What follows belongs to an exercise in optimizing a design on an open flow for small area and a short achievable clock period; a production flow would make more cautious choices. At most, simulation tests tie the RTL to the original design; equivalence was not proved. Some runs may be left out. An edit can pass the tests and still lose a function that they never use. Function not checked in runs 4 to 7: the RTL went through the layout flow alone. Power and IR drop assume default switching activity.

--- flow/run.sh ---
#!/bin/bash
# synth_recipe.tcl (not shown) runs the flow's synth.tcl, then flattens the netlist and writes it again
# the make line also repeats each setting of config.mk as NAME=value (left out here)
make -C /OpenROAD-flow-scripts/flow DESIGN_CONFIG=/design/flow/config.mk WORK_HOME=/design/flow/orfs CLKGATE_MAP_FILE= SYNTH_SCRIPT=/design/flow/synth_recipe.tcl finish
--- flow/config.mk ---
export PLATFORM = sky130hd
export DESIGN_NAME = FPM
export DESIGN_NICKNAME = FPM
export VERILOG_FILES = /design/flow/design.v
export SDC_FILE = /design/flow/constraint.sdc
export NUM_CORES = 4
export LEC_CHECK = 0
export CAP_MARGIN = 20
export CORE_MARGIN = 2
export CORE_UTILIZATION = 40
export SLEW_MARGIN = 20
--- flow/constraint.sdc ---
create_clock -name core_clock -period 3.0 [get_ports {clk}]
set_input_delay 0.6000 -clock core_clock [delete_from_list [all_inputs] [get_ports {clk}]]
set_output_delay 0.6000 -clock core_clock [all_outputs]
set_load 0.01 [all_outputs]
--- flow/design.v ---
module blackBox(gL,aL,gR,gOut);
input gL,aL,gR;
output gOut;
assign gOut = gL | (aL&gR);
endmodule
module whiteBox(gL,aL,gR,aR,gOut,aOut);
input gL,aL,gR,aR;
output gOut,aOut;
assign gOut = gL | (aL&gR);
assign aOut = aL&aR;
endmodule
module DFlipFlop(data,clk,q);
input data,clk;
output reg  q;
always@ (posedge clk)
begin
	q <= data;
end
endmodule  
module DFlipFlop2(DATA,clk,OUT);
input[1:0] DATA;
input clk;
output[1:0] OUT;
reg[1:0] OUT;
always @(posedge clk)
begin
	OUT <= DATA;
end
endmodule  
module DFlipFlop2IN(data1,data2,clk,out1,out2);
input data1, data2, clk;
output reg out1, out2;
always @(posedge clk)
begin
	out1 <= data1;
	out2 <= data2;
end
endmodule  
module DFlipFlop3(DATA,clk,OUT);
input[2:0] DATA;
input clk;
output[2:0] OUT;
reg[2:0] OUT;
always @(posedge clk)
begin
	OUT <= DATA;
end
endmodule  
module DFlipFlop4(DATA,clk,OUT);
input[3:0] DATA;
input clk;
output[3:0] OUT;
reg[3:0] OUT;
always @(posedge clk)
begin
	OUT <= DATA;
end
endmodule  
module DFlipFlop4IN(DATA1,DATA2,clk,OUT);
input[1:0] DATA1;
input[1:0] DATA2;
input clk;
output[3:0] OUT;
reg[3:0] OUT;
always @(posedge clk)
begin
	OUT[3:2] <= DATA1;
	OUT[1:0] <= DATA2;
end
endmodule  
module DFlipFlop5(DATA,clk,OUT);
input[4:0] DATA;
input clk;
output[4:0] OUT;
reg[4:0] OUT;
always @(posedge clk)
begin
	OUT <= DATA;
end
endmodule  
module DFlipFlop8IN(DATA1,DATA2,clk,OUT);
input[3:0] DATA1;
input[3:0] DATA2;
input clk;
output[7:0] OUT;
reg[7:0] OUT;
always @(posedge clk)
begin
	OUT[7:4] <= DATA1;
	OUT[3:0] <= DATA2;
end
endmodule  
module DFlipFlop8(DATA,clk,OUT);
input[7:0] DATA;
input clk;
output[7:0] OUT;
reg[7:0] OUT;
always @(posedge clk)
begin
	OUT <= DATA;
end
endmodule  
module DFlipFlop12(DATA,clk,OUT);
input[11:0] DATA;
input clk;
output[11:0] OUT;
reg[11:0] OUT;
always @(posedge clk)
begin
	OUT <= DATA;
end
endmodule  
module DFlipFlop14(DATA,clk,OUT);
input[13:0] DATA;
input clk;
output[13:0] OUT;
reg[13:0] OUT;
always @(posedge clk)
begin
	OUT <= DATA;
end
endmodule  
module DFlipFlop15(DATA,clk,OUT);
input[14:0] DATA;
input clk;
output[14:0] OUT;
reg[14:0] OUT;
always @(posedge clk)
begin
	OUT <= DATA;
end
endmodule  
module DFlipFlop16(DATA,clk,OUT);
input[15:0] DATA;
input clk;
output[15:0] OUT;
reg[15:0] OUT;
always @(posedge clk)
begin
	OUT <= DATA;
end
endmodule  
module DFlipFlop16IN(DATA1,DATA2,clk,OUT);
input[7:0] DATA1;
input[7:0] DATA2;
input clk;
output[15:0] OUT;
reg[15:0] OUT;
always @(posedge clk)
begin
	OUT[15:8] <= DATA1;
	OUT[7:0] <= DATA2;
end
endmodule  
module DFlipFlop23(DATA,clk, OUT);
input [22:0] DATA;
input clk;
output[22:0] OUT;
reg[22:0] OUT;
always @(posedge clk)
begin
	OUT <= DATA;
end
endmodule  
module DFlipFlop24(DATA,clk, OUT);
input [23:0] DATA;
input clk;
output[23:0] OUT;
reg[23:0] OUT;
always @(posedge clk)
begin
	OUT <= DATA;
end
endmodule  
module DFlipFlop32IN(DATA1,DATA2,clk,OUT);
input [15:0] DATA1;
input [15:0] DATA2;
input clk;
output[31:0] OUT;
reg[31:0] OUT;
always @(posedge clk)
begin
	OUT[31:16] <= DATA1;
	OUT[15:0]  <= DATA2;
end
endmodule  
module DFlipFlop32(DATA,clk, OUT);
input [31:0] DATA;
input clk;
output[31:0] OUT;
reg[31:0] OUT;
always @(posedge clk)
begin
	OUT <= DATA;
end
endmodule  
module DFlipFlop63bit(DATA,clk,OUT);
input[62:0] DATA;
input clk;
output[62:0] OUT;
reg[62:0] OUT;
always@ (posedge clk)
begin
	OUT <= DATA;
end
endmodule  
module DFlipFlop64(DATA,clk,OUT);
input[63:0] DATA;
input clk;
output[63:0] OUT;
reg[63:0] OUT;
always@ (posedge clk)
begin
	OUT <= DATA;
end
endmodule  
module delay10_1bit_DFF(in,clk,out);
	input in,clk;
	output out;
	wire level1_FF_OUT;
	DFlipFlop DFF_layer1(in,clk,level1_FF_OUT);
	wire level2_FF_OUT;
	DFlipFlop DFF_layer2(level1_FF_OUT,clk,level2_FF_OUT);
	wire level3_FF_OUT;
	DFlipFlop DFF_layer3(level2_FF_OUT,clk,level3_FF_OUT);
	wire level4_FF_OUT;
	DFlipFlop DFF_layer4(level3_FF_OUT,clk,level4_FF_OUT);
	wire level5_FF_OUT;
	DFlipFlop DFF_layer5(level4_FF_OUT,clk,level5_FF_OUT);
	wire level6_FF_OUT;
	DFlipFlop DFF_layer6(level5_FF_OUT,clk,level6_FF_OUT);
	wire level7_FF_OUT;
	DFlipFlop DFF_layer7(level6_FF_OUT,clk,level7_FF_OUT);
	wire level8_FF_OUT;
	DFlipFlop DFF_layer8(level7_FF_OUT,clk,level8_FF_OUT);
	wire level9_FF_OUT;
	DFlipFlop DFF_layer9(level8_FF_OUT,clk,level9_FF_OUT);
	wire level10_FF_OUT;
	DFlipFlop DFF_layer10(level9_FF_OUT,clk,out);
endmodule
module MUX_2x1(A,select,out);
	input[1:0] A;
	input select;
	output out;
	assign out=A[0]&(~select)|A[1]&select;
endmodule
module MUX2x1(data0,data1,select,out);
	input data0,data1,select;
	output out;
	assign out = data0 & (~select) | data1 & select;
endmodule  
module MUX8bit_2x1(DATA0,DATA1,select,OUT);
	input[7:0] DATA0, DATA1;
	input select;
	output[7:0] OUT;
	MUX2x1 MUX0(DATA0[0],DATA1[0],select,OUT[0]);
	MUX2x1 MUX1(DATA0[1],DATA1[1],select,OUT[1]);
	MUX2x1 MUX2(DATA0[2],DATA1[2],select,OUT[2]);
	MUX2x1 MUX3(DATA0[3],DATA1[3],select,OUT[3]);
	MUX2x1 MUX4(DATA0[4],DATA1[4],select,OUT[4]);
	MUX2x1 MUX5(DATA0[5],DATA1[5],select,OUT[5]);
	MUX2x1 MUX6(DATA0[6],DATA1[6],select,OUT[6]);
	MUX2x1 MUX7(DATA0[7],DATA1[7],select,OUT[7]);
endmodule  
module MUX24bit_2x1(DATA0,DATA1,select,OUT);
	input[23:0] DATA0,DATA1;
	input select;
	output[23:0] OUT;
	MUX2x1 MUX0(DATA0[0],DATA1[0],select,OUT[0]);
	MUX2x1 MUX1(DATA0[1],DATA1[1],select,OUT[1]);
	MUX2x1 MUX2(DATA0[2],DATA1[2],select,OUT[2]);
	MUX2x1 MUX3(DATA0[3],DATA1[3],select,OUT[3]);
	MUX2x1 MUX4(DATA0[4],DATA1[4],select,OUT[4]);
	MUX2x1 MUX5(DATA0[5],DATA1[5],select,OUT[5]);
	MUX2x1 MUX6(DATA0[6],DATA1[6],select,OUT[6]);
	MUX2x1 MUX7(DATA0[7],DATA1[7],select,OUT[7]);
	MUX2x1 MUX8(DATA0[8],DATA1[8],select,OUT[8]);
	MUX2x1 MUX9(DATA0[9],DATA1[9],select,OUT[9]);
	MUX2x1 MUX10(DATA0[10],DATA1[10],select,OUT[10]);
	MUX2x1 MUX11(DATA0[11],DATA1[11],select,OUT[11]);
	MUX2x1 MUX12(DATA0[12],DATA1[12],select,OUT[12]);
	MUX2x1 MUX13(DATA0[13],DATA1[13],select,OUT[13]);
	MUX2x1 MUX14(DATA0[14],DATA1[14],select,OUT[14]);
	MUX2x1 MUX15(DATA0[15],DATA1[15],select,OUT[15]);
	MUX2x1 MUX16(DATA0[16],DATA1[16],select,OUT[16]);
	MUX2x1 MUX17(DATA0[17],DATA1[17],select,OUT[17]);
	MUX2x1 MUX18(DATA0[18],DATA1[18],select,OUT[18]);
	MUX2x1 MUX19(DATA0[19],DATA1[19],select,OUT[19]);
	MUX2x1 MUX20(DATA0[20],DATA1[20],select,OUT[20]);
	MUX2x1 MUX21(DATA0[21],DATA1[21],select,OUT[21]);
	MUX2x1 MUX22(DATA0[22],DATA1[22],select,OUT[22]);
	MUX2x1 MUX23(DATA0[23],DATA1[23],select,OUT[23]);
endmodule  
module MUX32bit_2x1(DATA0,DATA1,select,OUT);
	input[31:0] DATA0,DATA1;
	input select;
	output[31:0] OUT;
	MUX2x1 MUX0(DATA0[0],DATA1[0],select,OUT[0]);
	MUX2x1 MUX1(DATA0[1],DATA1[1],select,OUT[1]);
	MUX2x1 MUX2(DATA0[2],DATA1[2],select,OUT[2]);
	MUX2x1 MUX3(DATA0[3],DATA1[3],select,OUT[3]);
	MUX2x1 MUX4(DATA0[4],DATA1[4],select,OUT[4]);
	MUX2x1 MUX5(DATA0[5],DATA1[5],select,OUT[5]);
	MUX2x1 MUX6(DATA0[6],DATA1[6],select,OUT[6]);
	MUX2x1 MUX7(DATA0[7],DATA1[7],select,OUT[7]);
	MUX2x1 MUX8(DATA0[8],DATA1[8],select,OUT[8]);
	MUX2x1 MUX9(DATA0[9],DATA1[9],select,OUT[9]);
	MUX2x1 MUX10(DATA0[10],DATA1[10],select,OUT[10]);
	MUX2x1 MUX11(DATA0[11],DATA1[11],select,OUT[11]);
	MUX2x1 MUX12(DATA0[12],DATA1[12],select,OUT[12]);
	MUX2x1 MUX13(DATA0[13],DATA1[13],select,OUT[13]);
	MUX2x1 MUX14(DATA0[14],DATA1[14],select,OUT[14]);
	MUX2x1 MUX15(DATA0[15],DATA1[15],select,OUT[15]);
	MUX2x1 MUX16(DATA0[16],DATA1[16],select,OUT[16]);
	MUX2x1 MUX17(DATA0[17],DATA1[17],select,OUT[17]);
	MUX2x1 MUX18(DATA0[18],DATA1[18],select,OUT[18]);
	MUX2x1 MUX19(DATA0[19],DATA1[19],select,OUT[19]);
	MUX2x1 MUX20(DATA0[20],DATA1[20],select,OUT[20]);
	MUX2x1 MUX21(DATA0[21],DATA1[21],select,OUT[21]);
	MUX2x1 MUX22(DATA0[22],DATA1[22],select,OUT[22]);
	MUX2x1 MUX23(DATA0[23],DATA1[23],select,OUT[23]);
	MUX2x1 MUX24(DATA0[24],DATA1[24],select,OUT[24]);
	MUX2x1 MUX25(DATA0[25],DATA1[25],select,OUT[25]);
	MUX2x1 MUX26(DATA0[26],DATA1[26],select,OUT[26]);
	MUX2x1 MUX27(DATA0[27],DATA1[27],select,OUT[27]);
	MUX2x1 MUX28(DATA0[28],DATA1[28],select,OUT[28]);
	MUX2x1 MUX29(DATA0[29],DATA1[29],select,OUT[29]);
	MUX2x1 MUX30(DATA0[30],DATA1[30],select,OUT[30]);
	MUX2x1 MUX31(DATA0[31],DATA1[31],select,OUT[31]);
endmodule  
module MUX_24bitShifter(DATA,shift,OUT);
	input[23:0] DATA;
	input shift;
	output[23:0] OUT;
	MUX2x1 MUX0(DATA[0],DATA[1],shift,OUT[0]);
	MUX2x1 MUX1(DATA[1],DATA[2],shift,OUT[1]);
	MUX2x1 MUX2(DATA[2],DATA[3],shift,OUT[2]);
	MUX2x1 MUX3(DATA[3],DATA[4],shift,OUT[3]);
	MUX2x1 MUX4(DATA[4],DATA[5],shift,OUT[4]);
	MUX2x1 MUX5(DATA[5],DATA[6],shift,OUT[5]);
	MUX2x1 MUX6(DATA[6],DATA[7],shift,OUT[6]);
	MUX2x1 MUX7(DATA[7],DATA[8],shift,OUT[7]);
	MUX2x1 MUX8(DATA[8],DATA[9],shift,OUT[8]);
	MUX2x1 MUX9(DATA[9],DATA[10],shift,OUT[9]);
	MUX2x1 MUX10(DATA[10],DATA[11],shift,OUT[10]);
	MUX2x1 MUX11(DATA[11],DATA[12],shift,OUT[11]);
	MUX2x1 MUX12(DATA[12],DATA[13],shift,OUT[12]);
	MUX2x1 MUX13(DATA[13],DATA[14],shift,OUT[13]);
	MUX2x1 MUX14(DATA[14],DATA[15],shift,OUT[14]);
	MUX2x1 MUX15(DATA[15],DATA[16],shift,OUT[15]);
	MUX2x1 MUX16(DATA[16],DATA[17],shift,OUT[16]);
	MUX2x1 MUX17(DATA[17],DATA[18],shift,OUT[17]);
	MUX2x1 MUX18(DATA[18],DATA[19],shift,OUT[18]);
	MUX2x1 MUX19(DATA[19],DATA[20],shift,OUT[19]);
	MUX2x1 MUX20(DATA[20],DATA[21],shift,OUT[20]);
	MUX2x1 MUX21(DATA[21],DATA[22],shift,OUT[21]);
	MUX2x1 MUX22(DATA[22],DATA[23],shift,OUT[22]);
	MUX2x1 MUX23(DATA[23],0,shift,OUT[23]);
endmodule
module MUX2x1_DFF(data0,data1,select,out,clk);
	input data0,data1,select,clk;
	output out;
	wire mux_out;
	assign mux_out = data0 & (~select) | data1 & select;
	DFlipFlop DFF(mux_out,clk,out);
endmodule  
module MUX4x1(data0,data1,data2,data3,SELECT,out,clk);
	input data0,data1,data2,data3,clk;
	input[1:0] SELECT;
	output out;
	wire level1_MUX0_out,level1_MUX1_out;
	MUX2x1 level1_MUX0(data0,data1,SELECT[0],level1_MUX0_out);
	MUX2x1 level1_MUX1(data2,data3,SELECT[0],level1_MUX1_out);
	MUX2x1 level2_MUX(level1_MUX0_out,level1_MUX1_out,SELECT[1],out);
endmodule  
module MUX64bit_4x1(DATA0,DATA1,DATA2,DATA3,SELECT,OUT,clk);
	input[63:0] DATA0,DATA1,DATA2,DATA3;
	input[1:0] SELECT;
	input clk;
	output[63:0] OUT;
	MUX4x1 MUX0(DATA0[0],DATA1[0],DATA2[0],DATA3[0],SELECT,OUT[0],clk);
	MUX4x1 MUX1(DATA0[1],DATA1[1],DATA2[1],DATA3[1],SELECT,OUT[1],clk);
	MUX4x1 MUX2(DATA0[2],DATA1[2],DATA2[2],DATA3[2],SELECT,OUT[2],clk);
	MUX4x1 MUX3(DATA0[3],DATA1[3],DATA2[3],DATA3[3],SELECT,OUT[3],clk);
	MUX4x1 MUX4(DATA0[4],DATA1[4],DATA2[4],DATA3[4],SELECT,OUT[4],clk);
	MUX4x1 MUX5(DATA0[5],DATA1[5],DATA2[5],DATA3[5],SELECT,OUT[5],clk);
	MUX4x1 MUX6(DATA0[6],DATA1[6],DATA2[6],DATA3[6],SELECT,OUT[6],clk);
	MUX4x1 MUX7(DATA0[7],DATA1[7],DATA2[7],DATA3[7],SELECT,OUT[7],clk);
	MUX4x1 MUX8(DATA0[8],DATA1[8],DATA2[8],DATA3[8],SELECT,OUT[8],clk);
	MUX4x1 MUX9(DATA0[9],DATA1[9],DATA2[9],DATA3[9],SELECT,OUT[9],clk);
	MUX4x1 MUX10(DATA0[10],DATA1[10],DATA2[10],DATA3[10],SELECT,OUT[10],clk);
	MUX4x1 MUX11(DATA0[11],DATA1[11],DATA2[11],DATA3[11],SELECT,OUT[11],clk);
	MUX4x1 MUX12(DATA0[12],DATA1[12],DATA2[12],DATA3[12],SELECT,OUT[12],clk);
	MUX4x1 MUX13(DATA0[13],DATA1[13],DATA2[13],DATA3[13],SELECT,OUT[13],clk);
	MUX4x1 MUX14(DATA0[14],DATA1[14],DATA2[14],DATA3[14],SELECT,OUT[14],clk);
	MUX4x1 MUX15(DATA0[15],DATA1[15],DATA2[15],DATA3[15],SELECT,OUT[15],clk);
	MUX4x1 MUX16(DATA0[16],DATA1[16],DATA2[16],DATA3[16],SELECT,OUT[16],clk);
	MUX4x1 MUX17(DATA0[17],DATA1[17],DATA2[17],DATA3[17],SELECT,OUT[17],clk);
	MUX4x1 MUX18(DATA0[18],DATA1[18],DATA2[18],DATA3[18],SELECT,OUT[18],clk);
	MUX4x1 MUX19(DATA0[19],DATA1[19],DATA2[19],DATA3[19],SELECT,OUT[19],clk);
	MUX4x1 MUX20(DATA0[20],DATA1[20],DATA2[20],DATA3[20],SELECT,OUT[20],clk);
	MUX4x1 MUX21(DATA0[21],DATA1[21],DATA2[21],DATA3[21],SELECT,OUT[21],clk);
	MUX4x1 MUX22(DATA0[22],DATA1[22],DATA2[22],DATA3[22],SELECT,OUT[22],clk);
	MUX4x1 MUX23(DATA0[23],DATA1[23],DATA2[23],DATA3[23],SELECT,OUT[23],clk);
	MUX4x1 MUX24(DATA0[24],DATA1[24],DATA2[24],DATA3[24],SELECT,OUT[24],clk);
	MUX4x1 MUX25(DATA0[25],DATA1[25],DATA2[25],DATA3[25],SELECT,OUT[25],clk);
	MUX4x1 MUX26(DATA0[26],DATA1[26],DATA2[26],DATA3[26],SELECT,OUT[26],clk);
	MUX4x1 MUX27(DATA0[27],DATA1[27],DATA2[27],DATA3[27],SELECT,OUT[27],clk);
	MUX4x1 MUX28(DATA0[28],DATA1[28],DATA2[28],DATA3[28],SELECT,OUT[28],clk);
	MUX4x1 MUX29(DATA0[29],DATA1[29],DATA2[29],DATA3[29],SELECT,OUT[29],clk);
	MUX4x1 MUX30(DATA0[30],DATA1[30],DATA2[30],DATA3[30],SELECT,OUT[30],clk);
	MUX4x1 MUX31(DATA0[31],DATA1[31],DATA2[31],DATA3[31],SELECT,OUT[31],clk);
	MUX4x1 MUX32(DATA0[32],DATA1[32],DATA2[32],DATA3[32],SELECT,OUT[32],clk);
	MUX4x1 MUX33(DATA0[33],DATA1[33],DATA2[33],DATA3[33],SELECT,OUT[33],clk);
	MUX4x1 MUX34(DATA0[34],DATA1[34],DATA2[34],DATA3[34],SELECT,OUT[34],clk);
	MUX4x1 MUX35(DATA0[35],DATA1[35],DATA2[35],DATA3[35],SELECT,OUT[35],clk);
	MUX4x1 MUX36(DATA0[36],DATA1[36],DATA2[36],DATA3[36],SELECT,OUT[36],clk);
	MUX4x1 MUX37(DATA0[37],DATA1[37],DATA2[37],DATA3[37],SELECT,OUT[37],clk);
	MUX4x1 MUX38(DATA0[38],DATA1[38],DATA2[38],DATA3[38],SELECT,OUT[38],clk);
	MUX4x1 MUX39(DATA0[39],DATA1[39],DATA2[39],DATA3[39],SELECT,OUT[39],clk);
	MUX4x1 MUX40(DATA0[40],DATA1[40],DATA2[40],DATA3[40],SELECT,OUT[40],clk);
	MUX4x1 MUX41(DATA0[41],DATA1[41],DATA2[41],DATA3[41],SELECT,OUT[41],clk);
	MUX4x1 MUX42(DATA0[42],DATA1[42],DATA2[42],DATA3[42],SELECT,OUT[42],clk);
	MUX4x1 MUX43(DATA0[43],DATA1[43],DATA2[43],DATA3[43],SELECT,OUT[43],clk);
	MUX4x1 MUX44(DATA0[44],DATA1[44],DATA2[44],DATA3[44],SELECT,OUT[44],clk);
	MUX4x1 MUX45(DATA0[45],DATA1[45],DATA2[45],DATA3[45],SELECT,OUT[45],clk);
	MUX4x1 MUX46(DATA0[46],DATA1[46],DATA2[46],DATA3[46],SELECT,OUT[46],clk);
	MUX4x1 MUX47(DATA0[47],DATA1[47],DATA2[47],DATA3[47],SELECT,OUT[47],clk);
	MUX4x1 MUX48(DATA0[48],DATA1[48],DATA2[48],DATA3[48],SELECT,OUT[48],clk);
	MUX4x1 MUX49(DATA0[49],DATA1[49],DATA2[49],DATA3[49],SELECT,OUT[49],clk);
	MUX4x1 MUX50(DATA0[50],DATA1[50],DATA2[50],DATA3[50],SELECT,OUT[50],clk);
	MUX4x1 MUX51(DATA0[51],DATA1[51],DATA2[51],DATA3[51],SELECT,OUT[51],clk);
	MUX4x1 MUX52(DATA0[52],DATA1[52],DATA2[52],DATA3[52],SELECT,OUT[52],clk);
	MUX4x1 MUX53(DATA0[53],DATA1[53],DATA2[53],DATA3[53],SELECT,OUT[53],clk);
	MUX4x1 MUX54(DATA0[54],DATA1[54],DATA2[54],DATA3[54],SELECT,OUT[54],clk);
	MUX4x1 MUX55(DATA0[55],DATA1[55],DATA2[55],DATA3[55],SELECT,OUT[55],clk);
	MUX4x1 MUX56(DATA0[56],DATA1[56],DATA2[56],DATA3[56],SELECT,OUT[56],clk);
	MUX4x1 MUX57(DATA0[57],DATA1[57],DATA2[57],DATA3[57],SELECT,OUT[57],clk);
	MUX4x1 MUX58(DATA0[58],DATA1[58],DATA2[58],DATA3[58],SELECT,OUT[58],clk);
	MUX4x1 MUX59(DATA0[59],DATA1[59],DATA2[59],DATA3[59],SELECT,OUT[59],clk);
	MUX4x1 MUX60(DATA0[60],DATA1[60],DATA2[60],DATA3[60],SELECT,OUT[60],clk);
	MUX4x1 MUX61(DATA0[61],DATA1[61],DATA2[61],DATA3[61],SELECT,OUT[61],clk);
	MUX4x1 MUX62(DATA0[62],DATA1[62],DATA2[62],DATA3[62],SELECT,OUT[62],clk);
	MUX4x1 MUX63(DATA0[63],DATA1[63],DATA2[63],DATA3[63],SELECT,OUT[63],clk);
endmodule  
module MUX64bit_16x1(DATA0,DATA1,DATA2,DATA3,DATA4,DATA5,DATA6,DATA7,DATA8,DATA9,DATA10,DATA11,DATA12,DATA13,DATA14,DATA15,SELECT,OUT,clk);
	input[63:0] DATA0,DATA1,DATA2,DATA3,DATA4,DATA5,DATA6,DATA7,DATA8,DATA9,DATA10,DATA11,DATA12,DATA13,DATA14,DATA15;
	input[3:0] SELECT;
	input clk;
	output[63:0] OUT;
	wire[63:0] LEVEL1_MUX0_OUT,LEVEL1_MUX1_OUT,LEVEL1_MUX2_OUT,LEVEL1_MUX3_OUT;
  	MUX64bit_4x1 level1_MUX0(DATA0,DATA1,DATA2,DATA3,SELECT[1:0],LEVEL1_MUX0_OUT,clk);
	MUX64bit_4x1 level1_MUX1(DATA4,DATA5,DATA6,DATA7,SELECT[1:0],LEVEL1_MUX1_OUT,clk);
	MUX64bit_4x1 level1_MUX2(DATA8,DATA9,DATA10,DATA11,SELECT[1:0],LEVEL1_MUX2_OUT,clk);
	MUX64bit_4x1 level1_MUX3(DATA12,DATA13,DATA14,DATA15,SELECT[1:0],LEVEL1_MUX3_OUT,clk);
	wire[63:0] LEVEL1_MUX0_FFOUT,LEVEL1_MUX1_FFOUT,LEVEL1_MUX2_FFOUT,LEVEL1_MUX3_FFOUT;
	DFlipFlop64 MUX0_outFF(LEVEL1_MUX0_OUT,clk,LEVEL1_MUX0_FFOUT);
	DFlipFlop64 MUX1_outFF(LEVEL1_MUX1_OUT,clk,LEVEL1_MUX1_FFOUT);
	DFlipFlop64 MUX2_outFF(LEVEL1_MUX2_OUT,clk,LEVEL1_MUX2_FFOUT);
	DFlipFlop64 MUX3_outFF(LEVEL1_MUX3_OUT,clk,LEVEL1_MUX3_FFOUT);
	wire[1:0] LEVEL1_SELECT_FFOUT;
	DFlipFlop2 level1_SELECT_FF(SELECT[3:2],clk,LEVEL1_SELECT_FFOUT);
	MUX64bit_4x1 level2_MUX(LEVEL1_MUX0_FFOUT,LEVEL1_MUX1_FFOUT,LEVEL1_MUX2_FFOUT,LEVEL1_MUX3_FFOUT,LEVEL1_SELECT_FFOUT,OUT,clk);
endmodule  
module fullAdder(a,b,cin,sum,cout);
	input a, b, cin;
	output cout, sum;
	assign sum = a^b^cin;
	assign cout= (a&b) | (b&cin) | (cin&a);
endmodule  
module CSA63bit(A,B,C,SUM,CARRY);
	input[62:0] A,B,C;
	output[62:0] SUM,CARRY;
	assign CARRY[0]=0;
	fullAdder FA0(A[0],B[0],C[0],SUM[0],CARRY[1]);
	fullAdder FA1(A[1],B[1],C[1],SUM[1],CARRY[2]);
	fullAdder FA2(A[2],B[2],C[2],SUM[2],CARRY[3]);
	fullAdder FA3(A[3],B[3],C[3],SUM[3],CARRY[4]);
	fullAdder FA4(A[4],B[4],C[4],SUM[4],CARRY[5]);
	fullAdder FA5(A[5],B[5],C[5],SUM[5],CARRY[6]);
	fullAdder FA6(A[6],B[6],C[6],SUM[6],CARRY[7]);
	fullAdder FA7(A[7],B[7],C[7],SUM[7],CARRY[8]);
	fullAdder FA8(A[8],B[8],C[8],SUM[8],CARRY[9]);
	fullAdder FA9(A[9],B[9],C[9],SUM[9],CARRY[10]);
	fullAdder FA10(A[10],B[10],C[10],SUM[10],CARRY[11]);
	fullAdder FA11(A[11],B[11],C[11],SUM[11],CARRY[12]);
	fullAdder FA12(A[12],B[12],C[12],SUM[12],CARRY[13]);
	fullAdder FA13(A[13],B[13],C[13],SUM[13],CARRY[14]);
	fullAdder FA14(A[14],B[14],C[14],SUM[14],CARRY[15]);
	fullAdder FA15(A[15],B[15],C[15],SUM[15],CARRY[16]);
	fullAdder FA16(A[16],B[16],C[16],SUM[16],CARRY[17]);
	fullAdder FA17(A[17],B[17],C[17],SUM[17],CARRY[18]);
	fullAdder FA18(A[18],B[18],C[18],SUM[18],CARRY[19]);
	fullAdder FA19(A[19],B[19],C[19],SUM[19],CARRY[20]);
	fullAdder FA20(A[20],B[20],C[20],SUM[20],CARRY[21]);
	fullAdder FA21(A[21],B[21],C[21],SUM[21],CARRY[22]);
	fullAdder FA22(A[22],B[22],C[22],SUM[22],CARRY[23]);
	fullAdder FA23(A[23],B[23],C[23],SUM[23],CARRY[24]);
	fullAdder FA24(A[24],B[24],C[24],SUM[24],CARRY[25]);
	fullAdder FA25(A[25],B[25],C[25],SUM[25],CARRY[26]);
	fullAdder FA26(A[26],B[26],C[26],SUM[26],CARRY[27]);
	fullAdder FA27(A[27],B[27],C[27],SUM[27],CARRY[28]);
	fullAdder FA28(A[28],B[28],C[28],SUM[28],CARRY[29]);
	fullAdder FA29(A[29],B[29],C[29],SUM[29],CARRY[30]);
	fullAdder FA30(A[30],B[30],C[30],SUM[30],CARRY[31]);
	fullAdder FA31(A[31],B[31],C[31],SUM[31],CARRY[32]);
	fullAdder FA32(A[32],B[32],C[32],SUM[32],CARRY[33]);
	fullAdder FA33(A[33],B[33],C[33],SUM[33],CARRY[34]);
	fullAdder FA34(A[34],B[34],C[34],SUM[34],CARRY[35]);
	fullAdder FA35(A[35],B[35],C[35],SUM[35],CARRY[36]);
	fullAdder FA36(A[36],B[36],C[36],SUM[36],CARRY[37]);
	fullAdder FA37(A[37],B[37],C[37],SUM[37],CARRY[38]);
	fullAdder FA38(A[38],B[38],C[38],SUM[38],CARRY[39]);
	fullAdder FA39(A[39],B[39],C[39],SUM[39],CARRY[40]);
	fullAdder FA40(A[40],B[40],C[40],SUM[40],CARRY[41]);
	fullAdder FA41(A[41],B[41],C[41],SUM[41],CARRY[42]);
	fullAdder FA42(A[42],B[42],C[42],SUM[42],CARRY[43]);
	fullAdder FA43(A[43],B[43],C[43],SUM[43],CARRY[44]);
	fullAdder FA44(A[44],B[44],C[44],SUM[44],CARRY[45]);
	fullAdder FA45(A[45],B[45],C[45],SUM[45],CARRY[46]);
	fullAdder FA46(A[46],B[46],C[46],SUM[46],CARRY[47]);
	fullAdder FA47(A[47],B[47],C[47],SUM[47],CARRY[48]);
	fullAdder FA48(A[48],B[48],C[48],SUM[48],CARRY[49]);
	fullAdder FA49(A[49],B[49],C[49],SUM[49],CARRY[50]);
	fullAdder FA50(A[50],B[50],C[50],SUM[50],CARRY[51]);
	fullAdder FA51(A[51],B[51],C[51],SUM[51],CARRY[52]);
	fullAdder FA52(A[52],B[52],C[52],SUM[52],CARRY[53]);
	fullAdder FA53(A[53],B[53],C[53],SUM[53],CARRY[54]);
	fullAdder FA54(A[54],B[54],C[54],SUM[54],CARRY[55]);
	fullAdder FA55(A[55],B[55],C[55],SUM[55],CARRY[56]);
	fullAdder FA56(A[56],B[56],C[56],SUM[56],CARRY[57]);
	fullAdder FA57(A[57],B[57],C[57],SUM[57],CARRY[58]);
	fullAdder FA58(A[58],B[58],C[58],SUM[58],CARRY[59]);
	fullAdder FA59(A[59],B[59],C[59],SUM[59],CARRY[60]);
	fullAdder FA60(A[60],B[60],C[60],SUM[60],CARRY[61]);
	fullAdder FA61(A[61],B[61],C[61],SUM[61],CARRY[62]);
	wire temp;
	fullAdder FA62(A[62],B[62],C[62],SUM[62],temp);
endmodule  
module partialSum(A,b,OUT);
	input[31:0] A;
	input b;
	output[31:0] OUT;
	assign OUT[0] = A[0]&b;
	assign OUT[1] = A[1]&b;
	assign OUT[2] = A[2]&b;
	assign OUT[3] = A[3]&b;
	assign OUT[4] = A[4]&b;
	assign OUT[5] = A[5]&b;
	assign OUT[6] = A[6]&b;
	assign OUT[7] = A[7]&b;
	assign OUT[8] = A[8]&b;
	assign OUT[9] = A[9]&b;
	assign OUT[10] = A[10]&b;
	assign OUT[11] = A[11]&b;
	assign OUT[12] = A[12]&b;
	assign OUT[13] = A[13]&b;
	assign OUT[14] = A[14]&b;
	assign OUT[15] = A[15]&b;
	assign OUT[16] = A[16]&b;
	assign OUT[17] = A[17]&b;
	assign OUT[18] = A[18]&b;
	assign OUT[19] = A[19]&b;
	assign OUT[20] = A[20]&b;
	assign OUT[21] = A[21]&b;
	assign OUT[22] = A[22]&b;
	assign OUT[23] = A[23]&b;
	assign OUT[24] = A[24]&b;
	assign OUT[25] = A[25]&b;
	assign OUT[26] = A[26]&b;
	assign OUT[27] = A[27]&b;
	assign OUT[28] = A[28]&b;
	assign OUT[29] = A[29]&b;
	assign OUT[30] = A[30]&b;
	assign OUT[31] = A[31]&b;
endmodule  
module prefixAdder(X,Y,cin,cout,SUM,clk);
input[31:0] X,Y;
input cin,clk;
output[31:0] SUM;
output cout;
wire[31:0] P,G,A;
assign P = X^Y;
assign G = X&Y;
assign A = P|G;
wire[31:0] carry;
assign carry[0]=cin;
wire[14:0] level01_FFIN_gOutL1;
wire[14:0] level01_FFIN_aOutL1;
blackBox level1_01(G[0],A[0],carry[0],carry[1]);
whiteBox level1_02(G[2],A[2],G[1],A[1],level01_FFIN_gOutL1[0],level01_FFIN_aOutL1[0]);
whiteBox level1_03(G[4],A[4],G[3],A[3],level01_FFIN_gOutL1[1],level01_FFIN_aOutL1[1]);
whiteBox level1_04(G[6],A[6],G[5],A[5],level01_FFIN_gOutL1[2],level01_FFIN_aOutL1[2]);
whiteBox level1_05(G[8],A[8],G[7],A[7],level01_FFIN_gOutL1[3],level01_FFIN_aOutL1[3]);
whiteBox level1_06(G[10],A[10],G[9],A[9],level01_FFIN_gOutL1[4],level01_FFIN_aOutL1[4]);
whiteBox level1_07(G[12],A[12],G[11],A[11],level01_FFIN_gOutL1[5],level01_FFIN_aOutL1[5]);
whiteBox level1_08(G[14],A[14],G[13],A[13],level01_FFIN_gOutL1[6],level01_FFIN_aOutL1[6]);
whiteBox level1_09(G[16],A[16],G[15],A[15],level01_FFIN_gOutL1[7],level01_FFIN_aOutL1[7]);
whiteBox level1_10(G[18],A[18],G[17],A[17],level01_FFIN_gOutL1[8],level01_FFIN_aOutL1[8]);
whiteBox level1_11(G[20],A[20],G[19],A[19],level01_FFIN_gOutL1[9],level01_FFIN_aOutL1[9]);
whiteBox level1_12(G[22],A[22],G[21],A[21],level01_FFIN_gOutL1[10],level01_FFIN_aOutL1[10]);
whiteBox level1_13(G[24],A[24],G[23],A[23],level01_FFIN_gOutL1[11],level01_FFIN_aOutL1[11]);
whiteBox level1_14(G[26],A[26],G[25],A[25],level01_FFIN_gOutL1[12],level01_FFIN_aOutL1[12]);
whiteBox level1_15(G[28],A[28],G[27],A[27],level01_FFIN_gOutL1[13],level01_FFIN_aOutL1[13]);
whiteBox level1_16(G[30],A[30],G[29],A[29],level01_FFIN_gOutL1[14],level01_FFIN_aOutL1[14]);
wire[31:0] level01_PFF_OUT;
DFlipFlop32 layer01_P_FF(P,clk,level01_PFF_OUT);
wire[1:0] level_01_carryFF_OUT;
DFlipFlop2IN layer01_CARRY_FF(carry[1],carry[0],clk,level_01_carryFF_OUT[1],level_01_carryFF_OUT[0]);
wire[31:0] level01_FFOUT_G;
DFlipFlop32 layer01_G_FF(G[31:0],clk,level01_FFOUT_G);
wire[31:0] level01_FFOUT_A;
DFlipFlop32 layer01_A_FF(A[31:0],clk,level01_FFOUT_A);
wire[14:0] level01_FFOUT_gOutL1;
wire[14:0] level01_FFOUT_aOutL1;
DFlipFlop15 layer01_gOutL1_FF(level01_FFIN_gOutL1[14:0],clk,level01_FFOUT_gOutL1[14:0]);
DFlipFlop15 layer01_aOutL1_FF(level01_FFIN_aOutL1[14:0],clk,level01_FFOUT_aOutL1[14:0]);
wire[13:0] level02_FFIN_gOutL2;
wire[13:0] level02_FFIN_aOutL2;
blackBox level2_01(level01_FFOUT_G[1],level01_FFOUT_A[1],level_01_carryFF_OUT[1],carry[2]);
blackBox level2_02(level01_FFOUT_gOutL1[0],level01_FFOUT_aOutL1[0],level_01_carryFF_OUT[1],carry[3]);
whiteBox level2_03(level01_FFOUT_G[5],level01_FFOUT_A[5],level01_FFOUT_gOutL1[1],level01_FFOUT_aOutL1[1],level02_FFIN_gOutL2[0],level02_FFIN_aOutL2[0]);
whiteBox level2_04(level01_FFOUT_gOutL1[2],level01_FFOUT_aOutL1[2],level01_FFOUT_gOutL1[1],level01_FFOUT_aOutL1[1],level02_FFIN_gOutL2[1],level02_FFIN_aOutL2[1]);
whiteBox level2_05(level01_FFOUT_G[9],level01_FFOUT_A[9],level01_FFOUT_gOutL1[3],level01_FFOUT_aOutL1[3],level02_FFIN_gOutL2[2],level02_FFIN_aOutL2[2]);
whiteBox level2_06(level01_FFOUT_gOutL1[4],level01_FFOUT_aOutL1[4],level01_FFOUT_gOutL1[3],level01_FFOUT_aOutL1[3],level02_FFIN_gOutL2[3],level02_FFIN_aOutL2[3]);
whiteBox level2_07(level01_FFOUT_G[13],level01_FFOUT_A[13],level01_FFOUT_gOutL1[5],level01_FFOUT_aOutL1[5],level02_FFIN_gOutL2[4],level02_FFIN_aOutL2[4]);
whiteBox level2_08(level01_FFOUT_gOutL1[6],level01_FFOUT_aOutL1[6],level01_FFOUT_gOutL1[5],level01_FFOUT_aOutL1[5],level02_FFIN_gOutL2[5],level02_FFIN_aOutL2[5]);
whiteBox level2_09(level01_FFOUT_G[17],level01_FFOUT_A[17],level01_FFOUT_gOutL1[7],level01_FFOUT_aOutL1[7],level02_FFIN_gOutL2[6],level02_FFIN_aOutL2[6]);
whiteBox level2_10(level01_FFOUT_gOutL1[8],level01_FFOUT_aOutL1[8],level01_FFOUT_gOutL1[7],level01_FFOUT_aOutL1[7],level02_FFIN_gOutL2[7],level02_FFIN_aOutL2[7]);
whiteBox level2_11(level01_FFOUT_G[21],level01_FFOUT_A[21],level01_FFOUT_gOutL1[9],level01_FFOUT_aOutL1[9],level02_FFIN_gOutL2[8],level02_FFIN_aOutL2[8]);
whiteBox level2_12(level01_FFOUT_gOutL1[10],level01_FFOUT_aOutL1[10],level01_FFOUT_gOutL1[9],level01_FFOUT_aOutL1[9],level02_FFIN_gOutL2[9],level02_FFIN_aOutL2[9]);
whiteBox level2_13(level01_FFOUT_G[25],level01_FFOUT_A[25],level01_FFOUT_gOutL1[11],level01_FFOUT_aOutL1[11],level02_FFIN_gOutL2[10],level02_FFIN_aOutL2[10]);
whiteBox level2_14(level01_FFOUT_gOutL1[12],level01_FFOUT_aOutL1[12],level01_FFOUT_gOutL1[11],level01_FFOUT_aOutL1[11],level02_FFIN_gOutL2[11],level02_FFIN_aOutL2[11]);
whiteBox level2_15(level01_FFOUT_G[29],level01_FFOUT_A[29],level01_FFOUT_gOutL1[13],level01_FFOUT_aOutL1[13],level02_FFIN_gOutL2[12],level02_FFIN_aOutL2[12]);
whiteBox level2_16(level01_FFOUT_gOutL1[14],level01_FFOUT_aOutL1[14],level01_FFOUT_gOutL1[13],level01_FFOUT_aOutL1[13],level02_FFIN_gOutL2[13],level02_FFIN_aOutL2[13]);
wire[31:0] level02_PFF_OUT;
DFlipFlop32 layer02_P_FF(level01_PFF_OUT,clk,level02_PFF_OUT);
wire[3:0] level_02_carryFF_OUT;
DFlipFlop4IN layer02_CARRY_FF(carry[3:2],level_01_carryFF_OUT[1:0],clk,level_02_carryFF_OUT[3:0]);
wire[31:0] level02_FFOUT_G;
DFlipFlop32 layer02_G_FF(level01_FFOUT_G,clk,level02_FFOUT_G);
wire[31:0] level02_FFOUT_A;
DFlipFlop32 layer02_A_FF(level01_FFOUT_A,clk,level02_FFOUT_A);
wire[14:0] level02_FFOUT_gOutL1;
wire[14:0] level02_FFOUT_aOutL1;
DFlipFlop15 layer02_gOutL1_FF(level01_FFOUT_gOutL1[14:0],clk,level02_FFOUT_gOutL1[14:0]);
DFlipFlop15 layer02_aOutL1_FF(level01_FFOUT_aOutL1[14:0],clk,level02_FFOUT_aOutL1[14:0]);
wire[13:0] level02_FFOUT_gOutL2;
wire[13:0] level02_FFOUT_aOutL2;
DFlipFlop14 layer02_gOutL2_FF(level02_FFIN_gOutL2[13:0],clk,level02_FFOUT_gOutL2[13:0]);
DFlipFlop14 layer02_aOutL2_FF(level02_FFIN_aOutL2[13:0],clk,level02_FFOUT_aOutL2[13:0]);
wire[11:0] level03_FFIN_gOutL3;
wire[11:0] level03_FFIN_aOutL3;
blackBox level3_01(level02_FFOUT_G[3],level02_FFOUT_A[3],level_02_carryFF_OUT[3],carry[4]);
blackBox level3_02(level02_FFOUT_gOutL1[1],level02_FFOUT_aOutL1[1],level_02_carryFF_OUT[3],carry[5]);
blackBox level3_03(level02_FFOUT_gOutL2[0],level02_FFOUT_aOutL2[0],level_02_carryFF_OUT[3],carry[6]);
blackBox level3_04(level02_FFOUT_gOutL2[1],level02_FFOUT_aOutL2[1],level_02_carryFF_OUT[3],carry[7]);
whiteBox level3_05(level02_FFOUT_G[11],level02_FFOUT_A[11],level02_FFOUT_gOutL2[3],level02_FFOUT_aOutL2[3],level03_FFIN_gOutL3[0],level03_FFIN_aOutL3[0]);
whiteBox level3_06(level02_FFOUT_gOutL1[5],level02_FFOUT_aOutL1[5],level02_FFOUT_gOutL2[3],level02_FFOUT_aOutL2[3],level03_FFIN_gOutL3[1],level03_FFIN_aOutL3[1]);
whiteBox level3_07(level02_FFOUT_gOutL2[4],level02_FFOUT_aOutL2[4],level02_FFOUT_gOutL2[3],level02_FFOUT_aOutL2[3],level03_FFIN_gOutL3[2],level03_FFIN_aOutL3[2]);
whiteBox level3_08(level02_FFOUT_gOutL2[5],level02_FFOUT_aOutL2[5],level02_FFOUT_gOutL2[3],level02_FFOUT_aOutL2[3],level03_FFIN_gOutL3[3],level03_FFIN_aOutL3[3]);
whiteBox level3_09(level02_FFOUT_G[19],level02_FFOUT_A[19],level02_FFOUT_gOutL2[7],level02_FFOUT_aOutL2[7],level03_FFIN_gOutL3[4],level03_FFIN_aOutL3[4]);
whiteBox level3_10(level02_FFOUT_gOutL1[9],level02_FFOUT_aOutL1[9],level02_FFOUT_gOutL2[7],level02_FFOUT_aOutL2[7],level03_FFIN_gOutL3[5],level03_FFIN_aOutL3[5]);
whiteBox level3_11(level02_FFOUT_gOutL2[8],level02_FFOUT_aOutL2[8],level02_FFOUT_gOutL2[7],level02_FFOUT_aOutL2[7],level03_FFIN_gOutL3[6],level03_FFIN_aOutL3[6]);
whiteBox level3_12(level02_FFOUT_gOutL2[9],level02_FFOUT_aOutL2[9],level02_FFOUT_gOutL2[7],level02_FFOUT_aOutL2[7],level03_FFIN_gOutL3[7],level03_FFIN_aOutL3[7]);
whiteBox level3_13(level02_FFOUT_G[27],level02_FFOUT_A[27],level02_FFOUT_gOutL2[11],level02_FFOUT_aOutL2[11],level03_FFIN_gOutL3[8],level03_FFIN_aOutL3[8]);
whiteBox level3_14(level02_FFOUT_gOutL1[13],level02_FFOUT_aOutL1[13],level02_FFOUT_gOutL2[11],level02_FFOUT_aOutL2[11],level03_FFIN_gOutL3[9],level03_FFIN_aOutL3[9]);
whiteBox level3_15(level02_FFOUT_gOutL2[12],level02_FFOUT_aOutL2[12],level02_FFOUT_gOutL2[11],level02_FFOUT_aOutL2[11],level03_FFIN_gOutL3[10],level03_FFIN_aOutL3[10]);
whiteBox level3_16(level02_FFOUT_gOutL2[13],level02_FFOUT_aOutL2[13],level02_FFOUT_gOutL2[11],level02_FFOUT_aOutL2[11],level03_FFIN_gOutL3[11],level03_FFIN_aOutL3[11]);
wire[31:0] level03_PFF_OUT;
DFlipFlop32 layer03_P_FF(level02_PFF_OUT,clk,level03_PFF_OUT);
wire[7:0] level_03_carryFF_OUT;
DFlipFlop8IN layer03_CARRY_FF(carry[7:4],level_02_carryFF_OUT[3:0],clk,level_03_carryFF_OUT[7:0]);
wire[31:0] level03_FFOUT_G;
DFlipFlop32 layer03_G_FF(level02_FFOUT_G,clk,level03_FFOUT_G);
wire[31:0] level03_FFOUT_A;
DFlipFlop32 layer03_A_FF(level02_FFOUT_A,clk,level03_FFOUT_A);
wire[14:0] level03_FFOUT_gOutL1;
wire[14:0] level03_FFOUT_aOutL1;
DFlipFlop15 layer03_gOutL1_FF(level02_FFOUT_gOutL1[14:0],clk,level03_FFOUT_gOutL1[14:0]);
DFlipFlop15 layer03_aOutL1_FF(level02_FFOUT_aOutL1[14:0],clk,level03_FFOUT_aOutL1[14:0]);
wire[13:0] level03_FFOUT_gOutL2;
wire[13:0] level03_FFOUT_aOutL2;
DFlipFlop14 layer03_gOutL2_FF(level02_FFOUT_gOutL2[13:0],clk,level03_FFOUT_gOutL2[13:0]);
DFlipFlop14 layer03_aOutL2_FF(level02_FFOUT_aOutL2[13:0],clk,level03_FFOUT_aOutL2[13:0]);
wire[11:0] level03_FFOUT_gOutL3;
wire[11:0] level03_FFOUT_aOutL3;
DFlipFlop12 layer03_gOutL3_FF(level03_FFIN_gOutL3[11:0],clk,level03_FFOUT_gOutL3[11:0]);
DFlipFlop12 layer03_aOutL3_FF(level03_FFIN_aOutL3[11:0],clk,level03_FFOUT_aOutL3[11:0]);
wire[7:0] level04_FFIN_gOutL4;
wire[7:0] level04_FFIN_aOutL4;
blackBox level4_01(level03_FFOUT_G[7],level03_FFOUT_A[7],level_03_carryFF_OUT[7],carry[8]);
blackBox level4_02(level03_FFOUT_gOutL1[3],level03_FFOUT_aOutL1[3],level_03_carryFF_OUT[7],carry[9]);
blackBox level4_03(level03_FFOUT_gOutL2[2],level03_FFOUT_aOutL2[2],level_03_carryFF_OUT[7],carry[10]);
blackBox level4_04(level03_FFOUT_gOutL2[3],level03_FFOUT_aOutL2[3],level_03_carryFF_OUT[7],carry[11]);
blackBox level4_05(level03_FFOUT_gOutL3[0],level03_FFOUT_aOutL3[0],level_03_carryFF_OUT[7],carry[12]);
blackBox level4_06(level03_FFOUT_gOutL3[1],level03_FFOUT_aOutL3[1],level_03_carryFF_OUT[7],carry[13]);
blackBox level4_07(level03_FFOUT_gOutL3[2],level03_FFOUT_aOutL3[2],level_03_carryFF_OUT[7],carry[14]);
blackBox level4_08(level03_FFOUT_gOutL3[3],level03_FFOUT_aOutL3[3],level_03_carryFF_OUT[7],carry[15]);
whiteBox level4_09(level03_FFOUT_G[23],level03_FFOUT_A[23],level03_FFOUT_gOutL3[7],level03_FFOUT_aOutL3[7],level04_FFIN_gOutL4[0],level04_FFIN_aOutL4[0]);
whiteBox level4_10(level03_FFOUT_gOutL1[11],level03_FFOUT_aOutL1[11],level03_FFOUT_gOutL3[7],level03_FFOUT_aOutL3[7],level04_FFIN_gOutL4[1],level04_FFIN_aOutL4[1]);
whiteBox level4_11(level03_FFOUT_gOutL2[10],level03_FFOUT_aOutL2[10],level03_FFOUT_gOutL3[7],level03_FFOUT_aOutL3[7],level04_FFIN_gOutL4[2],level04_FFIN_aOutL4[2]);
whiteBox level4_12(level03_FFOUT_gOutL2[11],level03_FFOUT_aOutL2[11],level03_FFOUT_gOutL3[7],level03_FFOUT_aOutL3[7],level04_FFIN_gOutL4[3],level04_FFIN_aOutL4[3]);
whiteBox level4_13(level03_FFOUT_gOutL3[8],level03_FFOUT_aOutL3[8],level03_FFOUT_gOutL3[7],level03_FFOUT_aOutL3[7],level04_FFIN_gOutL4[4],level04_FFIN_aOutL4[4]);
whiteBox level4_14(level03_FFOUT_gOutL3[9],level03_FFOUT_aOutL3[9],level03_FFOUT_gOutL3[7],level03_FFOUT_aOutL3[7],level04_FFIN_gOutL4[5],level04_FFIN_aOutL4[5]);
whiteBox level4_15(level03_FFOUT_gOutL3[10],level03_FFOUT_aOutL3[10],level03_FFOUT_gOutL3[7],level03_FFOUT_aOutL3[7],level04_FFIN_gOutL4[6],level04_FFIN_aOutL4[6]);
whiteBox level4_16(level03_FFOUT_gOutL3[11],level03_FFOUT_aOutL3[11],level03_FFOUT_gOutL3[7],level03_FFOUT_aOutL3[7],level04_FFIN_gOutL4[7],level04_FFIN_aOutL4[7]);
wire[31:0] level04_PFF_OUT;
DFlipFlop32 layer04_P_FF(level03_PFF_OUT,clk,level04_PFF_OUT);
wire[15:0] level_04_carryFF_OUT;
DFlipFlop16IN layer04_CARRY_FF(carry[15:8],level_03_carryFF_OUT[7:0],clk,level_04_carryFF_OUT[15:0]);
wire[31:0] level04_FFOUT_G;
DFlipFlop32 layer04_G_FF(level03_FFOUT_G,clk,level04_FFOUT_G);
wire[31:0] level04_FFOUT_A;
DFlipFlop32 layer04_A_FF(level03_FFOUT_A,clk,level04_FFOUT_A);
wire[14:0] level04_FFOUT_gOutL1;
wire[14:0] level04_FFOUT_aOutL1;
DFlipFlop15 layer04_gOutL1_FF(level03_FFOUT_gOutL1[14:0],clk,level04_FFOUT_gOutL1[14:0]);
DFlipFlop15 layer04_aOutL1_FF(level03_FFOUT_aOutL1[14:0],clk,level04_FFOUT_aOutL1[14:0]);
wire[13:0] level04_FFOUT_gOutL2;
wire[13:0] level04_FFOUT_aOutL2;
DFlipFlop14 layer04_gOutL2_FF(level03_FFOUT_gOutL2[13:0],clk,level04_FFOUT_gOutL2[13:0]);
DFlipFlop14 layer04_aOutL2_FF(level03_FFOUT_aOutL2[13:0],clk,level04_FFOUT_aOutL2[13:0]);
wire[11:0] level04_FFOUT_gOutL3;
wire[11:0] level04_FFOUT_aOutL3;
DFlipFlop12 layer04_gOutL3_FF(level03_FFOUT_gOutL3[11:0],clk,level04_FFOUT_gOutL3[11:0]);
DFlipFlop12 layer04_aOutL3_FF(level03_FFOUT_aOutL3[11:0],clk,level04_FFOUT_aOutL3[11:0]);
wire[7:0] level04_FFOUT_gOutL4;
wire[7:0] level04_FFOUT_aOutL4;
DFlipFlop8 layer04_gOutL4_FF(level04_FFIN_gOutL4[7:0],clk,level04_FFOUT_gOutL4[7:0]);
DFlipFlop8 layer04_aOutL4_FF(level04_FFIN_aOutL4[7:0],clk,level04_FFOUT_aOutL4[7:0]);
blackBox level5_01(level04_FFOUT_G[15],level04_FFOUT_A[15],level_04_carryFF_OUT[15],carry[16]);
blackBox level5_02(level04_FFOUT_gOutL1[7],level04_FFOUT_aOutL1[7],level_04_carryFF_OUT[15],carry[17]);
blackBox level5_03(level04_FFOUT_gOutL2[6],level04_FFOUT_aOutL2[6],level_04_carryFF_OUT[15],carry[18]);
blackBox level5_04(level04_FFOUT_gOutL2[7],level04_FFOUT_aOutL2[7],level_04_carryFF_OUT[15],carry[19]);
blackBox level5_05(level04_FFOUT_gOutL3[4],level04_FFOUT_aOutL3[4],level_04_carryFF_OUT[15],carry[20]);
blackBox level5_06(level04_FFOUT_gOutL3[5],level04_FFOUT_aOutL3[5],level_04_carryFF_OUT[15],carry[21]);
blackBox level5_07(level04_FFOUT_gOutL3[6],level04_FFOUT_aOutL3[6],level_04_carryFF_OUT[15],carry[22]);
blackBox level5_08(level04_FFOUT_gOutL3[7],level04_FFOUT_aOutL3[7],level_04_carryFF_OUT[15],carry[23]);
blackBox level5_09(level04_FFOUT_gOutL4[0],level04_FFOUT_aOutL4[0],level_04_carryFF_OUT[15],carry[24]);
blackBox level5_10(level04_FFOUT_gOutL4[1],level04_FFOUT_aOutL4[1],level_04_carryFF_OUT[15],carry[25]);
blackBox level5_11(level04_FFOUT_gOutL4[2],level04_FFOUT_aOutL4[2],level_04_carryFF_OUT[15],carry[26]);
blackBox level5_12(level04_FFOUT_gOutL4[3],level04_FFOUT_aOutL4[3],level_04_carryFF_OUT[15],carry[27]);
blackBox level5_13(level04_FFOUT_gOutL4[4],level04_FFOUT_aOutL4[4],level_04_carryFF_OUT[15],carry[28]);
blackBox level5_14(level04_FFOUT_gOutL4[5],level04_FFOUT_aOutL4[5],level_04_carryFF_OUT[15],carry[29]);
blackBox level5_15(level04_FFOUT_gOutL4[6],level04_FFOUT_aOutL4[6],level_04_carryFF_OUT[15],carry[30]);
blackBox level5_16(level04_FFOUT_gOutL4[7],level04_FFOUT_aOutL4[7],level_04_carryFF_OUT[15],carry[31]);
wire[31:0] level_05_carry_OUT;
assign level_05_carry_OUT[31:16]= carry[31:16];
assign level_05_carry_OUT[15:0] = level_04_carryFF_OUT[15:0];
blackBox carry_out(level04_FFOUT_G[31],level04_FFOUT_A[31],carry[31],cout);
assign SUM = level04_PFF_OUT^level_05_carry_OUT;
endmodule
module prefixAdder8bit(X,Y,cin,cout,SUM,clk);
	input[7:0] X,Y;
	input cin,clk;
	output[7:0] SUM;
	output cout;
	wire[7:0] P,G,A;
	assign P = X ^ Y;
	assign G = X & Y;
	assign A = X | Y;
	wire[7:0] carry;
	assign carry[0]=cin;
	wire[2:0] level01_FFIN_gOutL1,level01_FFIN_aOutL1;
	blackBox level1_01(G[0],A[0],carry[0],carry[1]);
	whiteBox level1_02(G[2],A[2],G[1],A[1],level01_FFIN_gOutL1[0],level01_FFIN_aOutL1[0]);
	whiteBox level1_03(G[4],A[4],G[3],A[3],level01_FFIN_gOutL1[1],level01_FFIN_aOutL1[1]);
	whiteBox level1_04(G[6],A[6],G[5],A[5],level01_FFIN_gOutL1[2],level01_FFIN_aOutL1[2]);
	wire[7:0] level01_FFOUT_P, level01_FFOUT_G, level01_FFOUT_A;
	DFlipFlop8 level01_P_FF(P,clk,level01_FFOUT_P);
	DFlipFlop8 level01_G_FF(G,clk,level01_FFOUT_G);
	DFlipFlop8 level01_A_FF(A,clk,level01_FFOUT_A);
	wire[1:0] level_01_carryFF_OUT;
	DFlipFlop2IN layer01_CARRY_FF(carry[1],carry[0],clk,level_01_carryFF_OUT[1],level_01_carryFF_OUT[0]);
	wire[2:0] level01_FFOUT_gOutL1, level01_FFOUT_aOutL1;
	DFlipFlop3 layer01_gOutL1_FF(level01_FFIN_gOutL1,clk,level01_FFOUT_gOutL1);
	DFlipFlop3 layer01_aOutL1_FF(level01_FFIN_aOutL1,clk,level01_FFOUT_aOutL1);
	wire[1:0] level02_FFIN_gOutL2, level02_FFIN_aOutL2;
	blackBox level2_01(level01_FFOUT_G[1],level01_FFOUT_A[1],level_01_carryFF_OUT[1],carry[2]);
	blackBox level2_02(level01_FFOUT_gOutL1[0],level01_FFOUT_aOutL1[0],level_01_carryFF_OUT[1],carry[3]);
	whiteBox level2_03(level01_FFOUT_G[5],level01_FFOUT_A[5],level01_FFOUT_gOutL1[1],level01_FFOUT_aOutL1[1],level02_FFIN_gOutL2[0],level02_FFIN_aOutL2[0]);
	whiteBox level2_04(level01_FFOUT_gOutL1[2],level01_FFOUT_aOutL1[2],level01_FFOUT_gOutL1[1],level01_FFOUT_aOutL1[1],level02_FFIN_gOutL2[1],level02_FFIN_aOutL2[1]);
	wire[7:0] level02_FFOUT_P, level02_FFOUT_G, level02_FFOUT_A;
	DFlipFlop8 level02_P_FF(level01_FFOUT_P,clk,level02_FFOUT_P);
	DFlipFlop8 level02_G_FF(level01_FFOUT_G,clk,level02_FFOUT_G);
	DFlipFlop8 level02_A_FF(level01_FFOUT_A,clk,level02_FFOUT_A);
	wire[3:0] level_02_carryFF_OUT;
	DFlipFlop4IN layer02_CARRY_FF(carry[3:2],level_01_carryFF_OUT[1:0],clk,level_02_carryFF_OUT[3:0]);
	wire[2:0] level02_FFOUT_gOutL1, level02_FFOUT_aOutL1;
	DFlipFlop3 layer02_gOutL1_FF(level01_FFOUT_gOutL1,clk,level02_FFOUT_gOutL1);
	DFlipFlop3 layer02_aOutL1_FF(level01_FFOUT_aOutL1,clk,level02_FFOUT_aOutL1);
	wire[1:0] level02_FFOUT_gOutL2, level02_FFOUT_aOutL2;
	DFlipFlop2 layer02_gOutL2_FF(level02_FFIN_gOutL2,clk,level02_FFOUT_gOutL2);
	DFlipFlop2 layer02_aOutL2_FF(level02_FFIN_aOutL2,clk,level02_FFOUT_aOutL2);
	blackBox level3_01(level02_FFOUT_G[3],level02_FFOUT_A[3],level_02_carryFF_OUT[3],carry[4]);
	blackBox level3_02(level02_FFOUT_gOutL1[1],level02_FFOUT_aOutL1[1],level_02_carryFF_OUT[3],carry[5]);
	blackBox level3_03(level02_FFOUT_gOutL2[0],level02_FFOUT_aOutL2[0],level_02_carryFF_OUT[3],carry[6]);
	blackBox level3_04(level02_FFOUT_gOutL2[1],level02_FFOUT_aOutL2[1],level_02_carryFF_OUT[3],carry[7]);
	wire[7:0] level_03_carry_OUT;
	assign level_03_carry_OUT[7:4]=carry[7:4];
	assign level_03_carry_OUT[3:0]=level_02_carryFF_OUT;
	blackBox carry_out(level02_FFOUT_G[7],level02_FFOUT_A[7],carry[7],cout);
	assign SUM = level_03_carry_OUT ^ level02_FFOUT_P;
endmodule  
module prefixAdder64(A,B,cin,cout,SUM,clk);
	input[63:0] A,B;
	input cin,clk;
	output[63:0] SUM;
	output cout;
	wire PA32_LSB_cout;
	wire[31:0] PA32_LSB_SUM;
	prefixAdder PA32_LSB(A[31:0],B[31:0],cin,PA32_LSB_cout,PA32_LSB_SUM,clk);
	wire PA32_MSB_cout0,PA32_MSB_cout1;
	wire[31:0] PA32_MSB_SUM0;
	wire[31:0] PA32_MSB_SUM1;
	prefixAdder PA32_MSB_0(A[63:32],B[63:32],0,PA32_MSB_cout0,PA32_MSB_SUM0,clk);
	prefixAdder PA32_MSB_1(A[63:32],B[63:32],1,PA32_MSB_cout1,PA32_MSB_SUM1,clk);
	wire[31:0] LSB_SUM_OUT,MSB_SUM0_OUT,MSB_SUM1_OUT;
	DFlipFlop32 SUM_LSB_FF(PA32_LSB_SUM,clk,LSB_SUM_OUT);
	DFlipFlop32 SUM_MSB_FF0(PA32_MSB_SUM0,clk,MSB_SUM0_OUT);
	DFlipFlop32 SUM_MSB_FF1(PA32_MSB_SUM1,clk,MSB_SUM1_OUT);
	wire LSB_cout_OUT,MSB_cout0_OUT,MSB_cout1_OUT;
	DFlipFlop cout_LSB_FF(PA32_LSB_cout,clk,LSB_cout_OUT);
	DFlipFlop cout_MSB0_FF(PA32_MSB_cout0,clk,MSB_cout0_OUT);
	DFlipFlop cout_MSB1_FF(PA32_MSB_cout1,clk,MSB_cout1_OUT);
	assign SUM[31:0] = LSB_SUM_OUT;
	MUX32bit_2x1 SUM_SELECT(MSB_SUM0_OUT,MSB_SUM1_OUT,LSB_cout_OUT,SUM[63:32]);
	MUX2x1 cout_Select(MSB_cout0_OUT,MSB_cout1_OUT,LSB_cout_OUT,cout);
endmodule  
module wallaceMultiplier(A,B,OUT,clk);
	input[31:0] A,B;
	input clk;
	output[63:0] OUT;
	wire[62:0] level1_partial_sum[0:31];
	assign level1_partial_sum[0][62:32]=31'b0;
	assign level1_partial_sum[1][0]=0;
	assign level1_partial_sum[1][62:33]=30'b0;
	assign level1_partial_sum[2][1:0]=2'b0;
	assign level1_partial_sum[2][62:34]=29'b0;
	assign level1_partial_sum[3][2:0]=3'b0;
	assign level1_partial_sum[3][62:35]=28'b0;
	assign level1_partial_sum[4][3:0]=4'b0;
	assign level1_partial_sum[4][62:36]=27'b0;
	assign level1_partial_sum[5][4:0]=5'b0;
	assign level1_partial_sum[5][62:37]=26'b0;
	assign level1_partial_sum[6][5:0]=6'b0;
	assign level1_partial_sum[6][62:38]=25'b0;
	assign level1_partial_sum[7][6:0]=7'b0;
	assign level1_partial_sum[7][62:39]=24'b0;
	assign level1_partial_sum[8][7:0]=8'b0;
	assign level1_partial_sum[8][62:40]=23'b0;
	assign level1_partial_sum[9][8:0]=9'b0;
	assign level1_partial_sum[9][62:41]=22'b0;
	assign level1_partial_sum[10][9:0]=10'b0;
	assign level1_partial_sum[10][62:42]=21'b0;
	assign level1_partial_sum[11][10:0]=11'b0;
	assign level1_partial_sum[11][62:43]=20'b0;
	assign level1_partial_sum[12][11:0]=12'b0;
	assign level1_partial_sum[12][62:44]=19'b0;
	assign level1_partial_sum[13][12:0]=13'b0;
	assign level1_partial_sum[13][62:45]=18'b0;
	assign level1_partial_sum[14][13:0]=14'b0;
	assign level1_partial_sum[14][62:46]=17'b0;
	assign level1_partial_sum[15][14:0]=15'b0;
	assign level1_partial_sum[15][62:47]=16'b0;
	assign level1_partial_sum[16][15:0]=16'b0;
	assign level1_partial_sum[16][62:48]=15'b0;
	assign level1_partial_sum[17][16:0]=17'b0;
	assign level1_partial_sum[17][62:49]=14'b0;
	assign level1_partial_sum[18][17:0]=18'b0;
	assign level1_partial_sum[18][62:50]=13'b0;
	assign level1_partial_sum[19][18:0]=19'b0;
	assign level1_partial_sum[19][62:51]=12'b0;
	assign level1_partial_sum[20][19:0]=20'b0;
	assign level1_partial_sum[20][62:52]=11'b0;
	assign level1_partial_sum[21][20:0]=21'b0;
	assign level1_partial_sum[21][62:53]=10'b0;
	assign level1_partial_sum[22][21:0]=22'b0;
	assign level1_partial_sum[22][62:54]=9'b0;
	assign level1_partial_sum[23][22:0]=23'b0;
	assign level1_partial_sum[23][62:55]=8'b0;
	assign level1_partial_sum[24][23:0]=24'b0;
	assign level1_partial_sum[24][62:56]=7'b0;
	assign level1_partial_sum[25][24:0]=25'b0;
	assign level1_partial_sum[25][62:57]=6'b0;
	assign level1_partial_sum[26][25:0]=26'b0;
	assign level1_partial_sum[26][62:58]=5'b0;
	assign level1_partial_sum[27][26:0]=27'b0;
	assign level1_partial_sum[27][62:59]=4'b0;
	assign level1_partial_sum[28][27:0]=28'b0;
	assign level1_partial_sum[28][62:60]=3'b0;
	assign level1_partial_sum[29][28:0]=29'b0;
	assign level1_partial_sum[29][62:61]=2'b0;
	assign level1_partial_sum[30][29:0]=30'b0;
	assign level1_partial_sum[30][62]=1'b0;
	assign level1_partial_sum[31][30:0]=31'b0;
	partialSum level1_PS0(A,B[0],level1_partial_sum[0][31:0]);
	partialSum level1_PS1(A,B[1],level1_partial_sum[1][32:1]);
	partialSum level1_PS2(A,B[2],level1_partial_sum[2][33:2]);
	partialSum level1_PS3(A,B[3],level1_partial_sum[3][34:3]);
	partialSum level1_PS4(A,B[4],level1_partial_sum[4][35:4]);
	partialSum level1_PS5(A,B[5],level1_partial_sum[5][36:5]);
	partialSum level1_PS6(A,B[6],level1_partial_sum[6][37:6]);
	partialSum level1_PS7(A,B[7],level1_partial_sum[7][38:7]);
	partialSum level1_PS8(A,B[8],level1_partial_sum[8][39:8]);
	partialSum level1_PS9(A,B[9],level1_partial_sum[9][40:9]);
	partialSum level1_PS10(A,B[10],level1_partial_sum[10][41:10]);
	partialSum level1_PS11(A,B[11],level1_partial_sum[11][42:11]);
	partialSum level1_PS12(A,B[12],level1_partial_sum[12][43:12]);
	partialSum level1_PS13(A,B[13],level1_partial_sum[13][44:13]);
	partialSum level1_PS14(A,B[14],level1_partial_sum[14][45:14]);
	partialSum level1_PS15(A,B[15],level1_partial_sum[15][46:15]);
	partialSum level1_PS16(A,B[16],level1_partial_sum[16][47:16]);
	partialSum level1_PS17(A,B[17],level1_partial_sum[17][48:17]);
	partialSum level1_PS18(A,B[18],level1_partial_sum[18][49:18]);
	partialSum level1_PS19(A,B[19],level1_partial_sum[19][50:19]);
	partialSum level1_PS20(A,B[20],level1_partial_sum[20][51:20]);
	partialSum level1_PS21(A,B[21],level1_partial_sum[21][52:21]);
	partialSum level1_PS22(A,B[22],level1_partial_sum[22][53:22]);
	partialSum level1_PS23(A,B[23],level1_partial_sum[23][54:23]);
	partialSum level1_PS24(A,B[24],level1_partial_sum[24][55:24]);
	partialSum level1_PS25(A,B[25],level1_partial_sum[25][56:25]);
	partialSum level1_PS26(A,B[26],level1_partial_sum[26][57:26]);
	partialSum level1_PS27(A,B[27],level1_partial_sum[27][58:27]);
	partialSum level1_PS28(A,B[28],level1_partial_sum[28][59:28]);
	partialSum level1_PS29(A,B[29],level1_partial_sum[29][60:29]);
	partialSum level1_PS30(A,B[30],level1_partial_sum[30][61:30]);
	partialSum level1_PS31(A,B[31],level1_partial_sum[31][62:31]);
	wire[62:0] level1_PS_FFIN[0:21];
	CSA63bit CSA_level1_0(level1_partial_sum[0],level1_partial_sum[1],level1_partial_sum[2],level1_PS_FFIN[0],level1_PS_FFIN[1]);
	CSA63bit CSA_level1_1(level1_partial_sum[3],level1_partial_sum[4],level1_partial_sum[5],level1_PS_FFIN[2],level1_PS_FFIN[3]);
	CSA63bit CSA_level1_2(level1_partial_sum[6],level1_partial_sum[7],level1_partial_sum[8],level1_PS_FFIN[4],level1_PS_FFIN[5]);
	CSA63bit CSA_level1_3(level1_partial_sum[9],level1_partial_sum[10],level1_partial_sum[11],level1_PS_FFIN[6],level1_PS_FFIN[7]);
	CSA63bit CSA_level1_4(level1_partial_sum[12],level1_partial_sum[13],level1_partial_sum[14],level1_PS_FFIN[8],level1_PS_FFIN[9]);
	CSA63bit CSA_level1_5(level1_partial_sum[15],level1_partial_sum[16],level1_partial_sum[17],level1_PS_FFIN[10],level1_PS_FFIN[11]);
	CSA63bit CSA_level1_6(level1_partial_sum[18],level1_partial_sum[19],level1_partial_sum[20],level1_PS_FFIN[12],level1_PS_FFIN[13]);
	CSA63bit CSA_level1_7(level1_partial_sum[21],level1_partial_sum[22],level1_partial_sum[23],level1_PS_FFIN[14],level1_PS_FFIN[15]);
	CSA63bit CSA_level1_8(level1_partial_sum[24],level1_partial_sum[25],level1_partial_sum[26],level1_PS_FFIN[16],level1_PS_FFIN[17]);
	CSA63bit CSA_level1_9(level1_partial_sum[27],level1_partial_sum[28],level1_partial_sum[29],level1_PS_FFIN[18],level1_PS_FFIN[19]);
	assign level1_PS_FFIN[20] = level1_partial_sum[30];
	assign level1_PS_FFIN[21] = level1_partial_sum[31];
	wire[62:0] level1_PS_FFOUT[0:21];
	DFlipFlop63bit level1_PSFF0(level1_PS_FFIN[0],clk,level1_PS_FFOUT[0]);
	DFlipFlop63bit level1_PSFF1(level1_PS_FFIN[1],clk,level1_PS_FFOUT[1]);
	DFlipFlop63bit level1_PSFF2(level1_PS_FFIN[2],clk,level1_PS_FFOUT[2]);
	DFlipFlop63bit level1_PSFF3(level1_PS_FFIN[3],clk,level1_PS_FFOUT[3]);
	DFlipFlop63bit level1_PSFF4(level1_PS_FFIN[4],clk,level1_PS_FFOUT[4]);
	DFlipFlop63bit level1_PSFF5(level1_PS_FFIN[5],clk,level1_PS_FFOUT[5]);
	DFlipFlop63bit level1_PSFF6(level1_PS_FFIN[6],clk,level1_PS_FFOUT[6]);
	DFlipFlop63bit level1_PSFF7(level1_PS_FFIN[7],clk,level1_PS_FFOUT[7]);
	DFlipFlop63bit level1_PSFF8(level1_PS_FFIN[8],clk,level1_PS_FFOUT[8]);
	DFlipFlop63bit level1_PSFF9(level1_PS_FFIN[9],clk,level1_PS_FFOUT[9]);
	DFlipFlop63bit level1_PSFF10(level1_PS_FFIN[10],clk,level1_PS_FFOUT[10]);
	DFlipFlop63bit level1_PSFF11(level1_PS_FFIN[11],clk,level1_PS_FFOUT[11]);
	DFlipFlop63bit level1_PSFF12(level1_PS_FFIN[12],clk,level1_PS_FFOUT[12]);
	DFlipFlop63bit level1_PSFF13(level1_PS_FFIN[13],clk,level1_PS_FFOUT[13]);
	DFlipFlop63bit level1_PSFF14(level1_PS_FFIN[14],clk,level1_PS_FFOUT[14]);
	DFlipFlop63bit level1_PSFF15(level1_PS_FFIN[15],clk,level1_PS_FFOUT[15]);
	DFlipFlop63bit level1_PSFF16(level1_PS_FFIN[16],clk,level1_PS_FFOUT[16]);
	DFlipFlop63bit level1_PSFF17(level1_PS_FFIN[17],clk,level1_PS_FFOUT[17]);
	DFlipFlop63bit level1_PSFF18(level1_PS_FFIN[18],clk,level1_PS_FFOUT[18]);
	DFlipFlop63bit level1_PSFF19(level1_PS_FFIN[19],clk,level1_PS_FFOUT[19]);
	DFlipFlop63bit level1_PSFF20(level1_PS_FFIN[20],clk,level1_PS_FFOUT[20]);
	DFlipFlop63bit level1_PSFF21(level1_PS_FFIN[21],clk,level1_PS_FFOUT[21]);
	wire[62:0] level2_partial_sum[0:14];
	CSA63bit CSA_level2_0(level1_PS_FFOUT[0],level1_PS_FFOUT[1],level1_PS_FFOUT[2],level2_partial_sum[0],level2_partial_sum[1]);
	CSA63bit CSA_level2_1(level1_PS_FFOUT[3],level1_PS_FFOUT[4],level1_PS_FFOUT[5],level2_partial_sum[2],level2_partial_sum[3]);
	CSA63bit CSA_level2_2(level1_PS_FFOUT[6],level1_PS_FFOUT[7],level1_PS_FFOUT[8],level2_partial_sum[4],level2_partial_sum[5]);
	CSA63bit CSA_level2_3(level1_PS_FFOUT[9],level1_PS_FFOUT[10],level1_PS_FFOUT[11],level2_partial_sum[6],level2_partial_sum[7]);
	CSA63bit CSA_level2_4(level1_PS_FFOUT[12],level1_PS_FFOUT[13],level1_PS_FFOUT[14],level2_partial_sum[8],level2_partial_sum[9]);
	CSA63bit CSA_level2_5(level1_PS_FFOUT[15],level1_PS_FFOUT[16],level1_PS_FFOUT[17],level2_partial_sum[10],level2_partial_sum[11]);
	CSA63bit CSA_level2_6(level1_PS_FFOUT[18],level1_PS_FFOUT[19],level1_PS_FFOUT[20],level2_partial_sum[12],level2_partial_sum[13]);
	assign level2_partial_sum[14] = level1_PS_FFOUT[21];
	wire[62:0] level3_partial_sum[0:9];
	CSA63bit CSA_level3_0(level2_partial_sum[0],level2_partial_sum[1],level2_partial_sum[2],level3_partial_sum[0],level3_partial_sum[1]);
	CSA63bit CSA_level3_1(level2_partial_sum[3],level2_partial_sum[4],level2_partial_sum[5],level3_partial_sum[2],level3_partial_sum[3]);
	CSA63bit CSA_level3_2(level2_partial_sum[6],level2_partial_sum[7],level2_partial_sum[8],level3_partial_sum[4],level3_partial_sum[5]);
	CSA63bit CSA_level3_3(level2_partial_sum[9],level2_partial_sum[10],level2_partial_sum[11],level3_partial_sum[6],level3_partial_sum[7]);
	CSA63bit CSA_level3_4(level2_partial_sum[12],level2_partial_sum[13],level2_partial_sum[14],level3_partial_sum[8],level3_partial_sum[9]);
	wire[62:0] level3_PS_FFOUT[0:9];
	DFlipFlop63bit level3_PSFF0(level3_partial_sum[0],clk,level3_PS_FFOUT[0]);
	DFlipFlop63bit level3_PSFF1(level3_partial_sum[1],clk,level3_PS_FFOUT[1]);
	DFlipFlop63bit level3_PSFF2(level3_partial_sum[2],clk,level3_PS_FFOUT[2]);
	DFlipFlop63bit level3_PSFF3(level3_partial_sum[3],clk,level3_PS_FFOUT[3]);
	DFlipFlop63bit level3_PSFF4(level3_partial_sum[4],clk,level3_PS_FFOUT[4]);
	DFlipFlop63bit level3_PSFF5(level3_partial_sum[5],clk,level3_PS_FFOUT[5]);
	DFlipFlop63bit level3_PSFF6(level3_partial_sum[6],clk,level3_PS_FFOUT[6]);
	DFlipFlop63bit level3_PSFF7(level3_partial_sum[7],clk,level3_PS_FFOUT[7]);
	DFlipFlop63bit level3_PSFF8(level3_partial_sum[8],clk,level3_PS_FFOUT[8]);
	DFlipFlop63bit level3_PSFF9(level3_partial_sum[9],clk,level3_PS_FFOUT[9]);
	wire[62:0] level4_partial_sum[0:6];
	CSA63bit CSA_level4_0(level3_PS_FFOUT[0],level3_PS_FFOUT[1],level3_PS_FFOUT[2],level4_partial_sum[0],level4_partial_sum[1]);
	CSA63bit CSA_level4_1(level3_PS_FFOUT[3],level3_PS_FFOUT[4],level3_PS_FFOUT[5],level4_partial_sum[2],level4_partial_sum[3]);
	CSA63bit CSA_level4_2(level3_PS_FFOUT[6],level3_PS_FFOUT[7],level3_PS_FFOUT[8],level4_partial_sum[4],level4_partial_sum[5]);
	assign level4_partial_sum[6] = level3_PS_FFOUT[9];
	wire[62:0] level5_partial_sum[0:4];
	CSA63bit CSA_level5_0(level4_partial_sum[0],level4_partial_sum[1],level4_partial_sum[2],level5_partial_sum[0],level5_partial_sum[1]);
	CSA63bit CSA_level5_1(level4_partial_sum[3],level4_partial_sum[4],level4_partial_sum[5],level5_partial_sum[2],level5_partial_sum[3]);
	assign level5_partial_sum[4] = level4_partial_sum[6];
	wire[62:0] level5_PS_FFOUT[0:4];
	DFlipFlop63bit level5_PSFF0(level5_partial_sum[0],clk,level5_PS_FFOUT[0]);
	DFlipFlop63bit level5_PSFF1(level5_partial_sum[1],clk,level5_PS_FFOUT[1]);
	DFlipFlop63bit level5_PSFF2(level5_partial_sum[2],clk,level5_PS_FFOUT[2]);
	DFlipFlop63bit level5_PSFF3(level5_partial_sum[3],clk,level5_PS_FFOUT[3]);
	DFlipFlop63bit level5_PSFF4(level5_partial_sum[4],clk,level5_PS_FFOUT[4]);
	wire[62:0] level6_partial_sum[0:3];
	CSA63bit CSA_level6_0(level5_PS_FFOUT[0],level5_PS_FFOUT[1],level5_PS_FFOUT[2],level6_partial_sum[0],level6_partial_sum[1]);
	assign level6_partial_sum[2] = level5_PS_FFOUT[3];
	assign level6_partial_sum[3] = level5_PS_FFOUT[4];
	wire[62:0] level7_partial_sum[0:2];
	CSA63bit CSA_level7_0(level6_partial_sum[0],level6_partial_sum[1],level6_partial_sum[2],level7_partial_sum[0],level7_partial_sum[1]);
	assign level7_partial_sum[2] = level6_partial_sum[3];
	wire[62:0] level7_PS_FFOUT[0:2];
	DFlipFlop63bit level7_PSFF0(level7_partial_sum[0],clk,level7_PS_FFOUT[0]);
	DFlipFlop63bit level7_PSFF1(level7_partial_sum[1],clk,level7_PS_FFOUT[1]);
	DFlipFlop63bit level7_PSFF2(level7_partial_sum[2],clk,level7_PS_FFOUT[2]);
	wire[62:0] level8_partial_sum[0:1];
	CSA63bit CSA_level8_0(level7_PS_FFOUT[0],level7_PS_FFOUT[1],level7_PS_FFOUT[2],level8_partial_sum[0],level8_partial_sum[1]);
	wire[63:0] partial_sumA,partial_sumB;
	assign partial_sumA[62:0] = level8_partial_sum[0];
	assign partial_sumB[62:0] = level8_partial_sum[1];
	assign partial_sumA[63] = 0;
	assign partial_sumB[63] = 0;
	wire temp_cout;
	prefixAdder64 PS_finalFF(partial_sumA,partial_sumB,0,temp_cout,OUT,clk);
endmodule  
module FPM(A,B,SUM,clk);
	input[31:0] A,B;
	input clk;
	output[31:0] SUM;
	wire exponentSUM_PA_cout;
	wire[7:0] exponent_SUM_FFIN;
	prefixAdder8bit exponentSUM_PA8(A[30:23],B[30:23],0,exponentSUM_PA_cout,exponent_SUM_FFIN,clk);
	wire[7:0] exponent_SUM_FFOUT;
	DFlipFlop8 exponentSUM_FF(exponent_SUM_FFIN,clk,exponent_SUM_FFOUT);
	wire exp_normalise_cout0, exp_normalise_cout1;
	wire[7:0] exp_normalise0__FFIN, exp_normalise1__FFIN;
	prefixAdder8bit exp_normalisePA_case0(exponent_SUM_FFOUT,8'b10000001,0,exp_normalise_cout0,exp_normalise0__FFIN,clk);
	prefixAdder8bit exp_normalisePA_case1(exponent_SUM_FFOUT,8'b10000001,1,exp_normalise_cout1,exp_normalise1__FFIN,clk);
	wire[7:0] exp_normalise0__FF0OUT, exp_normalise1__FF0OUT;
	DFlipFlop8 expSUM_norm_FF0_level0(exp_normalise0__FFIN,clk,exp_normalise0__FF0OUT);
	DFlipFlop8 expSUM_norm_FF1_level0(exp_normalise1__FFIN,clk,exp_normalise1__FF0OUT);
	wire[7:0] exp_normalise0__FF1OUT, exp_normalise1__FF1OUT;
	DFlipFlop8 expSUM_norm_FF0_level1(exp_normalise0__FF0OUT,clk,exp_normalise0__FF1OUT);
	DFlipFlop8 expSUM_norm_FF1_level1(exp_normalise1__FF0OUT,clk,exp_normalise1__FF1OUT);
	wire[7:0] exp_normalise0__FF2OUT, exp_normalise1__FF2OUT;
	DFlipFlop8 expSUM_norm_FF0_level2(exp_normalise0__FF1OUT,clk,exp_normalise0__FF2OUT);
	DFlipFlop8 expSUM_norm_FF1_level2(exp_normalise1__FF1OUT,clk,exp_normalise1__FF2OUT);
	wire[7:0] exp_normalise0__FF3OUT, exp_normalise1__FF3OUT;
	DFlipFlop8 expSUM_norm_FF0_level3(exp_normalise0__FF2OUT,clk,exp_normalise0__FF3OUT);
	DFlipFlop8 expSUM_norm_FF1_level3(exp_normalise1__FF2OUT,clk,exp_normalise1__FF3OUT);
	wire[7:0] exp_normalise0__FFOUT, exp_normalise1__FFOUT;
	DFlipFlop8 expSUM_norm_FF0(exp_normalise0__FF3OUT,clk,exp_normalise0__FFOUT);
	DFlipFlop8 expSUM_norm_FF1(exp_normalise1__FF3OUT,clk,exp_normalise1__FFOUT);
	wire[31:0] mantissa_A, mantissa_B;
	assign mantissa_A[22:0] = A[22:0];
	assign mantissa_B[22:0] = B[22:0];
	assign mantissa_A[23]=1;
	assign mantissa_B[23]=1;
	assign mantissa_A[31:24] = 8'd0;
	assign mantissa_B[31:24] = 8'd0;
	wire[63:0] mantissa_product_FFIN, mantissa_product_FFOUT;
	wallaceMultiplier mantissas_WM(mantissa_A,mantissa_B,mantissa_product_FFIN,clk);
	DFlipFlop64 mantissa_product_FF(mantissa_product_FFIN,clk,mantissa_product_FFOUT);
	MUX8bit_2x1 MUX_exp_norm(exp_normalise0__FFOUT, exp_normalise1__FFOUT, mantissa_product_FFOUT[47],SUM[30:23]);
	wire[23:0] mantissa_pro_shifted;
	MUX_24bitShifter mantissa_shifter(mantissa_product_FFOUT[46:23],mantissa_product_FFOUT[47],mantissa_pro_shifted);
	assign SUM[22:0] = mantissa_pro_shifted[22:0];
	assign SUM_sign = A[31] ^ B[31];
	delay10_1bit_DFF sign_delay_FFs(SUM_sign,clk,SUM[31]);
endmodule  
Fig. 1: run 1, supply network
Pins as bars on the die edge.
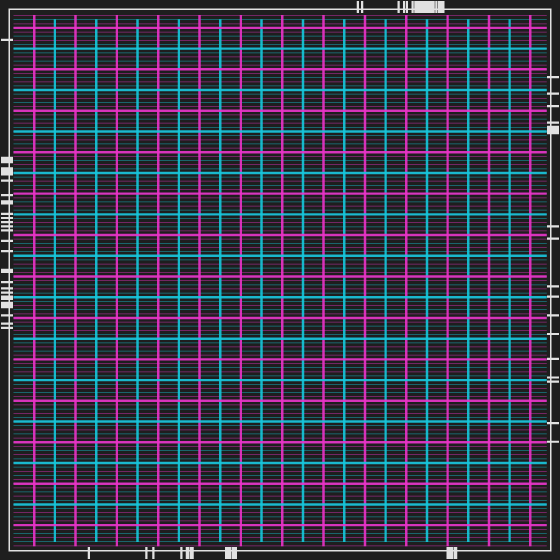
- VSS: magenta
- VDD: cyan
- met5 straps: 25
- signal pins: 97
- rows: 128
- met4 straps: 25
- met1 rails: 129

Fig. 2: run 1, placed cells, one color a class
The bar under the picture is 100 µm long. Fill, decap, tap and diode cells in gray.
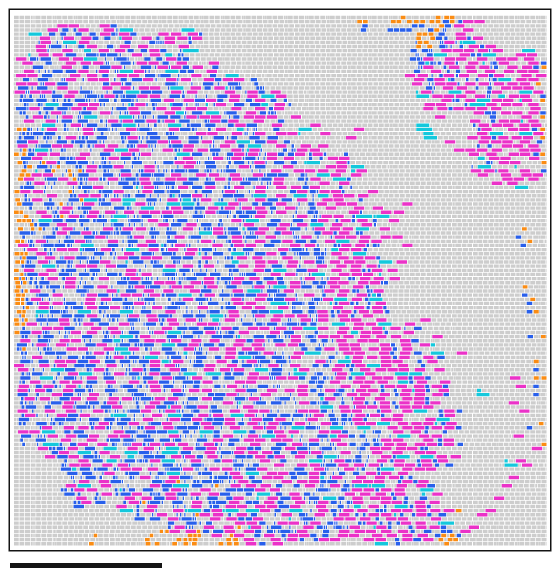
- all other logic: blue (cells 2389)
- clock drivers and dummy loads: cyan (cells 243)
- flip-flops: magenta (cells 1376)
- other buffers and delay cells: orange (cells 149)

Fig. 3: run 1, clock wires, drivers and flops
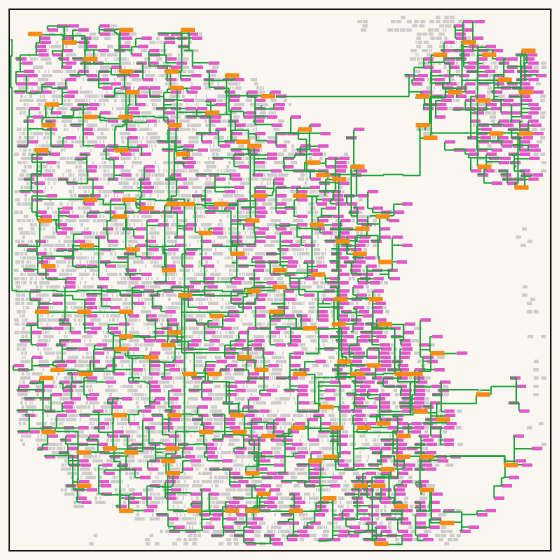
- clock wires: green (length 15300 µm)
- flip-flops: magenta (count 1376)
- cells driving clock nets: orange (count 142)
- flops lie: widely spread
- routed clock nets: 143
Setup Skew: 24.3 ps
worst skew pair latency: 730 ps
clk pwr: 17000 µW

-- run 1: final cells by class --
cell class / count / area (µm²)
Fill cell: 10900 / 65400
Sequential cell: 1376 / 27500
Multi-Input combinational cell: 1546 / 17800
Clock buffer: 199 / 3950
Inverter: 843 / 3160
Tap cell: 1625 / 2030
Timing Repair Buffer: 149 / 1360
Clock inverter: 44 / 613
Antenna cell: 1 / 2.50
-- run 1: power breakdown --
part	internal, µW	total, µW	switching, µW	leakage (µW)
clock network	9900	17000	7150	0.00222
logic	5670	12300	6590	0.0133
registers	24000	25900	1970	0.0115
-- run 1: metal layers --
metal / vias up / part of all wire (%)
met5: - / 0
met1: 11800 / 46
met2: 406 / 46
met3: 174 / 4.4
li1: 11600 / -
met4: 0 / 3.3
-- run 1: sequential cells by signal (all words and copies together) (netlist names), 25 cells and up --
| register | count |
|---|---|
| mantissas_WM.level5_PSFF2.OUT | 32 |
| mantissas_WM.level1_PSFF10.OUT | 26 |
| mantissas_WM.level3_PSFF1.OUT | 26 |
| mantissas_WM.level3_PSFF3.OUT | 27 |
| mantissas_WM.level1_PSFF14.OUT | 25 |
| mantissas_WM.level7_PSFF1.OUT | 40 |
| mantissas_WM.level5_PSFF3.OUT | 26 |
| mantissas_WM.level1_PSFF8.OUT | 26 |
| mantissas_WM.level3_PSFF2.OUT | 31 |
| mantissas_WM.level3_PSFF5.OUT | 26 |
| mantissas_WM.level7_PSFF0.OUT | 40 |
| mantissas_WM.level3_PSFF0.OUT | 28 |
| mantissas_WM.level1_PSFF6.OUT | 26 |
| mantissas_WM.level3_PSFF6.OUT | 26 |
| mantissa_product_FF.OUT | 25 |
| mantissas_WM.level3_PSFF4.OUT | 32 |
| mantissas_WM.level5_PSFF0.OUT | 40 |
| mantissas_WM.level1_PSFF4.OUT | 26 |
| mantissas_WM.level1_PSFF12.OUT | 26 |
| mantissas_WM.level1_PSFF2.OUT | 26 |
| mantissas_WM.level5_PSFF1.OUT | 33 |
-- run 1: through the flow --
stage | instance area, µm² | setup WS [ps] | hold WS [ps]
after global placement | 51900 | 434 | 310
final | 56500 | 150 | 314
after floorplan | 49100 | 1400 | 310
after CTS | 56500 | 31.9 | 308
after detailed placement | 51900 | 398 | 312
after global routing | 56500 | 13.7 | 319
-- run 1: worst max-delay path, cell delays in order (launching register included) --
cell and delay (ps):
dfxtp_2 320, buf_6 280, mux2_2 380, clkdlybuf4s50_1 480
-- run 1: cells in the mapped netlist --
cell type / number / share of area (%)
a22oi_1: 1 / 0.015
a31oi_1: 5 / 0.064
buf_2: 17 / 0.17
mux2_2: 37 / 0.85
a21oi_1: 17 / 0.17
a21o_1: 79 / 1.2
a32oi_1: 1 / 0.018
buf_12: 1 / 0.041
xnor2_1: 20 / 0.36
o22a_1: 5 / 0.089
mux2_4: 10 / 0.31
and2_1: 363 / 4.6
dfxtp_1: 1376 / 56
xor2_1: 42 / 0.75
and3_1: 3 / 0.038
buf_6: 1 / 0.023
fa_1: 487 / 20
clkinv_1: 19 / 0.15
ha_1: 242 / 6.2
inv_1: 824 / 6.3
clkbuf_1: 58 / 0.44
nand2_1: 63 / 0.48
nor2_1: 171 / 1.3
buf_4: 35 / 0.53
-- run 1: path summary, 6_finish.rpt --
check	slack, ps	endpoint	cells after the start	start
setup / recovery	150	SUM[0]	3	mantissa_product_FF.OUT[47]$_DFF_P_
hold / removal	310	exponentSUM_PA8.level02_P_FF.OUT[7]$_DFF_P_	0	exponentSUM_PA8.level01_P_FF.OUT[7]$_DFF_P_
setup reg to reg	1310	mantissas_WM.level5_PSFF0.OUT[29]$_DFF_P_	4	mantissas_WM.level3_PSFF2.OUT[29]$_DFF_P_
hold reg to reg	310	exponentSUM_PA8.level02_P_FF.OUT[7]$_DFF_P_	0	exponentSUM_PA8.level01_P_FF.OUT[7]$_DFF_P_
-- run 1: cell families (layout without fill, tap and decap cells) --
| group | after synthesis | count (layout) | synth area share, % |
|---|---|---|---|
| compound gates | 108 | 108 | 1.57 |
| other cells | 0 | 1 | 0 |
| mux | 47 | 47 | 1.15 |
| flops | 1376 | 1376 | 56.1 |
| buf+inv | 955 | 1235 | 7.66 |
| simple gates | 600 | 600 | 6.45 |
| fa+ha+maj | 729 | 729 | 26.0 |
| xor+xnor | 62 | 62 | 1.11 |
==> summary.md, run 1 <==
| Metric | Value |
|---|---|
| Depth of the CTS H-tree | `4` |
| Fraction of layout cells with a size suffix above 1 | `7.31%` |
| Highest clock rate | `351 MHz` |
| Hold Crit Class | `reg2reg` |
| Layout Cells excl Fill | `5783` |
| Rows | `128` |
| Total Neg Setup Slack | `0 ps` |
| Most crowded layer after global routing | `met2` |
| Die Wd | `354 µm` |
| Synth Cell Area | `0.0491 mm²` |
| Pin count of the biggest net entering global routing | `32` |
| Clock Sinks | `1376` |
| Most frequent cells in the layout | `dfxtp_1 (1375), inv_1 (824), fa_1 (487)` |
| Max-slew violations | `0` |
| Worst Tran Pin Value | `1040 ps` |
| Ports | `97` |
| Overall routing resource usage | `14.5%` |
| RSZ-0062 raised after global routing | `no` |
| Required @ worst endpoint | `2400 ps` |
| DRC viols | `0` |
| Final hold vios | `0` |
| Register area share after synthesis | `56.1%` |
| Port buffer count | `96` |
| Starting density of the core | `40.3%` |
| M2 GR Usage | `23.7%` |
| Status | `complete, no violations` |
| Nets@finish | `4852` |
| Clk buf depth | `3` |
| CP max FO | `31` |
| Crit. End Element | `output pin` |
| Die ar. | `0.126 mm²` |
| Startpoint types | `flop` |
| Synth unique cells | `24` |
| Layout area overhead | `15.0%` |
| DR WL/cell | `15.2 µm` |
| Crit path kind | `reg2out` |
| Clock-pin transition on the worst setup and hold timing paths | `60 ps` |
| Final Power | `55200 µW` |
| Drt total wl | `87900 µm` |
| Setup-failing EPs final | `0` |
| Initial DRT Pass Iterations | `5` |
| Hold buffer count at cts | `0` |
| P per Cell Area | `978 mW/mm²` |
| Crit path time final | `2850 ps` |
| CTS tree | `done` |
| Arr. time, crit path | `2250 ps` |
| Vias per Instance | `4.14` |
| Via count | `23900` |
| Synth Instances | `3877` |
| Initial antenna violation count | `2` |
| Post-CTS Setup Bufs | `0` |
| Synth Warn # | `23` |
| Period utilisation layout | `95.0%` |
| Core area | `0.122 mm²` |
| Maximum VDD drop | `639 µV` |
| Relative slew slack | `30.6%` |
| Leading cell type in the layout, fill and taps excluded | `dfxtp_1` |
| FF+latch count, synth | `1376` |
| ANT nets after route | `0` |
| Die Y | `354 µm` |
| Post_cts resized | `1` |
| Iteration-0 DRC Markers | `991` |
| Leakage power | `0.0270 µW` |
| Grt met3 use | `3.10%` |
| Gpl congestion | `0.808` |
| Met1 usage | `18.9%` |
| Cell count after placement | `5539` |
| Gr ovfl total | `0` |
| Maxcap violations | `0` |
| Layout Utilization | `46.4%` |
| Synth Area per Inst | `12.7 µm²` |
| HPWL after DPL | `64600 µm` |
| Global-route wire length before repair | `141000 µm` |
| Total CTS buffers | `142` |
| Vias in the first global route | `26100` |
| Clock root buffer | `clkbuf_16` |
Fig. 4: run 1, static IR drop
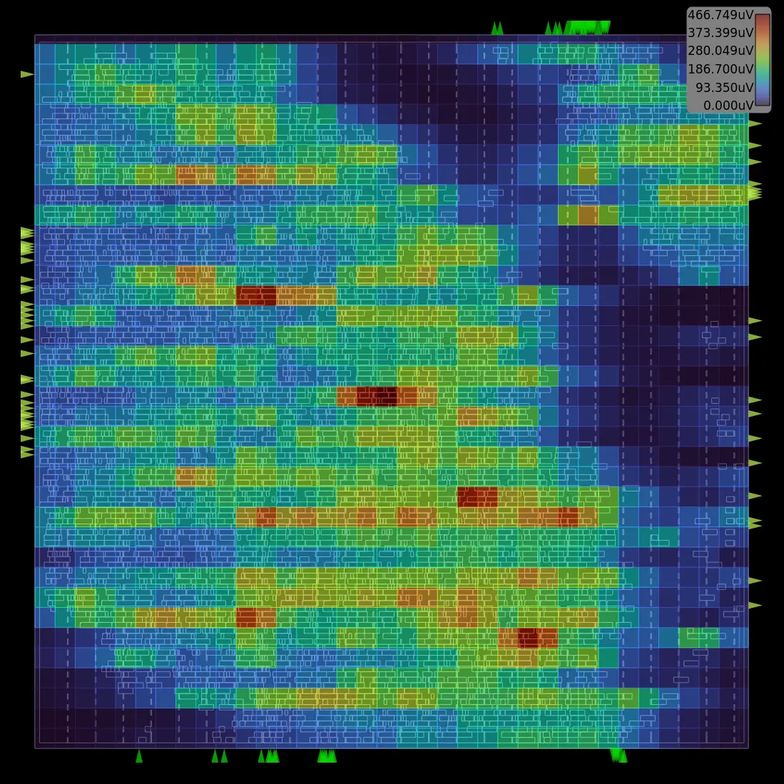

==> run 2: a larger rewrite; changed files in full <==
==> flow/design.v <==
module FPM(A, B, SUM, clk);
  input [31:0] A, B;
  input clk;
  output [31:0] SUM;
  wire       s0_sgn = A[31] ^ B[31];
  wire [7:0] s0_exp = A[30:23] + B[30:23] + 8'h81;
  wire [24:0] q = {1'b1, B[22:0], 1'b0};
  wire [11:0] one, two, neg;
  wire [24:0] m = {1'b1, A[22:0], 1'b0};   
  genvar gi, gj;
  generate for (gi = 0; gi < 12; gi = gi + 1) begin : enc
    assign one[gi] = q[2*gi+1] ^ q[2*gi];
    assign two[gi] = (q[2*gi+2] & ~q[2*gi+1] & ~q[2*gi]) | (~q[2*gi+2] & q[2*gi+1] & q[2*gi]);
    assign neg[gi] = q[2*gi+2] & ~(q[2*gi+1] & q[2*gi]);
  end endgenerate
  wire [24:0] pp [0:11];
  generate for (gi = 0; gi < 12; gi = gi + 1) begin : rw
    for (gj = 0; gj < 25; gj = gj + 1) begin : col
      if (gj == 24)
        assign pp[gi][gj] = two[gi] ^ neg[gi];
      else
        assign pp[gi][gj] = ((one[gi] & m[gj+1]) | (two[gi] & m[gj])) ^ neg[gi];
    end
  end endgenerate
  wire n1 = ~neg[0];
  wire n2 = ~neg[1];
  wire n3 = ~neg[2];
  wire n4 = ~neg[3];
  wire n5 = ~neg[4];
  wire n6 = ~neg[5];
  wire n7 = ~neg[6];
  wire n8 = ~neg[7];
  wire n9 = ~neg[8];
  wire n10 = ~neg[9];
  wire n11 = ~neg[10];
  wire n12 = ~neg[11];
  wire n13, n14;
  fpm_x3 xn13 (neg[1], pp[0][2], pp[1][0], n13);
  fpm_mj mn14 (neg[1], pp[0][2], pp[1][0], n14);
  wire n15, n16;
  fpm_x3 xn15 (neg[2], pp[0][4], pp[1][2], n15);
  fpm_mj mn16 (neg[2], pp[0][4], pp[1][2], n16);
  wire n17, n18;
  fpm_x3 xn17 (pp[0][5], pp[1][3], pp[2][1], n17);
  fpm_mj mn18 (pp[0][5], pp[1][3], pp[2][1], n18);
  wire n19, n20;
  fpm_x3 xn19 (neg[3], pp[0][6], pp[1][4], n19);
  fpm_mj mn20 (neg[3], pp[0][6], pp[1][4], n20);
  wire n21, n22;
  fpm_x3 xn21 (pp[0][7], pp[1][5], pp[2][3], n21);
  fpm_mj mn22 (pp[0][7], pp[1][5], pp[2][3], n22);
  wire n23, n24;
  fpm_x3 xn23 (neg[4], pp[0][8], pp[1][6], n23);
  fpm_mj mn24 (neg[4], pp[0][8], pp[1][6], n24);
  wire n25, n26;
  fpm_x3 xn25 (pp[2][4], pp[3][2], pp[4][0], n25);
  fpm_mj mn26 (pp[2][4], pp[3][2], pp[4][0], n26);
  wire n27, n28;
  fpm_x3 xn27 (pp[0][9], pp[1][7], pp[2][5], n27);
  fpm_mj mn28 (pp[0][9], pp[1][7], pp[2][5], n28);
  wire n29, n30;
  fpm_x3 xn29 (neg[5], pp[0][10], pp[1][8], n29);
  fpm_mj mn30 (neg[5], pp[0][10], pp[1][8], n30);
  wire n31, n32;
  fpm_x3 xn31 (pp[2][6], pp[3][4], pp[4][2], n31);
  fpm_mj mn32 (pp[2][6], pp[3][4], pp[4][2], n32);
  wire n33, n34;
  fpm_x3 xn33 (pp[0][11], pp[1][9], pp[2][7], n33);
  fpm_mj mn34 (pp[0][11], pp[1][9], pp[2][7], n34);
  wire n35, n36;
  fpm_x3 xn35 (pp[3][5], pp[4][3], pp[5][1], n35);
  fpm_mj mn36 (pp[3][5], pp[4][3], pp[5][1], n36);
  wire n37, n38;
  fpm_x3 xn37 (neg[6], pp[0][12], pp[1][10], n37);
  fpm_mj mn38 (neg[6], pp[0][12], pp[1][10], n38);
  wire n39, n40;
  fpm_x3 xn39 (pp[2][8], pp[3][6], pp[4][4], n39);
  fpm_mj mn40 (pp[2][8], pp[3][6], pp[4][4], n40);
  wire n41, n42;
  fpm_x3 xn41 (pp[0][13], pp[1][11], pp[2][9], n41);
  fpm_mj mn42 (pp[0][13], pp[1][11], pp[2][9], n42);
  wire n43, n44;
  fpm_x3 xn43 (pp[3][7], pp[4][5], pp[5][3], n43);
  fpm_mj mn44 (pp[3][7], pp[4][5], pp[5][3], n44);
  wire n45, n46;
  fpm_x3 xn45 (neg[7], pp[0][14], pp[1][12], n45);
  fpm_mj mn46 (neg[7], pp[0][14], pp[1][12], n46);
  wire n47, n48;
  fpm_x3 xn47 (pp[2][10], pp[3][8], pp[4][6], n47);
  fpm_mj mn48 (pp[2][10], pp[3][8], pp[4][6], n48);
  wire n49, n50;
  fpm_x3 xn49 (pp[5][4], pp[6][2], pp[7][0], n49);
  fpm_mj mn50 (pp[5][4], pp[6][2], pp[7][0], n50);
  wire n51, n52;
  fpm_x3 xn51 (pp[0][15], pp[1][13], pp[2][11], n51);
  fpm_mj mn52 (pp[0][15], pp[1][13], pp[2][11], n52);
  wire n53, n54;
  fpm_x3 xn53 (pp[3][9], pp[4][7], pp[5][5], n53);
  fpm_mj mn54 (pp[3][9], pp[4][7], pp[5][5], n54);
  wire n55, n56;
  fpm_x3 xn55 (neg[8], pp[0][16], pp[1][14], n55);
  fpm_mj mn56 (neg[8], pp[0][16], pp[1][14], n56);
  wire n57, n58;
  fpm_x3 xn57 (pp[2][12], pp[3][10], pp[4][8], n57);
  fpm_mj mn58 (pp[2][12], pp[3][10], pp[4][8], n58);
  wire n59, n60;
  fpm_x3 xn59 (pp[5][6], pp[6][4], pp[7][2], n59);
  fpm_mj mn60 (pp[5][6], pp[6][4], pp[7][2], n60);
  wire n61, n62;
  fpm_x3 xn61 (pp[0][17], pp[1][15], pp[2][13], n61);
  fpm_mj mn62 (pp[0][17], pp[1][15], pp[2][13], n62);
  wire n63, n64;
  fpm_x3 xn63 (pp[3][11], pp[4][9], pp[5][7], n63);
  fpm_mj mn64 (pp[3][11], pp[4][9], pp[5][7], n64);
  wire n65, n66;
  fpm_x3 xn65 (pp[6][5], pp[7][3], pp[8][1], n65);
  fpm_mj mn66 (pp[6][5], pp[7][3], pp[8][1], n66);
  wire n67, n68;
  fpm_x3 xn67 (neg[9], pp[0][18], pp[1][16], n67);
  fpm_mj mn68 (neg[9], pp[0][18], pp[1][16], n68);
  wire n69, n70;
  fpm_x3 xn69 (pp[2][14], pp[3][12], pp[4][10], n69);
  fpm_mj mn70 (pp[2][14], pp[3][12], pp[4][10], n70);
  wire n71, n72;
  fpm_x3 xn71 (pp[5][8], pp[6][6], pp[7][4], n71);
  fpm_mj mn72 (pp[5][8], pp[6][6], pp[7][4], n72);
  wire n73, n74;
  fpm_x3 xn73 (pp[0][19], pp[1][17], pp[2][15], n73);
  fpm_mj mn74 (pp[0][19], pp[1][17], pp[2][15], n74);
  wire n75, n76;
  fpm_x3 xn75 (pp[3][13], pp[4][11], pp[5][9], n75);
  fpm_mj mn76 (pp[3][13], pp[4][11], pp[5][9], n76);
  wire n77, n78;
  fpm_x3 xn77 (pp[6][7], pp[7][5], pp[8][3], n77);
  fpm_mj mn78 (pp[6][7], pp[7][5], pp[8][3], n78);
  wire n79, n80;
  fpm_x3 xn79 (neg[10], pp[0][20], pp[1][18], n79);
  fpm_mj mn80 (neg[10], pp[0][20], pp[1][18], n80);
  wire n81, n82;
  fpm_x3 xn81 (pp[2][16], pp[3][14], pp[4][12], n81);
  fpm_mj mn82 (pp[2][16], pp[3][14], pp[4][12], n82);
  wire n83, n84;
  fpm_x3 xn83 (pp[5][10], pp[6][8], pp[7][6], n83);
  fpm_mj mn84 (pp[5][10], pp[6][8], pp[7][6], n84);
  wire n85, n86;
  fpm_x3 xn85 (pp[8][4], pp[9][2], pp[10][0], n85);
  fpm_mj mn86 (pp[8][4], pp[9][2], pp[10][0], n86);
  wire n87, n88;
  fpm_x3 xn87 (pp[0][21], pp[1][19], pp[2][17], n87);
  fpm_mj mn88 (pp[0][21], pp[1][19], pp[2][17], n88);
  wire n89, n90;
  fpm_x3 xn89 (pp[3][15], pp[4][13], pp[5][11], n89);
  fpm_mj mn90 (pp[3][15], pp[4][13], pp[5][11], n90);
  wire n91, n92;
  fpm_x3 xn91 (pp[6][9], pp[7][7], pp[8][5], n91);
  fpm_mj mn92 (pp[6][9], pp[7][7], pp[8][5], n92);
  wire n93, n94;
  fpm_x3 xn93 (neg[11], pp[0][22], pp[1][20], n93);
  fpm_mj mn94 (neg[11], pp[0][22], pp[1][20], n94);
  wire n95, n96;
  fpm_x3 xn95 (pp[2][18], pp[3][16], pp[4][14], n95);
  fpm_mj mn96 (pp[2][18], pp[3][16], pp[4][14], n96);
  wire n97, n98;
  fpm_x3 xn97 (pp[5][12], pp[6][10], pp[7][8], n97);
  fpm_mj mn98 (pp[5][12], pp[6][10], pp[7][8], n98);
  wire n99, n100;
  fpm_x3 xn99 (pp[8][6], pp[9][4], pp[10][2], n99);
  fpm_mj mn100 (pp[8][6], pp[9][4], pp[10][2], n100);
  wire n101, n102;
  fpm_x3 xn101 (pp[0][23], pp[1][21], pp[2][19], n101);
  fpm_mj mn102 (pp[0][23], pp[1][21], pp[2][19], n102);
  wire n103, n104;
  fpm_x3 xn103 (pp[3][17], pp[4][15], pp[5][13], n103);
  fpm_mj mn104 (pp[3][17], pp[4][15], pp[5][13], n104);
  wire n105, n106;
  fpm_x3 xn105 (pp[6][11], pp[7][9], pp[8][7], n105);
  fpm_mj mn106 (pp[6][11], pp[7][9], pp[8][7], n106);
  wire n107, n108;
  fpm_x3 xn107 (pp[9][5], pp[10][3], pp[11][1], n107);
  fpm_mj mn108 (pp[9][5], pp[10][3], pp[11][1], n108);
  wire n109, n110;
  fpm_x3 xn109 (A[0], pp[0][24], pp[1][22], n109);
  fpm_mj mn110 (A[0], pp[0][24], pp[1][22], n110);
  wire n111, n112;
  fpm_x3 xn111 (pp[2][20], pp[3][18], pp[4][16], n111);
  fpm_mj mn112 (pp[2][20], pp[3][18], pp[4][16], n112);
  wire n113, n114;
  fpm_x3 xn113 (pp[5][14], pp[6][12], pp[7][10], n113);
  fpm_mj mn114 (pp[5][14], pp[6][12], pp[7][10], n114);
  wire n115, n116;
  fpm_x3 xn115 (pp[8][8], pp[9][6], pp[10][4], n115);
  fpm_mj mn116 (pp[8][8], pp[9][6], pp[10][4], n116);
  wire n117, n118;
  fpm_fa un117 (1'b1, A[1], n1, n117, n118);
  wire n119, n120;
  fpm_x3 xn119 (pp[1][23], pp[2][21], pp[3][19], n119);
  fpm_mj mn120 (pp[1][23], pp[2][21], pp[3][19], n120);
  wire n121, n122;
  fpm_x3 xn121 (pp[4][17], pp[5][15], pp[6][13], n121);
  fpm_mj mn122 (pp[4][17], pp[5][15], pp[6][13], n122);
  wire n123, n124;
  fpm_x3 xn123 (pp[7][11], pp[8][9], pp[9][7], n123);
  fpm_mj mn124 (pp[7][11], pp[8][9], pp[9][7], n124);
  wire n125, n126;
  fpm_x3 xn125 (1'b1, A[2], pp[1][24], n125);
  fpm_mj mn126 (1'b1, A[2], pp[1][24], n126);
  wire n127, n128;
  fpm_x3 xn127 (pp[2][22], pp[3][20], pp[4][18], n127);
  fpm_mj mn128 (pp[2][22], pp[3][20], pp[4][18], n128);
  wire n129, n130;
  fpm_x3 xn129 (pp[5][16], pp[6][14], pp[7][12], n129);
  fpm_mj mn130 (pp[5][16], pp[6][14], pp[7][12], n130);
  wire n131, n132;
  fpm_x3 xn131 (pp[8][10], pp[9][8], pp[10][6], n131);
  fpm_mj mn132 (pp[8][10], pp[9][8], pp[10][6], n132);
  wire n133, n134;
  fpm_x3 xn133 (A[3], n2, pp[2][23], n133);
  fpm_mj mn134 (A[3], n2, pp[2][23], n134);
  wire n135, n136;
  fpm_x3 xn135 (pp[3][21], pp[4][19], pp[5][17], n135);
  fpm_mj mn136 (pp[3][21], pp[4][19], pp[5][17], n136);
  wire n137, n138;
  fpm_x3 xn137 (pp[6][15], pp[7][13], pp[8][11], n137);
  fpm_mj mn138 (pp[6][15], pp[7][13], pp[8][11], n138);
  wire n139, n140;
  fpm_x3 xn139 (pp[9][9], pp[10][7], pp[11][5], n139);
  fpm_mj mn140 (pp[9][9], pp[10][7], pp[11][5], n140);
  wire n141, n142;
  fpm_x3 xn141 (1'b1, A[4], pp[2][24], n141);
  fpm_mj mn142 (1'b1, A[4], pp[2][24], n142);
  wire n143, n144;
  fpm_x3 xn143 (pp[3][22], pp[4][20], pp[5][18], n143);
  fpm_mj mn144 (pp[3][22], pp[4][20], pp[5][18], n144);
  wire n145, n146;
  fpm_x3 xn145 (pp[6][16], pp[7][14], pp[8][12], n145);
  fpm_mj mn146 (pp[6][16], pp[7][14], pp[8][12], n146);
  wire n147, n148;
  fpm_x3 xn147 (pp[9][10], pp[10][8], pp[11][6], n147);
  fpm_mj mn148 (pp[9][10], pp[10][8], pp[11][6], n148);
  wire n149, n150;
  fpm_x3 xn149 (A[5], n3, pp[3][23], n149);
  fpm_mj mn150 (A[5], n3, pp[3][23], n150);
  wire n151, n152;
  fpm_x3 xn151 (pp[4][21], pp[5][19], pp[6][17], n151);
  fpm_mj mn152 (pp[4][21], pp[5][19], pp[6][17], n152);
  wire n153, n154;
  fpm_x3 xn153 (pp[7][15], pp[8][13], pp[9][11], n153);
  fpm_mj mn154 (pp[7][15], pp[8][13], pp[9][11], n154);
  wire n155, n156;
  fpm_x3 xn155 (1'b1, A[6], pp[3][24], n155);
  fpm_mj mn156 (1'b1, A[6], pp[3][24], n156);
  wire n157, n158;
  fpm_x3 xn157 (pp[4][22], pp[5][20], pp[6][18], n157);
  fpm_mj mn158 (pp[4][22], pp[5][20], pp[6][18], n158);
  wire n159, n160;
  fpm_x3 xn159 (pp[7][16], pp[8][14], pp[9][12], n159);
  fpm_mj mn160 (pp[7][16], pp[8][14], pp[9][12], n160);
  wire n161, n162;
  fpm_x3 xn161 (A[7], n4, pp[4][23], n161);
  fpm_mj mn162 (A[7], n4, pp[4][23], n162);
  wire n163, n164;
  fpm_x3 xn163 (pp[5][21], pp[6][19], pp[7][17], n163);
  fpm_mj mn164 (pp[5][21], pp[6][19], pp[7][17], n164);
  wire n165, n166;
  fpm_x3 xn165 (pp[8][15], pp[9][13], pp[10][11], n165);
  fpm_mj mn166 (pp[8][15], pp[9][13], pp[10][11], n166);
  wire n167, n168;
  fpm_x3 xn167 (1'b1, A[8], pp[4][24], n167);
  fpm_mj mn168 (1'b1, A[8], pp[4][24], n168);
  wire n169, n170;
  fpm_x3 xn169 (pp[5][22], pp[6][20], pp[7][18], n169);
  fpm_mj mn170 (pp[5][22], pp[6][20], pp[7][18], n170);
  wire n171, n172;
  fpm_x3 xn171 (pp[8][16], pp[9][14], pp[10][12], n171);
  fpm_mj mn172 (pp[8][16], pp[9][14], pp[10][12], n172);
  wire n173, n174;
  fpm_x3 xn173 (A[9], n5, pp[5][23], n173);
  fpm_mj mn174 (A[9], n5, pp[5][23], n174);
  wire n175, n176;
  fpm_x3 xn175 (pp[6][21], pp[7][19], pp[8][17], n175);
  fpm_mj mn176 (pp[6][21], pp[7][19], pp[8][17], n176);
  wire n177, n178;
  fpm_x3 xn177 (pp[9][15], pp[10][13], pp[11][11], n177);
  fpm_mj mn178 (pp[9][15], pp[10][13], pp[11][11], n178);
  wire n179, n180;
  fpm_x3 xn179 (1'b1, A[10], pp[5][24], n179);
  fpm_mj mn180 (1'b1, A[10], pp[5][24], n180);
  wire n181, n182;
  fpm_x3 xn181 (pp[6][22], pp[7][20], pp[8][18], n181);
  fpm_mj mn182 (pp[6][22], pp[7][20], pp[8][18], n182);
  wire n183, n184;
  fpm_x3 xn183 (pp[9][16], pp[10][14], pp[11][12], n183);
  fpm_mj mn184 (pp[9][16], pp[10][14], pp[11][12], n184);
  wire n185, n186;
  fpm_x3 xn185 (A[11], n6, pp[6][23], n185);
  fpm_mj mn186 (A[11], n6, pp[6][23], n186);
  wire n187, n188;
  fpm_x3 xn187 (pp[7][21], pp[8][19], pp[9][17], n187);
  fpm_mj mn188 (pp[7][21], pp[8][19], pp[9][17], n188);
  wire n189, n190;
  fpm_x3 xn189 (1'b1, A[12], pp[6][24], n189);
  fpm_mj mn190 (1'b1, A[12], pp[6][24], n190);
  wire n191, n192;
  fpm_x3 xn191 (pp[7][22], pp[8][20], pp[9][18], n191);
  fpm_mj mn192 (pp[7][22], pp[8][20], pp[9][18], n192);
  wire n193, n194;
  fpm_x3 xn193 (A[13], n7, pp[7][23], n193);
  fpm_mj mn194 (A[13], n7, pp[7][23], n194);
  wire n195, n196;
  fpm_x3 xn195 (pp[8][21], pp[9][19], pp[10][17], n195);
  fpm_mj mn196 (pp[8][21], pp[9][19], pp[10][17], n196);
  wire n197, n198;
  fpm_x3 xn197 (1'b1, A[14], pp[7][24], n197);
  fpm_mj mn198 (1'b1, A[14], pp[7][24], n198);
  wire n199, n200;
  fpm_x3 xn199 (pp[8][22], pp[9][20], pp[10][18], n199);
  fpm_mj mn200 (pp[8][22], pp[9][20], pp[10][18], n200);
  wire n201, n202;
  fpm_x3 xn201 (A[15], n8, pp[8][23], n201);
  fpm_mj mn202 (A[15], n8, pp[8][23], n202);
  wire n203, n204;
  fpm_x3 xn203 (pp[9][21], pp[10][19], pp[11][17], n203);
  fpm_mj mn204 (pp[9][21], pp[10][19], pp[11][17], n204);
  wire n205, n206;
  fpm_x3 xn205 (1'b1, A[16], pp[8][24], n205);
  fpm_mj mn206 (1'b1, A[16], pp[8][24], n206);
  wire n207, n208;
  fpm_x3 xn207 (pp[9][22], pp[10][20], pp[11][18], n207);
  fpm_mj mn208 (pp[9][22], pp[10][20], pp[11][18], n208);
  wire n209, n210;
  fpm_x3 xn209 (A[17], n9, pp[9][23], n209);
  fpm_mj mn210 (A[17], n9, pp[9][23], n210);
  wire n211, n212;
  fpm_x3 xn211 (1'b1, A[18], pp[9][24], n211);
  fpm_mj mn212 (1'b1, A[18], pp[9][24], n212);
  wire n213, n214;
  fpm_x3 xn213 (A[19], n10, pp[10][23], n213);
  fpm_mj mn214 (A[19], n10, pp[10][23], n214);
  wire n215, n216;
  fpm_x3 xn215 (1'b1, A[20], pp[10][24], n215);
  fpm_mj mn216 (1'b1, A[20], pp[10][24], n216);
  wire n217, n218;
  fpm_x3 xn217 (A[21], n11, pp[11][23], n217);
  fpm_mj mn218 (A[21], n11, pp[11][23], n218);
  wire n219, n220;
  fpm_x3 xn219 (1'b1, A[22], pp[11][24], n219);
  fpm_mj mn220 (1'b1, A[22], pp[11][24], n220);
  wire n221, n222;
  fpm_x3 xn221 (pp[2][2], pp[3][0], n19, n221);
  fpm_mj mn222 (pp[2][2], pp[3][0], n19, n222);
  wire n223, n224;
  fpm_x3 xn223 (pp[3][3], pp[4][1], n27, n223);
  fpm_mj mn224 (pp[3][3], pp[4][1], n27, n224);
  wire n225, n226;
  fpm_x3 xn225 (pp[5][0], n29, n31, n225);
  fpm_mj mn226 (pp[5][0], n29, n31, n226);
  wire n227, n228;
  fpm_x3 xn227 (pp[5][2], pp[6][0], n37, n227);
  fpm_mj mn228 (pp[5][2], pp[6][0], n37, n228);
  wire n229, n230;
  fpm_x3 xn229 (pp[6][1], n41, n43, n229);
  fpm_mj mn230 (pp[6][1], n41, n43, n230);
  wire n231, n232;
  fpm_x3 xn231 (n45, n47, n49, n231);
  fpm_mj mn232 (n45, n47, n49, n232);
  wire n233, n234;
  fpm_x3 xn233 (pp[6][3], pp[7][1], n51, n233);
  fpm_mj mn234 (pp[6][3], pp[7][1], n51, n234);
  wire n235, n236;
  fpm_x3 xn235 (pp[8][0], n55, n57, n235);
  fpm_mj mn236 (pp[8][0], n55, n57, n236);
  wire n237, n238;
  fpm_x3 xn237 (n61, n63, n65, n237);
  fpm_mj mn238 (n61, n63, n65, n238);
  wire n239, n240;
  fpm_x3 xn239 (pp[8][2], pp[9][0], n67, n239);
  fpm_mj mn240 (pp[8][2], pp[9][0], n67, n240);
  wire n241, n242;
  fpm_x3 xn241 (pp[9][1], n73, n75, n241);
  fpm_mj mn242 (pp[9][1], n73, n75, n242);
  wire n243, n244;
  fpm_x3 xn243 (n79, n81, n83, n243);
  fpm_mj mn244 (n79, n81, n83, n244);
  wire n245, n246;
  fpm_x3 xn245 (pp[9][3], pp[10][1], n87, n245);
  fpm_mj mn246 (pp[9][3], pp[10][1], n87, n246);
  wire n247, n248;
  fpm_x3 xn247 (pp[11][0], n93, n95, n247);
  fpm_mj mn248 (pp[11][0], n93, n95, n248);
  wire n249, n250;
  fpm_x3 xn249 (n101, n103, n105, n249);
  fpm_mj mn250 (n101, n103, n105, n250);
  wire n251, n252;
  fpm_x3 xn251 (pp[11][2], n109, n111, n251);
  fpm_mj mn252 (pp[11][2], n109, n111, n252);
  wire n253, n254;
  fpm_x3 xn253 (pp[10][5], pp[11][3], n117, n253);
  fpm_mj mn254 (pp[10][5], pp[11][3], n117, n254);
  wire n255, n256;
  fpm_x3 xn255 (n119, n121, n123, n255);
  fpm_mj mn256 (n119, n121, n123, n256);
  wire n257, n258;
  fpm_x3 xn257 (pp[11][4], n118, n125, n257);
  fpm_mj mn258 (pp[11][4], n118, n125, n258);
  wire n259, n260;
  fpm_x3 xn259 (n127, n129, n131, n259);
  fpm_mj mn260 (n127, n129, n131, n260);
  wire n261, n262;
  fpm_x3 xn261 (n133, n135, n137, n261);
  fpm_mj mn262 (n133, n135, n137, n262);
  wire n263, n264;
  fpm_x3 xn263 (n141, n143, n145, n263);
  fpm_mj mn264 (n141, n143, n145, n264);
  wire n265, n266;
  fpm_x3 xn265 (pp[10][9], pp[11][7], n149, n265);
  fpm_mj mn266 (pp[10][9], pp[11][7], n149, n266);
  wire n267, n268;
  fpm_x3 xn267 (pp[10][10], pp[11][8], n155, n267);
  fpm_mj mn268 (pp[10][10], pp[11][8], n155, n268);
  wire n269, n270;
  fpm_x3 xn269 (pp[11][9], n161, n163, n269);
  fpm_mj mn270 (pp[11][9], n161, n163, n270);
  wire n271, n272;
  fpm_x3 xn271 (pp[11][10], n167, n169, n271);
  fpm_mj mn272 (pp[11][10], n167, n169, n272);
  wire n273, n274;
  fpm_x3 xn273 (n173, n175, n177, n273);
  fpm_mj mn274 (n173, n175, n177, n274);
  wire n275, n276;
  fpm_x3 xn275 (n179, n181, n183, n275);
  fpm_mj mn276 (n179, n181, n183, n276);
  wire n277, n278;
  fpm_x3 xn277 (pp[10][15], pp[11][13], n185, n277);
  fpm_mj mn278 (pp[10][15], pp[11][13], n185, n278);
  wire n279, n280;
  fpm_x3 xn279 (pp[10][16], pp[11][14], n189, n279);
  fpm_mj mn280 (pp[10][16], pp[11][14], n189, n280);
  wire n281, n282;
  fpm_x3 xn281 (pp[11][15], n193, n195, n281);
  fpm_mj mn282 (pp[11][15], n193, n195, n282);
  wire n283, n284;
  fpm_x3 xn283 (pp[11][16], n197, n199, n283);
  fpm_mj mn284 (pp[11][16], n197, n199, n284);
  wire n285, n286;
  fpm_x3 xn285 (pp[10][21], pp[11][19], n209, n285);
  fpm_mj mn286 (pp[10][21], pp[11][19], n209, n286);
  wire n287, n288;
  fpm_x3 xn287 (pp[10][22], pp[11][20], n211, n287);
  fpm_mj mn288 (pp[10][22], pp[11][20], n211, n288);
  reg [221:0] r1_m;
  reg        r1_sgn;
  reg [7:0]  r1_exp;
  always @(posedge clk) begin
    r1_m <= {n220, n12, 1'b1, n218, n219, n216, n217, n214, n215, pp[11][22], n288, n212, n213, pp[11][21], n286, n287, n210, n285, n208, n206, n204, n202, n207, n205, n284, n200, n198, n203, n201, n282, n283, n196, n194, n280, n281, n192, n190, n278, n279, n188, n186, n191, n276, n277, n184, n182, n180, n187, n274, n275, n178, n176, n174, n272, n273, n172, n170, n168, n270, n271, n166, n164, n162, n171, n268, n269, n160, n158, n156, n165, n266, n267, n154, n152, n150, n159, n157, n264, n265, n148, n146, n144, n142, n153, n151, n262, n263, n140, n138, n136, n134, n147, n260, n258, n261, n132, n130, n128, n126, n139, n256, n259, n257, n254, n124, n122, n120, n252, n255, n253, n116, n114, n112, n110, n250, n251, n108, n106, n104, n102, n115, n113, n248, n249, n100, n98, n96, n94, n107, n246, n247, n92, n90, n88, n99, n97, n244, n245, n86, n84, n82, n80, n91, n89, n242, n243, n78, n76, n74, n85, n240, n241, n72, n70, n68, n77, n238, n239, n66, n64, n62, n71, n69, n236, n237, n60, n58, n56, n234, n235, n54, n52, n59, n232, n233, n50, n48, n46, n53, n230, n231, n44, n42, n228, n229, n40, n38, n227, n36, n34, n39, n226, n32, n30, n35, n33, n224, n225, n28, n223, n26, n24, n22, n25, n23, n222, n20, n21, pp[3][1], n221, n18, n16, n17, n15, pp[2][0], n14, pp[1][1], pp[0][3], n13, pp[0][1], pp[0][0], neg[0]};
    r1_sgn <= s0_sgn; r1_exp <= s0_exp;
  end
  wire n289, n290;
  fpm_fa un289 (r1_m[4], r1_m[5], r1_m[6], n289, n290);
  wire n291, n292;
  fpm_fa un291 (r1_m[13], r1_m[14], r1_m[15], n291, n292);
  wire n293, n294;
  fpm_fa un293 (r1_m[17], r1_m[18], r1_m[19], n293, n294);
  wire n295, n296;
  fpm_fa un295 (r1_m[20], r1_m[21], r1_m[22], n295, n296);
  wire n297, n298;
  fpm_fa un297 (r1_m[23], r1_m[24], r1_m[25], n297, n298);
  wire n299, n300;
  fpm_fa un299 (r1_m[26], r1_m[27], r1_m[28], n299, n300);
  wire n301, n302;
  fpm_fa un301 (r1_m[31], r1_m[32], r1_m[33], n301, n302);
  wire n303, n304;
  fpm_fa un303 (r1_m[35], r1_m[36], r1_m[37], n303, n304);
  wire n305, n306;
  fpm_fa un305 (r1_m[39], r1_m[40], r1_m[41], n305, n306);
  wire n307, n308;
  fpm_fa un307 (r1_m[43], r1_m[44], r1_m[45], n307, n308);
  wire n309, n310;
  fpm_fa un309 (r1_m[46], r1_m[47], r1_m[48], n309, n310);
  wire n311, n312;
  fpm_fa un311 (r1_m[49], r1_m[50], r1_m[51], n311, n312);
  wire n313, n314;
  fpm_fa un313 (r1_m[54], r1_m[55], r1_m[56], n313, n314);
  wire n315, n316;
  fpm_fa un315 (r1_m[59], r1_m[60], r1_m[61], n315, n316);
  wire n317, n318;
  fpm_fa un317 (r1_m[62], r1_m[63], r1_m[64], n317, n318);
  wire n319, n320;
  fpm_fa un319 (r1_m[66], r1_m[67], r1_m[68], n319, n320);
  wire n321, n322;
  fpm_fa un321 (r1_m[69], r1_m[70], r1_m[71], n321, n322);
  wire n323, n324;
  fpm_fa un323 (r1_m[72], r1_m[73], r1_m[74], n323, n324);
  wire n325, n326;
  fpm_fa un325 (r1_m[75], r1_m[76], r1_m[77], n325, n326);
  wire n327, n328;
  fpm_fa un327 (r1_m[78], r1_m[79], r1_m[80], n327, n328);
  wire n329, n330;
  fpm_fa un329 (r1_m[81], r1_m[82], r1_m[83], n329, n330);
  wire n331, n332;
  fpm_fa un331 (r1_m[86], r1_m[87], r1_m[88], n331, n332);
  wire n333, n334;
  fpm_fa un333 (r1_m[89], r1_m[90], r1_m[91], n333, n334);
  wire n335, n336;
  fpm_fa un335 (r1_m[93], r1_m[94], r1_m[95], n335, n336);
  wire n337, n338;
  fpm_fa un337 (r1_m[96], r1_m[97], r1_m[98], n337, n338);
  wire n339, n340;
  fpm_fa un339 (r1_m[100], r1_m[101], r1_m[102], n339, n340);
  wire n341, n342;
  fpm_fa un341 (r1_m[103], r1_m[104], r1_m[105], n341, n342);
  wire n343, n344;
  fpm_fa un343 (r1_m[108], r1_m[109], r1_m[110], n343, n344);
  wire n345, n346;
  fpm_fa un345 (r1_m[111], r1_m[112], r1_m[113], n345, n346);
  wire n347, n348;
  fpm_fa un347 (r1_m[115], r1_m[116], r1_m[117], n347, n348);
  wire n349, n350;
  fpm_fa un349 (r1_m[118], r1_m[119], r1_m[120], n349, n350);
  wire n351, n352;
  fpm_fa un351 (r1_m[122], r1_m[123], r1_m[124], n351, n352);
  wire n353, n354;
  fpm_fa un353 (r1_m[125], r1_m[126], r1_m[127], n353, n354);
  wire n355, n356;
  fpm_fa un355 (r1_m[130], r1_m[131], r1_m[132], n355, n356);
  wire n357, n358;
  fpm_fa un357 (r1_m[133], r1_m[134], r1_m[135], n357, n358);
  wire n359, n360;
  fpm_fa un359 (r1_m[137], r1_m[138], r1_m[139], n359, n360);
  wire n361, n362;
  fpm_fa un361 (r1_m[140], r1_m[141], r1_m[142], n361, n362);
  wire n363, n364;
  fpm_fa un363 (r1_m[145], r1_m[146], r1_m[147], n363, n364);
  wire n365, n366;
  fpm_fa un365 (r1_m[148], r1_m[149], r1_m[150], n365, n366);
  wire n367, n368;
  fpm_fa un367 (r1_m[152], r1_m[153], r1_m[154], n367, n368);
  wire n369, n370;
  fpm_fa un369 (r1_m[155], r1_m[156], r1_m[157], n369, n370);
  wire n371, n372;
  fpm_fa un371 (r1_m[158], r1_m[159], r1_m[160], n371, n372);
  wire n373, n374;
  fpm_fa un373 (r1_m[161], r1_m[162], r1_m[163], n373, n374);
  wire n375, n376;
  fpm_fa un375 (r1_m[164], r1_m[165], r1_m[166], n375, n376);
  wire n377, n378;
  fpm_fa un377 (r1_m[169], r1_m[170], r1_m[171], n377, n378);
  wire n379, n380;
  fpm_fa un379 (r1_m[174], r1_m[175], r1_m[176], n379, n380);
  wire n381, n382;
  fpm_fa un381 (r1_m[177], r1_m[178], r1_m[179], n381, n382);
  wire n383, n384;
  fpm_fa un383 (r1_m[180], r1_m[181], r1_m[182], n383, n384);
  wire n385, n386;
  fpm_fa un385 (r1_m[185], r1_m[186], r1_m[187], n385, n386);
  wire n387, n388;
  fpm_fa un387 (r1_m[189], r1_m[190], r1_m[191], n387, n388);
  wire n389, n390;
  fpm_fa un389 (r1_m[193], r1_m[194], r1_m[195], n389, n390);
  wire n391, n392;
  fpm_fa un391 (r1_m[198], r1_m[199], r1_m[200], n391, n392);
  wire n393, n394;
  fpm_fa un393 (r1_m[202], r1_m[203], r1_m[204], n393, n394);
  wire n395, n396;
  fpm_fa un395 (r1_m[205], r1_m[206], r1_m[207], n395, n396);
  wire n397, n398;
  fpm_fa un397 (r1_m[208], r1_m[209], r1_m[210], n397, n398);
  wire n399, n400;
  fpm_fa un399 (r1_m[212], r1_m[213], r1_m[214], n399, n400);
  wire n401, n402;
  fpm_fa un401 (r1_m[219], r1_m[220], r1_m[221], n401, n402);
  wire n403, n404;
  fpm_x3 xn403 (r1_m[7], r1_m[8], n290, n403);
  fpm_mj mn404 (r1_m[7], r1_m[8], n290, n404);
  wire n405, n406;
  fpm_x3 xn405 (r1_m[29], r1_m[30], n298, n405);
  fpm_mj mn406 (r1_m[29], r1_m[30], n298, n406);
  wire n407, n408;
  fpm_x3 xn407 (r1_m[34], n300, n301, n407);
  fpm_mj mn408 (r1_m[34], n300, n301, n408);
  wire n409, n410;
  fpm_x3 xn409 (r1_m[38], n302, n303, n409);
  fpm_mj mn410 (r1_m[38], n302, n303, n410);
  wire n411, n412;
  fpm_x3 xn411 (r1_m[42], n304, n305, n411);
  fpm_mj mn412 (r1_m[42], n304, n305, n412);
  wire n413, n414;
  fpm_x3 xn413 (n306, n307, n309, n413);
  fpm_mj mn414 (n306, n307, n309, n414);
  wire n415, n416;
  fpm_x3 xn415 (r1_m[52], r1_m[53], n308, n415);
  fpm_mj mn416 (r1_m[52], r1_m[53], n308, n416);
  wire n417, n418;
  fpm_x3 xn417 (r1_m[57], r1_m[58], n312, n417);
  fpm_mj mn418 (r1_m[57], r1_m[58], n312, n418);
  wire n419, n420;
  fpm_x3 xn419 (r1_m[65], n314, n315, n419);
  fpm_mj mn420 (r1_m[65], n314, n315, n420);
  wire n421, n422;
  fpm_x3 xn421 (n316, n318, n319, n421);
  fpm_mj mn422 (n316, n318, n319, n422);
  wire n423, n424;
  fpm_x3 xn423 (n320, n322, n323, n423);
  fpm_mj mn424 (n320, n322, n323, n424);
  wire n425, n426;
  fpm_x3 xn425 (r1_m[84], r1_m[85], n324, n425);
  fpm_mj mn426 (r1_m[84], r1_m[85], n324, n426);
  wire n427, n428;
  fpm_x3 xn427 (n326, n327, n329, n427);
  fpm_mj mn428 (n326, n327, n329, n428);
  wire n429, n430;
  fpm_x3 xn429 (r1_m[92], n328, n330, n429);
  fpm_mj mn430 (r1_m[92], n328, n330, n430);
  wire n431, n432;
  fpm_x3 xn431 (r1_m[99], n332, n334, n431);
  fpm_mj mn432 (r1_m[99], n332, n334, n432);
  wire n433, n434;
  fpm_x3 xn433 (r1_m[106], r1_m[107], n336, n433);
  fpm_mj mn434 (r1_m[106], r1_m[107], n336, n434);
  wire n435, n436;
  fpm_x3 xn435 (n338, n339, n341, n435);
  fpm_mj mn436 (n338, n339, n341, n436);
  wire n437, n438;
  fpm_x3 xn437 (r1_m[114], n340, n342, n437);
  fpm_mj mn438 (r1_m[114], n340, n342, n438);
  wire n439, n440;
  fpm_x3 xn439 (r1_m[121], n344, n346, n439);
  fpm_mj mn440 (r1_m[121], n344, n346, n440);
  wire n441, n442;
  fpm_x3 xn441 (r1_m[128], r1_m[129], n348, n441);
  fpm_mj mn442 (r1_m[128], r1_m[129], n348, n442);
  wire n443, n444;
  fpm_x3 xn443 (n350, n351, n353, n443);
  fpm_mj mn444 (n350, n351, n353, n444);
  wire n445, n446;
  fpm_x3 xn445 (r1_m[136], n352, n354, n445);
  fpm_mj mn446 (r1_m[136], n352, n354, n446);
  wire n447, n448;
  fpm_x3 xn447 (r1_m[143], r1_m[144], n356, n447);
  fpm_mj mn448 (r1_m[143], r1_m[144], n356, n448);
  wire n449, n450;
  fpm_x3 xn449 (n358, n359, n361, n449);
  fpm_mj mn450 (n358, n359, n361, n450);
  wire n451, n452;
  fpm_x3 xn451 (r1_m[151], n360, n362, n451);
  fpm_mj mn452 (r1_m[151], n360, n362, n452);
  wire n453, n454;
  fpm_x3 xn453 (n364, n366, n367, n453);
  fpm_mj mn454 (n364, n366, n367, n454);
  wire n455, n456;
  fpm_x3 xn455 (n368, n370, n371, n455);
  fpm_mj mn456 (n368, n370, n371, n456);
  wire n457, n458;
  fpm_x3 xn457 (r1_m[167], r1_m[168], n372, n457);
  fpm_mj mn458 (r1_m[167], r1_m[168], n372, n458);
  wire n459, n460;
  fpm_x3 xn459 (r1_m[172], r1_m[173], n376, n459);
  fpm_mj mn460 (r1_m[172], r1_m[173], n376, n460);
  wire n461, n462;
  fpm_x3 xn461 (n378, n379, n381, n461);
  fpm_mj mn462 (n378, n379, n381, n462);
  wire n463, n464;
  fpm_x3 xn463 (r1_m[183], r1_m[184], n380, n463);
  fpm_mj mn464 (r1_m[183], r1_m[184], n380, n464);
  wire n465, n466;
  fpm_x3 xn465 (r1_m[188], n384, n385, n465);
  fpm_mj mn466 (r1_m[188], n384, n385, n466);
  wire n467, n468;
  fpm_x3 xn467 (r1_m[192], n386, n387, n467);
  fpm_mj mn468 (r1_m[192], n386, n387, n468);
  wire n469, n470;
  fpm_x3 xn469 (r1_m[196], r1_m[197], n388, n469);
  fpm_mj mn470 (r1_m[196], r1_m[197], n388, n470);
  wire n471, n472;
  fpm_x3 xn471 (r1_m[201], n390, n391, n471);
  fpm_mj mn472 (r1_m[201], n390, n391, n472);
  wire n473, n474;
  fpm_x3 xn473 (r1_m[211], n396, n397, n473);
  fpm_mj mn474 (r1_m[211], n396, n397, n474);
  wire n475, n476;
  fpm_x3 xn475 (r1_m[215], r1_m[216], n400, n475);
  fpm_mj mn476 (r1_m[215], r1_m[216], n400, n476);
  wire n477, n478;
  fpm_x3 xn477 (r1_m[9], r1_m[10], n404, n477);
  fpm_mj mn478 (r1_m[9], r1_m[10], n404, n478);
  wire n479, n480;
  fpm_x3 xn479 (n310, n311, n415, n479);
  fpm_mj mn480 (n310, n311, n415, n480);
  wire n481, n482;
  fpm_x3 xn481 (n313, n417, n416, n481);
  fpm_mj mn482 (n313, n417, n416, n482);
  wire n483, n484;
  fpm_x3 xn483 (n317, n418, n419, n483);
  fpm_mj mn484 (n317, n418, n419, n484);
  wire n485, n486;
  fpm_x3 xn485 (n331, n333, n429, n485);
  fpm_mj mn486 (n331, n333, n429, n486);
  wire n487, n488;
  fpm_x3 xn487 (n335, n337, n431, n487);
  fpm_mj mn488 (n335, n337, n431, n488);
  wire n489, n490;
  fpm_x3 xn489 (n433, n432, n435, n489);
  fpm_mj mn490 (n433, n432, n435, n490);
  wire n491, n492;
  fpm_x3 xn491 (n343, n345, n437, n491);
  fpm_mj mn492 (n343, n345, n437, n492);
  wire n493, n494;
  fpm_x3 xn493 (n347, n349, n439, n493);
  fpm_mj mn494 (n347, n349, n439, n494);
  wire n495, n496;
  fpm_x3 xn495 (n441, n440, n443, n495);
  fpm_mj mn496 (n441, n440, n443, n496);
  wire n497, n498;
  fpm_x3 xn497 (n355, n357, n445, n497);
  fpm_mj mn498 (n355, n357, n445, n498);
  wire n499, n500;
  fpm_x3 xn499 (n447, n446, n449, n499);
  fpm_mj mn500 (n447, n446, n449, n500);
  wire n501, n502;
  fpm_x3 xn501 (n363, n365, n451, n501);
  fpm_mj mn502 (n363, n365, n451, n502);
  wire n503, n504;
  fpm_x3 xn503 (n369, n452, n453, n503);
  fpm_mj mn504 (n369, n452, n453, n504);
  wire n505, n506;
  fpm_x3 xn505 (n374, n375, n457, n505);
  fpm_mj mn506 (n374, n375, n457, n506);
  wire n507, n508;
  fpm_x3 xn507 (n377, n459, n458, n507);
  fpm_mj mn508 (n377, n459, n458, n508);
  wire n509, n510;
  fpm_x3 xn509 (n382, n383, n463, n509);
  fpm_mj mn510 (n382, n383, n463, n510);
  wire n511, n512;
  fpm_x3 xn511 (r1_m[217], r1_m[218], n476, n511);
  fpm_mj mn512 (r1_m[217], r1_m[218], n476, n512);
  reg [108:0] r2_m;
  reg        r2_sgn;
  reg [7:0]  r2_exp;
  always @(posedge clk) begin
    r2_m <= {n512, n401, n511, n475, n474, n399, n398, n473, n395, n394, n472, n393, n392, n471, n470, n468, n469, n389, n466, n467, n510, n465, n464, n509, n462, n508, n461, n460, n506, n507, n505, n456, n504, n454, n455, n373, n503, n502, n500, n501, n450, n448, n499, n498, n496, n497, n444, n442, n495, n494, n492, n493, n438, n490, n491, n436, n434, n489, n488, n486, n487, n430, n485, n428, n426, n424, n427, n425, n422, n423, n325, n484, n420, n421, n321, n483, n482, n480, n481, n479, n414, n412, n413, n410, n411, n408, n409, n407, n406, n405, n299, n297, n296, n295, n294, n293, n292, n291, r1_m[16], n478, r1_m[12], r1_m[11], n477, n403, n289, r1_m[3], r1_m[2], r1_m[1], r1_m[0]};
    r2_sgn <= r1_sgn; r2_exp <= r1_exp;
  end
  wire n513, n514;
  fpm_fa un513 (r2_m[7], r2_m[8], r2_m[9], n513, n514);
  wire n515, n516;
  fpm_fa un515 (r2_m[34], r2_m[35], r2_m[36], n515, n516);
  wire n517, n518;
  fpm_fa un517 (r2_m[38], r2_m[39], r2_m[40], n517, n518);
  wire n519, n520;
  fpm_fa un519 (r2_m[41], r2_m[42], r2_m[43], n519, n520);
  wire n521, n522;
  fpm_fa un521 (r2_m[44], r2_m[45], r2_m[46], n521, n522);
  wire n523, n524;
  fpm_fa un523 (r2_m[47], r2_m[48], r2_m[49], n523, n524);
  wire n525, n526;
  fpm_fa un525 (r2_m[52], r2_m[53], r2_m[54], n525, n526);
  wire n527, n528;
  fpm_fa un527 (r2_m[56], r2_m[57], r2_m[58], n527, n528);
  wire n529, n530;
  fpm_fa un529 (r2_m[61], r2_m[62], r2_m[63], n529, n530);
  wire n531, n532;
  fpm_fa un531 (r2_m[67], r2_m[68], r2_m[69], n531, n532);
  wire n533, n534;
  fpm_fa un533 (r2_m[73], r2_m[74], r2_m[75], n533, n534);
  wire n535, n536;
  fpm_fa un535 (r2_m[81], r2_m[82], r2_m[83], n535, n536);
  wire n537, n538;
  fpm_fa un537 (r2_m[86], r2_m[87], r2_m[88], n537, n538);
  wire n539, n540;
  fpm_fa un539 (r2_m[91], r2_m[92], r2_m[93], n539, n540);
  wire n541, n542;
  fpm_fa un541 (r2_m[96], r2_m[97], r2_m[98], n541, n542);
  wire n543, n544;
  fpm_fa un543 (r2_m[102], r2_m[103], r2_m[104], n543, n544);
  wire n545, n546;
  fpm_x3 xn545 (r2_m[10], r2_m[11], n514, n545);
  fpm_mj mn546 (r2_m[10], r2_m[11], n514, n546);
  wire n547, n548;
  fpm_ha hn547 (r2_m[12], r2_m[13], n547, n548);
  wire n549, n550;
  fpm_ha hn549 (r2_m[14], r2_m[15], n549, n550);
  wire n551, n552;
  fpm_ha hn551 (r2_m[16], r2_m[17], n551, n552);
  wire n553, n554;
  fpm_ha hn553 (r2_m[18], r2_m[19], n553, n554);
  wire n555, n556;
  fpm_ha hn555 (r2_m[20], r2_m[21], n555, n556);
  wire n557, n558;
  fpm_ha hn557 (r2_m[22], r2_m[23], n557, n558);
  wire n559, n560;
  fpm_ha hn559 (r2_m[24], r2_m[25], n559, n560);
  wire n561, n562;
  fpm_ha hn561 (r2_m[26], r2_m[27], n561, n562);
  wire n563, n564;
  fpm_ha hn563 (r2_m[28], r2_m[29], n563, n564);
  wire n565, n566;
  fpm_ha hn565 (r2_m[30], r2_m[31], n565, n566);
  wire n567, n568;
  fpm_ha hn567 (r2_m[32], r2_m[33], n567, n568);
  wire n569, n570;
  fpm_ha hn569 (r2_m[37], n515, n569, n570);
  wire n571, n572;
  fpm_ha hn571 (n516, n517, n571, n572);
  wire n573, n574;
  fpm_ha hn573 (n518, n519, n573, n574);
  wire n575, n576;
  fpm_ha hn575 (n520, n521, n575, n576);
  wire n577, n578;
  fpm_ha hn577 (n522, n523, n577, n578);
  wire n579, n580;
  fpm_x3 xn579 (r2_m[50], r2_m[51], n524, n579);
  fpm_mj mn580 (r2_m[50], r2_m[51], n524, n580);
  wire n581, n582;
  fpm_ha hn581 (r2_m[55], n525, n581, n582);
  wire n583, n584;
  fpm_ha hn583 (n526, n527, n583, n584);
  wire n585, n586;
  fpm_x3 xn585 (r2_m[59], r2_m[60], n528, n585);
  fpm_mj mn586 (r2_m[59], r2_m[60], n528, n586);
  wire n587, n588;
  fpm_ha hn587 (r2_m[64], n529, n587, n588);
  wire n589, n590;
  fpm_x3 xn589 (r2_m[65], r2_m[66], n530, n589);
  fpm_mj mn590 (r2_m[65], r2_m[66], n530, n590);
  wire n591, n592;
  fpm_ha hn591 (r2_m[70], n531, n591, n592);
  wire n593, n594;
  fpm_x3 xn593 (r2_m[71], r2_m[72], n532, n593);
  fpm_mj mn594 (r2_m[71], r2_m[72], n532, n594);
  wire n595, n596;
  fpm_ha hn595 (r2_m[76], n533, n595, n596);
  wire n597, n598;
  fpm_x3 xn597 (r2_m[77], r2_m[78], n534, n597);
  fpm_mj mn598 (r2_m[77], r2_m[78], n534, n598);
  wire n599, n600;
  fpm_ha hn599 (r2_m[79], r2_m[80], n599, n600);
  wire n601, n602;
  fpm_x3 xn601 (r2_m[84], r2_m[85], n536, n601);
  fpm_mj mn602 (r2_m[84], r2_m[85], n536, n602);
  wire n603, n604;
  fpm_x3 xn603 (r2_m[89], r2_m[90], n538, n603);
  fpm_mj mn604 (r2_m[89], r2_m[90], n538, n604);
  wire n605, n606;
  fpm_x3 xn605 (r2_m[94], r2_m[95], n540, n605);
  fpm_mj mn606 (r2_m[94], r2_m[95], n540, n606);
  wire n607, n608;
  fpm_x3 xn607 (r2_m[99], r2_m[100], n542, n607);
  fpm_mj mn608 (r2_m[99], r2_m[100], n542, n608);
  reg [82:0] r3_m;
  reg        r3_sgn;
  reg [7:0]  r3_exp;
  always @(posedge clk) begin
    r3_m <= {r2_m[108], r2_m[107], r2_m[106], n544, r2_m[105], n543, n608, r2_m[101], n607, n606, n541, n605, n604, n539, n603, n602, n537, n601, n600, n535, n598, n599, n596, n597, n594, n595, n592, n593, n590, n591, n588, n589, n586, n587, n584, n585, n582, n583, n580, n581, n578, n579, n576, n577, n574, n575, n572, n573, n570, n571, n568, n569, n566, n567, n564, n565, n562, n563, n560, n561, n558, n559, n556, n557, n554, n555, n552, n553, n550, n551, n548, n549, n546, n547, n545, n513, r2_m[6], r2_m[5], r2_m[4], r2_m[3], r2_m[2], r2_m[1], r2_m[0]};
    r3_sgn <= r2_sgn; r3_exp <= r2_exp;
  end
  wire [47:0] fx = {r3_m[81], r3_m[80], r3_m[78], r3_m[77], r3_m[75], r3_m[74], r3_m[72], r3_m[71], r3_m[69], r3_m[68], r3_m[66], r3_m[65], r3_m[63], r3_m[61], r3_m[59], r3_m[57], r3_m[55], r3_m[53], r3_m[51], r3_m[49], r3_m[47], r3_m[45], r3_m[43], r3_m[41], r3_m[39], r3_m[37], r3_m[35], r3_m[33], r3_m[31], r3_m[29], r3_m[27], r3_m[25], r3_m[23], r3_m[21], r3_m[19], r3_m[17], r3_m[15], r3_m[13], r3_m[11], r3_m[9], r3_m[8], r3_m[7], r3_m[6], r3_m[5], r3_m[4], r3_m[3], r3_m[2], r3_m[0]};
  wire [47:0] fy = {r3_m[82], 1'b0, r3_m[79], 1'b0, r3_m[76], 1'b0, r3_m[73], 1'b0, r3_m[70], 1'b0, r3_m[67], 1'b0, r3_m[64], r3_m[62], r3_m[60], r3_m[58], r3_m[56], r3_m[54], r3_m[52], r3_m[50], r3_m[48], r3_m[46], r3_m[44], r3_m[42], r3_m[40], r3_m[38], r3_m[36], r3_m[34], r3_m[32], r3_m[30], r3_m[28], r3_m[26], r3_m[24], r3_m[22], r3_m[20], r3_m[18], r3_m[16], r3_m[14], r3_m[12], r3_m[10], 1'b0, 1'b0, 1'b0, 1'b0, 1'b0, 1'b0, 1'b0, r3_m[1]};
  wire [47:0] fp = fx + fy;
  reg [24:0] r4_p;
  reg        r4_sgn;
  reg [7:0]  r4_exp;
  always @(posedge clk) begin
    r4_p <= fp[47:23]; r4_sgn <= r3_sgn; r4_exp <= r3_exp;
  end
  wire [31:0] res = {r4_sgn, r4_exp + {7'd0, r4_p[24]}, r4_p[24] ? r4_p[23:1] : r4_p[22:0]};
  reg [31:0] r5_o;
  always @(posedge clk) r5_o <= res;
  reg [31:0] r6_o;
  always @(posedge clk) r6_o <= r5_o;
  reg [31:0] r7_o;
  always @(posedge clk) r7_o <= r6_o;
  reg [31:0] r8_o;
  always @(posedge clk) r8_o <= r7_o;
  reg [31:0] r9_o;
  always @(posedge clk) r9_o <= r8_o;
  reg [31:0] r10_o;
  always @(posedge clk) r10_o <= r9_o;
  assign SUM = r10_o;
endmodule
module fpm_fa(a, b, c, s, co);
  input a, b, c;
  output s, co;
  assign s = a ^ b ^ c;
  assign co = (a & b) | (a & c) | (b & c);
endmodule
module fpm_ha(a, b, s, co);
  input a, b;
  output s, co;
  assign s = a ^ b;
  assign co = a & b;
endmodule
module fpm_x3(a, b, c, s);
  input a, b, c;
  output s;
  assign s = a ^ b ^ c;
endmodule
module fpm_mj(a, b, c, co);
  input a, b, c;
  output co;
  assign co = (a & b) | (a & c) | (b & c);
endmodule
==> flow/config.mk <==
export PLATFORM = sky130hd
export DESIGN_NAME = FPM
export DESIGN_NICKNAME = FPM
export VERILOG_FILES = /design/flow/design.v
export SDC_FILE = /design/flow/constraint.sdc
export NUM_CORES = 4
export LEC_CHECK = 0
export CAP_MARGIN = 20
export CORE_MARGIN = 2
export CORE_UTILIZATION = 55
export SETUP_SLACK_MARGIN = 1.2
export SLEW_MARGIN = 20
export SYNTH_HIERARCHICAL = 1
export SYNTH_MINIMUM_KEEP_SIZE = 0
Fig. 5: run 2, static IR drop
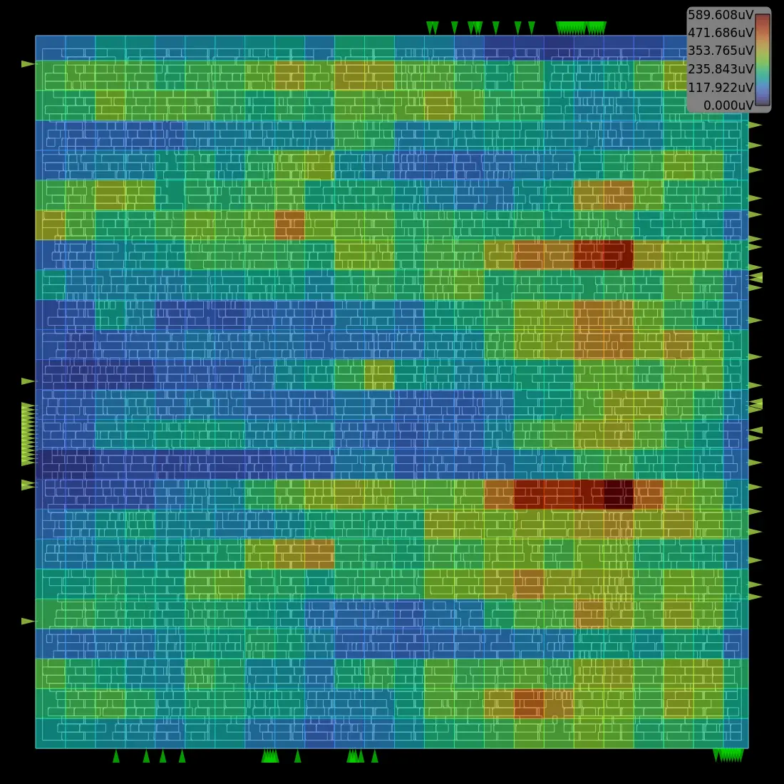
P_int: 29700 µW
switching power: 13500 µW
P per Cell Area: 984 mW/mm²
Final Power: 43200 µW

Fig. 6: run 2, placed cells, one color a class
The bar under the picture is 50 µm long. Fill, decap, tap and diode cells in gray.
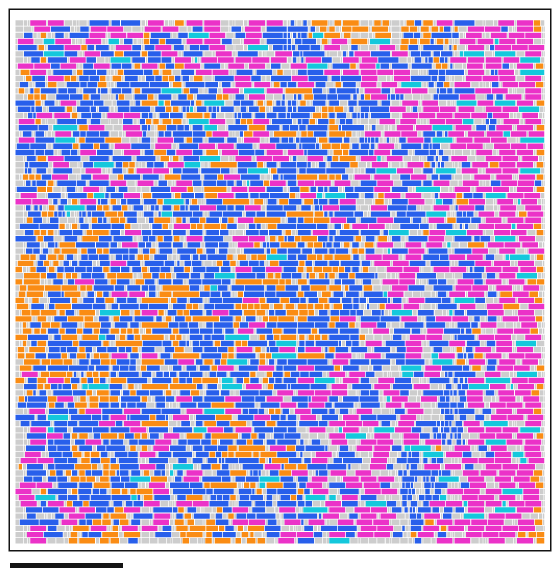
- flip-flops: magenta (cells 666)
- all other logic: blue (cells 1516)
- other buffers and delay cells: orange (cells 679)
- clock drivers and dummy loads: cyan (cells 127)

==> run 2 against run 1 <==
Register-to-register slack lost 950 ps. Synthesized area shrank 39%. Via count shrank 11%. Worst hold slack gained 5.8 ps. Sequential power shrank 42%. Sequential share of layout area shrank 18 points. Sequential cell count shrank 710. Critical path type is now reg2reg. Critical endpoint is now r4_p[24]$_DFF_P_. Largest cell class is now multi-input gates.
==> summary.md, run 2 <==
| Metric | Value |
|---|---|
| HPWL after DPL | `52900 µm (was 64600 µm)` |
| Gr ovfl total | `0 (unchanged)` |
| Largest register FFs | `221` |
| Most frequent cell after synthesis | `dfxtp_1 (unchanged)` |
| Slowest Stage Delay on Critical Path | `420 ps (was 480 ps)` |
| Pre-CTS WS | `-273 ps (was 398 ps)` |
| R2r endpoint | `r4_p[24]$_DFF_P_ (was mantissas_WM.level5_PSFF0.OUT[29]$_DFF_P_)` |
| Rows | `85 (was 128)` |
| Status | `complete, no violations (unchanged)` |
| Post-synth top area share | `44.2% (was 56.1%)` |
| Crit path kind | `reg2reg (was reg2out)` |
| Overall routing resource usage | `31.9% (was 14.5%)` |
| Gpl congestion | `0.825 (was 0.808)` |
| Starting density of the core | `55.9% (was 40.3%)` |
| Ports | `97 (unchanged)` |
| Final hold vios | `0 (unchanged)` |
| Most frequent cells in the layout | `dfxtp_1 (662), buf_4 (344), maj3_2 (202) (was dfxtp_1 (1375), inv_1 (824), fa_1 (487))` |
| Synth Cell Area | `0.0302 mm² (was 0.0491 mm²)` |
| Crit path time final | `2640 ps (was 2850 ps)` |
| Reg with most FFs | `r1_m` |
| Synth Instances | `2292 (was 3877)` |
| Clock-pin transition on the worst setup and hold timing paths | `70 ps (was 60 ps)` |
| CTS tree | `done (unchanged)` |
| Synth Area per Inst | `13.2 µm² (was 12.7 µm²)` |
| Clock root buffer | `clkbuf_16 (unchanged)` |
| Via count | `21400 (was 23900)` |
| Port buffer count | `96 (unchanged)` |
| Leading cell type in the layout, fill and taps excluded | `dfxtp_1 (unchanged)` |
| Iteration-0 DRC Markers | `1628 (was 991)` |
| Worst R2R Path Depth | `9 (was 4)` |
| CP max-delay cell | `a221o_2 (was clkdlybuf4s50_1)` |
| Crit-path cells | `ha_4 > a21o_1 > a311o_1 > o31ai_4 > buf_6 > a31oi_4 > a221o_2 > a311oi_2 > buf_4 (was buf_6 > mux2_2 > clkdlybuf4s50_1)` |
| Global-route wire length before repair | `133000 µm (was 141000 µm)` |
| DR WL/cell | `25.4 µm (was 15.2 µm)` |
| Arr. time, crit path | `3190 ps (was 2250 ps)` |
| Crit. End Element | `flop (was output pin)` |
| Hold slack | `320 ps (was 314 ps)` |
| Synth unique cells | `58 (was 24)` |
| Biggest regs | `r1_m (221), r2_m (109), r3_m (83) (was mantissas_WM.level5_PSFF0.OUT (40), mantissas_WM.level7_PSFF0.OUT (40), mantissas_WM.level7_PSFF1.OUT (40))` |
| Initial DRT Pass Iterations | `6 (was 5)` |
| Register area share after synthesis | `44.2% (was 56.1%)` |
| Startpoint types | `flop (unchanged)` |
| Drt total wl | `93500 µm (was 87900 µm)` |
| Leading register cell type out of synthesis | `dfxtp_1 (unchanged)` |
| CP max FO | `5 (was 31)` |
| Area contributors post-synth | `dfxtp_1 (44%), xor3_1 (16%), xnor2_1 (8.3%), maj3_2 (7.5%), a22oi_1 (6.0%) (was dfxtp_1 (56%), fa_1 (20%), inv_1 (6.3%), ha_1 (6.2%), and2_1 (4.6%))` |
| Worst path bufs/invs | `2 (unchanged)` |
| Die ar. | `0.0568 mm² (was 0.126 mm²)` |
| ANT nets after route | `0 (unchanged)` |
| Synth Warn # | `7 (was 23)` |
| Reg2Reg Launch Point | `r3_m[29]$_DFF_P_ (was mantissas_WM.level3_PSFF2.OUT[29]$_DFF_P_)` |
| Setup-failing EPs final | `0 (unchanged)` |
| FF+latch count, synth | `666 (was 1376)` |
| Highest clock rate | `379 MHz (was 351 MHz)` |
| Period utilisation layout | `87.9% (was 95.0%)` |
| Leading area contributor after synthesis | `dfxtp_1 (unchanged)` |
| Maxcap violations | `0 (unchanged)` |
| DRC viols | `0 (unchanged)` |
| Relative slew slack | `58.9% (was 30.6%)` |
| Fraction of registers with async set or reset after synthesis | `0% (unchanged)` |
| Hold Path Sink | `r3_m[3]$_DFF_P_ (was exponentSUM_PA8.level02_P_FF.OUT[7]$_DFF_P_)` |
| Fraction of layout cells with a size suffix above 1 | `48.8% (was 7.31%)` |
| Core area | `0.0540 mm² (was 0.122 mm²)` |
| Vias in the first global route | `21700 (was 26100)` |
| Reg2reg setup slack | `360 ps (was 1310 ps)` |
| Layout area overhead | `45.4% (was 15.0%)` |
| CP delay by family, top | `compound AO/OA/AOI/OAI gates (was buffers and inverters)` |
| Max-slew violations | `0 (unchanged)` |
| Nets@finish | `3154 (was 4852)` |
| Hold Crit Class | `reg2reg (unchanged)` |
| Commonest cells post-synth | `dfxtp_1 (666), xnor2_1 (287), a22oi_1 (242) (was dfxtp_1 (1376), inv_1 (824), fa_1 (487))` |
| Clock Sinks | `666 (was 1376)` |
| PnR worst setup slack | `363 ps (was 150 ps)` |
| Clk buf depth | `3 (unchanged)` |
| Depth of the CTS H-tree | `3 (was 4)` |
| Vias per Instance | `5.81 (was 4.14)` |
| Pin count of the biggest net entering global routing | `39 (was 32)` |
| Leakage power | `0.0193 µW (was 0.0270 µW)` |
| Worst Tran Pin Value | `612 ps (was 1040 ps)` |
| Worst hold stages | `0 (unchanged)` |
| RSZ-0062 raised after global routing | `yes (was no)` |
| Post-synth EDFFs | `0 (unchanged)` |
| Initial antenna violation count | `4 (was 2)` |
| Required @ worst endpoint | `3550 ps (was 2400 ps)` |
| Hold Path Origin | `r2_m[3]$_DFF_P_ (was exponentSUM_PA8.level01_P_FF.OUT[7]$_DFF_P_)` |
| Total CTS buffers | `69 (was 142)` |
Fig. 7: run 2, supply network
Pins as bars on the die edge.
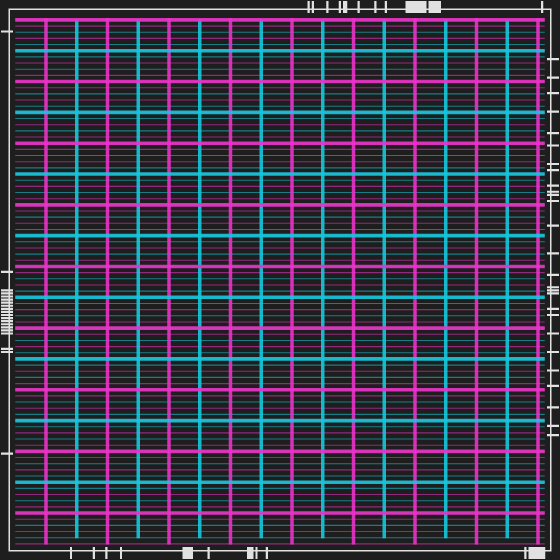
Die Wd: 238 µm
maximum VDD drop: 762 µV
Die Y: 238 µm

Fig. 8: run 2, clock wires, drivers and flops
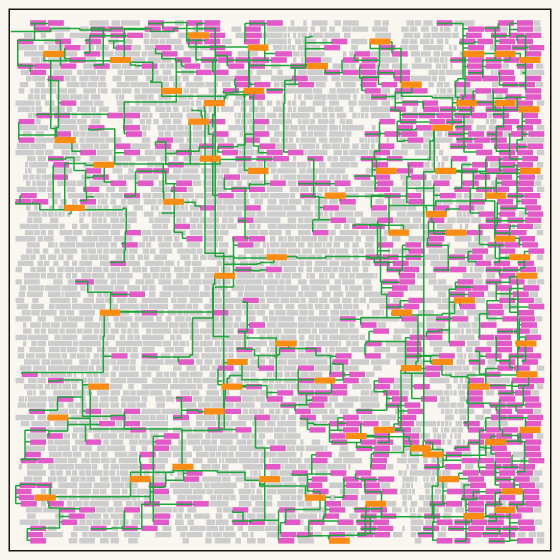
- cells driving clock nets: orange (count 69)
- flip-flops: magenta (count 666)
- clock wires: green (length 7460 µm)
- routed clock nets: 70
worst skew pair latency: 610 ps
Setup Skew: 20.5 ps
clk pwr: 8910 µW
Clock power frac: 20.6%

-- run 2: area by class of cell --
class | count | area [µm²]
multi-input cells | 1484 | 19600
flip-flops and latches | 666 | 13300
fillers | 2895 | 10100
repair buffers | 679 | 7440
clock buffers | 84 | 1890
well taps | 696 | 871
clock inverters | 43 | 526
inverters | 29 | 228
repair inverters | 3 | 23.8
diodes | 4 | 10.0
-- run 2: worst max-delay path by stage --
stage                                 from                 to  slack (ps)  cells after the start
after global placement               B[15]  r1_m[167]$_DFF_P_        -220                      7
final                     r3_m[29]$_DFF_P_   r4_p[24]$_DFF_P_         360                      9
after detailed placement             B[15]  r1_m[167]$_DFF_P_        -270                      7
after CTS                 r3_m[30]$_DFF_P_   r4_p[23]$_DFF_P_         360                      9
after global routing      r3_m[29]$_DFF_P_   r4_p[24]$_DFF_P_         310                      9
after floorplan                      B[18]  r1_m[120]$_DFF_P_         670                      8
-- run 2: layer usage --
metal | global-route usage [%] | share of wire, % | routed length, µm | vias to the layer above
li1 | - | - | - | 9418
met1 | 42.1 | 40 | 37500 | 10600
met2 | 49.6 | 45 | 41900 | 1113
met3 | 8.23 | 9.8 | 9190 | 307
met4 | 14.4 | 5.3 | 4910 | 0
met5 | 0 | 0 | 0 | -
-- run 2: per-module statistics from Yosys (local to each module, per instance) --
module	flip-flops and latches	times used
fpm_fa	0	74
FPM	666	1
fpm_x3	0	202
fpm_mj	0	202
fpm_ha	0	22
-- run 2: repair_timing --
action,4_1_cts,5_1_grt
cloned,28,1
pin swaps,266,220
hold buffers,0,0
setup buffers,236,61
hold endpoints to repair,0,0
endpoints found under the setup margin,269,171
gates resized for setup,520,212
-- run 2: per-stage QoR --
step	total power (µW)	instance area [µm²]	cells	util, %	TNS [ps]
2_1_floorplan	26800	32300	2315	-	0
6_report	43200	43900	3688	81.3	0
5_1_grt	45400	43900	3685	81.2	0
3_5_place_dp	31500	35400	3231	65.5	-5760
3_3_place_gp	31100	35400	3231	65.5	-3510
4_1_cts	42200	42300	3622	78.3	0
-- run 2: kinds of logic (layout without fill, tap and decap cells) --
group / Yosys count / after routing / synth area share (%)
other cells: 1 / 28 / 0.0124
flops: 666 / 666 / 44.2
xor+xnor: 509 / 509 / 24.8
buf+inv: 165 / 838 / 2.06
simple gates: 187 / 187 / 3.27
fa+ha+maj: 359 / 359 / 15.9
compound gates: 379 / 379 / 8.82
mux: 26 / 26 / 0.961
-- run 2: where the power goes --
part           switching [µW]  internal, µW  total [µW]
Combinational            8010         11400       19400
Clock                    3640          5270        8910
Sequential               1890         13000       14900
Fig. 9: run 2, routed metal, one color a layer
The bar under the picture is 50 µm long. Only two layers are drawn.
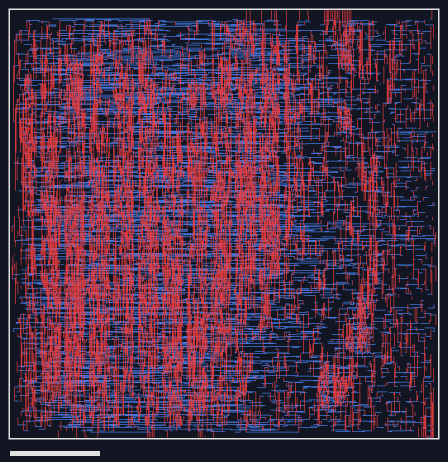

--- run 3 (diff from run 2) ---
--- a/flow/config.mk
+++ b/flow/config.mk
@@ -10,3 +10,2 @@
 export CORE_UTILIZATION = 55
-export SETUP_SLACK_MARGIN = 1.2
 export SLEW_MARGIN = 20
Fig. 10: run 3, routed metal, one color a layer
The bar under the picture is 50 µm long. Only two layers are drawn.
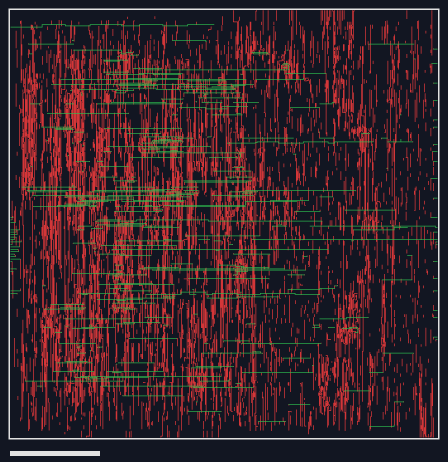
- met3: green (wire length 5620 µm)
- met2: red (wire length 31.2 mm)

Fig. 11: run 3, supply network
Pins as bars on the die edge.
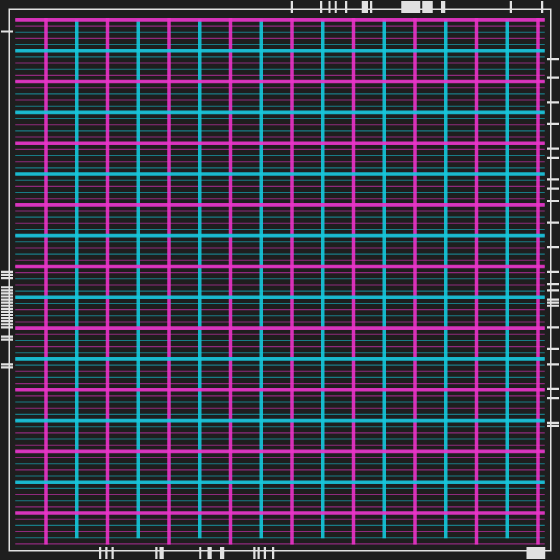
- VSS: magenta
- VDD: cyan
- rows: 85
- met5 straps: 17
- signal pins: 97
- met1 rails: 86
- met4 straps: 17

Fig. 12: run 3, clock wires, drivers and flops
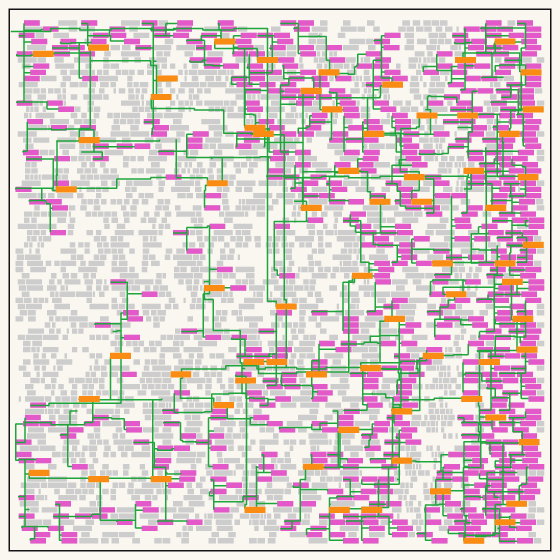
- flip-flops: magenta (count 666)
- cells driving clock nets: orange (count 70)
- clock wires: green (length 7550 µm)
- flops lie: widely spread
- routed clock nets: 71

Fig. 13: run 3, placed cells, one color a class
The bar under the picture is 50 µm long. Fill, decap, tap and diode cells in gray.
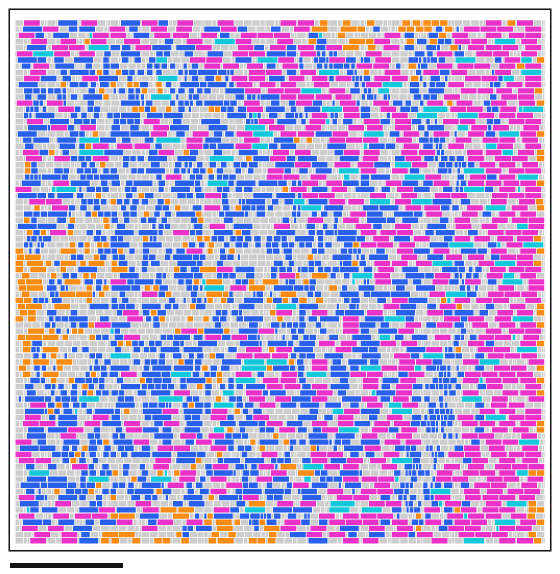
- all other logic: blue (cells 1513)
- flip-flops: magenta (cells 666)
- clock drivers and dummy loads: cyan (cells 123)
- other buffers and delay cells: orange (cells 308)

==> run 3 against run 2 <==
Setup slack worse by 200 ps. Highest routed layer is now met5. Critical endpoint unchanged. Critical path depth shrank 1. Non-clock buffer count decreased by 371. Largest power group unchanged. Sequential power barely moved.
==> summary.md, run 3 <==
| Metric | Value |
|---|---|
| Post-CTS Setup Bufs | `0 (was 236)` |
| Vias in the first global route | `18800 (was 21700)` |
| CTS tree | `done (unchanged)` |
| Die ar. | `0.0568 mm² (unchanged)` |
| Startpoint types | `flop (unchanged)` |
| Gpl congestion | `0.849 (was 0.825)` |
| Synth Area per Inst | `13.2 µm² (unchanged)` |
| Drt total wl | `72300 µm (was 93500 µm)` |
| Detail Route met2 WL | `31200 µm (was 41900 µm)` |
| Via count | `18400 (was 21400)` |
| Required @ worst endpoint | `3560 ps (was 3550 ps)` |
| Overall routing resource usage | `25.9% (was 31.9%)` |
| Die Wd | `238 µm (unchanged)` |
| Largest register FFs | `221 (unchanged)` |
| Period utilisation layout | `94.6% (was 87.9%)` |
| RSZ-0062 raised after global routing | `no (was yes)` |
| Relative slew slack | `46.4% (was 58.9%)` |
| Total CTS buffers | `70 (was 69)` |
| CP delay by family, top | `compound AO/OA/AOI/OAI gates (unchanged)` |
| Biggest regs | `r1_m (221), r2_m (109), r3_m (83) (unchanged)` |
| Iteration-0 DRC Markers | `1300 (was 1628)` |
| Design Area, Final | `0.0362 mm² (was 0.0439 mm²)` |
| Crit. End Element | `flop (unchanged)` |
| Maxcap violations | `0 (unchanged)` |
| Placed Area | `0.0338 mm² (was 0.0354 mm²)` |
| Commonest cells post-synth | `dfxtp_1 (666), xnor2_1 (287), a22oi_1 (242) (unchanged)` |
| Rows | `85 (unchanged)` |
| Max-slew violations | `0 (unchanged)` |
| Crit-path cells | `ha_1 > a21o_1 > a311o_1 > o31ai_4 > a31oi_2 > a221o_1 > a311oi_1 > buf_4 (was ha_4 > a21o_1 > a311o_1 > o31ai_4 > buf_6 > a31oi_4 > a221o_2 > a311oi_2 > buf_4)` |
| Clock root buffer | `clkbuf_16 (unchanged)` |
| ANT nets after route | `0 (unchanged)` |
| Post_cts resized | `0 (was 520)` |
| Worst Tran Pin Value | `804 ps (was 612 ps)` |
| Most frequent cell after synthesis | `dfxtp_1 (unchanged)` |
| Global-route wire length before repair | `111000 µm (was 133000 µm)` |
| Most frequent cells in the layout | `dfxtp_1 (666), xnor2_1 (287), a22oi_1 (242) (was dfxtp_1 (662), buf_4 (344), maj3_2 (202))` |
| CP max FO | `6 (was 5)` |
| Port buffer count | `96 (unchanged)` |
| Pin count of the biggest net entering global routing | `50 (was 39)` |
| Vias per Instance | `5.58 (was 5.81)` |
| Hold buffer count at cts | `0 (unchanged)` |
| Crit path kind | `reg2reg (unchanged)` |
| Synth Cell Area | `0.0302 mm² (unchanged)` |
| Post-synth top area share | `44.2% (unchanged)` |
| Reg with most FFs | `r1_m (unchanged)` |
| Final hold vios | `0 (unchanged)` |
| Nets@finish | `2781 (was 3154)` |
| Worst path bufs/invs | `1 (was 2)` |
| Highest Signal Layer | `met5 (was met4)` |
| CP max-delay cell | `a221o_1 (was a221o_2)` |
| Arr. time, crit path | `3400 ps (was 3190 ps)` |
| HPWL after DPL | `50500 µm (was 52900 µm)` |
| Worst skew pair latency | `620 ps (was 610 ps)` |
| Leading register cell type out of synthesis | `dfxtp_1 (unchanged)` |
| Leakage power | `0.0155 µW (was 0.0193 µW)` |
| Crit path time final | `2840 ps (was 2640 ps)` |
| FF+latch count, synth | `666 (unchanged)` |
| Maximum VDD drop | `675 µV (was 762 µV)` |
| Starting density of the core | `55.9% (unchanged)` |
| Fraction of registers with async set or reset after synthesis | `0% (unchanged)` |
| Initial DRT Pass Iterations | `5 (was 6)` |
| Synth Instances | `2292 (unchanged)` |
| Leading area contributor after synthesis | `dfxtp_1 (unchanged)` |
| Core area | `0.0540 mm² (unchanged)` |
| Met3 WL | `5620 µm (was 9190 µm)` |
| Clock Sinks | `666 (unchanged)` |
| Register area share after synthesis | `44.2% (unchanged)` |
| Highest clock rate | `353 MHz (was 379 MHz)` |
| Fraction of layout cells with a size suffix above 1 | `22.1% (was 48.8%)` |
| Area contributors post-synth | `dfxtp_1 (44%), xor3_1 (16%), xnor2_1 (8.3%), maj3_2 (7.5%), a22oi_1 (6.0%) (unchanged)` |
| Setup-failing EPs final | `0 (unchanged)` |
| Initial antenna violation count | `10 (was 4)` |
| Clk buf depth | `3 (unchanged)` |
| P per Cell Area | `1100 mW/mm² (was 984 mW/mm²)` |
| Depth of the CTS H-tree | `3 (unchanged)` |
| Reg2reg setup slack | `160 ps (was 360 ps)` |
| Ports | `97 (unchanged)` |
| DR WL/cell | `21.8 µm (was 25.4 µm)` |
| Layout area overhead | `19.9% (was 45.4%)` |
| Leading cell type in the layout, fill and taps excluded | `dfxtp_1 (unchanged)` |
| Status | `complete, no violations (unchanged)` |
| DRC viols | `0 (unchanged)` |
| Die Y | `238 µm (unchanged)` |
| Wl on met1 | `33500 µm (was 37500 µm)` |
| Hold Crit Class | `reg2reg (unchanged)` |
| Post-synth EDFFs | `0 (unchanged)` |
| Gr ovfl total | `0 (unchanged)` |
| Synth Warn # | `7 (unchanged)` |
| Setup Skew | `20.8 ps (was 20.5 ps)` |
| Final Power | `39900 µW (was 43200 µW)` |
| Clock-pin transition on the worst setup and hold timing paths | `60 ps (was 70 ps)` |
| Slowest Stage Delay on Critical Path | `460 ps (was 420 ps)` |
| Synth unique cells | `58 (unchanged)` |
## run 3: cell counts after synthesis
No cell type changed its count.
## run 3: metrics by stage
stage | instances | TNS, ps | utilization, % | worst slack, ps | hold slack, ps
floorplan | 2315 | 0 | - | 201 | 310
global placement | 3183 | -4420 | 62.5 | -259 | 310
detailed placement | 3183 | -6280 | 62.5 | -274 | 312
CTS | 3306 | 0 | 67.0 | 169 | 319
global route | 3306 | 0 | 67.0 | 60.2 | 322
finish | 3307 | 0 | 67.0 | 163 | 321
## run 3: area by class of cell
cell class / count / area, µm²
diodes: 1 / 2.50
clock buffers: 94 / 2010
clock inverters: 29 / 397
fillers: 4001 / 17800
inverters: 29 / 109
multi-input cells: 1484 / 16400
flip-flops and latches: 666 / 13300
well taps: 696 / 871
repair buffers: 308 / 3110
## run 3: worst reg2reg max path, cell delays in order, from the launching register on
cell	delay (ps)
dfxtp_1	300
ha_1	340
a21o_1	220
a311o_1	370
o31ai_4	400
a31oi_2	200
a221o_1	460
a311oi_1	350
buf_4	170
## run 3: power breakdown
part	switching, µW	internal, µW
Clock	3600	5210
Sequential	1690	13000
Combinational	6900	9480
## run 3: Yosys stat by module (local to each module, per instance)
| module | cells | flip-flops and latches |
|---|---|---|
| FPM | 1792 | 666 |
| fpm_x3 | 1 | 0 |
| fpm_fa | 1 | 0 |
| fpm_ha | 1 | 0 |
| fpm_mj | 1 | 0 |
## run 3: kinds of logic (layout without fill, tap and decap cells)
logic type | Yosys count | after routing | synth area share [%]
flip-flops | 666 | 666 | 44.2
XOR/XNOR | 509 | 509 | 24.8
AO/OA/AOI/OAI | 379 | 379 | 8.82
adder cells (fa/ha/maj) | 359 | 359 | 15.9
AND/OR/NAND/NOR | 187 | 187 | 3.27
buffers and inverters | 165 | 460 | 2.06
multiplexers | 26 | 26 | 0.961
other | 1 | 25 | 0.0124
## run 3: final timing paths
check | start | to | cells after the start
max | r3_m[29]$_DFF_P_ | r4_p[24]$_DFF_P_ | 8
min | r3_exp[2]$_DFF_P_ | r4_exp[2]$_DFF_P_ | 0
max reg2reg | r3_m[29]$_DFF_P_ | r4_p[24]$_DFF_P_ | 8
min reg2reg | r3_exp[2]$_DFF_P_ | r4_exp[2]$_DFF_P_ | 0
## run 3: routing by layer
layer  global-route usage (%)  vias up
li1                         -     8606
met1                     37.3     9068
met2                     39.0      638
met3                     5.81      131
met4                     8.22        4
met5                        0        -
Fig. 14: run 3, static IR drop
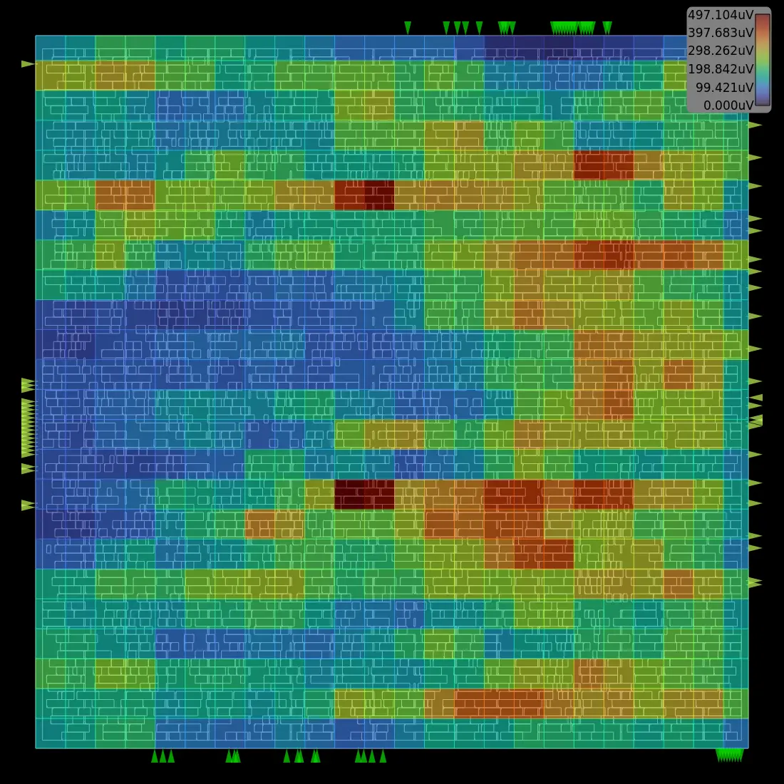

## Run 4: files that changed since run 3, shown whole
==> flow/design.v <==
module FPM(A, B, SUM, clk);
  input [31:0] A, B;
  input clk;
  output [31:0] SUM;
  wire       s0_sgn = A[31] ^ B[31];
  wire [7:0] s0_exp = A[30:23] + B[30:23] + 8'h81;
  wire [24:0] q = {1'b1, B[22:0], 1'b0};
  wire [11:0] one, two, neg;
  wire [24:0] m = {1'b1, A[22:0], 1'b0};   
  genvar gi, gj;
  generate for (gi = 0; gi < 12; gi = gi + 1) begin : enc
    assign one[gi] = q[2*gi+1] ^ q[2*gi];
    assign two[gi] = (q[2*gi+2] & ~q[2*gi+1] & ~q[2*gi]) | (~q[2*gi+2] & q[2*gi+1] & q[2*gi]);
    assign neg[gi] = q[2*gi+2] & ~(q[2*gi+1] & q[2*gi]);
  end endgenerate
  wire [24:0] pp [0:11];
  generate for (gi = 0; gi < 12; gi = gi + 1) begin : rw
    for (gj = 0; gj < 25; gj = gj + 1) begin : cl
      if (gj == 24)
        assign pp[gi][gj] = two[gi] ^ neg[gi];
      else
        assign pp[gi][gj] = ((one[gi] & m[gj+1]) | (two[gi] & m[gj])) ^ neg[gi];
    end
  end endgenerate
  wire n1 = ~neg[0];
  wire n2 = ~neg[1];
  wire n3 = ~neg[2];
  wire n4 = ~neg[3];
  wire n5 = ~neg[4];
  wire n6 = ~neg[5];
  wire n7 = ~neg[6];
  wire n8 = ~neg[7];
  wire n9 = ~neg[8];
  wire n10 = ~neg[9];
  wire n11 = ~neg[10];
  wire n12 = ~neg[11];
  wire n13, n14;
  fpm_fa un13 (neg[1], pp[0][2], pp[1][0], n13, n14);
  wire n15, n16;
  fpm_fa un15 (neg[2], pp[0][4], pp[1][2], n15, n16);
  wire n17, n18;
  fpm_fa un17 (pp[0][5], pp[1][3], pp[2][1], n17, n18);
  wire n19, n20;
  fpm_fa un19 (neg[3], pp[0][6], pp[1][4], n19, n20);
  wire n21, n22;
  fpm_fa un21 (pp[0][7], pp[1][5], pp[2][3], n21, n22);
  wire n23, n24;
  fpm_fa un23 (neg[4], pp[0][8], pp[1][6], n23, n24);
  wire n25, n26;
  fpm_fa un25 (pp[2][4], pp[3][2], pp[4][0], n25, n26);
  wire n27, n28;
  fpm_fa un27 (pp[0][9], pp[1][7], pp[2][5], n27, n28);
  wire n29, n30;
  fpm_fa un29 (neg[5], pp[0][10], pp[1][8], n29, n30);
  wire n31, n32;
  fpm_fa un31 (pp[2][6], pp[3][4], pp[4][2], n31, n32);
  wire n33, n34;
  fpm_fa un33 (pp[0][11], pp[1][9], pp[2][7], n33, n34);
  wire n35, n36;
  fpm_fa un35 (pp[3][5], pp[4][3], pp[5][1], n35, n36);
  wire n37, n38;
  fpm_fa un37 (neg[6], pp[0][12], pp[1][10], n37, n38);
  wire n39, n40;
  fpm_fa un39 (pp[2][8], pp[3][6], pp[4][4], n39, n40);
  wire n41, n42;
  fpm_fa un41 (pp[0][13], pp[1][11], pp[2][9], n41, n42);
  wire n43, n44;
  fpm_fa un43 (pp[3][7], pp[4][5], pp[5][3], n43, n44);
  wire n45, n46;
  fpm_fa un45 (neg[7], pp[0][14], pp[1][12], n45, n46);
  wire n47, n48;
  fpm_fa un47 (pp[2][10], pp[3][8], pp[4][6], n47, n48);
  wire n49, n50;
  fpm_fa un49 (pp[5][4], pp[6][2], pp[7][0], n49, n50);
  wire n51, n52;
  fpm_fa un51 (pp[0][15], pp[1][13], pp[2][11], n51, n52);
  wire n53, n54;
  fpm_fa un53 (pp[3][9], pp[4][7], pp[5][5], n53, n54);
  wire n55, n56;
  fpm_fa un55 (neg[8], pp[0][16], pp[1][14], n55, n56);
  wire n57, n58;
  fpm_fa un57 (pp[2][12], pp[3][10], pp[4][8], n57, n58);
  wire n59, n60;
  fpm_fa un59 (pp[5][6], pp[6][4], pp[7][2], n59, n60);
  wire n61, n62;
  fpm_fa un61 (pp[0][17], pp[1][15], pp[2][13], n61, n62);
  wire n63, n64;
  fpm_fa un63 (pp[3][11], pp[4][9], pp[5][7], n63, n64);
  wire n65, n66;
  fpm_fa un65 (pp[6][5], pp[7][3], pp[8][1], n65, n66);
  wire n67, n68;
  fpm_fa un67 (neg[9], pp[0][18], pp[1][16], n67, n68);
  wire n69, n70;
  fpm_fa un69 (pp[2][14], pp[3][12], pp[4][10], n69, n70);
  wire n71, n72;
  fpm_fa un71 (pp[5][8], pp[6][6], pp[7][4], n71, n72);
  wire n73, n74;
  fpm_fa un73 (pp[0][19], pp[1][17], pp[2][15], n73, n74);
  wire n75, n76;
  fpm_fa un75 (pp[3][13], pp[4][11], pp[5][9], n75, n76);
  wire n77, n78;
  fpm_fa un77 (pp[6][7], pp[7][5], pp[8][3], n77, n78);
  wire n79, n80;
  fpm_fa un79 (neg[10], pp[0][20], pp[1][18], n79, n80);
  wire n81, n82;
  fpm_fa un81 (pp[2][16], pp[3][14], pp[4][12], n81, n82);
  wire n83, n84;
  fpm_fa un83 (pp[5][10], pp[6][8], pp[7][6], n83, n84);
  wire n85, n86;
  fpm_fa un85 (pp[8][4], pp[9][2], pp[10][0], n85, n86);
  wire n87, n88;
  fpm_fa un87 (pp[0][21], pp[1][19], pp[2][17], n87, n88);
  wire n89, n90;
  fpm_fa un89 (pp[3][15], pp[4][13], pp[5][11], n89, n90);
  wire n91, n92;
  fpm_fa un91 (pp[6][9], pp[7][7], pp[8][5], n91, n92);
  wire n93, n94;
  fpm_fa un93 (neg[11], pp[0][22], pp[1][20], n93, n94);
  wire n95, n96;
  fpm_fa un95 (pp[2][18], pp[3][16], pp[4][14], n95, n96);
  wire n97, n98;
  fpm_fa un97 (pp[5][12], pp[6][10], pp[7][8], n97, n98);
  wire n99, n100;
  fpm_fa un99 (pp[8][6], pp[9][4], pp[10][2], n99, n100);
  wire n101, n102;
  fpm_fa un101 (pp[0][23], pp[1][21], pp[2][19], n101, n102);
  wire n103, n104;
  fpm_fa un103 (pp[3][17], pp[4][15], pp[5][13], n103, n104);
  wire n105, n106;
  fpm_fa un105 (pp[6][11], pp[7][9], pp[8][7], n105, n106);
  wire n107, n108;
  fpm_fa un107 (pp[9][5], pp[10][3], pp[11][1], n107, n108);
  wire n109, n110;
  fpm_fa un109 (A[0], pp[0][24], pp[1][22], n109, n110);
  wire n111, n112;
  fpm_fa un111 (pp[2][20], pp[3][18], pp[4][16], n111, n112);
  wire n113, n114;
  fpm_fa un113 (pp[5][14], pp[6][12], pp[7][10], n113, n114);
  wire n115, n116;
  fpm_fa un115 (pp[8][8], pp[9][6], pp[10][4], n115, n116);
  wire n117, n118;
  fpm_fa un117 (1'b1, A[1], n1, n117, n118);
  wire n119, n120;
  fpm_fa un119 (pp[1][23], pp[2][21], pp[3][19], n119, n120);
  wire n121, n122;
  fpm_fa un121 (pp[4][17], pp[5][15], pp[6][13], n121, n122);
  wire n123, n124;
  fpm_fa un123 (pp[7][11], pp[8][9], pp[9][7], n123, n124);
  wire n125, n126;
  fpm_fa un125 (1'b1, A[2], pp[1][24], n125, n126);
  wire n127, n128;
  fpm_fa un127 (pp[2][22], pp[3][20], pp[4][18], n127, n128);
  wire n129, n130;
  fpm_fa un129 (pp[5][16], pp[6][14], pp[7][12], n129, n130);
  wire n131, n132;
  fpm_fa un131 (pp[8][10], pp[9][8], pp[10][6], n131, n132);
  wire n133, n134;
  fpm_fa un133 (A[3], n2, pp[2][23], n133, n134);
  wire n135, n136;
  fpm_fa un135 (pp[3][21], pp[4][19], pp[5][17], n135, n136);
  wire n137, n138;
  fpm_fa un137 (pp[6][15], pp[7][13], pp[8][11], n137, n138);
  wire n139, n140;
  fpm_fa un139 (pp[9][9], pp[10][7], pp[11][5], n139, n140);
  wire n141, n142;
  fpm_fa un141 (1'b1, A[4], pp[2][24], n141, n142);
  wire n143, n144;
  fpm_fa un143 (pp[3][22], pp[4][20], pp[5][18], n143, n144);
  wire n145, n146;
  fpm_fa un145 (pp[6][16], pp[7][14], pp[8][12], n145, n146);
  wire n147, n148;
  fpm_fa un147 (pp[9][10], pp[10][8], pp[11][6], n147, n148);
  wire n149, n150;
  fpm_fa un149 (A[5], n3, pp[3][23], n149, n150);
  wire n151, n152;
  fpm_fa un151 (pp[4][21], pp[5][19], pp[6][17], n151, n152);
  wire n153, n154;
  fpm_fa un153 (pp[7][15], pp[8][13], pp[9][11], n153, n154);
  wire n155, n156;
  fpm_fa un155 (1'b1, A[6], pp[3][24], n155, n156);
  wire n157, n158;
  fpm_fa un157 (pp[4][22], pp[5][20], pp[6][18], n157, n158);
  wire n159, n160;
  fpm_fa un159 (pp[7][16], pp[8][14], pp[9][12], n159, n160);
  wire n161, n162;
  fpm_fa un161 (A[7], n4, pp[4][23], n161, n162);
  wire n163, n164;
  fpm_fa un163 (pp[5][21], pp[6][19], pp[7][17], n163, n164);
  wire n165, n166;
  fpm_fa un165 (pp[8][15], pp[9][13], pp[10][11], n165, n166);
  wire n167, n168;
  fpm_fa un167 (1'b1, A[8], pp[4][24], n167, n168);
  wire n169, n170;
  fpm_fa un169 (pp[5][22], pp[6][20], pp[7][18], n169, n170);
  wire n171, n172;
  fpm_fa un171 (pp[8][16], pp[9][14], pp[10][12], n171, n172);
  wire n173, n174;
  fpm_fa un173 (A[9], n5, pp[5][23], n173, n174);
  wire n175, n176;
  fpm_fa un175 (pp[6][21], pp[7][19], pp[8][17], n175, n176);
  wire n177, n178;
  fpm_fa un177 (pp[9][15], pp[10][13], pp[11][11], n177, n178);
  wire n179, n180;
  fpm_fa un179 (1'b1, A[10], pp[5][24], n179, n180);
  wire n181, n182;
  fpm_fa un181 (pp[6][22], pp[7][20], pp[8][18], n181, n182);
  wire n183, n184;
  fpm_fa un183 (pp[9][16], pp[10][14], pp[11][12], n183, n184);
  wire n185, n186;
  fpm_fa un185 (A[11], n6, pp[6][23], n185, n186);
  wire n187, n188;
  fpm_fa un187 (pp[7][21], pp[8][19], pp[9][17], n187, n188);
  wire n189, n190;
  fpm_fa un189 (1'b1, A[12], pp[6][24], n189, n190);
  wire n191, n192;
  fpm_fa un191 (pp[7][22], pp[8][20], pp[9][18], n191, n192);
  wire n193, n194;
  fpm_fa un193 (A[13], n7, pp[7][23], n193, n194);
  wire n195, n196;
  fpm_fa un195 (pp[8][21], pp[9][19], pp[10][17], n195, n196);
  wire n197, n198;
  fpm_fa un197 (1'b1, A[14], pp[7][24], n197, n198);
  wire n199, n200;
  fpm_fa un199 (pp[8][22], pp[9][20], pp[10][18], n199, n200);
  wire n201, n202;
  fpm_fa un201 (A[15], n8, pp[8][23], n201, n202);
  wire n203, n204;
  fpm_fa un203 (pp[9][21], pp[10][19], pp[11][17], n203, n204);
  wire n205, n206;
  fpm_fa un205 (1'b1, A[16], pp[8][24], n205, n206);
  wire n207, n208;
  fpm_fa un207 (pp[9][22], pp[10][20], pp[11][18], n207, n208);
  wire n209, n210;
  fpm_fa un209 (A[17], n9, pp[9][23], n209, n210);
  wire n211, n212;
  fpm_fa un211 (1'b1, A[18], pp[9][24], n211, n212);
  wire n213, n214;
  fpm_fa un213 (A[19], n10, pp[10][23], n213, n214);
  wire n215, n216;
  fpm_fa un215 (1'b1, A[20], pp[10][24], n215, n216);
  wire n217, n218;
  fpm_fa un217 (A[21], n11, pp[11][23], n217, n218);
  wire n219, n220;
  fpm_fa un219 (1'b1, A[22], pp[11][24], n219, n220);
  wire n221 = neg[0] & pp[0][0];
  wire n222 = neg[0] | pp[0][0];
  wire n223 = 1'b0 | (pp[0][1] & n221);
  reg [253:0] r1_m;
  reg        r1_sgn;
  reg [7:0]  r1_exp;
  always @(posedge clk) begin
    r1_m <= {n220, n12, 1'b1, n219, n218, n217, n216, n215, n214, pp[11][22], n213, n212, pp[11][21], n211, n210, pp[11][20], pp[10][22], n209, n208, n206, pp[11][19], pp[10][21], n207, n205, n204, n202, n203, n201, n200, n198, n199, n197, n196, n194, pp[11][16], n195, n193, n192, n190, pp[11][15], n191, n189, n188, n186, pp[11][14], pp[10][16], n187, n185, n184, n182, n180, pp[11][13], pp[10][15], n183, n181, n179, n178, n176, n174, n177, n175, n173, n172, n170, n168, n171, n169, n167, n166, n164, n162, pp[11][10], n165, n163, n161, n160, n158, n156, pp[11][9], n159, n157, n155, n154, n152, n150, pp[11][8], pp[10][10], n153, n151, n149, n148, n146, n144, n142, pp[11][7], pp[10][9], n147, n145, n143, n141, n140, n138, n136, n134, n139, n137, n135, n133, n132, n130, n128, n126, n131, n129, n127, n125, n124, n122, n120, n118, pp[11][4], n123, n121, n119, n116, n114, n112, n110, n117, pp[11][3], pp[10][5], n115, n113, n111, n109, n108, n106, n104, n102, pp[11][2], n107, n105, n103, n101, n100, n98, n96, n94, n99, n97, n95, n93, n92, n90, n88, pp[11][0], n91, n89, n87, n86, n84, n82, n80, pp[10][1], pp[9][3], n85, n83, n81, n79, n78, n76, n74, n77, n75, n73, n72, n70, n68, pp[9][1], n71, n69, n67, n66, n64, n62, pp[9][0], pp[8][2], n65, n63, n61, n60, n58, n56, n59, n57, n55, n54, n52, pp[8][0], n53, n51, n50, n48, n46, pp[7][1], pp[6][3], n49, n47, n45, n44, n42, n43, n41, n40, n38, pp[6][1], n39, n37, n36, n34, pp[6][0], pp[5][2], n35, n33, n32, n30, n31, n29, n28, pp[5][0], n27, n26, n24, pp[4][1], pp[3][3], n25, n23, n22, n21, n20, pp[3][1], n19, n18, pp[3][0], pp[2][2], n17, n16, n15, pp[2][0], n14, pp[1][1], pp[0][3], n13, n223};
    r1_sgn <= s0_sgn; r1_exp <= s0_exp;
  end
  wire n225, n226;
  fpm_fa un225 (r1_m[2], r1_m[3], r1_m[4], n225, n226);
  wire n227, n228;
  fpm_fa un227 (r1_m[9], r1_m[10], r1_m[11], n227, n228);
  wire n229, n230;
  fpm_fa un229 (r1_m[13], r1_m[14], r1_m[15], n229, n230);
  wire n231, n232;
  fpm_fa un231 (r1_m[16], r1_m[17], r1_m[18], n231, n232);
  wire n233, n234;
  fpm_fa un233 (r1_m[19], r1_m[20], r1_m[21], n233, n234);
  wire n235, n236;
  fpm_fa un235 (r1_m[24], r1_m[25], r1_m[26], n235, n236);
  wire n237, n238;
  fpm_fa un237 (r1_m[28], r1_m[29], r1_m[30], n237, n238);
  wire n239, n240;
  fpm_fa un239 (r1_m[32], r1_m[33], r1_m[34], n239, n240);
  wire n241, n242;
  fpm_fa un241 (r1_m[35], r1_m[36], r1_m[37], n241, n242);
  wire n243, n244;
  fpm_fa un243 (r1_m[38], r1_m[39], r1_m[40], n243, n244);
  wire n245, n246;
  fpm_fa un245 (r1_m[43], r1_m[44], r1_m[45], n245, n246);
  wire n247, n248;
  fpm_fa un247 (r1_m[48], r1_m[49], r1_m[50], n247, n248);
  wire n249, n250;
  fpm_fa un249 (r1_m[51], r1_m[52], r1_m[53], n249, n250);
  wire n251, n252;
  fpm_fa un251 (r1_m[55], r1_m[56], r1_m[57], n251, n252);
  wire n253, n254;
  fpm_fa un253 (r1_m[58], r1_m[59], r1_m[60], n253, n254);
  wire n255, n256;
  fpm_fa un255 (r1_m[61], r1_m[62], r1_m[63], n255, n256);
  wire n257, n258;
  fpm_fa un257 (r1_m[64], r1_m[65], r1_m[66], n257, n258);
  wire n259, n260;
  fpm_fa un259 (r1_m[67], r1_m[68], r1_m[69], n259, n260);
  wire n261, n262;
  fpm_fa un261 (r1_m[70], r1_m[71], r1_m[72], n261, n262);
  wire n263, n264;
  fpm_fa un263 (r1_m[75], r1_m[76], r1_m[77], n263, n264);
  wire n265, n266;
  fpm_fa un265 (r1_m[78], r1_m[79], r1_m[80], n265, n266);
  wire n267, n268;
  fpm_fa un267 (r1_m[82], r1_m[83], r1_m[84], n267, n268);
  wire n269, n270;
  fpm_fa un269 (r1_m[85], r1_m[86], r1_m[87], n269, n270);
  wire n271, n272;
  fpm_fa un271 (r1_m[89], r1_m[90], r1_m[91], n271, n272);
  wire n273, n274;
  fpm_fa un273 (r1_m[92], r1_m[93], r1_m[94], n273, n274);
  wire n275, n276;
  fpm_fa un275 (r1_m[95], r1_m[96], r1_m[97], n275, n276);
  wire n277, n278;
  fpm_fa un277 (r1_m[98], r1_m[99], r1_m[100], n277, n278);
  wire n279, n280;
  fpm_fa un279 (r1_m[101], r1_m[102], r1_m[103], n279, n280);
  wire n281, n282;
  fpm_fa un281 (r1_m[106], r1_m[107], r1_m[108], n281, n282);
  wire n283, n284;
  fpm_fa un283 (r1_m[109], r1_m[110], r1_m[111], n283, n284);
  wire n285, n286;
  fpm_fa un285 (r1_m[114], r1_m[115], r1_m[116], n285, n286);
  wire n287, n288;
  fpm_fa un287 (r1_m[117], r1_m[118], r1_m[119], n287, n288);
  wire n289, n290;
  fpm_fa un289 (r1_m[120], r1_m[121], r1_m[122], n289, n290);
  wire n291, n292;
  fpm_fa un291 (r1_m[123], r1_m[124], r1_m[125], n291, n292);
  wire n293, n294;
  fpm_fa un293 (r1_m[126], r1_m[127], r1_m[128], n293, n294);
  wire n295, n296;
  fpm_fa un295 (r1_m[129], r1_m[130], r1_m[131], n295, n296);
  wire n297, n298;
  fpm_fa un297 (r1_m[133], r1_m[134], r1_m[135], n297, n298);
  wire n299, n300;
  fpm_fa un299 (r1_m[136], r1_m[137], r1_m[138], n299, n300);
  wire n301, n302;
  fpm_fa un301 (r1_m[139], r1_m[140], r1_m[141], n301, n302);
  wire n303, n304;
  fpm_fa un303 (r1_m[142], r1_m[143], r1_m[144], n303, n304);
  wire n305, n306;
  fpm_fa un305 (r1_m[145], r1_m[146], r1_m[147], n305, n306);
  wire n307, n308;
  fpm_fa un307 (r1_m[150], r1_m[151], r1_m[152], n307, n308);
  wire n309, n310;
  fpm_fa un309 (r1_m[153], r1_m[154], r1_m[155], n309, n310);
  wire n311, n312;
  fpm_fa un311 (r1_m[158], r1_m[159], r1_m[160], n311, n312);
  wire n313, n314;
  fpm_fa un313 (r1_m[161], r1_m[162], r1_m[163], n313, n314);
  wire n315, n316;
  fpm_fa un315 (r1_m[164], r1_m[165], r1_m[166], n315, n316);
  wire n317, n318;
  fpm_fa un317 (r1_m[167], r1_m[168], r1_m[169], n317, n318);
  wire n319, n320;
  fpm_fa un319 (r1_m[170], r1_m[171], r1_m[172], n319, n320);
  wire n321, n322;
  fpm_fa un321 (r1_m[175], r1_m[176], r1_m[177], n321, n322);
  wire n323, n324;
  fpm_fa un323 (r1_m[178], r1_m[179], r1_m[180], n323, n324);
  wire n325, n326;
  fpm_fa un325 (r1_m[182], r1_m[183], r1_m[184], n325, n326);
  wire n327, n328;
  fpm_fa un327 (r1_m[185], r1_m[186], r1_m[187], n327, n328);
  wire n329, n330;
  fpm_fa un329 (r1_m[189], r1_m[190], r1_m[191], n329, n330);
  wire n331, n332;
  fpm_fa un331 (r1_m[192], r1_m[193], r1_m[194], n331, n332);
  wire n333, n334;
  fpm_fa un333 (r1_m[195], r1_m[196], r1_m[197], n333, n334);
  wire n335, n336;
  fpm_fa un335 (r1_m[198], r1_m[199], r1_m[200], n335, n336);
  wire n337, n338;
  fpm_fa un337 (r1_m[201], r1_m[202], r1_m[203], n337, n338);
  wire n339, n340;
  fpm_fa un339 (r1_m[204], r1_m[205], r1_m[206], n339, n340);
  wire n341, n342;
  fpm_fa un341 (r1_m[208], r1_m[209], r1_m[210], n341, n342);
  wire n343, n344;
  fpm_fa un343 (r1_m[211], r1_m[212], r1_m[213], n343, n344);
  wire n345, n346;
  fpm_fa un345 (r1_m[214], r1_m[215], r1_m[216], n345, n346);
  wire n347, n348;
  fpm_fa un347 (r1_m[219], r1_m[220], r1_m[221], n347, n348);
  wire n349, n350;
  fpm_fa un349 (r1_m[224], r1_m[225], r1_m[226], n349, n350);
  wire n351, n352;
  fpm_fa un351 (r1_m[228], r1_m[229], r1_m[230], n351, n352);
  wire n353, n354;
  fpm_fa un353 (r1_m[232], r1_m[233], r1_m[234], n353, n354);
  wire n355, n356;
  fpm_fa un355 (r1_m[237], r1_m[238], r1_m[239], n355, n356);
  wire n357, n358;
  fpm_fa un357 (r1_m[241], r1_m[242], r1_m[243], n357, n358);
  wire n359, n360;
  fpm_fa un359 (r1_m[244], r1_m[245], r1_m[246], n359, n360);
  wire n361, n362;
  fpm_fa un361 (r1_m[251], r1_m[252], r1_m[253], n361, n362);
  wire n363, n364;
  fpm_fa un363 (r1_m[5], r1_m[6], n226, n363, n364);
  wire n365, n366;
  fpm_fa un365 (r1_m[22], r1_m[23], n232, n365, n366);
  wire n367, n368;
  fpm_fa un367 (r1_m[27], n234, n235, n367, n368);
  wire n369, n370;
  fpm_fa un369 (r1_m[31], n236, n237, n369, n370);
  wire n371, n372;
  fpm_fa un371 (n238, n239, n241, n371, n372);
  wire n373, n374;
  fpm_fa un373 (r1_m[41], r1_m[42], n240, n373, n374);
  wire n375, n376;
  fpm_fa un375 (r1_m[46], r1_m[47], n244, n375, n376);
  wire n377, n378;
  fpm_fa un377 (r1_m[54], n246, n247, n377, n378);
  wire n379, n380;
  fpm_fa un379 (n248, n250, n251, n379, n380);
  wire n381, n382;
  fpm_fa un381 (n252, n254, n255, n381, n382);
  wire n383, n384;
  fpm_fa un383 (r1_m[73], r1_m[74], n256, n383, n384);
  wire n385, n386;
  fpm_fa un385 (n258, n259, n261, n385, n386);
  wire n387, n388;
  fpm_fa un387 (r1_m[81], n260, n262, n387, n388);
  wire n389, n390;
  fpm_fa un389 (r1_m[88], n264, n266, n389, n390);
  wire n391, n392;
  fpm_fa un391 (n268, n270, n271, n391, n392);
  wire n393, n394;
  fpm_fa un393 (r1_m[104], r1_m[105], n272, n393, n394);
  wire n395, n396;
  fpm_fa un395 (n274, n276, n277, n395, n396);
  wire n397, n398;
  fpm_fa un397 (r1_m[112], r1_m[113], n278, n397, n398);
  wire n399, n400;
  fpm_fa un399 (n280, n281, n283, n399, n400);
  wire n401, n402;
  fpm_fa un401 (n282, n284, n285, n401, n402);
  wire n403, n404;
  fpm_fa un403 (r1_m[132], n286, n288, n403, n404);
  wire n405, n406;
  fpm_fa un405 (n290, n291, n293, n405, n406);
  wire n407, n408;
  fpm_fa un407 (n292, n294, n296, n407, n408);
  wire n409, n410;
  fpm_fa un409 (n297, n299, n301, n409, n410);
  wire n411, n412;
  fpm_fa un411 (r1_m[148], r1_m[149], n298, n411, n412);
  wire n413, n414;
  fpm_fa un413 (n300, n302, n303, n413, n414);
  wire n415, n416;
  fpm_fa un415 (r1_m[156], r1_m[157], n304, n415, n416);
  wire n417, n418;
  fpm_fa un417 (n306, n307, n309, n417, n418);
  wire n419, n420;
  fpm_fa un419 (n308, n310, n311, n419, n420);
  wire n421, n422;
  fpm_fa un421 (r1_m[173], r1_m[174], n312, n421, n422);
  wire n423, n424;
  fpm_fa un423 (n314, n316, n317, n423, n424);
  wire n425, n426;
  fpm_fa un425 (r1_m[181], n318, n320, n425, n426);
  wire n427, n428;
  fpm_fa un427 (r1_m[188], n322, n324, n427, n428);
  wire n429, n430;
  fpm_fa un429 (n326, n328, n329, n429, n430);
  wire n431, n432;
  fpm_fa un431 (n330, n332, n333, n431, n432);
  wire n433, n434;
  fpm_fa un433 (r1_m[207], n334, n336, n433, n434);
  wire n435, n436;
  fpm_fa un435 (n338, n340, n341, n435, n436);
  wire n437, n438;
  fpm_fa un437 (r1_m[217], r1_m[218], n342, n437, n438);
  wire n439, n440;
  fpm_fa un439 (r1_m[222], r1_m[223], n346, n439, n440);
  wire n441, n442;
  fpm_fa un441 (r1_m[227], n348, n349, n441, n442);
  wire n443, n444;
  fpm_fa un443 (r1_m[231], n350, n351, n443, n444);
  wire n445, n446;
  fpm_fa un445 (r1_m[235], r1_m[236], n352, n445, n446);
  wire n447, n448;
  fpm_fa un447 (r1_m[240], n354, n355, n447, n448);
  wire n449, n450;
  fpm_fa un449 (r1_m[247], r1_m[248], n360, n449, n450);
  wire n451, n452;
  fpm_fa un451 (r1_m[7], r1_m[8], n364, n451, n452);
  wire n453, n454;
  fpm_fa un453 (n242, n243, n373, n453, n454);
  wire n455, n456;
  fpm_fa un455 (n245, n374, n375, n455, n456);
  wire n457, n458;
  fpm_fa un457 (n263, n265, n384, n457, n458);
  wire n459, n460;
  fpm_fa un459 (n267, n269, n388, n459, n460);
  wire n461, n462;
  fpm_fa un461 (n273, n275, n390, n461, n462);
  wire n463, n464;
  fpm_fa un463 (n279, n393, n392, n463, n464);
  wire n465, n466;
  fpm_fa un465 (n394, n397, n396, n465, n466);
  wire n467, n468;
  fpm_fa un467 (n287, n289, n398, n467, n468);
  wire n469, n470;
  fpm_fa un469 (n295, n403, n402, n469, n470);
  wire n471, n472;
  fpm_fa un471 (n404, n407, n406, n471, n472);
  wire n473, n474;
  fpm_fa un473 (n305, n408, n411, n473, n474);
  wire n475, n476;
  fpm_fa un475 (n412, n415, n414, n475, n476);
  wire n477, n478;
  fpm_fa un477 (n313, n315, n416, n477, n478);
  wire n479, n480;
  fpm_fa un479 (n319, n421, n420, n479, n480);
  wire n481, n482;
  fpm_fa un481 (n321, n323, n422, n481, n482);
  wire n483, n484;
  fpm_fa un483 (n325, n327, n426, n483, n484);
  wire n485, n486;
  fpm_fa un485 (n337, n339, n433, n485, n486);
  wire n487, n488;
  fpm_fa un487 (n344, n345, n437, n487, n488);
  wire n489, n490;
  fpm_fa un489 (n347, n438, n439, n489, n490);
  wire n491, n492;
  fpm_fa un491 (n353, n445, n444, n491, n492);
  wire n493, n494;
  fpm_fa un493 (n356, n357, n448, n493, n494);
  wire n495, n496;
  fpm_fa un495 (r1_m[249], r1_m[250], n450, n495, n496);
  wire n497 = r1_m[0] & r1_m[1];
  wire n498 = r1_m[0] | r1_m[1];
  wire n499 = 1'b0 | (n225 & n497);
  reg [114:0] r2_m;
  reg        r2_sgn;
  reg [7:0]  r2_exp;
  always @(posedge clk) begin
    r2_m <= {n496, n361, n495, n449, n494, n359, n358, n493, n492, n447, n446, n491, n443, n442, n490, n441, n440, n489, n488, n487, n436, n486, n435, n434, n343, n485, n432, n431, n430, n335, n484, n429, n428, n331, n483, n482, n427, n480, n481, n424, n425, n479, n478, n423, n476, n477, n419, n418, n475, n474, n417, n473, n472, n413, n410, n471, n470, n409, n469, n468, n405, n466, n467, n401, n400, n465, n464, n399, n463, n462, n395, n461, n460, n391, n459, n458, n389, n457, n386, n387, n385, n382, n383, n381, n380, n257, n379, n378, n253, n456, n377, n376, n249, n455, n454, n453, n372, n371, n370, n369, n368, n367, n366, n365, n233, n231, n230, n229, n228, n452, n227, r1_m[12], n451, n499, n363};
    r2_sgn <= r1_sgn; r2_exp <= r1_exp;
  end
  wire n501, n502;
  fpm_fa un501 (r2_m[3], r2_m[4], r2_m[5], n501, n502);
  wire n503, n504;
  fpm_fa un503 (r2_m[22], r2_m[23], r2_m[24], n503, n504);
  wire n505, n506;
  fpm_fa un505 (r2_m[26], r2_m[27], r2_m[28], n505, n506);
  wire n507, n508;
  fpm_fa un507 (r2_m[29], r2_m[30], r2_m[31], n507, n508);
  wire n509, n510;
  fpm_fa un509 (r2_m[32], r2_m[33], r2_m[34], n509, n510);
  wire n511, n512;
  fpm_fa un511 (r2_m[35], r2_m[36], r2_m[37], n511, n512);
  wire n513, n514;
  fpm_fa un513 (r2_m[38], r2_m[39], r2_m[40], n513, n514);
  wire n515, n516;
  fpm_fa un515 (r2_m[41], r2_m[42], r2_m[43], n515, n516);
  wire n517, n518;
  fpm_fa un517 (r2_m[44], r2_m[45], r2_m[46], n517, n518);
  wire n519, n520;
  fpm_fa un519 (r2_m[47], r2_m[48], r2_m[49], n519, n520);
  wire n521, n522;
  fpm_fa un521 (r2_m[50], r2_m[51], r2_m[52], n521, n522);
  wire n523, n524;
  fpm_fa un523 (r2_m[54], r2_m[55], r2_m[56], n523, n524);
  wire n525, n526;
  fpm_fa un525 (r2_m[57], r2_m[58], r2_m[59], n525, n526);
  wire n527, n528;
  fpm_fa un527 (r2_m[60], r2_m[61], r2_m[62], n527, n528);
  wire n529, n530;
  fpm_fa un529 (r2_m[64], r2_m[65], r2_m[66], n529, n530);
  wire n531, n532;
  fpm_fa un531 (r2_m[67], r2_m[68], r2_m[69], n531, n532);
  wire n533, n534;
  fpm_fa un533 (r2_m[71], r2_m[72], r2_m[73], n533, n534);
  wire n535, n536;
  fpm_fa un535 (r2_m[74], r2_m[75], r2_m[76], n535, n536);
  wire n537, n538;
  fpm_fa un537 (r2_m[78], r2_m[79], r2_m[80], n537, n538);
  wire n539, n540;
  fpm_fa un539 (r2_m[81], r2_m[82], r2_m[83], n539, n540);
  wire n541, n542;
  fpm_fa un541 (r2_m[85], r2_m[86], r2_m[87], n541, n542);
  wire n543, n544;
  fpm_fa un543 (r2_m[90], r2_m[91], r2_m[92], n543, n544);
  wire n545, n546;
  fpm_fa un545 (r2_m[98], r2_m[99], r2_m[100], n545, n546);
  wire n547, n548;
  fpm_fa un547 (r2_m[104], r2_m[105], r2_m[106], n547, n548);
  wire n549, n550;
  fpm_fa un549 (r2_m[108], r2_m[109], r2_m[110], n549, n550);
  wire n551, n552;
  fpm_fa un551 (r2_m[6], r2_m[7], n502, n551, n552);
  wire n553, n554;
  fpm_ha hn553 (r2_m[8], r2_m[9], n553, n554);
  wire n555, n556;
  fpm_ha hn555 (r2_m[10], r2_m[11], n555, n556);
  wire n557, n558;
  fpm_ha hn557 (r2_m[12], r2_m[13], n557, n558);
  wire n559, n560;
  fpm_ha hn559 (r2_m[14], r2_m[15], n559, n560);
  wire n561, n562;
  fpm_ha hn561 (r2_m[16], r2_m[17], n561, n562);
  wire n563, n564;
  fpm_ha hn563 (r2_m[18], r2_m[19], n563, n564);
  wire n565, n566;
  fpm_ha hn565 (r2_m[20], r2_m[21], n565, n566);
  wire n567, n568;
  fpm_ha hn567 (r2_m[25], n503, n567, n568);
  wire n569, n570;
  fpm_ha hn569 (n504, n505, n569, n570);
  wire n571, n572;
  fpm_ha hn571 (n506, n507, n571, n572);
  wire n573, n574;
  fpm_ha hn573 (n508, n509, n573, n574);
  wire n575, n576;
  fpm_ha hn575 (n510, n511, n575, n576);
  wire n577, n578;
  fpm_ha hn577 (n512, n513, n577, n578);
  wire n579, n580;
  fpm_ha hn579 (n514, n515, n579, n580);
  wire n581, n582;
  fpm_ha hn581 (n516, n517, n581, n582);
  wire n583, n584;
  fpm_ha hn583 (n518, n519, n583, n584);
  wire n585, n586;
  fpm_fa un585 (r2_m[53], n520, n521, n585, n586);
  wire n587, n588;
  fpm_ha hn587 (n522, n523, n587, n588);
  wire n589, n590;
  fpm_ha hn589 (n524, n525, n589, n590);
  wire n591, n592;
  fpm_fa un591 (r2_m[63], n526, n527, n591, n592);
  wire n593, n594;
  fpm_ha hn593 (n528, n529, n593, n594);
  wire n595, n596;
  fpm_fa un595 (r2_m[70], n530, n531, n595, n596);
  wire n597, n598;
  fpm_ha hn597 (n532, n533, n597, n598);
  wire n599, n600;
  fpm_fa un599 (r2_m[77], n534, n535, n599, n600);
  wire n601, n602;
  fpm_ha hn601 (n536, n537, n601, n602);
  wire n603, n604;
  fpm_fa un603 (r2_m[84], n538, n539, n603, n604);
  wire n605, n606;
  fpm_ha hn605 (n540, n541, n605, n606);
  wire n607, n608;
  fpm_fa un607 (r2_m[88], r2_m[89], n542, n607, n608);
  wire n609, n610;
  fpm_ha hn609 (r2_m[93], n543, n609, n610);
  wire n611, n612;
  fpm_fa un611 (r2_m[94], r2_m[95], n544, n611, n612);
  wire n613, n614;
  fpm_ha hn613 (r2_m[96], r2_m[97], n613, n614);
  wire n615, n616;
  fpm_fa un615 (r2_m[101], r2_m[102], n546, n615, n616);
  wire n617 = r2_m[0] & r2_m[1];
  wire n618 = r2_m[0] | r2_m[1];
  wire n619 = 1'b0 | (r2_m[2] & n617);
  wire n621 = 1'b0 | (n501 & n619);
  reg [77:0] r3_m;
  reg        r3_sgn;
  reg [7:0]  r3_exp;
  always @(posedge clk) begin
    r3_m <= {r2_m[114], r2_m[113], r2_m[112], n550, r2_m[111], n549, n548, r2_m[107], n547, n616, r2_m[103], n615, n545, n614, n612, n613, n611, n610, n608, n609, n607, n606, n604, n605, n603, n602, n600, n601, n599, n598, n596, n597, n595, n594, n592, n593, n591, n590, n589, n588, n586, n587, n585, n584, n583, n582, n581, n580, n579, n578, n577, n576, n575, n574, n573, n572, n571, n570, n569, n568, n567, n566, n565, n564, n563, n562, n561, n560, n559, n558, n557, n556, n555, n554, n552, n553, n621, n551};
    r3_sgn <= r2_sgn; r3_exp <= r2_exp;
  end
  wire n623 = r3_m[0] & r3_m[1];
  wire n624 = r3_m[0] | r3_m[1];
  wire n625 = r3_m[0] ^ r3_m[1];
  wire n626 = r3_m[2] & r3_m[3];
  wire n627 = r3_m[2] | r3_m[3];
  wire n628 = r3_m[2] ^ r3_m[3];
  wire n629 = r3_m[4] & r3_m[5];
  wire n630 = r3_m[4] | r3_m[5];
  wire n631 = r3_m[4] ^ r3_m[5];
  wire n632 = r3_m[6] & r3_m[7];
  wire n633 = r3_m[6] | r3_m[7];
  wire n634 = r3_m[6] ^ r3_m[7];
  wire n635 = r3_m[8] & r3_m[9];
  wire n636 = r3_m[8] | r3_m[9];
  wire n637 = r3_m[8] ^ r3_m[9];
  wire n638 = r3_m[10] & r3_m[11];
  wire n639 = r3_m[10] | r3_m[11];
  wire n640 = r3_m[10] ^ r3_m[11];
  wire n641 = r3_m[12] & r3_m[13];
  wire n642 = r3_m[12] | r3_m[13];
  wire n643 = r3_m[12] ^ r3_m[13];
  wire n644 = r3_m[14] & r3_m[15];
  wire n645 = r3_m[14] | r3_m[15];
  wire n646 = r3_m[14] ^ r3_m[15];
  wire n647 = r3_m[16] & r3_m[17];
  wire n648 = r3_m[16] | r3_m[17];
  wire n649 = r3_m[16] ^ r3_m[17];
  wire n650 = r3_m[18] & r3_m[19];
  wire n651 = r3_m[18] | r3_m[19];
  wire n652 = r3_m[18] ^ r3_m[19];
  wire n653 = r3_m[20] & r3_m[21];
  wire n654 = r3_m[20] | r3_m[21];
  wire n655 = r3_m[20] ^ r3_m[21];
  wire n656 = r3_m[22] & r3_m[23];
  wire n657 = r3_m[22] | r3_m[23];
  wire n658 = r3_m[22] ^ r3_m[23];
  wire n659 = r3_m[24] & r3_m[25];
  wire n660 = r3_m[24] | r3_m[25];
  wire n661 = r3_m[24] ^ r3_m[25];
  wire n662 = r3_m[26] & r3_m[27];
  wire n663 = r3_m[26] | r3_m[27];
  wire n664 = r3_m[26] ^ r3_m[27];
  wire n665 = r3_m[28] & r3_m[29];
  wire n666 = r3_m[28] | r3_m[29];
  wire n667 = r3_m[28] ^ r3_m[29];
  wire n668 = r3_m[30] & r3_m[31];
  wire n669 = r3_m[30] | r3_m[31];
  wire n670 = r3_m[30] ^ r3_m[31];
  wire n671 = r3_m[32] & r3_m[33];
  wire n672 = r3_m[32] | r3_m[33];
  wire n673 = r3_m[32] ^ r3_m[33];
  wire n674 = r3_m[34] & r3_m[35];
  wire n675 = r3_m[34] | r3_m[35];
  wire n676 = r3_m[34] ^ r3_m[35];
  wire n677 = r3_m[36] & r3_m[37];
  wire n678 = r3_m[36] | r3_m[37];
  wire n679 = r3_m[36] ^ r3_m[37];
  wire n680 = r3_m[38] & r3_m[39];
  wire n681 = r3_m[38] | r3_m[39];
  wire n682 = r3_m[38] ^ r3_m[39];
  wire n683 = r3_m[40] & r3_m[41];
  wire n684 = r3_m[40] | r3_m[41];
  wire n685 = r3_m[40] ^ r3_m[41];
  wire n686 = r3_m[42] & r3_m[43];
  wire n687 = r3_m[42] | r3_m[43];
  wire n688 = r3_m[42] ^ r3_m[43];
  wire n689 = r3_m[44] & r3_m[45];
  wire n690 = r3_m[44] | r3_m[45];
  wire n691 = r3_m[44] ^ r3_m[45];
  wire n692 = r3_m[46] & r3_m[47];
  wire n693 = r3_m[46] | r3_m[47];
  wire n694 = r3_m[46] ^ r3_m[47];
  wire n695 = r3_m[48] & r3_m[49];
  wire n696 = r3_m[48] | r3_m[49];
  wire n697 = r3_m[48] ^ r3_m[49];
  wire n698 = r3_m[50] & r3_m[51];
  wire n699 = r3_m[50] | r3_m[51];
  wire n700 = r3_m[50] ^ r3_m[51];
  wire n701 = r3_m[52] & r3_m[53];
  wire n702 = r3_m[52] | r3_m[53];
  wire n703 = r3_m[52] ^ r3_m[53];
  wire n704 = r3_m[54] & r3_m[55];
  wire n705 = r3_m[54] | r3_m[55];
  wire n706 = r3_m[54] ^ r3_m[55];
  wire n707 = r3_m[56] & r3_m[57];
  wire n708 = r3_m[56] | r3_m[57];
  wire n709 = r3_m[56] ^ r3_m[57];
  wire n710 = r3_m[58] & r3_m[59];
  wire n711 = r3_m[58] | r3_m[59];
  wire n712 = r3_m[58] ^ r3_m[59];
  wire n713 = r3_m[60] & r3_m[61];
  wire n714 = r3_m[60] | r3_m[61];
  wire n715 = r3_m[60] ^ r3_m[61];
  wire n716 = r3_m[62] & r3_m[63];
  wire n717 = r3_m[62] | r3_m[63];
  wire n718 = r3_m[62] ^ r3_m[63];
  wire n719 = r3_m[64] & r3_m[65];
  wire n720 = r3_m[64] | r3_m[65];
  wire n721 = r3_m[64] ^ r3_m[65];
  wire n722 = r3_m[67] & r3_m[68];
  wire n723 = r3_m[67] | r3_m[68];
  wire n724 = r3_m[67] ^ r3_m[68];
  wire n725 = r3_m[70] & r3_m[71];
  wire n726 = r3_m[70] | r3_m[71];
  wire n727 = r3_m[70] ^ r3_m[71];
  wire n728 = r3_m[73] & r3_m[74];
  wire n729 = r3_m[73] | r3_m[74];
  wire n730 = r3_m[73] ^ r3_m[74];
  wire n731 = r3_m[76] & r3_m[77];
  wire n732 = r3_m[76] | r3_m[77];
  wire n733 = r3_m[76] ^ r3_m[77];
  wire n734 = n626 | (n627 & n623);
  wire n736 = n632 | (n633 & n629);
  wire n737 = n633 & n630;
  wire n738 = n638 | (n639 & n635);
  wire n739 = n639 & n636;
  wire n740 = n644 | (n645 & n641);
  wire n741 = n645 & n642;
  wire n742 = n650 | (n651 & n647);
  wire n743 = n651 & n648;
  wire n744 = n656 | (n657 & n653);
  wire n745 = n657 & n654;
  wire n746 = n662 | (n663 & n659);
  wire n747 = n663 & n660;
  wire n748 = n668 | (n669 & n665);
  wire n749 = n669 & n666;
  wire n750 = n674 | (n675 & n671);
  wire n751 = n675 & n672;
  wire n752 = n680 | (n681 & n677);
  wire n753 = n681 & n678;
  wire n754 = n686 | (n687 & n683);
  wire n755 = n687 & n684;
  wire n756 = n692 | (n693 & n689);
  wire n757 = n693 & n690;
  wire n758 = n698 | (n699 & n695);
  wire n759 = n699 & n696;
  wire n760 = n704 | (n705 & n701);
  wire n761 = n705 & n702;
  wire n762 = n710 | (n711 & n707);
  wire n763 = n711 & n708;
  wire n764 = n716 | (n717 & n713);
  wire n765 = n717 & n714;
  wire n766 = 1'b0 | (r3_m[66] & n719);
  wire n767 = r3_m[66] & n720;
  wire n768 = 1'b0 | (r3_m[69] & n722);
  wire n769 = r3_m[69] & n723;
  wire n770 = 1'b0 | (r3_m[72] & n725);
  wire n771 = r3_m[72] & n726;
  wire n772 = 1'b0 | (r3_m[75] & n728);
  wire n773 = r3_m[75] & n729;
  wire n774 = n629 | (n630 & n734);
  wire n776 = n736 | (n737 & n734);
  wire n778 = n641 | (n642 & n738);
  wire n779 = n642 & n739;
  wire n780 = n740 | (n741 & n738);
  wire n781 = n741 & n739;
  wire n782 = n653 | (n654 & n742);
  wire n783 = n654 & n743;
  wire n784 = n744 | (n745 & n742);
  wire n785 = n745 & n743;
  wire n786 = n665 | (n666 & n746);
  wire n787 = n666 & n747;
  wire n788 = n748 | (n749 & n746);
  wire n789 = n749 & n747;
  wire n790 = n677 | (n678 & n750);
  wire n791 = n678 & n751;
  wire n792 = n752 | (n753 & n750);
  wire n793 = n753 & n751;
  wire n794 = n689 | (n690 & n754);
  wire n795 = n690 & n755;
  wire n796 = n756 | (n757 & n754);
  wire n797 = n757 & n755;
  wire n798 = n701 | (n702 & n758);
  wire n799 = n702 & n759;
  wire n800 = n760 | (n761 & n758);
  wire n801 = n761 & n759;
  wire n802 = n713 | (n714 & n762);
  wire n803 = n714 & n763;
  wire n804 = n764 | (n765 & n762);
  wire n805 = n765 & n763;
  wire n806 = n722 | (n723 & n766);
  wire n807 = n723 & n767;
  wire n808 = n768 | (n769 & n766);
  wire n809 = n769 & n767;
  wire n810 = n728 | (n729 & n770);
  wire n811 = n729 & n771;
  wire n812 = n772 | (n773 & n770);
  wire n813 = n773 & n771;
  wire n814 = n635 | (n636 & n776);
  wire n816 = n738 | (n739 & n776);
  wire n818 = n778 | (n779 & n776);
  wire n820 = n780 | (n781 & n776);
  wire n822 = n659 | (n660 & n784);
  wire n823 = n660 & n785;
  wire n824 = n746 | (n747 & n784);
  wire n825 = n747 & n785;
  wire n826 = n786 | (n787 & n784);
  wire n827 = n787 & n785;
  wire n828 = n788 | (n789 & n784);
  wire n829 = n789 & n785;
  wire n830 = n683 | (n684 & n792);
  wire n831 = n684 & n793;
  wire n832 = n754 | (n755 & n792);
  wire n833 = n755 & n793;
  wire n834 = n794 | (n795 & n792);
  wire n835 = n795 & n793;
  wire n836 = n796 | (n797 & n792);
  wire n837 = n797 & n793;
  wire n838 = n707 | (n708 & n800);
  wire n839 = n708 & n801;
  wire n840 = n762 | (n763 & n800);
  wire n841 = n763 & n801;
  wire n842 = n802 | (n803 & n800);
  wire n843 = n803 & n801;
  wire n844 = n804 | (n805 & n800);
  wire n845 = n805 & n801;
  wire n846 = n725 | (n726 & n808);
  wire n847 = n726 & n809;
  wire n848 = n770 | (n771 & n808);
  wire n849 = n771 & n809;
  wire n850 = n810 | (n811 & n808);
  wire n851 = n811 & n809;
  wire n852 = n812 | (n813 & n808);
  wire n853 = n813 & n809;
  wire n854 = n647 | (n648 & n820);
  wire n856 = n742 | (n743 & n820);
  wire n858 = n782 | (n783 & n820);
  wire n860 = n784 | (n785 & n820);
  wire n862 = n822 | (n823 & n820);
  wire n864 = n824 | (n825 & n820);
  wire n866 = n826 | (n827 & n820);
  wire n868 = n828 | (n829 & n820);
  wire n870 = n695 | (n696 & n836);
  wire n871 = n696 & n837;
  wire n872 = n758 | (n759 & n836);
  wire n873 = n759 & n837;
  wire n874 = n798 | (n799 & n836);
  wire n875 = n799 & n837;
  wire n876 = n800 | (n801 & n836);
  wire n877 = n801 & n837;
  wire n878 = n838 | (n839 & n836);
  wire n879 = n839 & n837;
  wire n880 = n840 | (n841 & n836);
  wire n881 = n841 & n837;
  wire n882 = n842 | (n843 & n836);
  wire n883 = n843 & n837;
  wire n884 = n844 | (n845 & n836);
  wire n885 = n845 & n837;
  wire n886 = n731 | (n732 & n852);
  wire n887 = n732 & n853;
  wire n888 = n671 | (n672 & n868);
  wire n890 = n750 | (n751 & n868);
  wire n892 = n790 | (n791 & n868);
  wire n894 = n792 | (n793 & n868);
  wire n896 = n830 | (n831 & n868);
  wire n898 = n832 | (n833 & n868);
  wire n900 = n834 | (n835 & n868);
  wire n902 = n836 | (n837 & n868);
  wire n904 = n870 | (n871 & n868);
  wire n906 = n872 | (n873 & n868);
  wire n908 = n874 | (n875 & n868);
  wire n910 = n876 | (n877 & n868);
  wire n912 = n878 | (n879 & n868);
  wire n914 = n880 | (n881 & n868);
  wire n916 = n882 | (n883 & n868);
  wire n918 = n884 | (n885 & n868);
  wire n920 = n719 | (n720 & n918);
  wire n922 = n766 | (n767 & n918);
  wire n924 = n806 | (n807 & n918);
  wire n926 = n808 | (n809 & n918);
  wire n928 = n846 | (n847 & n918);
  wire n930 = n848 | (n849 & n918);
  wire n932 = n850 | (n851 & n918);
  wire n934 = n852 | (n853 & n918);
  wire n936 = n886 | (n887 & n918);
  wire n938 = n673 ^ n868;
  wire n939 = n676 ^ n888;
  wire n940 = n679 ^ n890;
  wire n941 = n682 ^ n892;
  wire n942 = n685 ^ n894;
  wire n943 = n688 ^ n896;
  wire n944 = n691 ^ n898;
  wire n945 = n694 ^ n900;
  wire n946 = n697 ^ n902;
  wire n947 = n700 ^ n904;
  wire n948 = n703 ^ n906;
  wire n949 = n706 ^ n908;
  wire n950 = n709 ^ n910;
  wire n951 = n712 ^ n912;
  wire n952 = n715 ^ n914;
  wire n953 = n718 ^ n916;
  wire n954 = n721 ^ n918;
  wire n955 = r3_m[66] ^ n920;
  wire n956 = n724 ^ n922;
  wire n957 = r3_m[69] ^ n924;
  wire n958 = n727 ^ n926;
  wire n959 = r3_m[72] ^ n928;
  wire n960 = n730 ^ n930;
  wire n961 = r3_m[75] ^ n932;
  wire n962 = n733 ^ n934;
  wire [24:0] n963 = {n962, n961, n960, n959, n958, n957, n956, n955, n954, n953, n952, n951, n950, n949, n948, n947, n946, n945, n944, n943, n942, n941, n940, n939, n938};
  reg [24:0] r4_p;
  reg        r4_sgn;
  reg [7:0]  r4_exp;
  always @(posedge clk) begin
    r4_p <= n963; r4_sgn <= r3_sgn; r4_exp <= r3_exp;
  end
  wire [31:0] n964 = {r4_sgn, r4_exp + {7'd0, r4_p[24]}, r4_p[24] ? r4_p[23:1] : r4_p[22:0]};
  reg [31:0] r5_o;
  always @(posedge clk) r5_o <= n964;
  reg [31:0] r6_o;
  always @(posedge clk) r6_o <= r5_o;
  reg [31:0] r7_o;
  always @(posedge clk) r7_o <= r6_o;
  reg [31:0] r8_o;
  always @(posedge clk) r8_o <= r7_o;
  reg [31:0] r9_o;
  always @(posedge clk) r9_o <= r8_o;
  reg [31:0] r10_o;
  always @(posedge clk) r10_o <= r9_o;
  assign SUM = r10_o;
endmodule
module fpm_fa(a, b, c, s, co);
  input a, b, c;
  output s, co;
  assign s = a ^ b ^ c;
  assign co = (a & b) | (a & c) | (b & c);
endmodule
module fpm_ha(a, b, s, co);
  input a, b;
  output s, co;
  assign s = a ^ b;
  assign co = a & b;
endmodule
==> flow/config.mk <==
export PLATFORM = sky130hd
export DESIGN_NAME = FPM
export DESIGN_NICKNAME = FPM
export VERILOG_FILES = /design/flow/design.v
export SDC_FILE = /design/flow/constraint.sdc
export NUM_CORES = 4
export LEC_CHECK = 0
export CAP_MARGIN = 20
export CORE_MARGIN = 2
export CORE_UTILIZATION = 55
export SETUP_SLACK_MARGIN = 1.0
export SLEW_MARGIN = 20
export SYNTH_HIERARCHICAL = 1
export SYNTH_MINIMUM_KEEP_SIZE = 0
Fig. 15: run 4, static IR drop
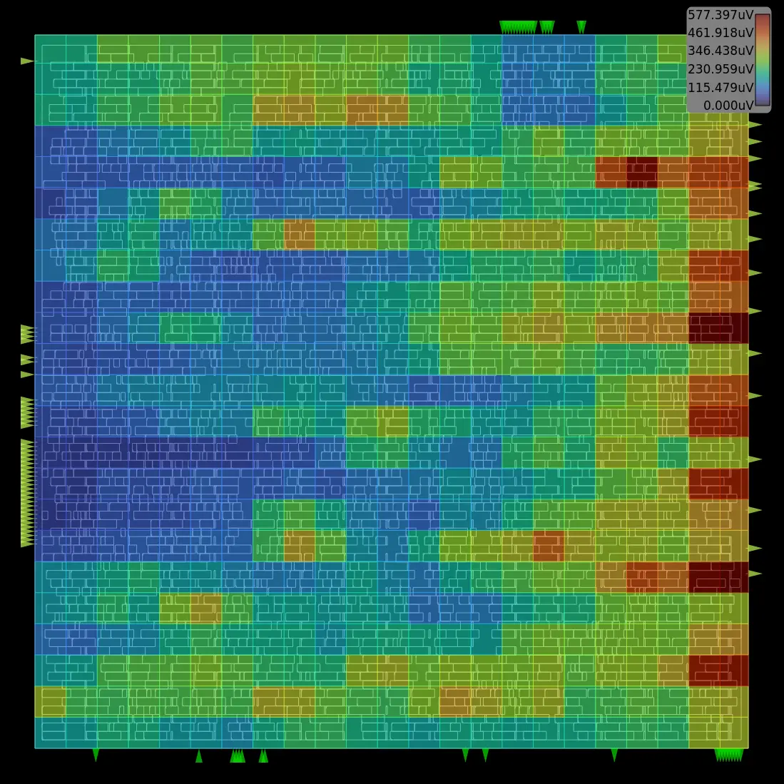
switching power: 11300 µW
Final Power: 35900 µW
P_int: 24500 µW

Fig. 16: run 4, clock wires, drivers and flops
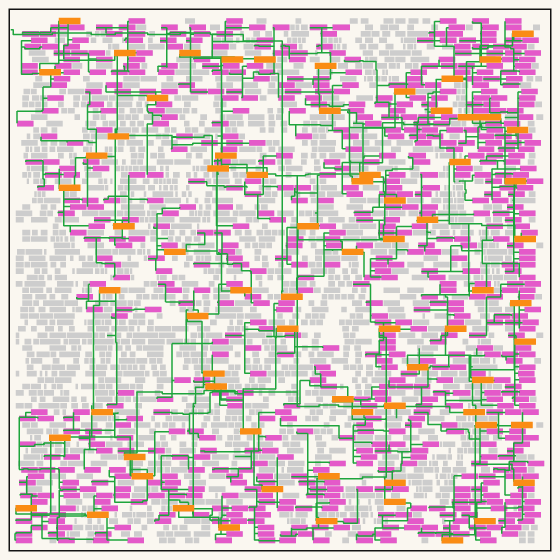
worst skew pair latency: 640 ps
clk pwr: 9090 µW
Setup Skew: 34.4 ps
Clock power frac: 25.4%

Fig. 17: run 4, supply network
Pins as bars on the die edge.
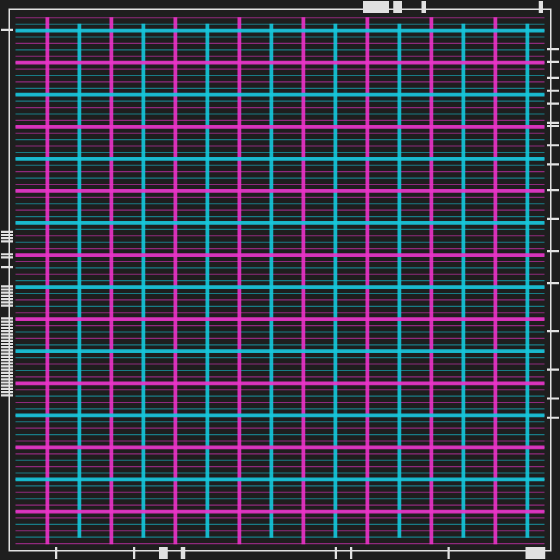
- VSS: magenta
- VDD: cyan
- rows: 82
- signal pins: 97
- met1 rails: 83
- met4 straps: 16
- met5 straps: 16
Die Y: 229 µm
core area: 0.0501 mm²

Fig. 18: run 4, routed metal, one color a layer
The bar under the picture is 50 µm long. Only two layers are drawn.
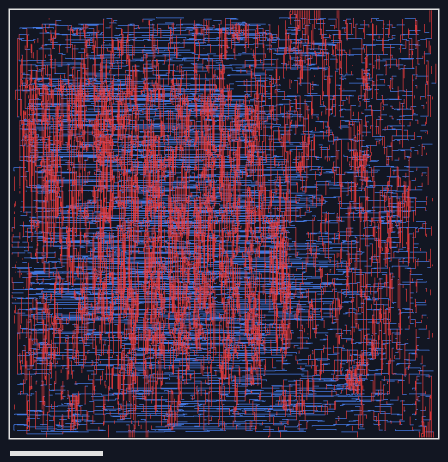
- met2: red (wire length 31.4 mm)
- met1: blue (wire length 29.2 mm)

==> run 4 against run 3 <==
Sequential cell count grew 33. Sequential share of layout area increased by 3.8 points. Critical endpoint is now r4_p[16]$_DFF_P_. Via count decreased by 8.7%. First-iteration DRC count grew 16%. Largest power group is now sequential cells. Register-to-register slack improved by 310 ps.
==> summary.md, run 4 <==
| Metric | Value |
|---|---|
| Overall routing resource usage | `26.4% (was 25.9%)` |
| Synth Instances | `2123 (was 2292)` |
| Crit. End Element | `flop (unchanged)` |
| Maximum VDD drop | `818 µV (was 675 µV)` |
| R2r endpoint | `r4_p[16]$_DFF_P_ (was r4_p[24]$_DFF_P_)` |
| Initial DRT Pass Iterations | `6 (was 5)` |
| Total Neg Setup Slack | `0 ps (unchanged)` |
| Via count | `16800 (was 18400)` |
| Leading area contributor after synthesis | `dfxtp_1 (unchanged)` |
| Iteration-0 DRC Markers | `1505 (was 1300)` |
| Hold Crit Class | `reg2reg (unchanged)` |
| Global-route wire length before repair | `104000 µm (was 111000 µm)` |
| Hold buffer count at cts | `0 (unchanged)` |
| Arr. time, crit path | `3080 ps (was 3400 ps)` |
| Slowest Stage Delay on Critical Path | `440 ps (was 460 ps)` |
| Period utilisation layout | `84.1% (was 94.6%)` |
| DRC viols | `0 (unchanged)` |
| Crit-path cells | `inv_2 > ha_4 > inv_2 > a21oi_2 > o21ba_4 > nor2_4 > a311oi_4 > buf_6 > buf_6 > a211oi_4 > or2_4 > a21oi_4 > fa_2 > inv_1 (was ha_1 > a21o_1 > a311o_1 > o31ai_4 > a31oi_2 > a221o_1 > a311oi_1 > buf_4)` |
| Clock Sinks | `699 (was 666)` |
| Layout area overhead | `23.7% (was 19.9%)` |
| CTS tree | `done (unchanged)` |
| Reg with most FFs | `r1_m (unchanged)` |
| Synth Warn # | `7 (unchanged)` |
| Vias per Instance | `5.51 (was 5.58)` |
| Leakage power | `0.0139 µW (was 0.0155 µW)` |
| # fillers | `3617 (was 4001)` |
| ANT nets after route | `0 (unchanged)` |
| Worst Tran Pin Value | `785 ps (was 804 ps)` |
| HPWL after DPL | `43100 µm (was 50500 µm)` |
| Vias in the first global route | `17700 (was 18800)` |
| Register area share after synthesis | `50.2% (was 44.2%)` |
| Total CTS buffers | `72 (was 70)` |
| Hold Path Sink | `r6_o[15]$_DFF_P_ (was r4_exp[2]$_DFF_P_)` |
| CP delay by family, top | `compound AO/OA/AOI/OAI gates (unchanged)` |
| Setup-failing EPs final | `0 (unchanged)` |
| Post-synth top area share | `50.2% (was 44.2%)` |
| Highest clock rate | `396 MHz (was 353 MHz)` |
| CP max-delay cell | `fa_2 (was a221o_1)` |
| Reg2Reg Launch Point | `r3_m[42]$_DFF_P_ (was r3_m[29]$_DFF_P_)` |
| RSZ-0062 raised after global routing | `yes (was no)` |
| P per Cell Area | `1040 mW/mm² (was 1100 mW/mm²)` |
| Synth unique cells | `56 (was 58)` |
| Hold slack | `319 ps (was 321 ps)` |
| Nets@finish | `2761 (was 2781)` |
| Relative slew slack | `47.6% (was 46.4%)` |
| Status | `complete, no violations (unchanged)` |
| Pin count of the biggest net entering global routing | `47 (was 50)` |
| Clk buf depth | `3 (unchanged)` |
| Die Wd | `229 µm (was 238 µm)` |
| Area contributors post-synth | `dfxtp_1 (50%), fa_1 (20%), xnor2_1 (9.1%), a22oi_1 (6.6%), ha_1 (4.1%) (was dfxtp_1 (44%), xor3_1 (16%), xnor2_1 (8.3%), maj3_2 (7.5%), a22oi_1 (6.0%))` |
| Depth of the CTS H-tree | `3 (unchanged)` |
| Die ar. | `0.0525 mm² (was 0.0568 mm²)` |
| Gpl congestion | `0.823 (was 0.849)` |
| Startpoint types | `flop (unchanged)` |
| Most frequent cell after synthesis | `dfxtp_1 (unchanged)` |
| Ports | `97 (unchanged)` |
| Maxcap violations | `0 (unchanged)` |
| Synth Area per Inst | `13.1 µm² (was 13.2 µm²)` |
| Required @ worst endpoint | `3550 ps (was 3560 ps)` |
| Worst hold stages | `0 (unchanged)` |
| Hold Path Origin | `r5_o[15]$_DFF_P_ (was r3_exp[2]$_DFF_P_)` |
| Fraction of layout cells with a size suffix above 1 | `18.5% (was 22.1%)` |
| Biggest regs | `r1_m (253), r2_m (115), r3_m (78) (was r1_m (221), r2_m (109), r3_m (83))` |
| Clock root buffer | `clkbuf_16 (unchanged)` |
| CP max FO | `3 (was 6)` |
| Area of the multi-input gates | `0.0138 mm² (was 0.0164 mm²)` |
| Commonest cells post-synth | `dfxtp_1 (699), xnor2_1 (288), fa_1 (277) (was dfxtp_1 (666), xnor2_1 (287), a22oi_1 (242))` |
| Leading register cell type out of synthesis | `dfxtp_1 (unchanged)` |
| Drt total wl | `70100 µm (was 72300 µm)` |
| Initial antenna violation count | `0 (was 10)` |
| Largest register FFs | `253 (was 221)` |
| Final hold vios | `0 (unchanged)` |
| Max-slew violations | `0 (unchanged)` |
| Synth Cell Area | `0.0279 mm² (was 0.0302 mm²)` |
| Most frequent cells in the layout | `dfxtp_1 (684), xnor2_1 (283), fa_1 (275) (was dfxtp_1 (666), xnor2_1 (287), a22oi_1 (242))` |
| Register cell area after layout | `0.0140 mm² (was 0.0133 mm²)` |
| DR WL/cell | `22.9 µm (was 21.8 µm)` |
| Crit path kind | `reg2reg (unchanged)` |
| Worst R2R Path Depth | `14 (was 8)` |
| Clock-pin transition on the worst setup and hold timing paths | `60 ps (about the same)` |
| Leading cell type in the layout, fill and taps excluded | `dfxtp_1 (unchanged)` |
| Port buffer count | `96 (unchanged)` |
| FF+latch count, synth | `699 (was 666)` |
| Reg2reg setup slack | `480 ps (was 160 ps)` |
| Ant. Diodes | `0 (was 1)` |
| Starting density of the core | `55.6% (was 55.9%)` |
| Crit path time final | `2520 ps (was 2840 ps)` |
| Worst path bufs/invs | `5 (was 1)` |
| Fraction of registers with async set or reset after synthesis | `0% (unchanged)` |
| Gr ovfl total | `0 (unchanged)` |
| Rows | `82 (was 85)` |
| Post-synth EDFFs | `0 (unchanged)` |
## run 4: final cells by class
cell class | count | area share, %
clock buffer | 97 | 5.94
clock inverter | 34 | 1.23
inverter | 79 | 1.13
multi-input combinational | 1223 | 40.1
sequential | 699 | 40.7
tap | 672 | 2.44
timing repair buffer | 253 | 8.52
## run 4: worst max-delay path by stage
stage,cells past startpoint,startpoint,to,slack [ps]
after floorplan,9,r3_m[50]$_DFF_P_,r4_p[16]$_DFF_P_,660
after global placement,6,B[5],r1_m[154]$_DFF_P_,140
after detailed placement,6,B[5],r1_m[154]$_DFF_P_,130
after CTS,10,r3_m[10]$_DFF_P_,r4_p[16]$_DFF_P_,470
after global routing,14,r3_m[42]$_DFF_P_,r4_p[16]$_DFF_P_,370
final,14,r3_m[42]$_DFF_P_,r4_p[16]$_DFF_P_,480
## run 4: stage by stage
step / worst slack [ps] / cell area (µm²) / power [µW] / utilization, % / std cells
global route: 368 / 34500 / 38400 / 68.8 / 3057
CTS: 471 / 33700 / 35600 / 67.3 / 3020
finish: 476 / 34500 / 35900 / 68.8 / 3057
global placement: 140 / 30500 / 25500 / 60.9 / 2850
detailed placement: 126 / 30500 / 25900 / 60.9 / 2850
floorplan: 664 / 28600 / 21700 / - / 2135
## run 4: timing repair
item                                   in CTS  in global routing
resized for setup                         105                 82
pin swaps                                  48                 49
setup buffers                              34                 27
gates cloned                                5                 10
setup endpoints to repair                 211                 98
endpoints found under the hold margin       0                  0
## run 4: layer usage
| layer | track usage [%] | routed length, µm |
|---|---|---|
| met5 | 0 | 0 |
| met4 | 10.9 | 2770 |
| met3 | 7.15 | 6720 |
| met2 | 40.7 | 31400 |
| met1 | 35.4 | 29200 |
## run 4: cell families after synthesis
logic type / share of synthesized area [%]
fa+ha+maj: 24.0
xor+xnor: 9.75
flops: 50.2
simple gates: 2.93
compound gates: 9.22
buf+inv: 2.87
other cells: 0.0135
mux: 0.970
## run 4: per-module statistics from Yosys (local to each module, per instance)
module | cells | cell area [µm²] | copies in the design
FPM | 1825 | 22100 | 1
fpm_fa | 1 | 20.0 | 274
fpm_ha | 1 | 12.5 | 24
## run 4: worst register-to-register path: stages, from the launching register on
cell,delay [ps]
dfxtp_2,320
inv_2,60
ha_4,130
inv_2,40
a21oi_2,160
o21ba_4,170
nor2_4,40
a311oi_4,290
buf_6,170
buf_6,110
a211oi_4,60
or2_4,260
a21oi_4,130
fa_2,440
inv_1,60
## run 4: where the power goes
part / switching (µW) / leakage, µW / internal, µW
combinational: 5710 / 0.00679 / 5650
sequential: 1860 / 0.00589 / 13500
clock: 3780 / 0.00120 / 5320
Fig. 19: run 4, placed cells, one color a class
The bar under the picture is 50 µm long. Fill, decap, tap and diode cells in gray.
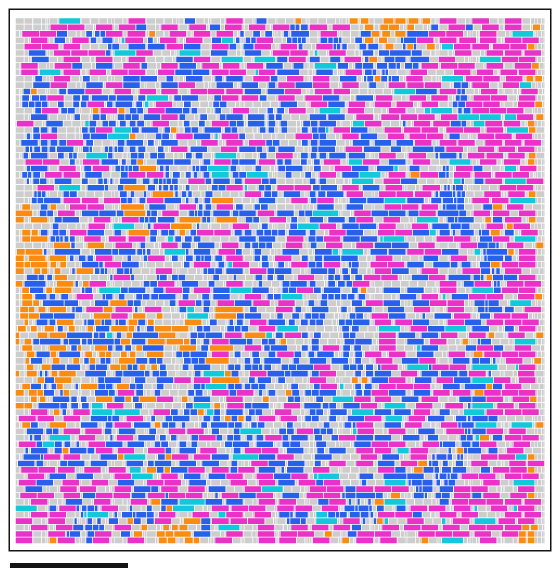

## Run 5: large edit since run 4, in outline
flow/design.v: 997 -> 777 lines; modules unchanged: 2
  FPM: edited, 985 -> 765 lines
Fig. 20: run 5, placed cells, one color a class
The bar under the picture is 50 µm long. Fill, decap, tap and diode cells in gray.
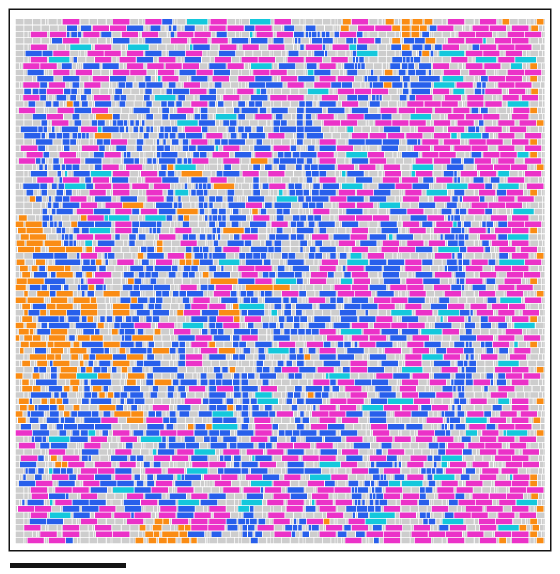
core area: 0.0514 mm²
fraction of area in registers: 41.1%
Design Area, Final: 0.0346 mm²
Layout Utilization: 67.2%

Fig. 21: run 5, supply network
Pins as bars on the die edge.
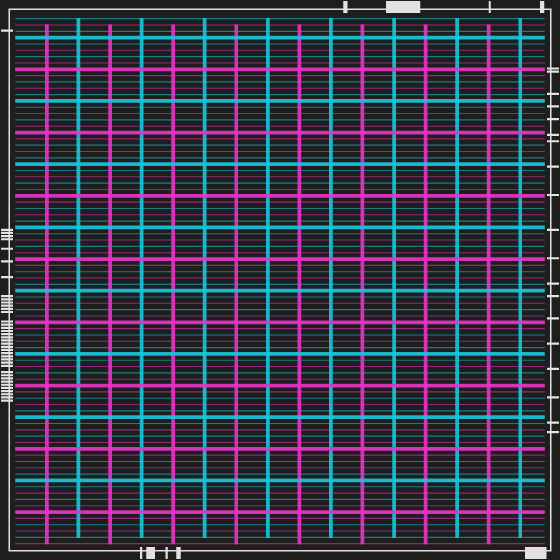
- VSS: magenta
- VDD: cyan
- met5 straps: 16
- signal pins: 97
- rows: 83

Fig. 22: run 5, routed metal, one color a layer
The bar under the picture is 50 µm long. Only two layers are drawn.
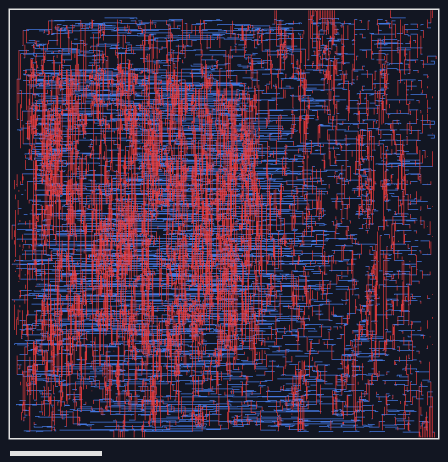
- met1: blue (wire length 29.1 mm)
- met2: red (wire length 30.4 mm)
via count: 16700
overall routing resource usage: 25.5%
DR WL/cell: 22.3 µm

Fig. 23: run 5, static IR drop
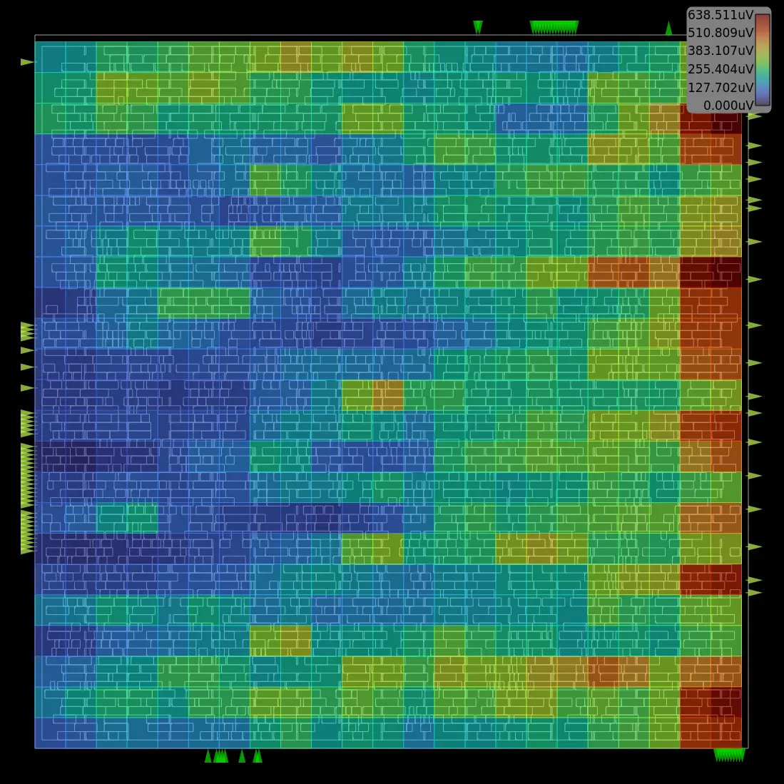
switching power: 10600 µW
P per Cell Area: 998 mW/mm²
Final Power: 34500 µW
P_int: 23900 µW

==> run 5 against run 4 <==
Still clean. Combinational power is 12% lower. Sequential power hardly changed. Setup slack better by 510 ps. Clock skew is 8.1 ps lower. Die area is 2.8% higher. Register-to-register slack better by 560 ps. Global-route usage is 0.87 points lower. Critical endpoint is now r1_m[132]$_DFF_P_. Largest cell class unchanged.
==> summary.md, run 5 <==
| Metric | Value |
|---|---|
| Status | `complete, no violations (unchanged)` |
| Drt total wl | `68300 µm (was 70100 µm)` |
| Worst Tran Pin Value | `525 ps (was 785 ps)` |
| Max-slew violations | `0 (unchanged)` |
| Post-synth top area share | `49.6% (was 50.2%)` |
| Fraction of registers with async set or reset after synthesis | `0% (unchanged)` |
| Setup Skew | `26.2 ps (was 34.4 ps)` |
| Final hold vios | `0 (unchanged)` |
| Synth unique cells | `47 (was 56)` |
| Synth Cell Area | `0.0286 mm² (was 0.0279 mm²)` |
| CTS tree | `done (unchanged)` |
| Reg with most FFs | `r1_m (unchanged)` |
| Area contributors post-synth | `dfxtp_1 (50%), fa_1 (19%), xnor2_1 (8.8%), a22oi_1 (5.8%), ha_1 (5.0%) (was dfxtp_1 (50%), fa_1 (20%), xnor2_1 (9.1%), a22oi_1 (6.6%), ha_1 (4.1%))` |
| Cell count after placement | `2897 (was 2850)` |
| Crit path kind | `in2reg (was reg2reg)` |
| Clock-pin transition on the worst setup and hold timing paths | `60 ps (about the same)` |
| Gpl congestion | `0.851 (was 0.823)` |
| Relative slew slack | `64.8% (was 47.6%)` |
| Post-synth EDFFs | `0 (unchanged)` |
| Maxcap violations | `0 (unchanged)` |
| Maximum VDD drop | `567 µV (was 818 µV)` |
| Nets@finish | `2797 (was 2761)` |
| CP max FO | `11 (was 3)` |
| Arr. time, crit path | `2490 ps (was 3080 ps)` |
| Iteration-0 DRC Markers | `1396 (was 1505)` |
| Commonest cells post-synth | `dfxtp_1 (710), xnor2_1 (287), fa_1 (278) (was dfxtp_1 (699), xnor2_1 (288), fa_1 (277))` |
| Fraction of layout cells with a size suffix above 1 | `15.6% (was 18.5%)` |
| Required @ worst endpoint | `3470 ps (was 3550 ps)` |
| Total Neg Setup Slack | `0 ps (unchanged)` |
| Startpoint types | `primary input (was flop)` |
| Worst skew pair latency | `610 ps (was 640 ps)` |
| Layout Cells excl Fill | `3071 (was 3057)` |
| Vias per Instance | `5.45 (was 5.51)` |
| Ports | `97 (unchanged)` |
| HPWL after DPL | `42900 µm (was 43100 µm)` |
| Crit path time final | `2020 ps (was 2520 ps)` |
| Ant. Diodes | `0 (unchanged)` |
| Synth Area per Inst | `13.3 µm² (was 13.1 µm²)` |
| Total CTS buffers | `72 (unchanged)` |
| Leakage power | `0.0142 µW (was 0.0139 µW)` |
| Pin count of the biggest net entering global routing | `47 (unchanged)` |
| Synth Warn # | `7 (unchanged)` |
| Setup-failing EPs final | `0 (unchanged)` |
| Leading cell type in the layout, fill and taps excluded | `dfxtp_1 (unchanged)` |
| Vias in the first global route | `17500 (was 17700)` |
| Highest clock rate | `496 MHz (was 396 MHz)` |
| Initial antenna violation count | `0 (unchanged)` |
| Clk buf depth | `3 (unchanged)` |
| Die Y | `232 µm (was 229 µm)` |
| Starting density of the core | `55.7% (was 55.6%)` |
| Global-route wire length before repair | `102000 µm (was 104000 µm)` |
| Most frequent cells in the layout | `dfxtp_1 (710), xnor2_1 (278), fa_1 (277) (was dfxtp_1 (684), xnor2_1 (283), fa_1 (275))` |
| Hold Crit Class | `reg2reg (unchanged)` |
| FF+latch count, synth | `710 (was 699)` |
| ANT nets after route | `0 (unchanged)` |
| Leading area contributor after synthesis | `dfxtp_1 (unchanged)` |
| Largest register FFs | `253 (unchanged)` |
| Die ar. | `0.0539 mm² (was 0.0525 mm²)` |
| Clock root buffer | `clkbuf_16 (unchanged)` |
| Port buffer count | `96 (unchanged)` |
| Leading register cell type out of synthesis | `dfxtp_1 (unchanged)` |
| Crit. End Element | `flop (unchanged)` |
| Register area share after synthesis | `49.6% (was 50.2%)` |
| Rows | `83 (was 82)` |
| Most frequent cell after synthesis | `dfxtp_1 (unchanged)` |
| Clock Sinks | `710 (was 699)` |
| Die Wd | `232 µm (was 229 µm)` |
| RSZ-0062 raised after global routing | `no (was yes)` |
| Gr ovfl total | `0 (unchanged)` |
| Biggest regs | `r1_m (253), r2_m (115), r3_m (78) (unchanged)` |
| DRC viols | `0 (unchanged)` |
| Layout area overhead | `20.7% (was 23.7%)` |
| Initial DRT Pass Iterations | `5 (was 6)` |
| Synth Instances | `2156 (was 2123)` |
| Period utilisation layout | `67.3% (was 84.1%)` |
| Depth of the CTS H-tree | `3 (unchanged)` |
run 5: cell types whose count changed after synthesis, moves of 18 or more:
cell	previous run	this run
a22oi_1	244	223
a22oi_2	0	18
buf_1	23	1
buf_2	0	48
clkbuf_1	111	80
ha_1	91	114
run 5: worst max-delay path, cell delays in order:
cell	delay (ps)
dlygate4sd2_1	400
ha_4	170
nand2b_1	180
inv_4	130
buf_4	160
xnor2_1	350
fa_1	480
run 5: cell families (layout without fill, tap and decap cells):
family | Yosys count | in the layout | share of synthesized area (%)
flip-flops | 710 | 710 | 49.6
other | 1 | 13 | 0.0131
AO/OA/AOI/OAI | 336 | 336 | 8.58
AND/OR/NAND/NOR | 160 | 160 | 3.04
XOR/XNOR | 327 | 327 | 10.3
multiplexers | 24 | 24 | 0.944
buffers and inverters | 206 | 429 | 3.10
adder cells (fa/ha/maj) | 392 | 392 | 24.4
run 5: cell type report:
class,instances,area (µm²)
fill,3757,16800
sequential,710,14200
tap,680,851
timing repair buffer,232,2760
inverter,72,359
clock buffer,97,2040
clock inverter,28,340
multi-input combinational,1252,14000
run 5: report_power, final:
part	leakage, µW	internal (µW)	switching, µW	total, µW
Combinational	0.00702	4890	5110	9990
Sequential	0.00598	13700	1840	15500
Clock	0.00116	5310	3640	8940
Total	0.0142	23900	10600	34500
run 5: stage by stage:
stage | worst slack, ps | util [%] | hold slack (ps) | power, µW | area (µm²)
detailed placement | 146 | 60.7 | 312 | 25700 | 31200
floorplan | 939 | - | 310 | 21600 | 29200
global placement | 147 | 60.7 | 310 | 25400 | 31200
finish | 982 | 67.2 | 308 | 34500 | 34600
CTS | 942 | 66.4 | 310 | 34800 | 34100
global route | 1000 | 67.2 | 319 | 37100 | 34600
run 5: per-layer routing:
| metal | share of wire, % | global-route usage, % | wire length, µm |
|---|---|---|---|
| met1 | 43 | 34.2 | 29100 |
| met3 | 9.3 | 6.93 | 6370 |
| met5 | 0 | 0 | 0 |
| met4 | 3.7 | 10.9 | 2520 |
| met2 | 44 | 39.0 | 30400 |
run 5: final timing paths:
path              cells after the start  slack, ps         startpoint                 to
setup reg to reg                      3       1040  r1_m[142]$_DFF_P_   r2_m[66]$_DFF_P_
hold / removal                        0        310  r4_exp[0]$_DFF_P_  r5_exp[0]$_DFF_P_
setup / recovery                      7        980              B[17]  r1_m[132]$_DFF_P_
hold reg to reg                       0        310  r4_exp[0]$_DFF_P_  r5_exp[0]$_DFF_P_
run 5: Yosys stat by module, one instance, submodules excluded:
| module | cells inside | cell area, µm² |
|---|---|---|
| FPM | 1858 | 22900 |
| fpm_fa | 1 | 20.0 |
| fpm_ha | 1 | 12.5 |
run 5: what timing repair did:
item / in CTS / in global routing
hold endpoints to repair: 0 / 0
gates cloned: 2 / 7
pin swaps: 14 / 28
resized for setup: 68 / 46
endpoints found under the setup margin: 172 / 107
hold buffers: 0 / 0
setup buffers: 30 / 10
Fig. 24: run 5, clock wires, drivers and flops
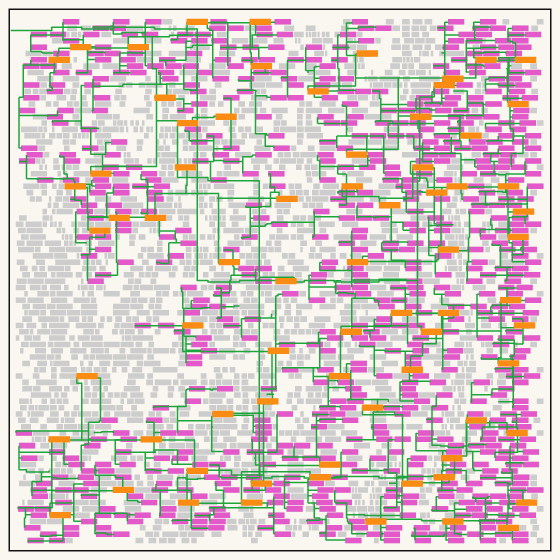

==> run 6: too many edits to list; what changed since run 5 <==
flow/design.v: 777 -> 920 lines; modules unchanged: 2
  FPM: edited, 765 -> 908 lines
--- a/flow/config.mk
+++ b/flow/config.mk
@@ -9,5 +9,5 @@
 export CORE_MARGIN = 2
 export CORE_UTILIZATION = 55
-export SETUP_SLACK_MARGIN = 1.0
+export SETUP_SLACK_MARGIN = 0.6
 export SLEW_MARGIN = 20
 export SYNTH_HIERARCHICAL = 1
Fig. 25: run 6, clock wires, drivers and flops
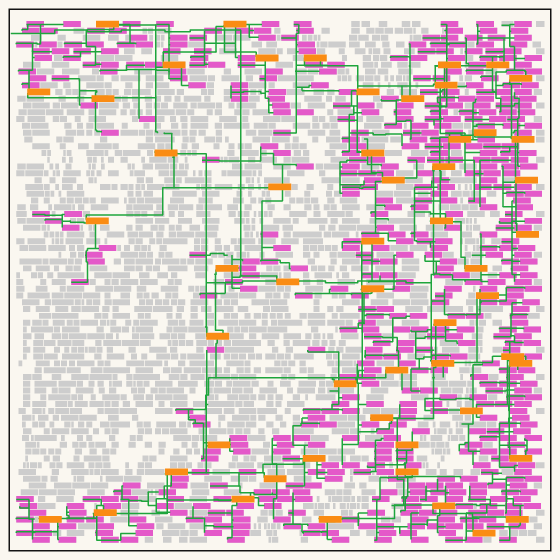
worst skew pair latency: 620 ps
Setup Skew: 33.0 ps

Fig. 26: run 6, static IR drop
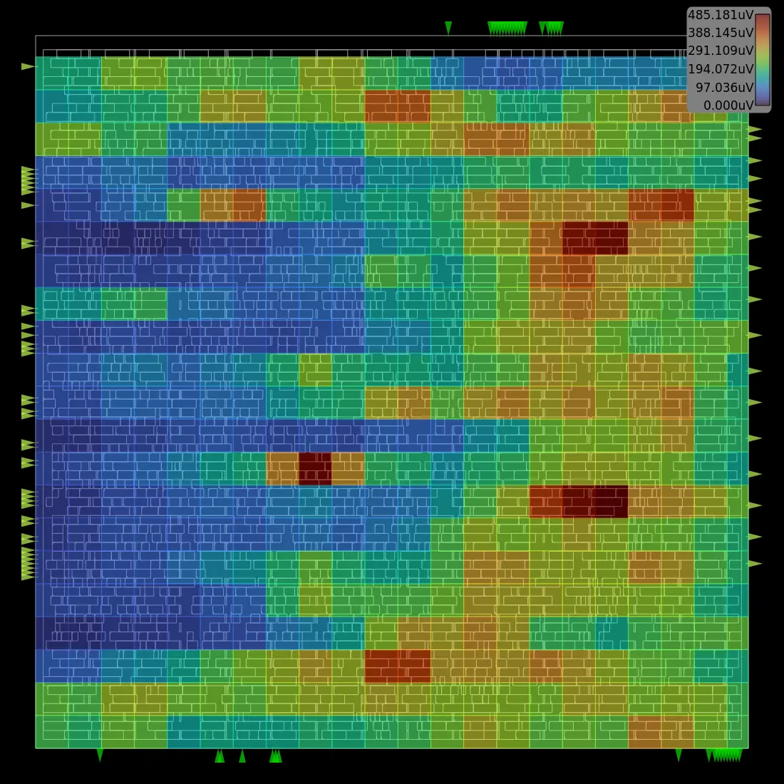
P_int: 21500 µW
Final Power: 31600 µW
switching power: 10100 µW

Fig. 27: run 6, supply network
Pins as bars on the die edge.
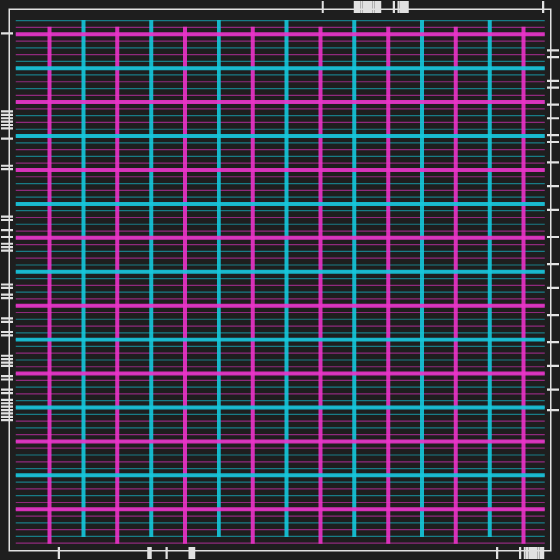
Die Wd: 216 µm
Die Y: 216 µm
core area: 0.0444 mm²
maximum VDD drop: 767 µV

Fig. 28: run 6, routed metal, one color a layer
The bar under the picture is 50 µm long. Only two layers are drawn.
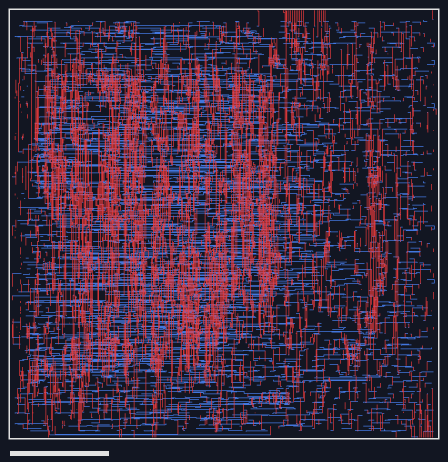
overall routing resource usage: 27.1%
DR WL/cell: 21.8 µm
drt total wl: 61800 µm
via count: 15700

==> run 6 against run 5 <==
Still clean on timing, DRC and antenna. Critical path depth is 3 higher. Count of clock-buffer cells in the layout is 18 lower. Clock power is 19% lower. Final cell count is 7.6% lower. Sequential cell count is 151 lower. First-iteration DRC count is 8.6% lower. Largest cell class is now multi-input gates. Largest power group unchanged.
==> summary.md, run 6 <==
| Metric | Value |
|---|---|
| Status | `complete, no violations (unchanged)` |
| Layout Utilization | `71.9% (was 67.2%)` |
| Arr. time, crit path | `2910 ps (was 2490 ps)` |
| Slowest Stage Delay on Critical Path | `600 ps (was 480 ps)` |
| Maxcap violations | `0 (unchanged)` |
| R2r endpoint | `r3_m[2]$_DFF_P_ (was r2_m[66]$_DFF_P_)` |
| Reg with most FFs | `r1_m (unchanged)` |
| Leading register cell type out of synthesis | `dfxtp_1 (unchanged)` |
| ANT nets after route | `0 (unchanged)` |
| Initial antenna violation count | `0 (unchanged)` |
| FF+latch count, synth | `559 (was 710)` |
| Leading area contributor after synthesis | `dfxtp_1 (unchanged)` |
| Crit. End Element | `flop (unchanged)` |
| Synth Instances | `1941 (was 2156)` |
| Hold buffer count at cts | `0 (unchanged)` |
| HPWL after DPL | `42000 µm (was 42900 µm)` |
| Worst Tran Pin Value | `606 ps (was 525 ps)` |
| Max-slew violations | `0 (unchanged)` |
| P per Cell Area | `990 mW/mm² (was 998 mW/mm²)` |
| Crit path time final | `2410 ps (was 2020 ps)` |
| Depth of the CTS H-tree | `2 (was 3)` |
| Crit path kind | `in2reg (unchanged)` |
| Required @ worst endpoint | `3500 ps (was 3470 ps)` |
| Synth Area per Inst | `12.8 µm² (was 13.3 µm²)` |
| Clock-pin transition on the worst setup and hold timing paths | `60 ps (about the same)` |
| Worst hold stages | `0 (unchanged)` |
| Relative slew slack | `59.5% (was 64.8%)` |
| Port buffer count | `96 (unchanged)` |
| Hold slack | `318 ps (was 308 ps)` |
| Clock Sinks | `559 (was 710)` |
| Startpoint types | `primary input (unchanged)` |
| Iteration-0 DRC Markers | `1276 (was 1396)` |
| Clk buf depth | `3 (unchanged)` |
| Total Neg Setup Slack | `0 ps (unchanged)` |
| Most frequent cells in the layout | `dfxtp_1 (559), fa_1 (259), xnor2_1 (254) (was dfxtp_1 (710), xnor2_1 (278), fa_1 (277))` |
| Reg2Reg Launch Point | `r2_m[2]$_DFF_P_ (was r1_m[142]$_DFF_P_)` |
| Leakage power | `0.0128 µW (was 0.0142 µW)` |
| RSZ-0062 raised after global routing | `yes (was no)` |
| Post-synth top area share | `45.1% (was 49.6%)` |
| CTS tree | `done (unchanged)` |
| Fraction of layout cells with a size suffix above 1 | `23.4% (was 15.6%)` |
| Detail Route met2 WL | `27600 µm (was 30400 µm)` |
| Nets@finish | `2628 (was 2797)` |
| Clock root buffer | `clkbuf_16 (unchanged)` |
| Biggest regs | `r1_m (184), r2_m (81), r3_m (41) (was r1_m (253), r2_m (115), r3_m (78))` |
| Vias in the first global route | `16700 (was 17500)` |
| Met3 WL | `5890 µm (was 6370 µm)` |
| Gpl congestion | `0.905 (was 0.851)` |
| Fraction of registers with async set or reset after synthesis | `0% (unchanged)` |
| Highest clock rate | `415 MHz (was 496 MHz)` |
| Gr ovfl total | `0 (unchanged)` |
| Most frequent cell after synthesis | `dfxtp_1 (unchanged)` |
| Hold Path Sink | `r10_o[12]$_DFF_P_ (was r5_exp[0]$_DFF_P_)` |
| CP max FO | `7 (was 11)` |
| Die ar. | `0.0468 mm² (was 0.0539 mm²)` |
| Ant. Diodes | `0 (unchanged)` |
| Final hold vios | `0 (unchanged)` |
| Crit-path cells | `clkdlybuf4s15_1 > buf_6 > buf_12 > ha_4 > buf_8 > a22oi_2 > xnor2_1 > buf_4 > fa_2 > fa_1 (was dlygate4sd2_1 > ha_4 > nand2b_1 > inv_4 > buf_4 > xnor2_1 > fa_1)` |
| Register area share after synthesis | `45.1% (was 49.6%)` |
| Hold Crit Class | `reg2reg (unchanged)` |
| Commonest cells post-synth | `dfxtp_1 (559), fa_1 (284), xnor2_1 (282) (was dfxtp_1 (710), xnor2_1 (287), fa_1 (278))` |
| Starting density of the core | `55.9% (was 55.7%)` |
| Synth unique cells | `49 (was 47)` |
| Synth Warn # | `7 (unchanged)` |
| Area contributors post-synth | `dfxtp_1 (45%), fa_1 (23%), xnor2_1 (10%), a22oi_1 (7.4%), ha_1 (3.9%) (was dfxtp_1 (50%), fa_1 (19%), xnor2_1 (8.8%), a22oi_1 (5.8%), ha_1 (5.0%))` |
| Initial DRT Pass Iterations | `5 (unchanged)` |
| DRC viols | `0 (unchanged)` |
| Worst path bufs/invs | `5 (was 3)` |
| CP max-delay cell | `fa_2 (was fa_1)` |
| Layout Cells excl Fill | `2838 (was 3071)` |
| Total CTS buffers | `54 (was 72)` |
| Setup-failing EPs final | `0 (unchanged)` |
| Largest register FFs | `184 (was 253)` |
| Synth Cell Area | `0.0248 mm² (was 0.0286 mm²)` |
| Layout area overhead | `28.7% (was 20.7%)` |
| Cell count after placement | `2676 (was 2897)` |
| Rows | `77 (was 83)` |
| Post-synth EDFFs | `0 (unchanged)` |
| CP delay by family, top | `adder cells (was buffers and inverters)` |
| Leading cell type in the layout, fill and taps excluded | `dfxtp_1 (unchanged)` |
| Reg2reg setup slack | `670 ps (was 1040 ps)` |
| Global-route wire length before repair | `96100 µm (was 102000 µm)` |
| Vias per Instance | `5.54 (was 5.45)` |
| Pin count of the biggest net entering global routing | `46 (was 47)` |
| Ports | `97 (unchanged)` |
| Highest Signal Layer | `met4 (unchanged)` |
| Hold Path Origin | `r9_o[12]$_DFF_P_ (was r4_exp[0]$_DFF_P_)` |
| Period utilisation layout | `80.4% (was 67.3%)` |
| Worst R2R Path Depth | `7 (was 3)` |
| Wl on met1 | `25900 µm (was 29100 µm)` |
[run 6: final cells by class]
cell class                 instances  area (µm²)
clock inverter                    22         404
clock buffer                      79        1580
sequential                       559       11200
timing repair buffer             324        3820
inverter                          58         343
tap                              592         741
multi-input combinational       1202       13900
timing repair inverter             2        17.5
fill                            3042       12500
[run 6: metrics by stage]
step           setup WS (ps)  cell area [µm²]  total power (µW)
2_1_floorplan            501            26100             19800
3_3_place_gp            -261            28700             23700
3_5_place_dp            -286            28700             24200
4_1_cts                  588            31600             32000
5_1_grt                  573            32000             34200
6_report                 588            32000             31600
[run 6: cells by family (layout without fill, tap and decap cells)]
group           count (synthesis)  count (layout)  synth area share (%)
flops                         559             559                  45.1
fa+ha+maj                     365             365                  27.0
compound gates                343             343                  9.77
xor+xnor                      306             306                  10.8
buf+inv                       192             485                  3.00
simple gates                  151             151                  3.28
mux                            24              24                  1.09
other cells                     1              13                0.0151
[run 6: per-layer routing]
layer	vias to the layer above	GRT usage, %
li1	6969	-
met1	7801	37.2
met2	771	41.5
met3	173	5.82
met4	0	11.8
met5	-	0
[run 6: repair_timing]
| item | in CTS | in global routing |
|---|---|---|
| endpoints found under the setup margin | 97 | 57 |
| pin swaps | 75 | 47 |
| cloned | 10 | 0 |
| gates resized for setup | 93 | 56 |
| buffers inserted | 39 | 12 |
[run 6: where the power goes]
part | internal (µW) | total [µW] | switching [µW]
clock network | 4450 | 7280 | 2830
registers | 11300 | 12800 | 1510
logic | 5810 | 11600 | 5760
total | 21500 | 31600 | 10100
[run 6: how the worst max path moves through the flow]
stage	from	to	slack, ps	depth (start not counted)
after floorplan	B[20]	r1_m[138]$_DFF_P_	500	7
after global placement	B[21]	r1_m[138]$_DFF_P_	-260	9
after detailed placement	B[21]	r1_m[138]$_DFF_P_	-290	9
after CTS	B[7]	r1_m[106]$_DFF_P_	590	9
after global routing	B[20]	r1_m[142]$_DFF_P_	570	8
final	B[7]	r1_m[117]$_DFF_P_	590	10
[run 6: Yosys stat by module (local to each module, per instance)]
module / cells inside / times used
fpm_ha: 1 / 20
fpm_fa: 1 / 281
FPM: 1640 / 1
Fig. 29: run 6, placed cells, one color a class
The bar under the picture is 50 µm long. Fill, decap, tap and diode cells in gray.
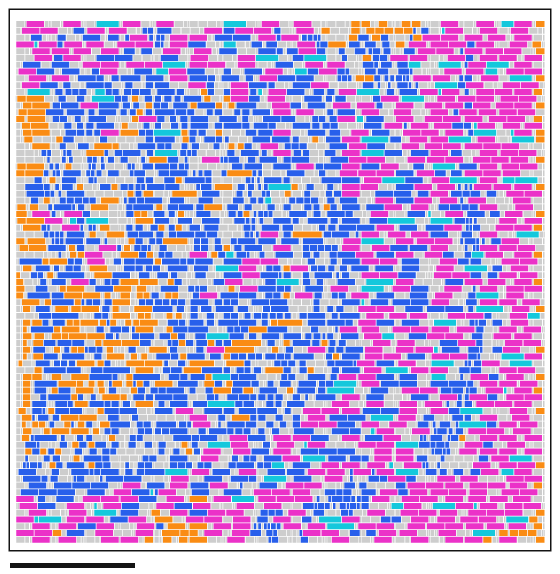

==> run 7: too many edits to list; what changed since run 6 <==
flow/design.v: 920 -> 843 lines; modules unchanged: 2
  FPM: edited, 908 -> 831 lines
--- a/flow/config.mk
+++ b/flow/config.mk
@@ -9,5 +9,5 @@
 export CORE_MARGIN = 2
 export CORE_UTILIZATION = 55
-export SETUP_SLACK_MARGIN = 0.6
+export SETUP_SLACK_MARGIN = 0.9
 export SLEW_MARGIN = 20
 export SYNTH_HIERARCHICAL = 1
Fig. 30: run 7, placed cells, one color a class
The bar under the picture is 50 µm long. Fill, decap, tap and diode cells in gray.
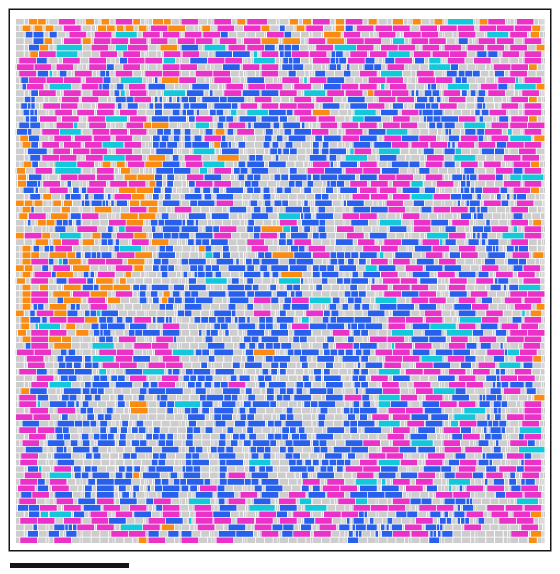
fraction of area in registers: 39.9%
Design Area, Final: 0.0322 mm²
core area: 0.0490 mm²

Fig. 31: run 7, supply network
Pins as bars on the die edge.
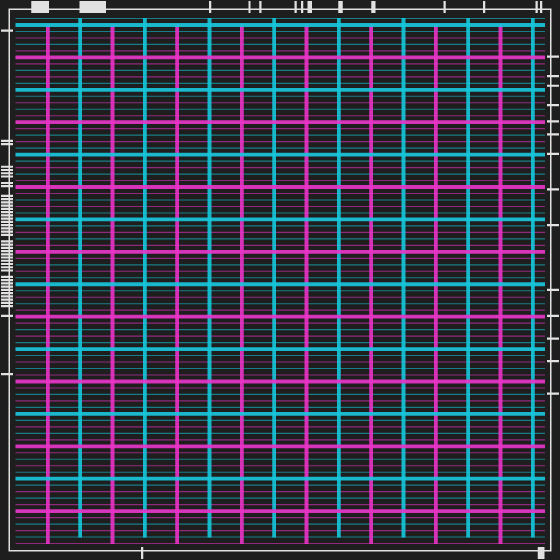
- VSS: magenta
- VDD: cyan
- met4 straps: 16
- met5 straps: 16
- signal pins: 97
- rows: 81
maximum VDD drop: 600 µV
Die Y: 227 µm
Die Wd: 227 µm

Fig. 32: run 7, static IR drop
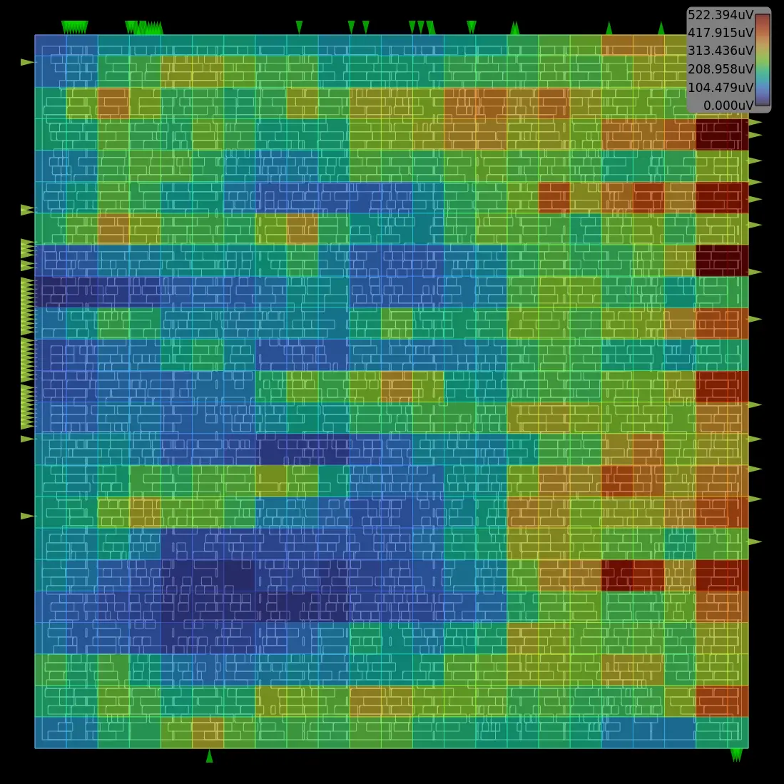
P per Cell Area: 1030 mW/mm²
switching power: 10300 µW

Fig. 33: run 7, clock wires, drivers and flops
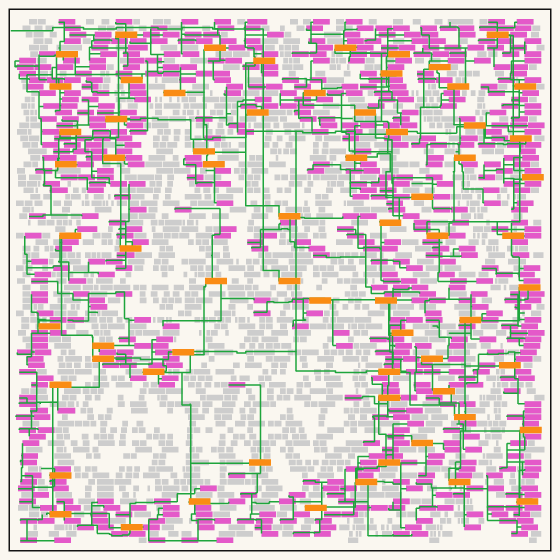
- clock wires: green (length 7100 µm)
- flip-flops: magenta (count 642)
- cells driving clock nets: orange (count 67)
- flops lie: widely spread
- routed clock nets: 68
clk pwr: 8640 µW
Setup Skew: 13.1 ps

==> run 7 against run 6 <==
Critical path depth is 6 lower. Register-to-register slack better by 250 ps. Combinational power shrank about 10%. Global-route usage shrank 2.1 points. Worst hold slack improved by 3.1 ps. Synthesized area is 9.8% higher. Setup slack improved by 330 ps. First-iteration DRC count rose by 5.2%. Sequential share of layout area rose by 4.9 points. Routed wire length up 0.81%. Clock power up 19%. Final cell count up 2.2%. Critical path type is now reg2reg. Critical endpoint is now r2_m[134]$_DFF_P_.
==> summary.md, run 7 <==
| Metric | Value |
|---|---|
| RSZ-0062 raised after global routing | `yes (unchanged)` |
| Port buffer count | `96 (unchanged)` |
| Starting density of the core | `55.7% (was 55.9%)` |
| Drt total wl | `62300 µm (was 61800 µm)` |
| Clock root buffer | `clkbuf_16 (unchanged)` |
| Rows | `81 (was 77)` |
| Final hold vios | `0 (unchanged)` |
| Nets@finish | `2659 (was 2628)` |
| Relative slew slack | `38.7% (was 59.5%)` |
| Hold Crit Class | `reg2reg (unchanged)` |
| Leading area contributor after synthesis | `dfxtp_1 (unchanged)` |
| Arr. time, crit path | `2530 ps (was 2910 ps)` |
| Cell count after placement | `2770 (was 2676)` |
| Vias per Instance | `5.43 (was 5.54)` |
| Depth of the CTS H-tree | `3 (was 2)` |
| Biggest regs | `r2_m (184), r3_m (87), r4_m (71) (was r1_m (184), r2_m (81), r3_m (41))` |
| Overall routing resource usage | `25.0% (was 27.1%)` |
| Hold Path Origin | `r3_m[78]$_DFF_P_ (was r9_o[12]$_DFF_P_)` |
| Ports | `97 (unchanged)` |
| Crit-path most repeated cell | `fa_1` |
| FF+latch count, synth | `642 (was 559)` |
| Clk buf depth | `3 (unchanged)` |
| Max-slew violations | `0 (unchanged)` |
| Worst path bufs/invs | `1 (was 5)` |
| Clock-pin transition on the worst setup and hold timing paths | `60 ps (about the same)` |
| Initial antenna violation count | `0 (unchanged)` |
| Placed Area | `0.0291 mm² (was 0.0287 mm²)` |
| Iteration-0 DRC Markers | `1342 (was 1276)` |
| Via count | `15700 (about the same)` |
| Gpl congestion | `0.819 (was 0.905)` |
| Commonest cells post-synth | `dfxtp_1 (642), xnor2_1 (318), fa_1 (281) (was dfxtp_1 (559), fa_1 (284), xnor2_1 (282))` |
| R2r endpoint | `r2_m[134]$_DFF_P_ (was r3_m[2]$_DFF_P_)` |
| Slowest Stage Delay on Critical Path | `520 ps (was 600 ps)` |
| Period utilisation layout | `69.3% (was 80.4%)` |
| Most frequent cells in the layout | `dfxtp_1 (634), xnor2_1 (317), fa_1 (276) (was dfxtp_1 (559), fa_1 (259), xnor2_1 (254))` |
| Clock Sinks | `642 (was 559)` |
| Reg2Reg Launch Point | `r1_neg[4]$_DFF_P_ (was r2_m[2]$_DFF_P_)` |
| CP max FO | `27 (was 7)` |
| Setup-failing EPs final | `0 (unchanged)` |
| Total Neg Setup Slack | `0 ps (unchanged)` |
| Synth Instances | `2065 (was 1941)` |
| Global-route wire length before repair | `95800 µm (was 96100 µm)` |
| Status | `complete, no violations (unchanged)` |
| Leakage power | `0.0131 µW (was 0.0128 µW)` |
| Post-synth top area share | `47.2% (was 45.1%)` |
| Met3 WL | `5710 µm (was 5890 µm)` |
| Gr ovfl total | `0 (unchanged)` |
| Largest register FFs | `184 (unchanged)` |
| Highest clock rate | `481 MHz (was 415 MHz)` |
| Synth Area per Inst | `13.2 µm² (was 12.8 µm²)` |
| Die ar. | `0.0514 mm² (was 0.0468 mm²)` |
| Detail Route met2 WL | `28600 µm (was 27600 µm)` |
| Synth unique cells | `41 (was 49)` |
| Startpoint types | `flop (was primary input)` |
## run 7: report_power, final
group          total [µW]  internal, µW  leakage [µW]  switching [µW]
Clock                8640          5270       0.00117            3370
Combinational       10400          5100       0.00650            5300
Sequential          14200         12500       0.00541            1660
Total               33200         22900        0.0131           10300
## run 7: layer usage
metal  up-vias  global-route usage, %
met5         -                      0
met4         0                   9.23
met3       105                   7.66
met2       668                   39.0
met1      7852                   32.9
li1       7110                      -
## run 7: logic make-up after synthesis
kind of cell | share of synthesized area (%)
AO/OA/AOI/OAI | 8.90
XOR/XNOR | 11.2
adder cells (fa/ha/maj) | 26.8
buffers and inverters | 2.94
flip-flops | 47.2
multiplexers | 0.950
other | 0.0138
AND/OR/NAND/NOR | 2.01
## run 7: repair_timing
item	4_1_cts	5_1_grt
hold endpoints to repair	0	0
endpoints found under the setup margin	72	68
buffers inserted	0	0
pin swaps	0	18
resized for setup	59	109
cloned	0	5
## run 7: worst max-delay path by stage
stage	cells after the start	from	endpoint
after CTS	4	r1_neg[0]$_DFF_P_	r2_m[58]$_DFF_P_
after floorplan	7	A[24]	r1_exp[7]$_DFF_P_
after global placement	8	A[24]	r1_exp[7]$_DFF_P_
after global routing	5	r1_two[4]$_DFF_P_	r2_m[112]$_DFF_P_
after detailed placement	8	A[24]	r1_exp[7]$_DFF_P_
final	4	r1_neg[4]$_DFF_P_	r2_m[134]$_DFF_P_
## run 7: layout make-up
type                    instances  area, µm²  area share, %
inverters                      69        259          0.803
flip-flops and latches        642      12900           39.9
multi-input cells            1234      13700           42.6
well taps                     664        831           2.58
repair buffers                166       2160           6.71
diodes                          1       2.50        0.00776
clock inverters                30        395           1.23
clock buffers                  94       1980           6.15
## run 7: metrics by stage
| stage | power [µW] | util [%] | setup WS, ps | hold slack [ps] |
|---|---|---|---|---|
| CTS | 33600 | 64.8 | 870 | 320 |
| detailed placement | 24700 | 59.5 | 394 | 312 |
| finish | 33200 | 65.9 | 922 | 321 |
| global placement | 24400 | 59.5 | 397 | 310 |
| global route | 35900 | 65.9 | 874 | 313 |
| floorplan | 20700 | - | 899 | 310 |
## run 7: per-module statistics from Yosys, one instance, submodules excluded
module,times used,cells inside
fpm_fa,277,1
FPM,1,1740
fpm_ha,48,1

static timing again, ports no longer ideal:
The flow's constraints put no driver on any port. The routed layouts listed below were extracted and timed again, unchanged, in two steps.
Step 1: set_driving_cell puts a clkbuf_16 on clk and a buf_2 on each other input, an assumption about the parent block.
Step 2 times the ports against the registers' clock, not the clock port: input delays grow and output delays shrink by t, the midpoint of the rising clock arrivals with the driver on.
a / b / c = no drivers / after step 1 / after step 2; a / b = the first two.
run	t, ns	setup WS [ns]
run 1	0.794	0.150 / 0.078 / 0.389
run 2	0.657	0.363 / 0.363 / 0.131
run 3	0.671	0.163 / 0.163 / -0.343
run 4	0.683	0.476 / 0.476 / 0.352
run 5	0.659	0.982 / 1.026 / 0.367
run 6	0.659	0.588 / 0.625 / -0.034
run 7	0.650	0.922 / 0.899 / 0.400
With both steps, setup timing fails in run 3 and run 6, where it was met with ideal ports.
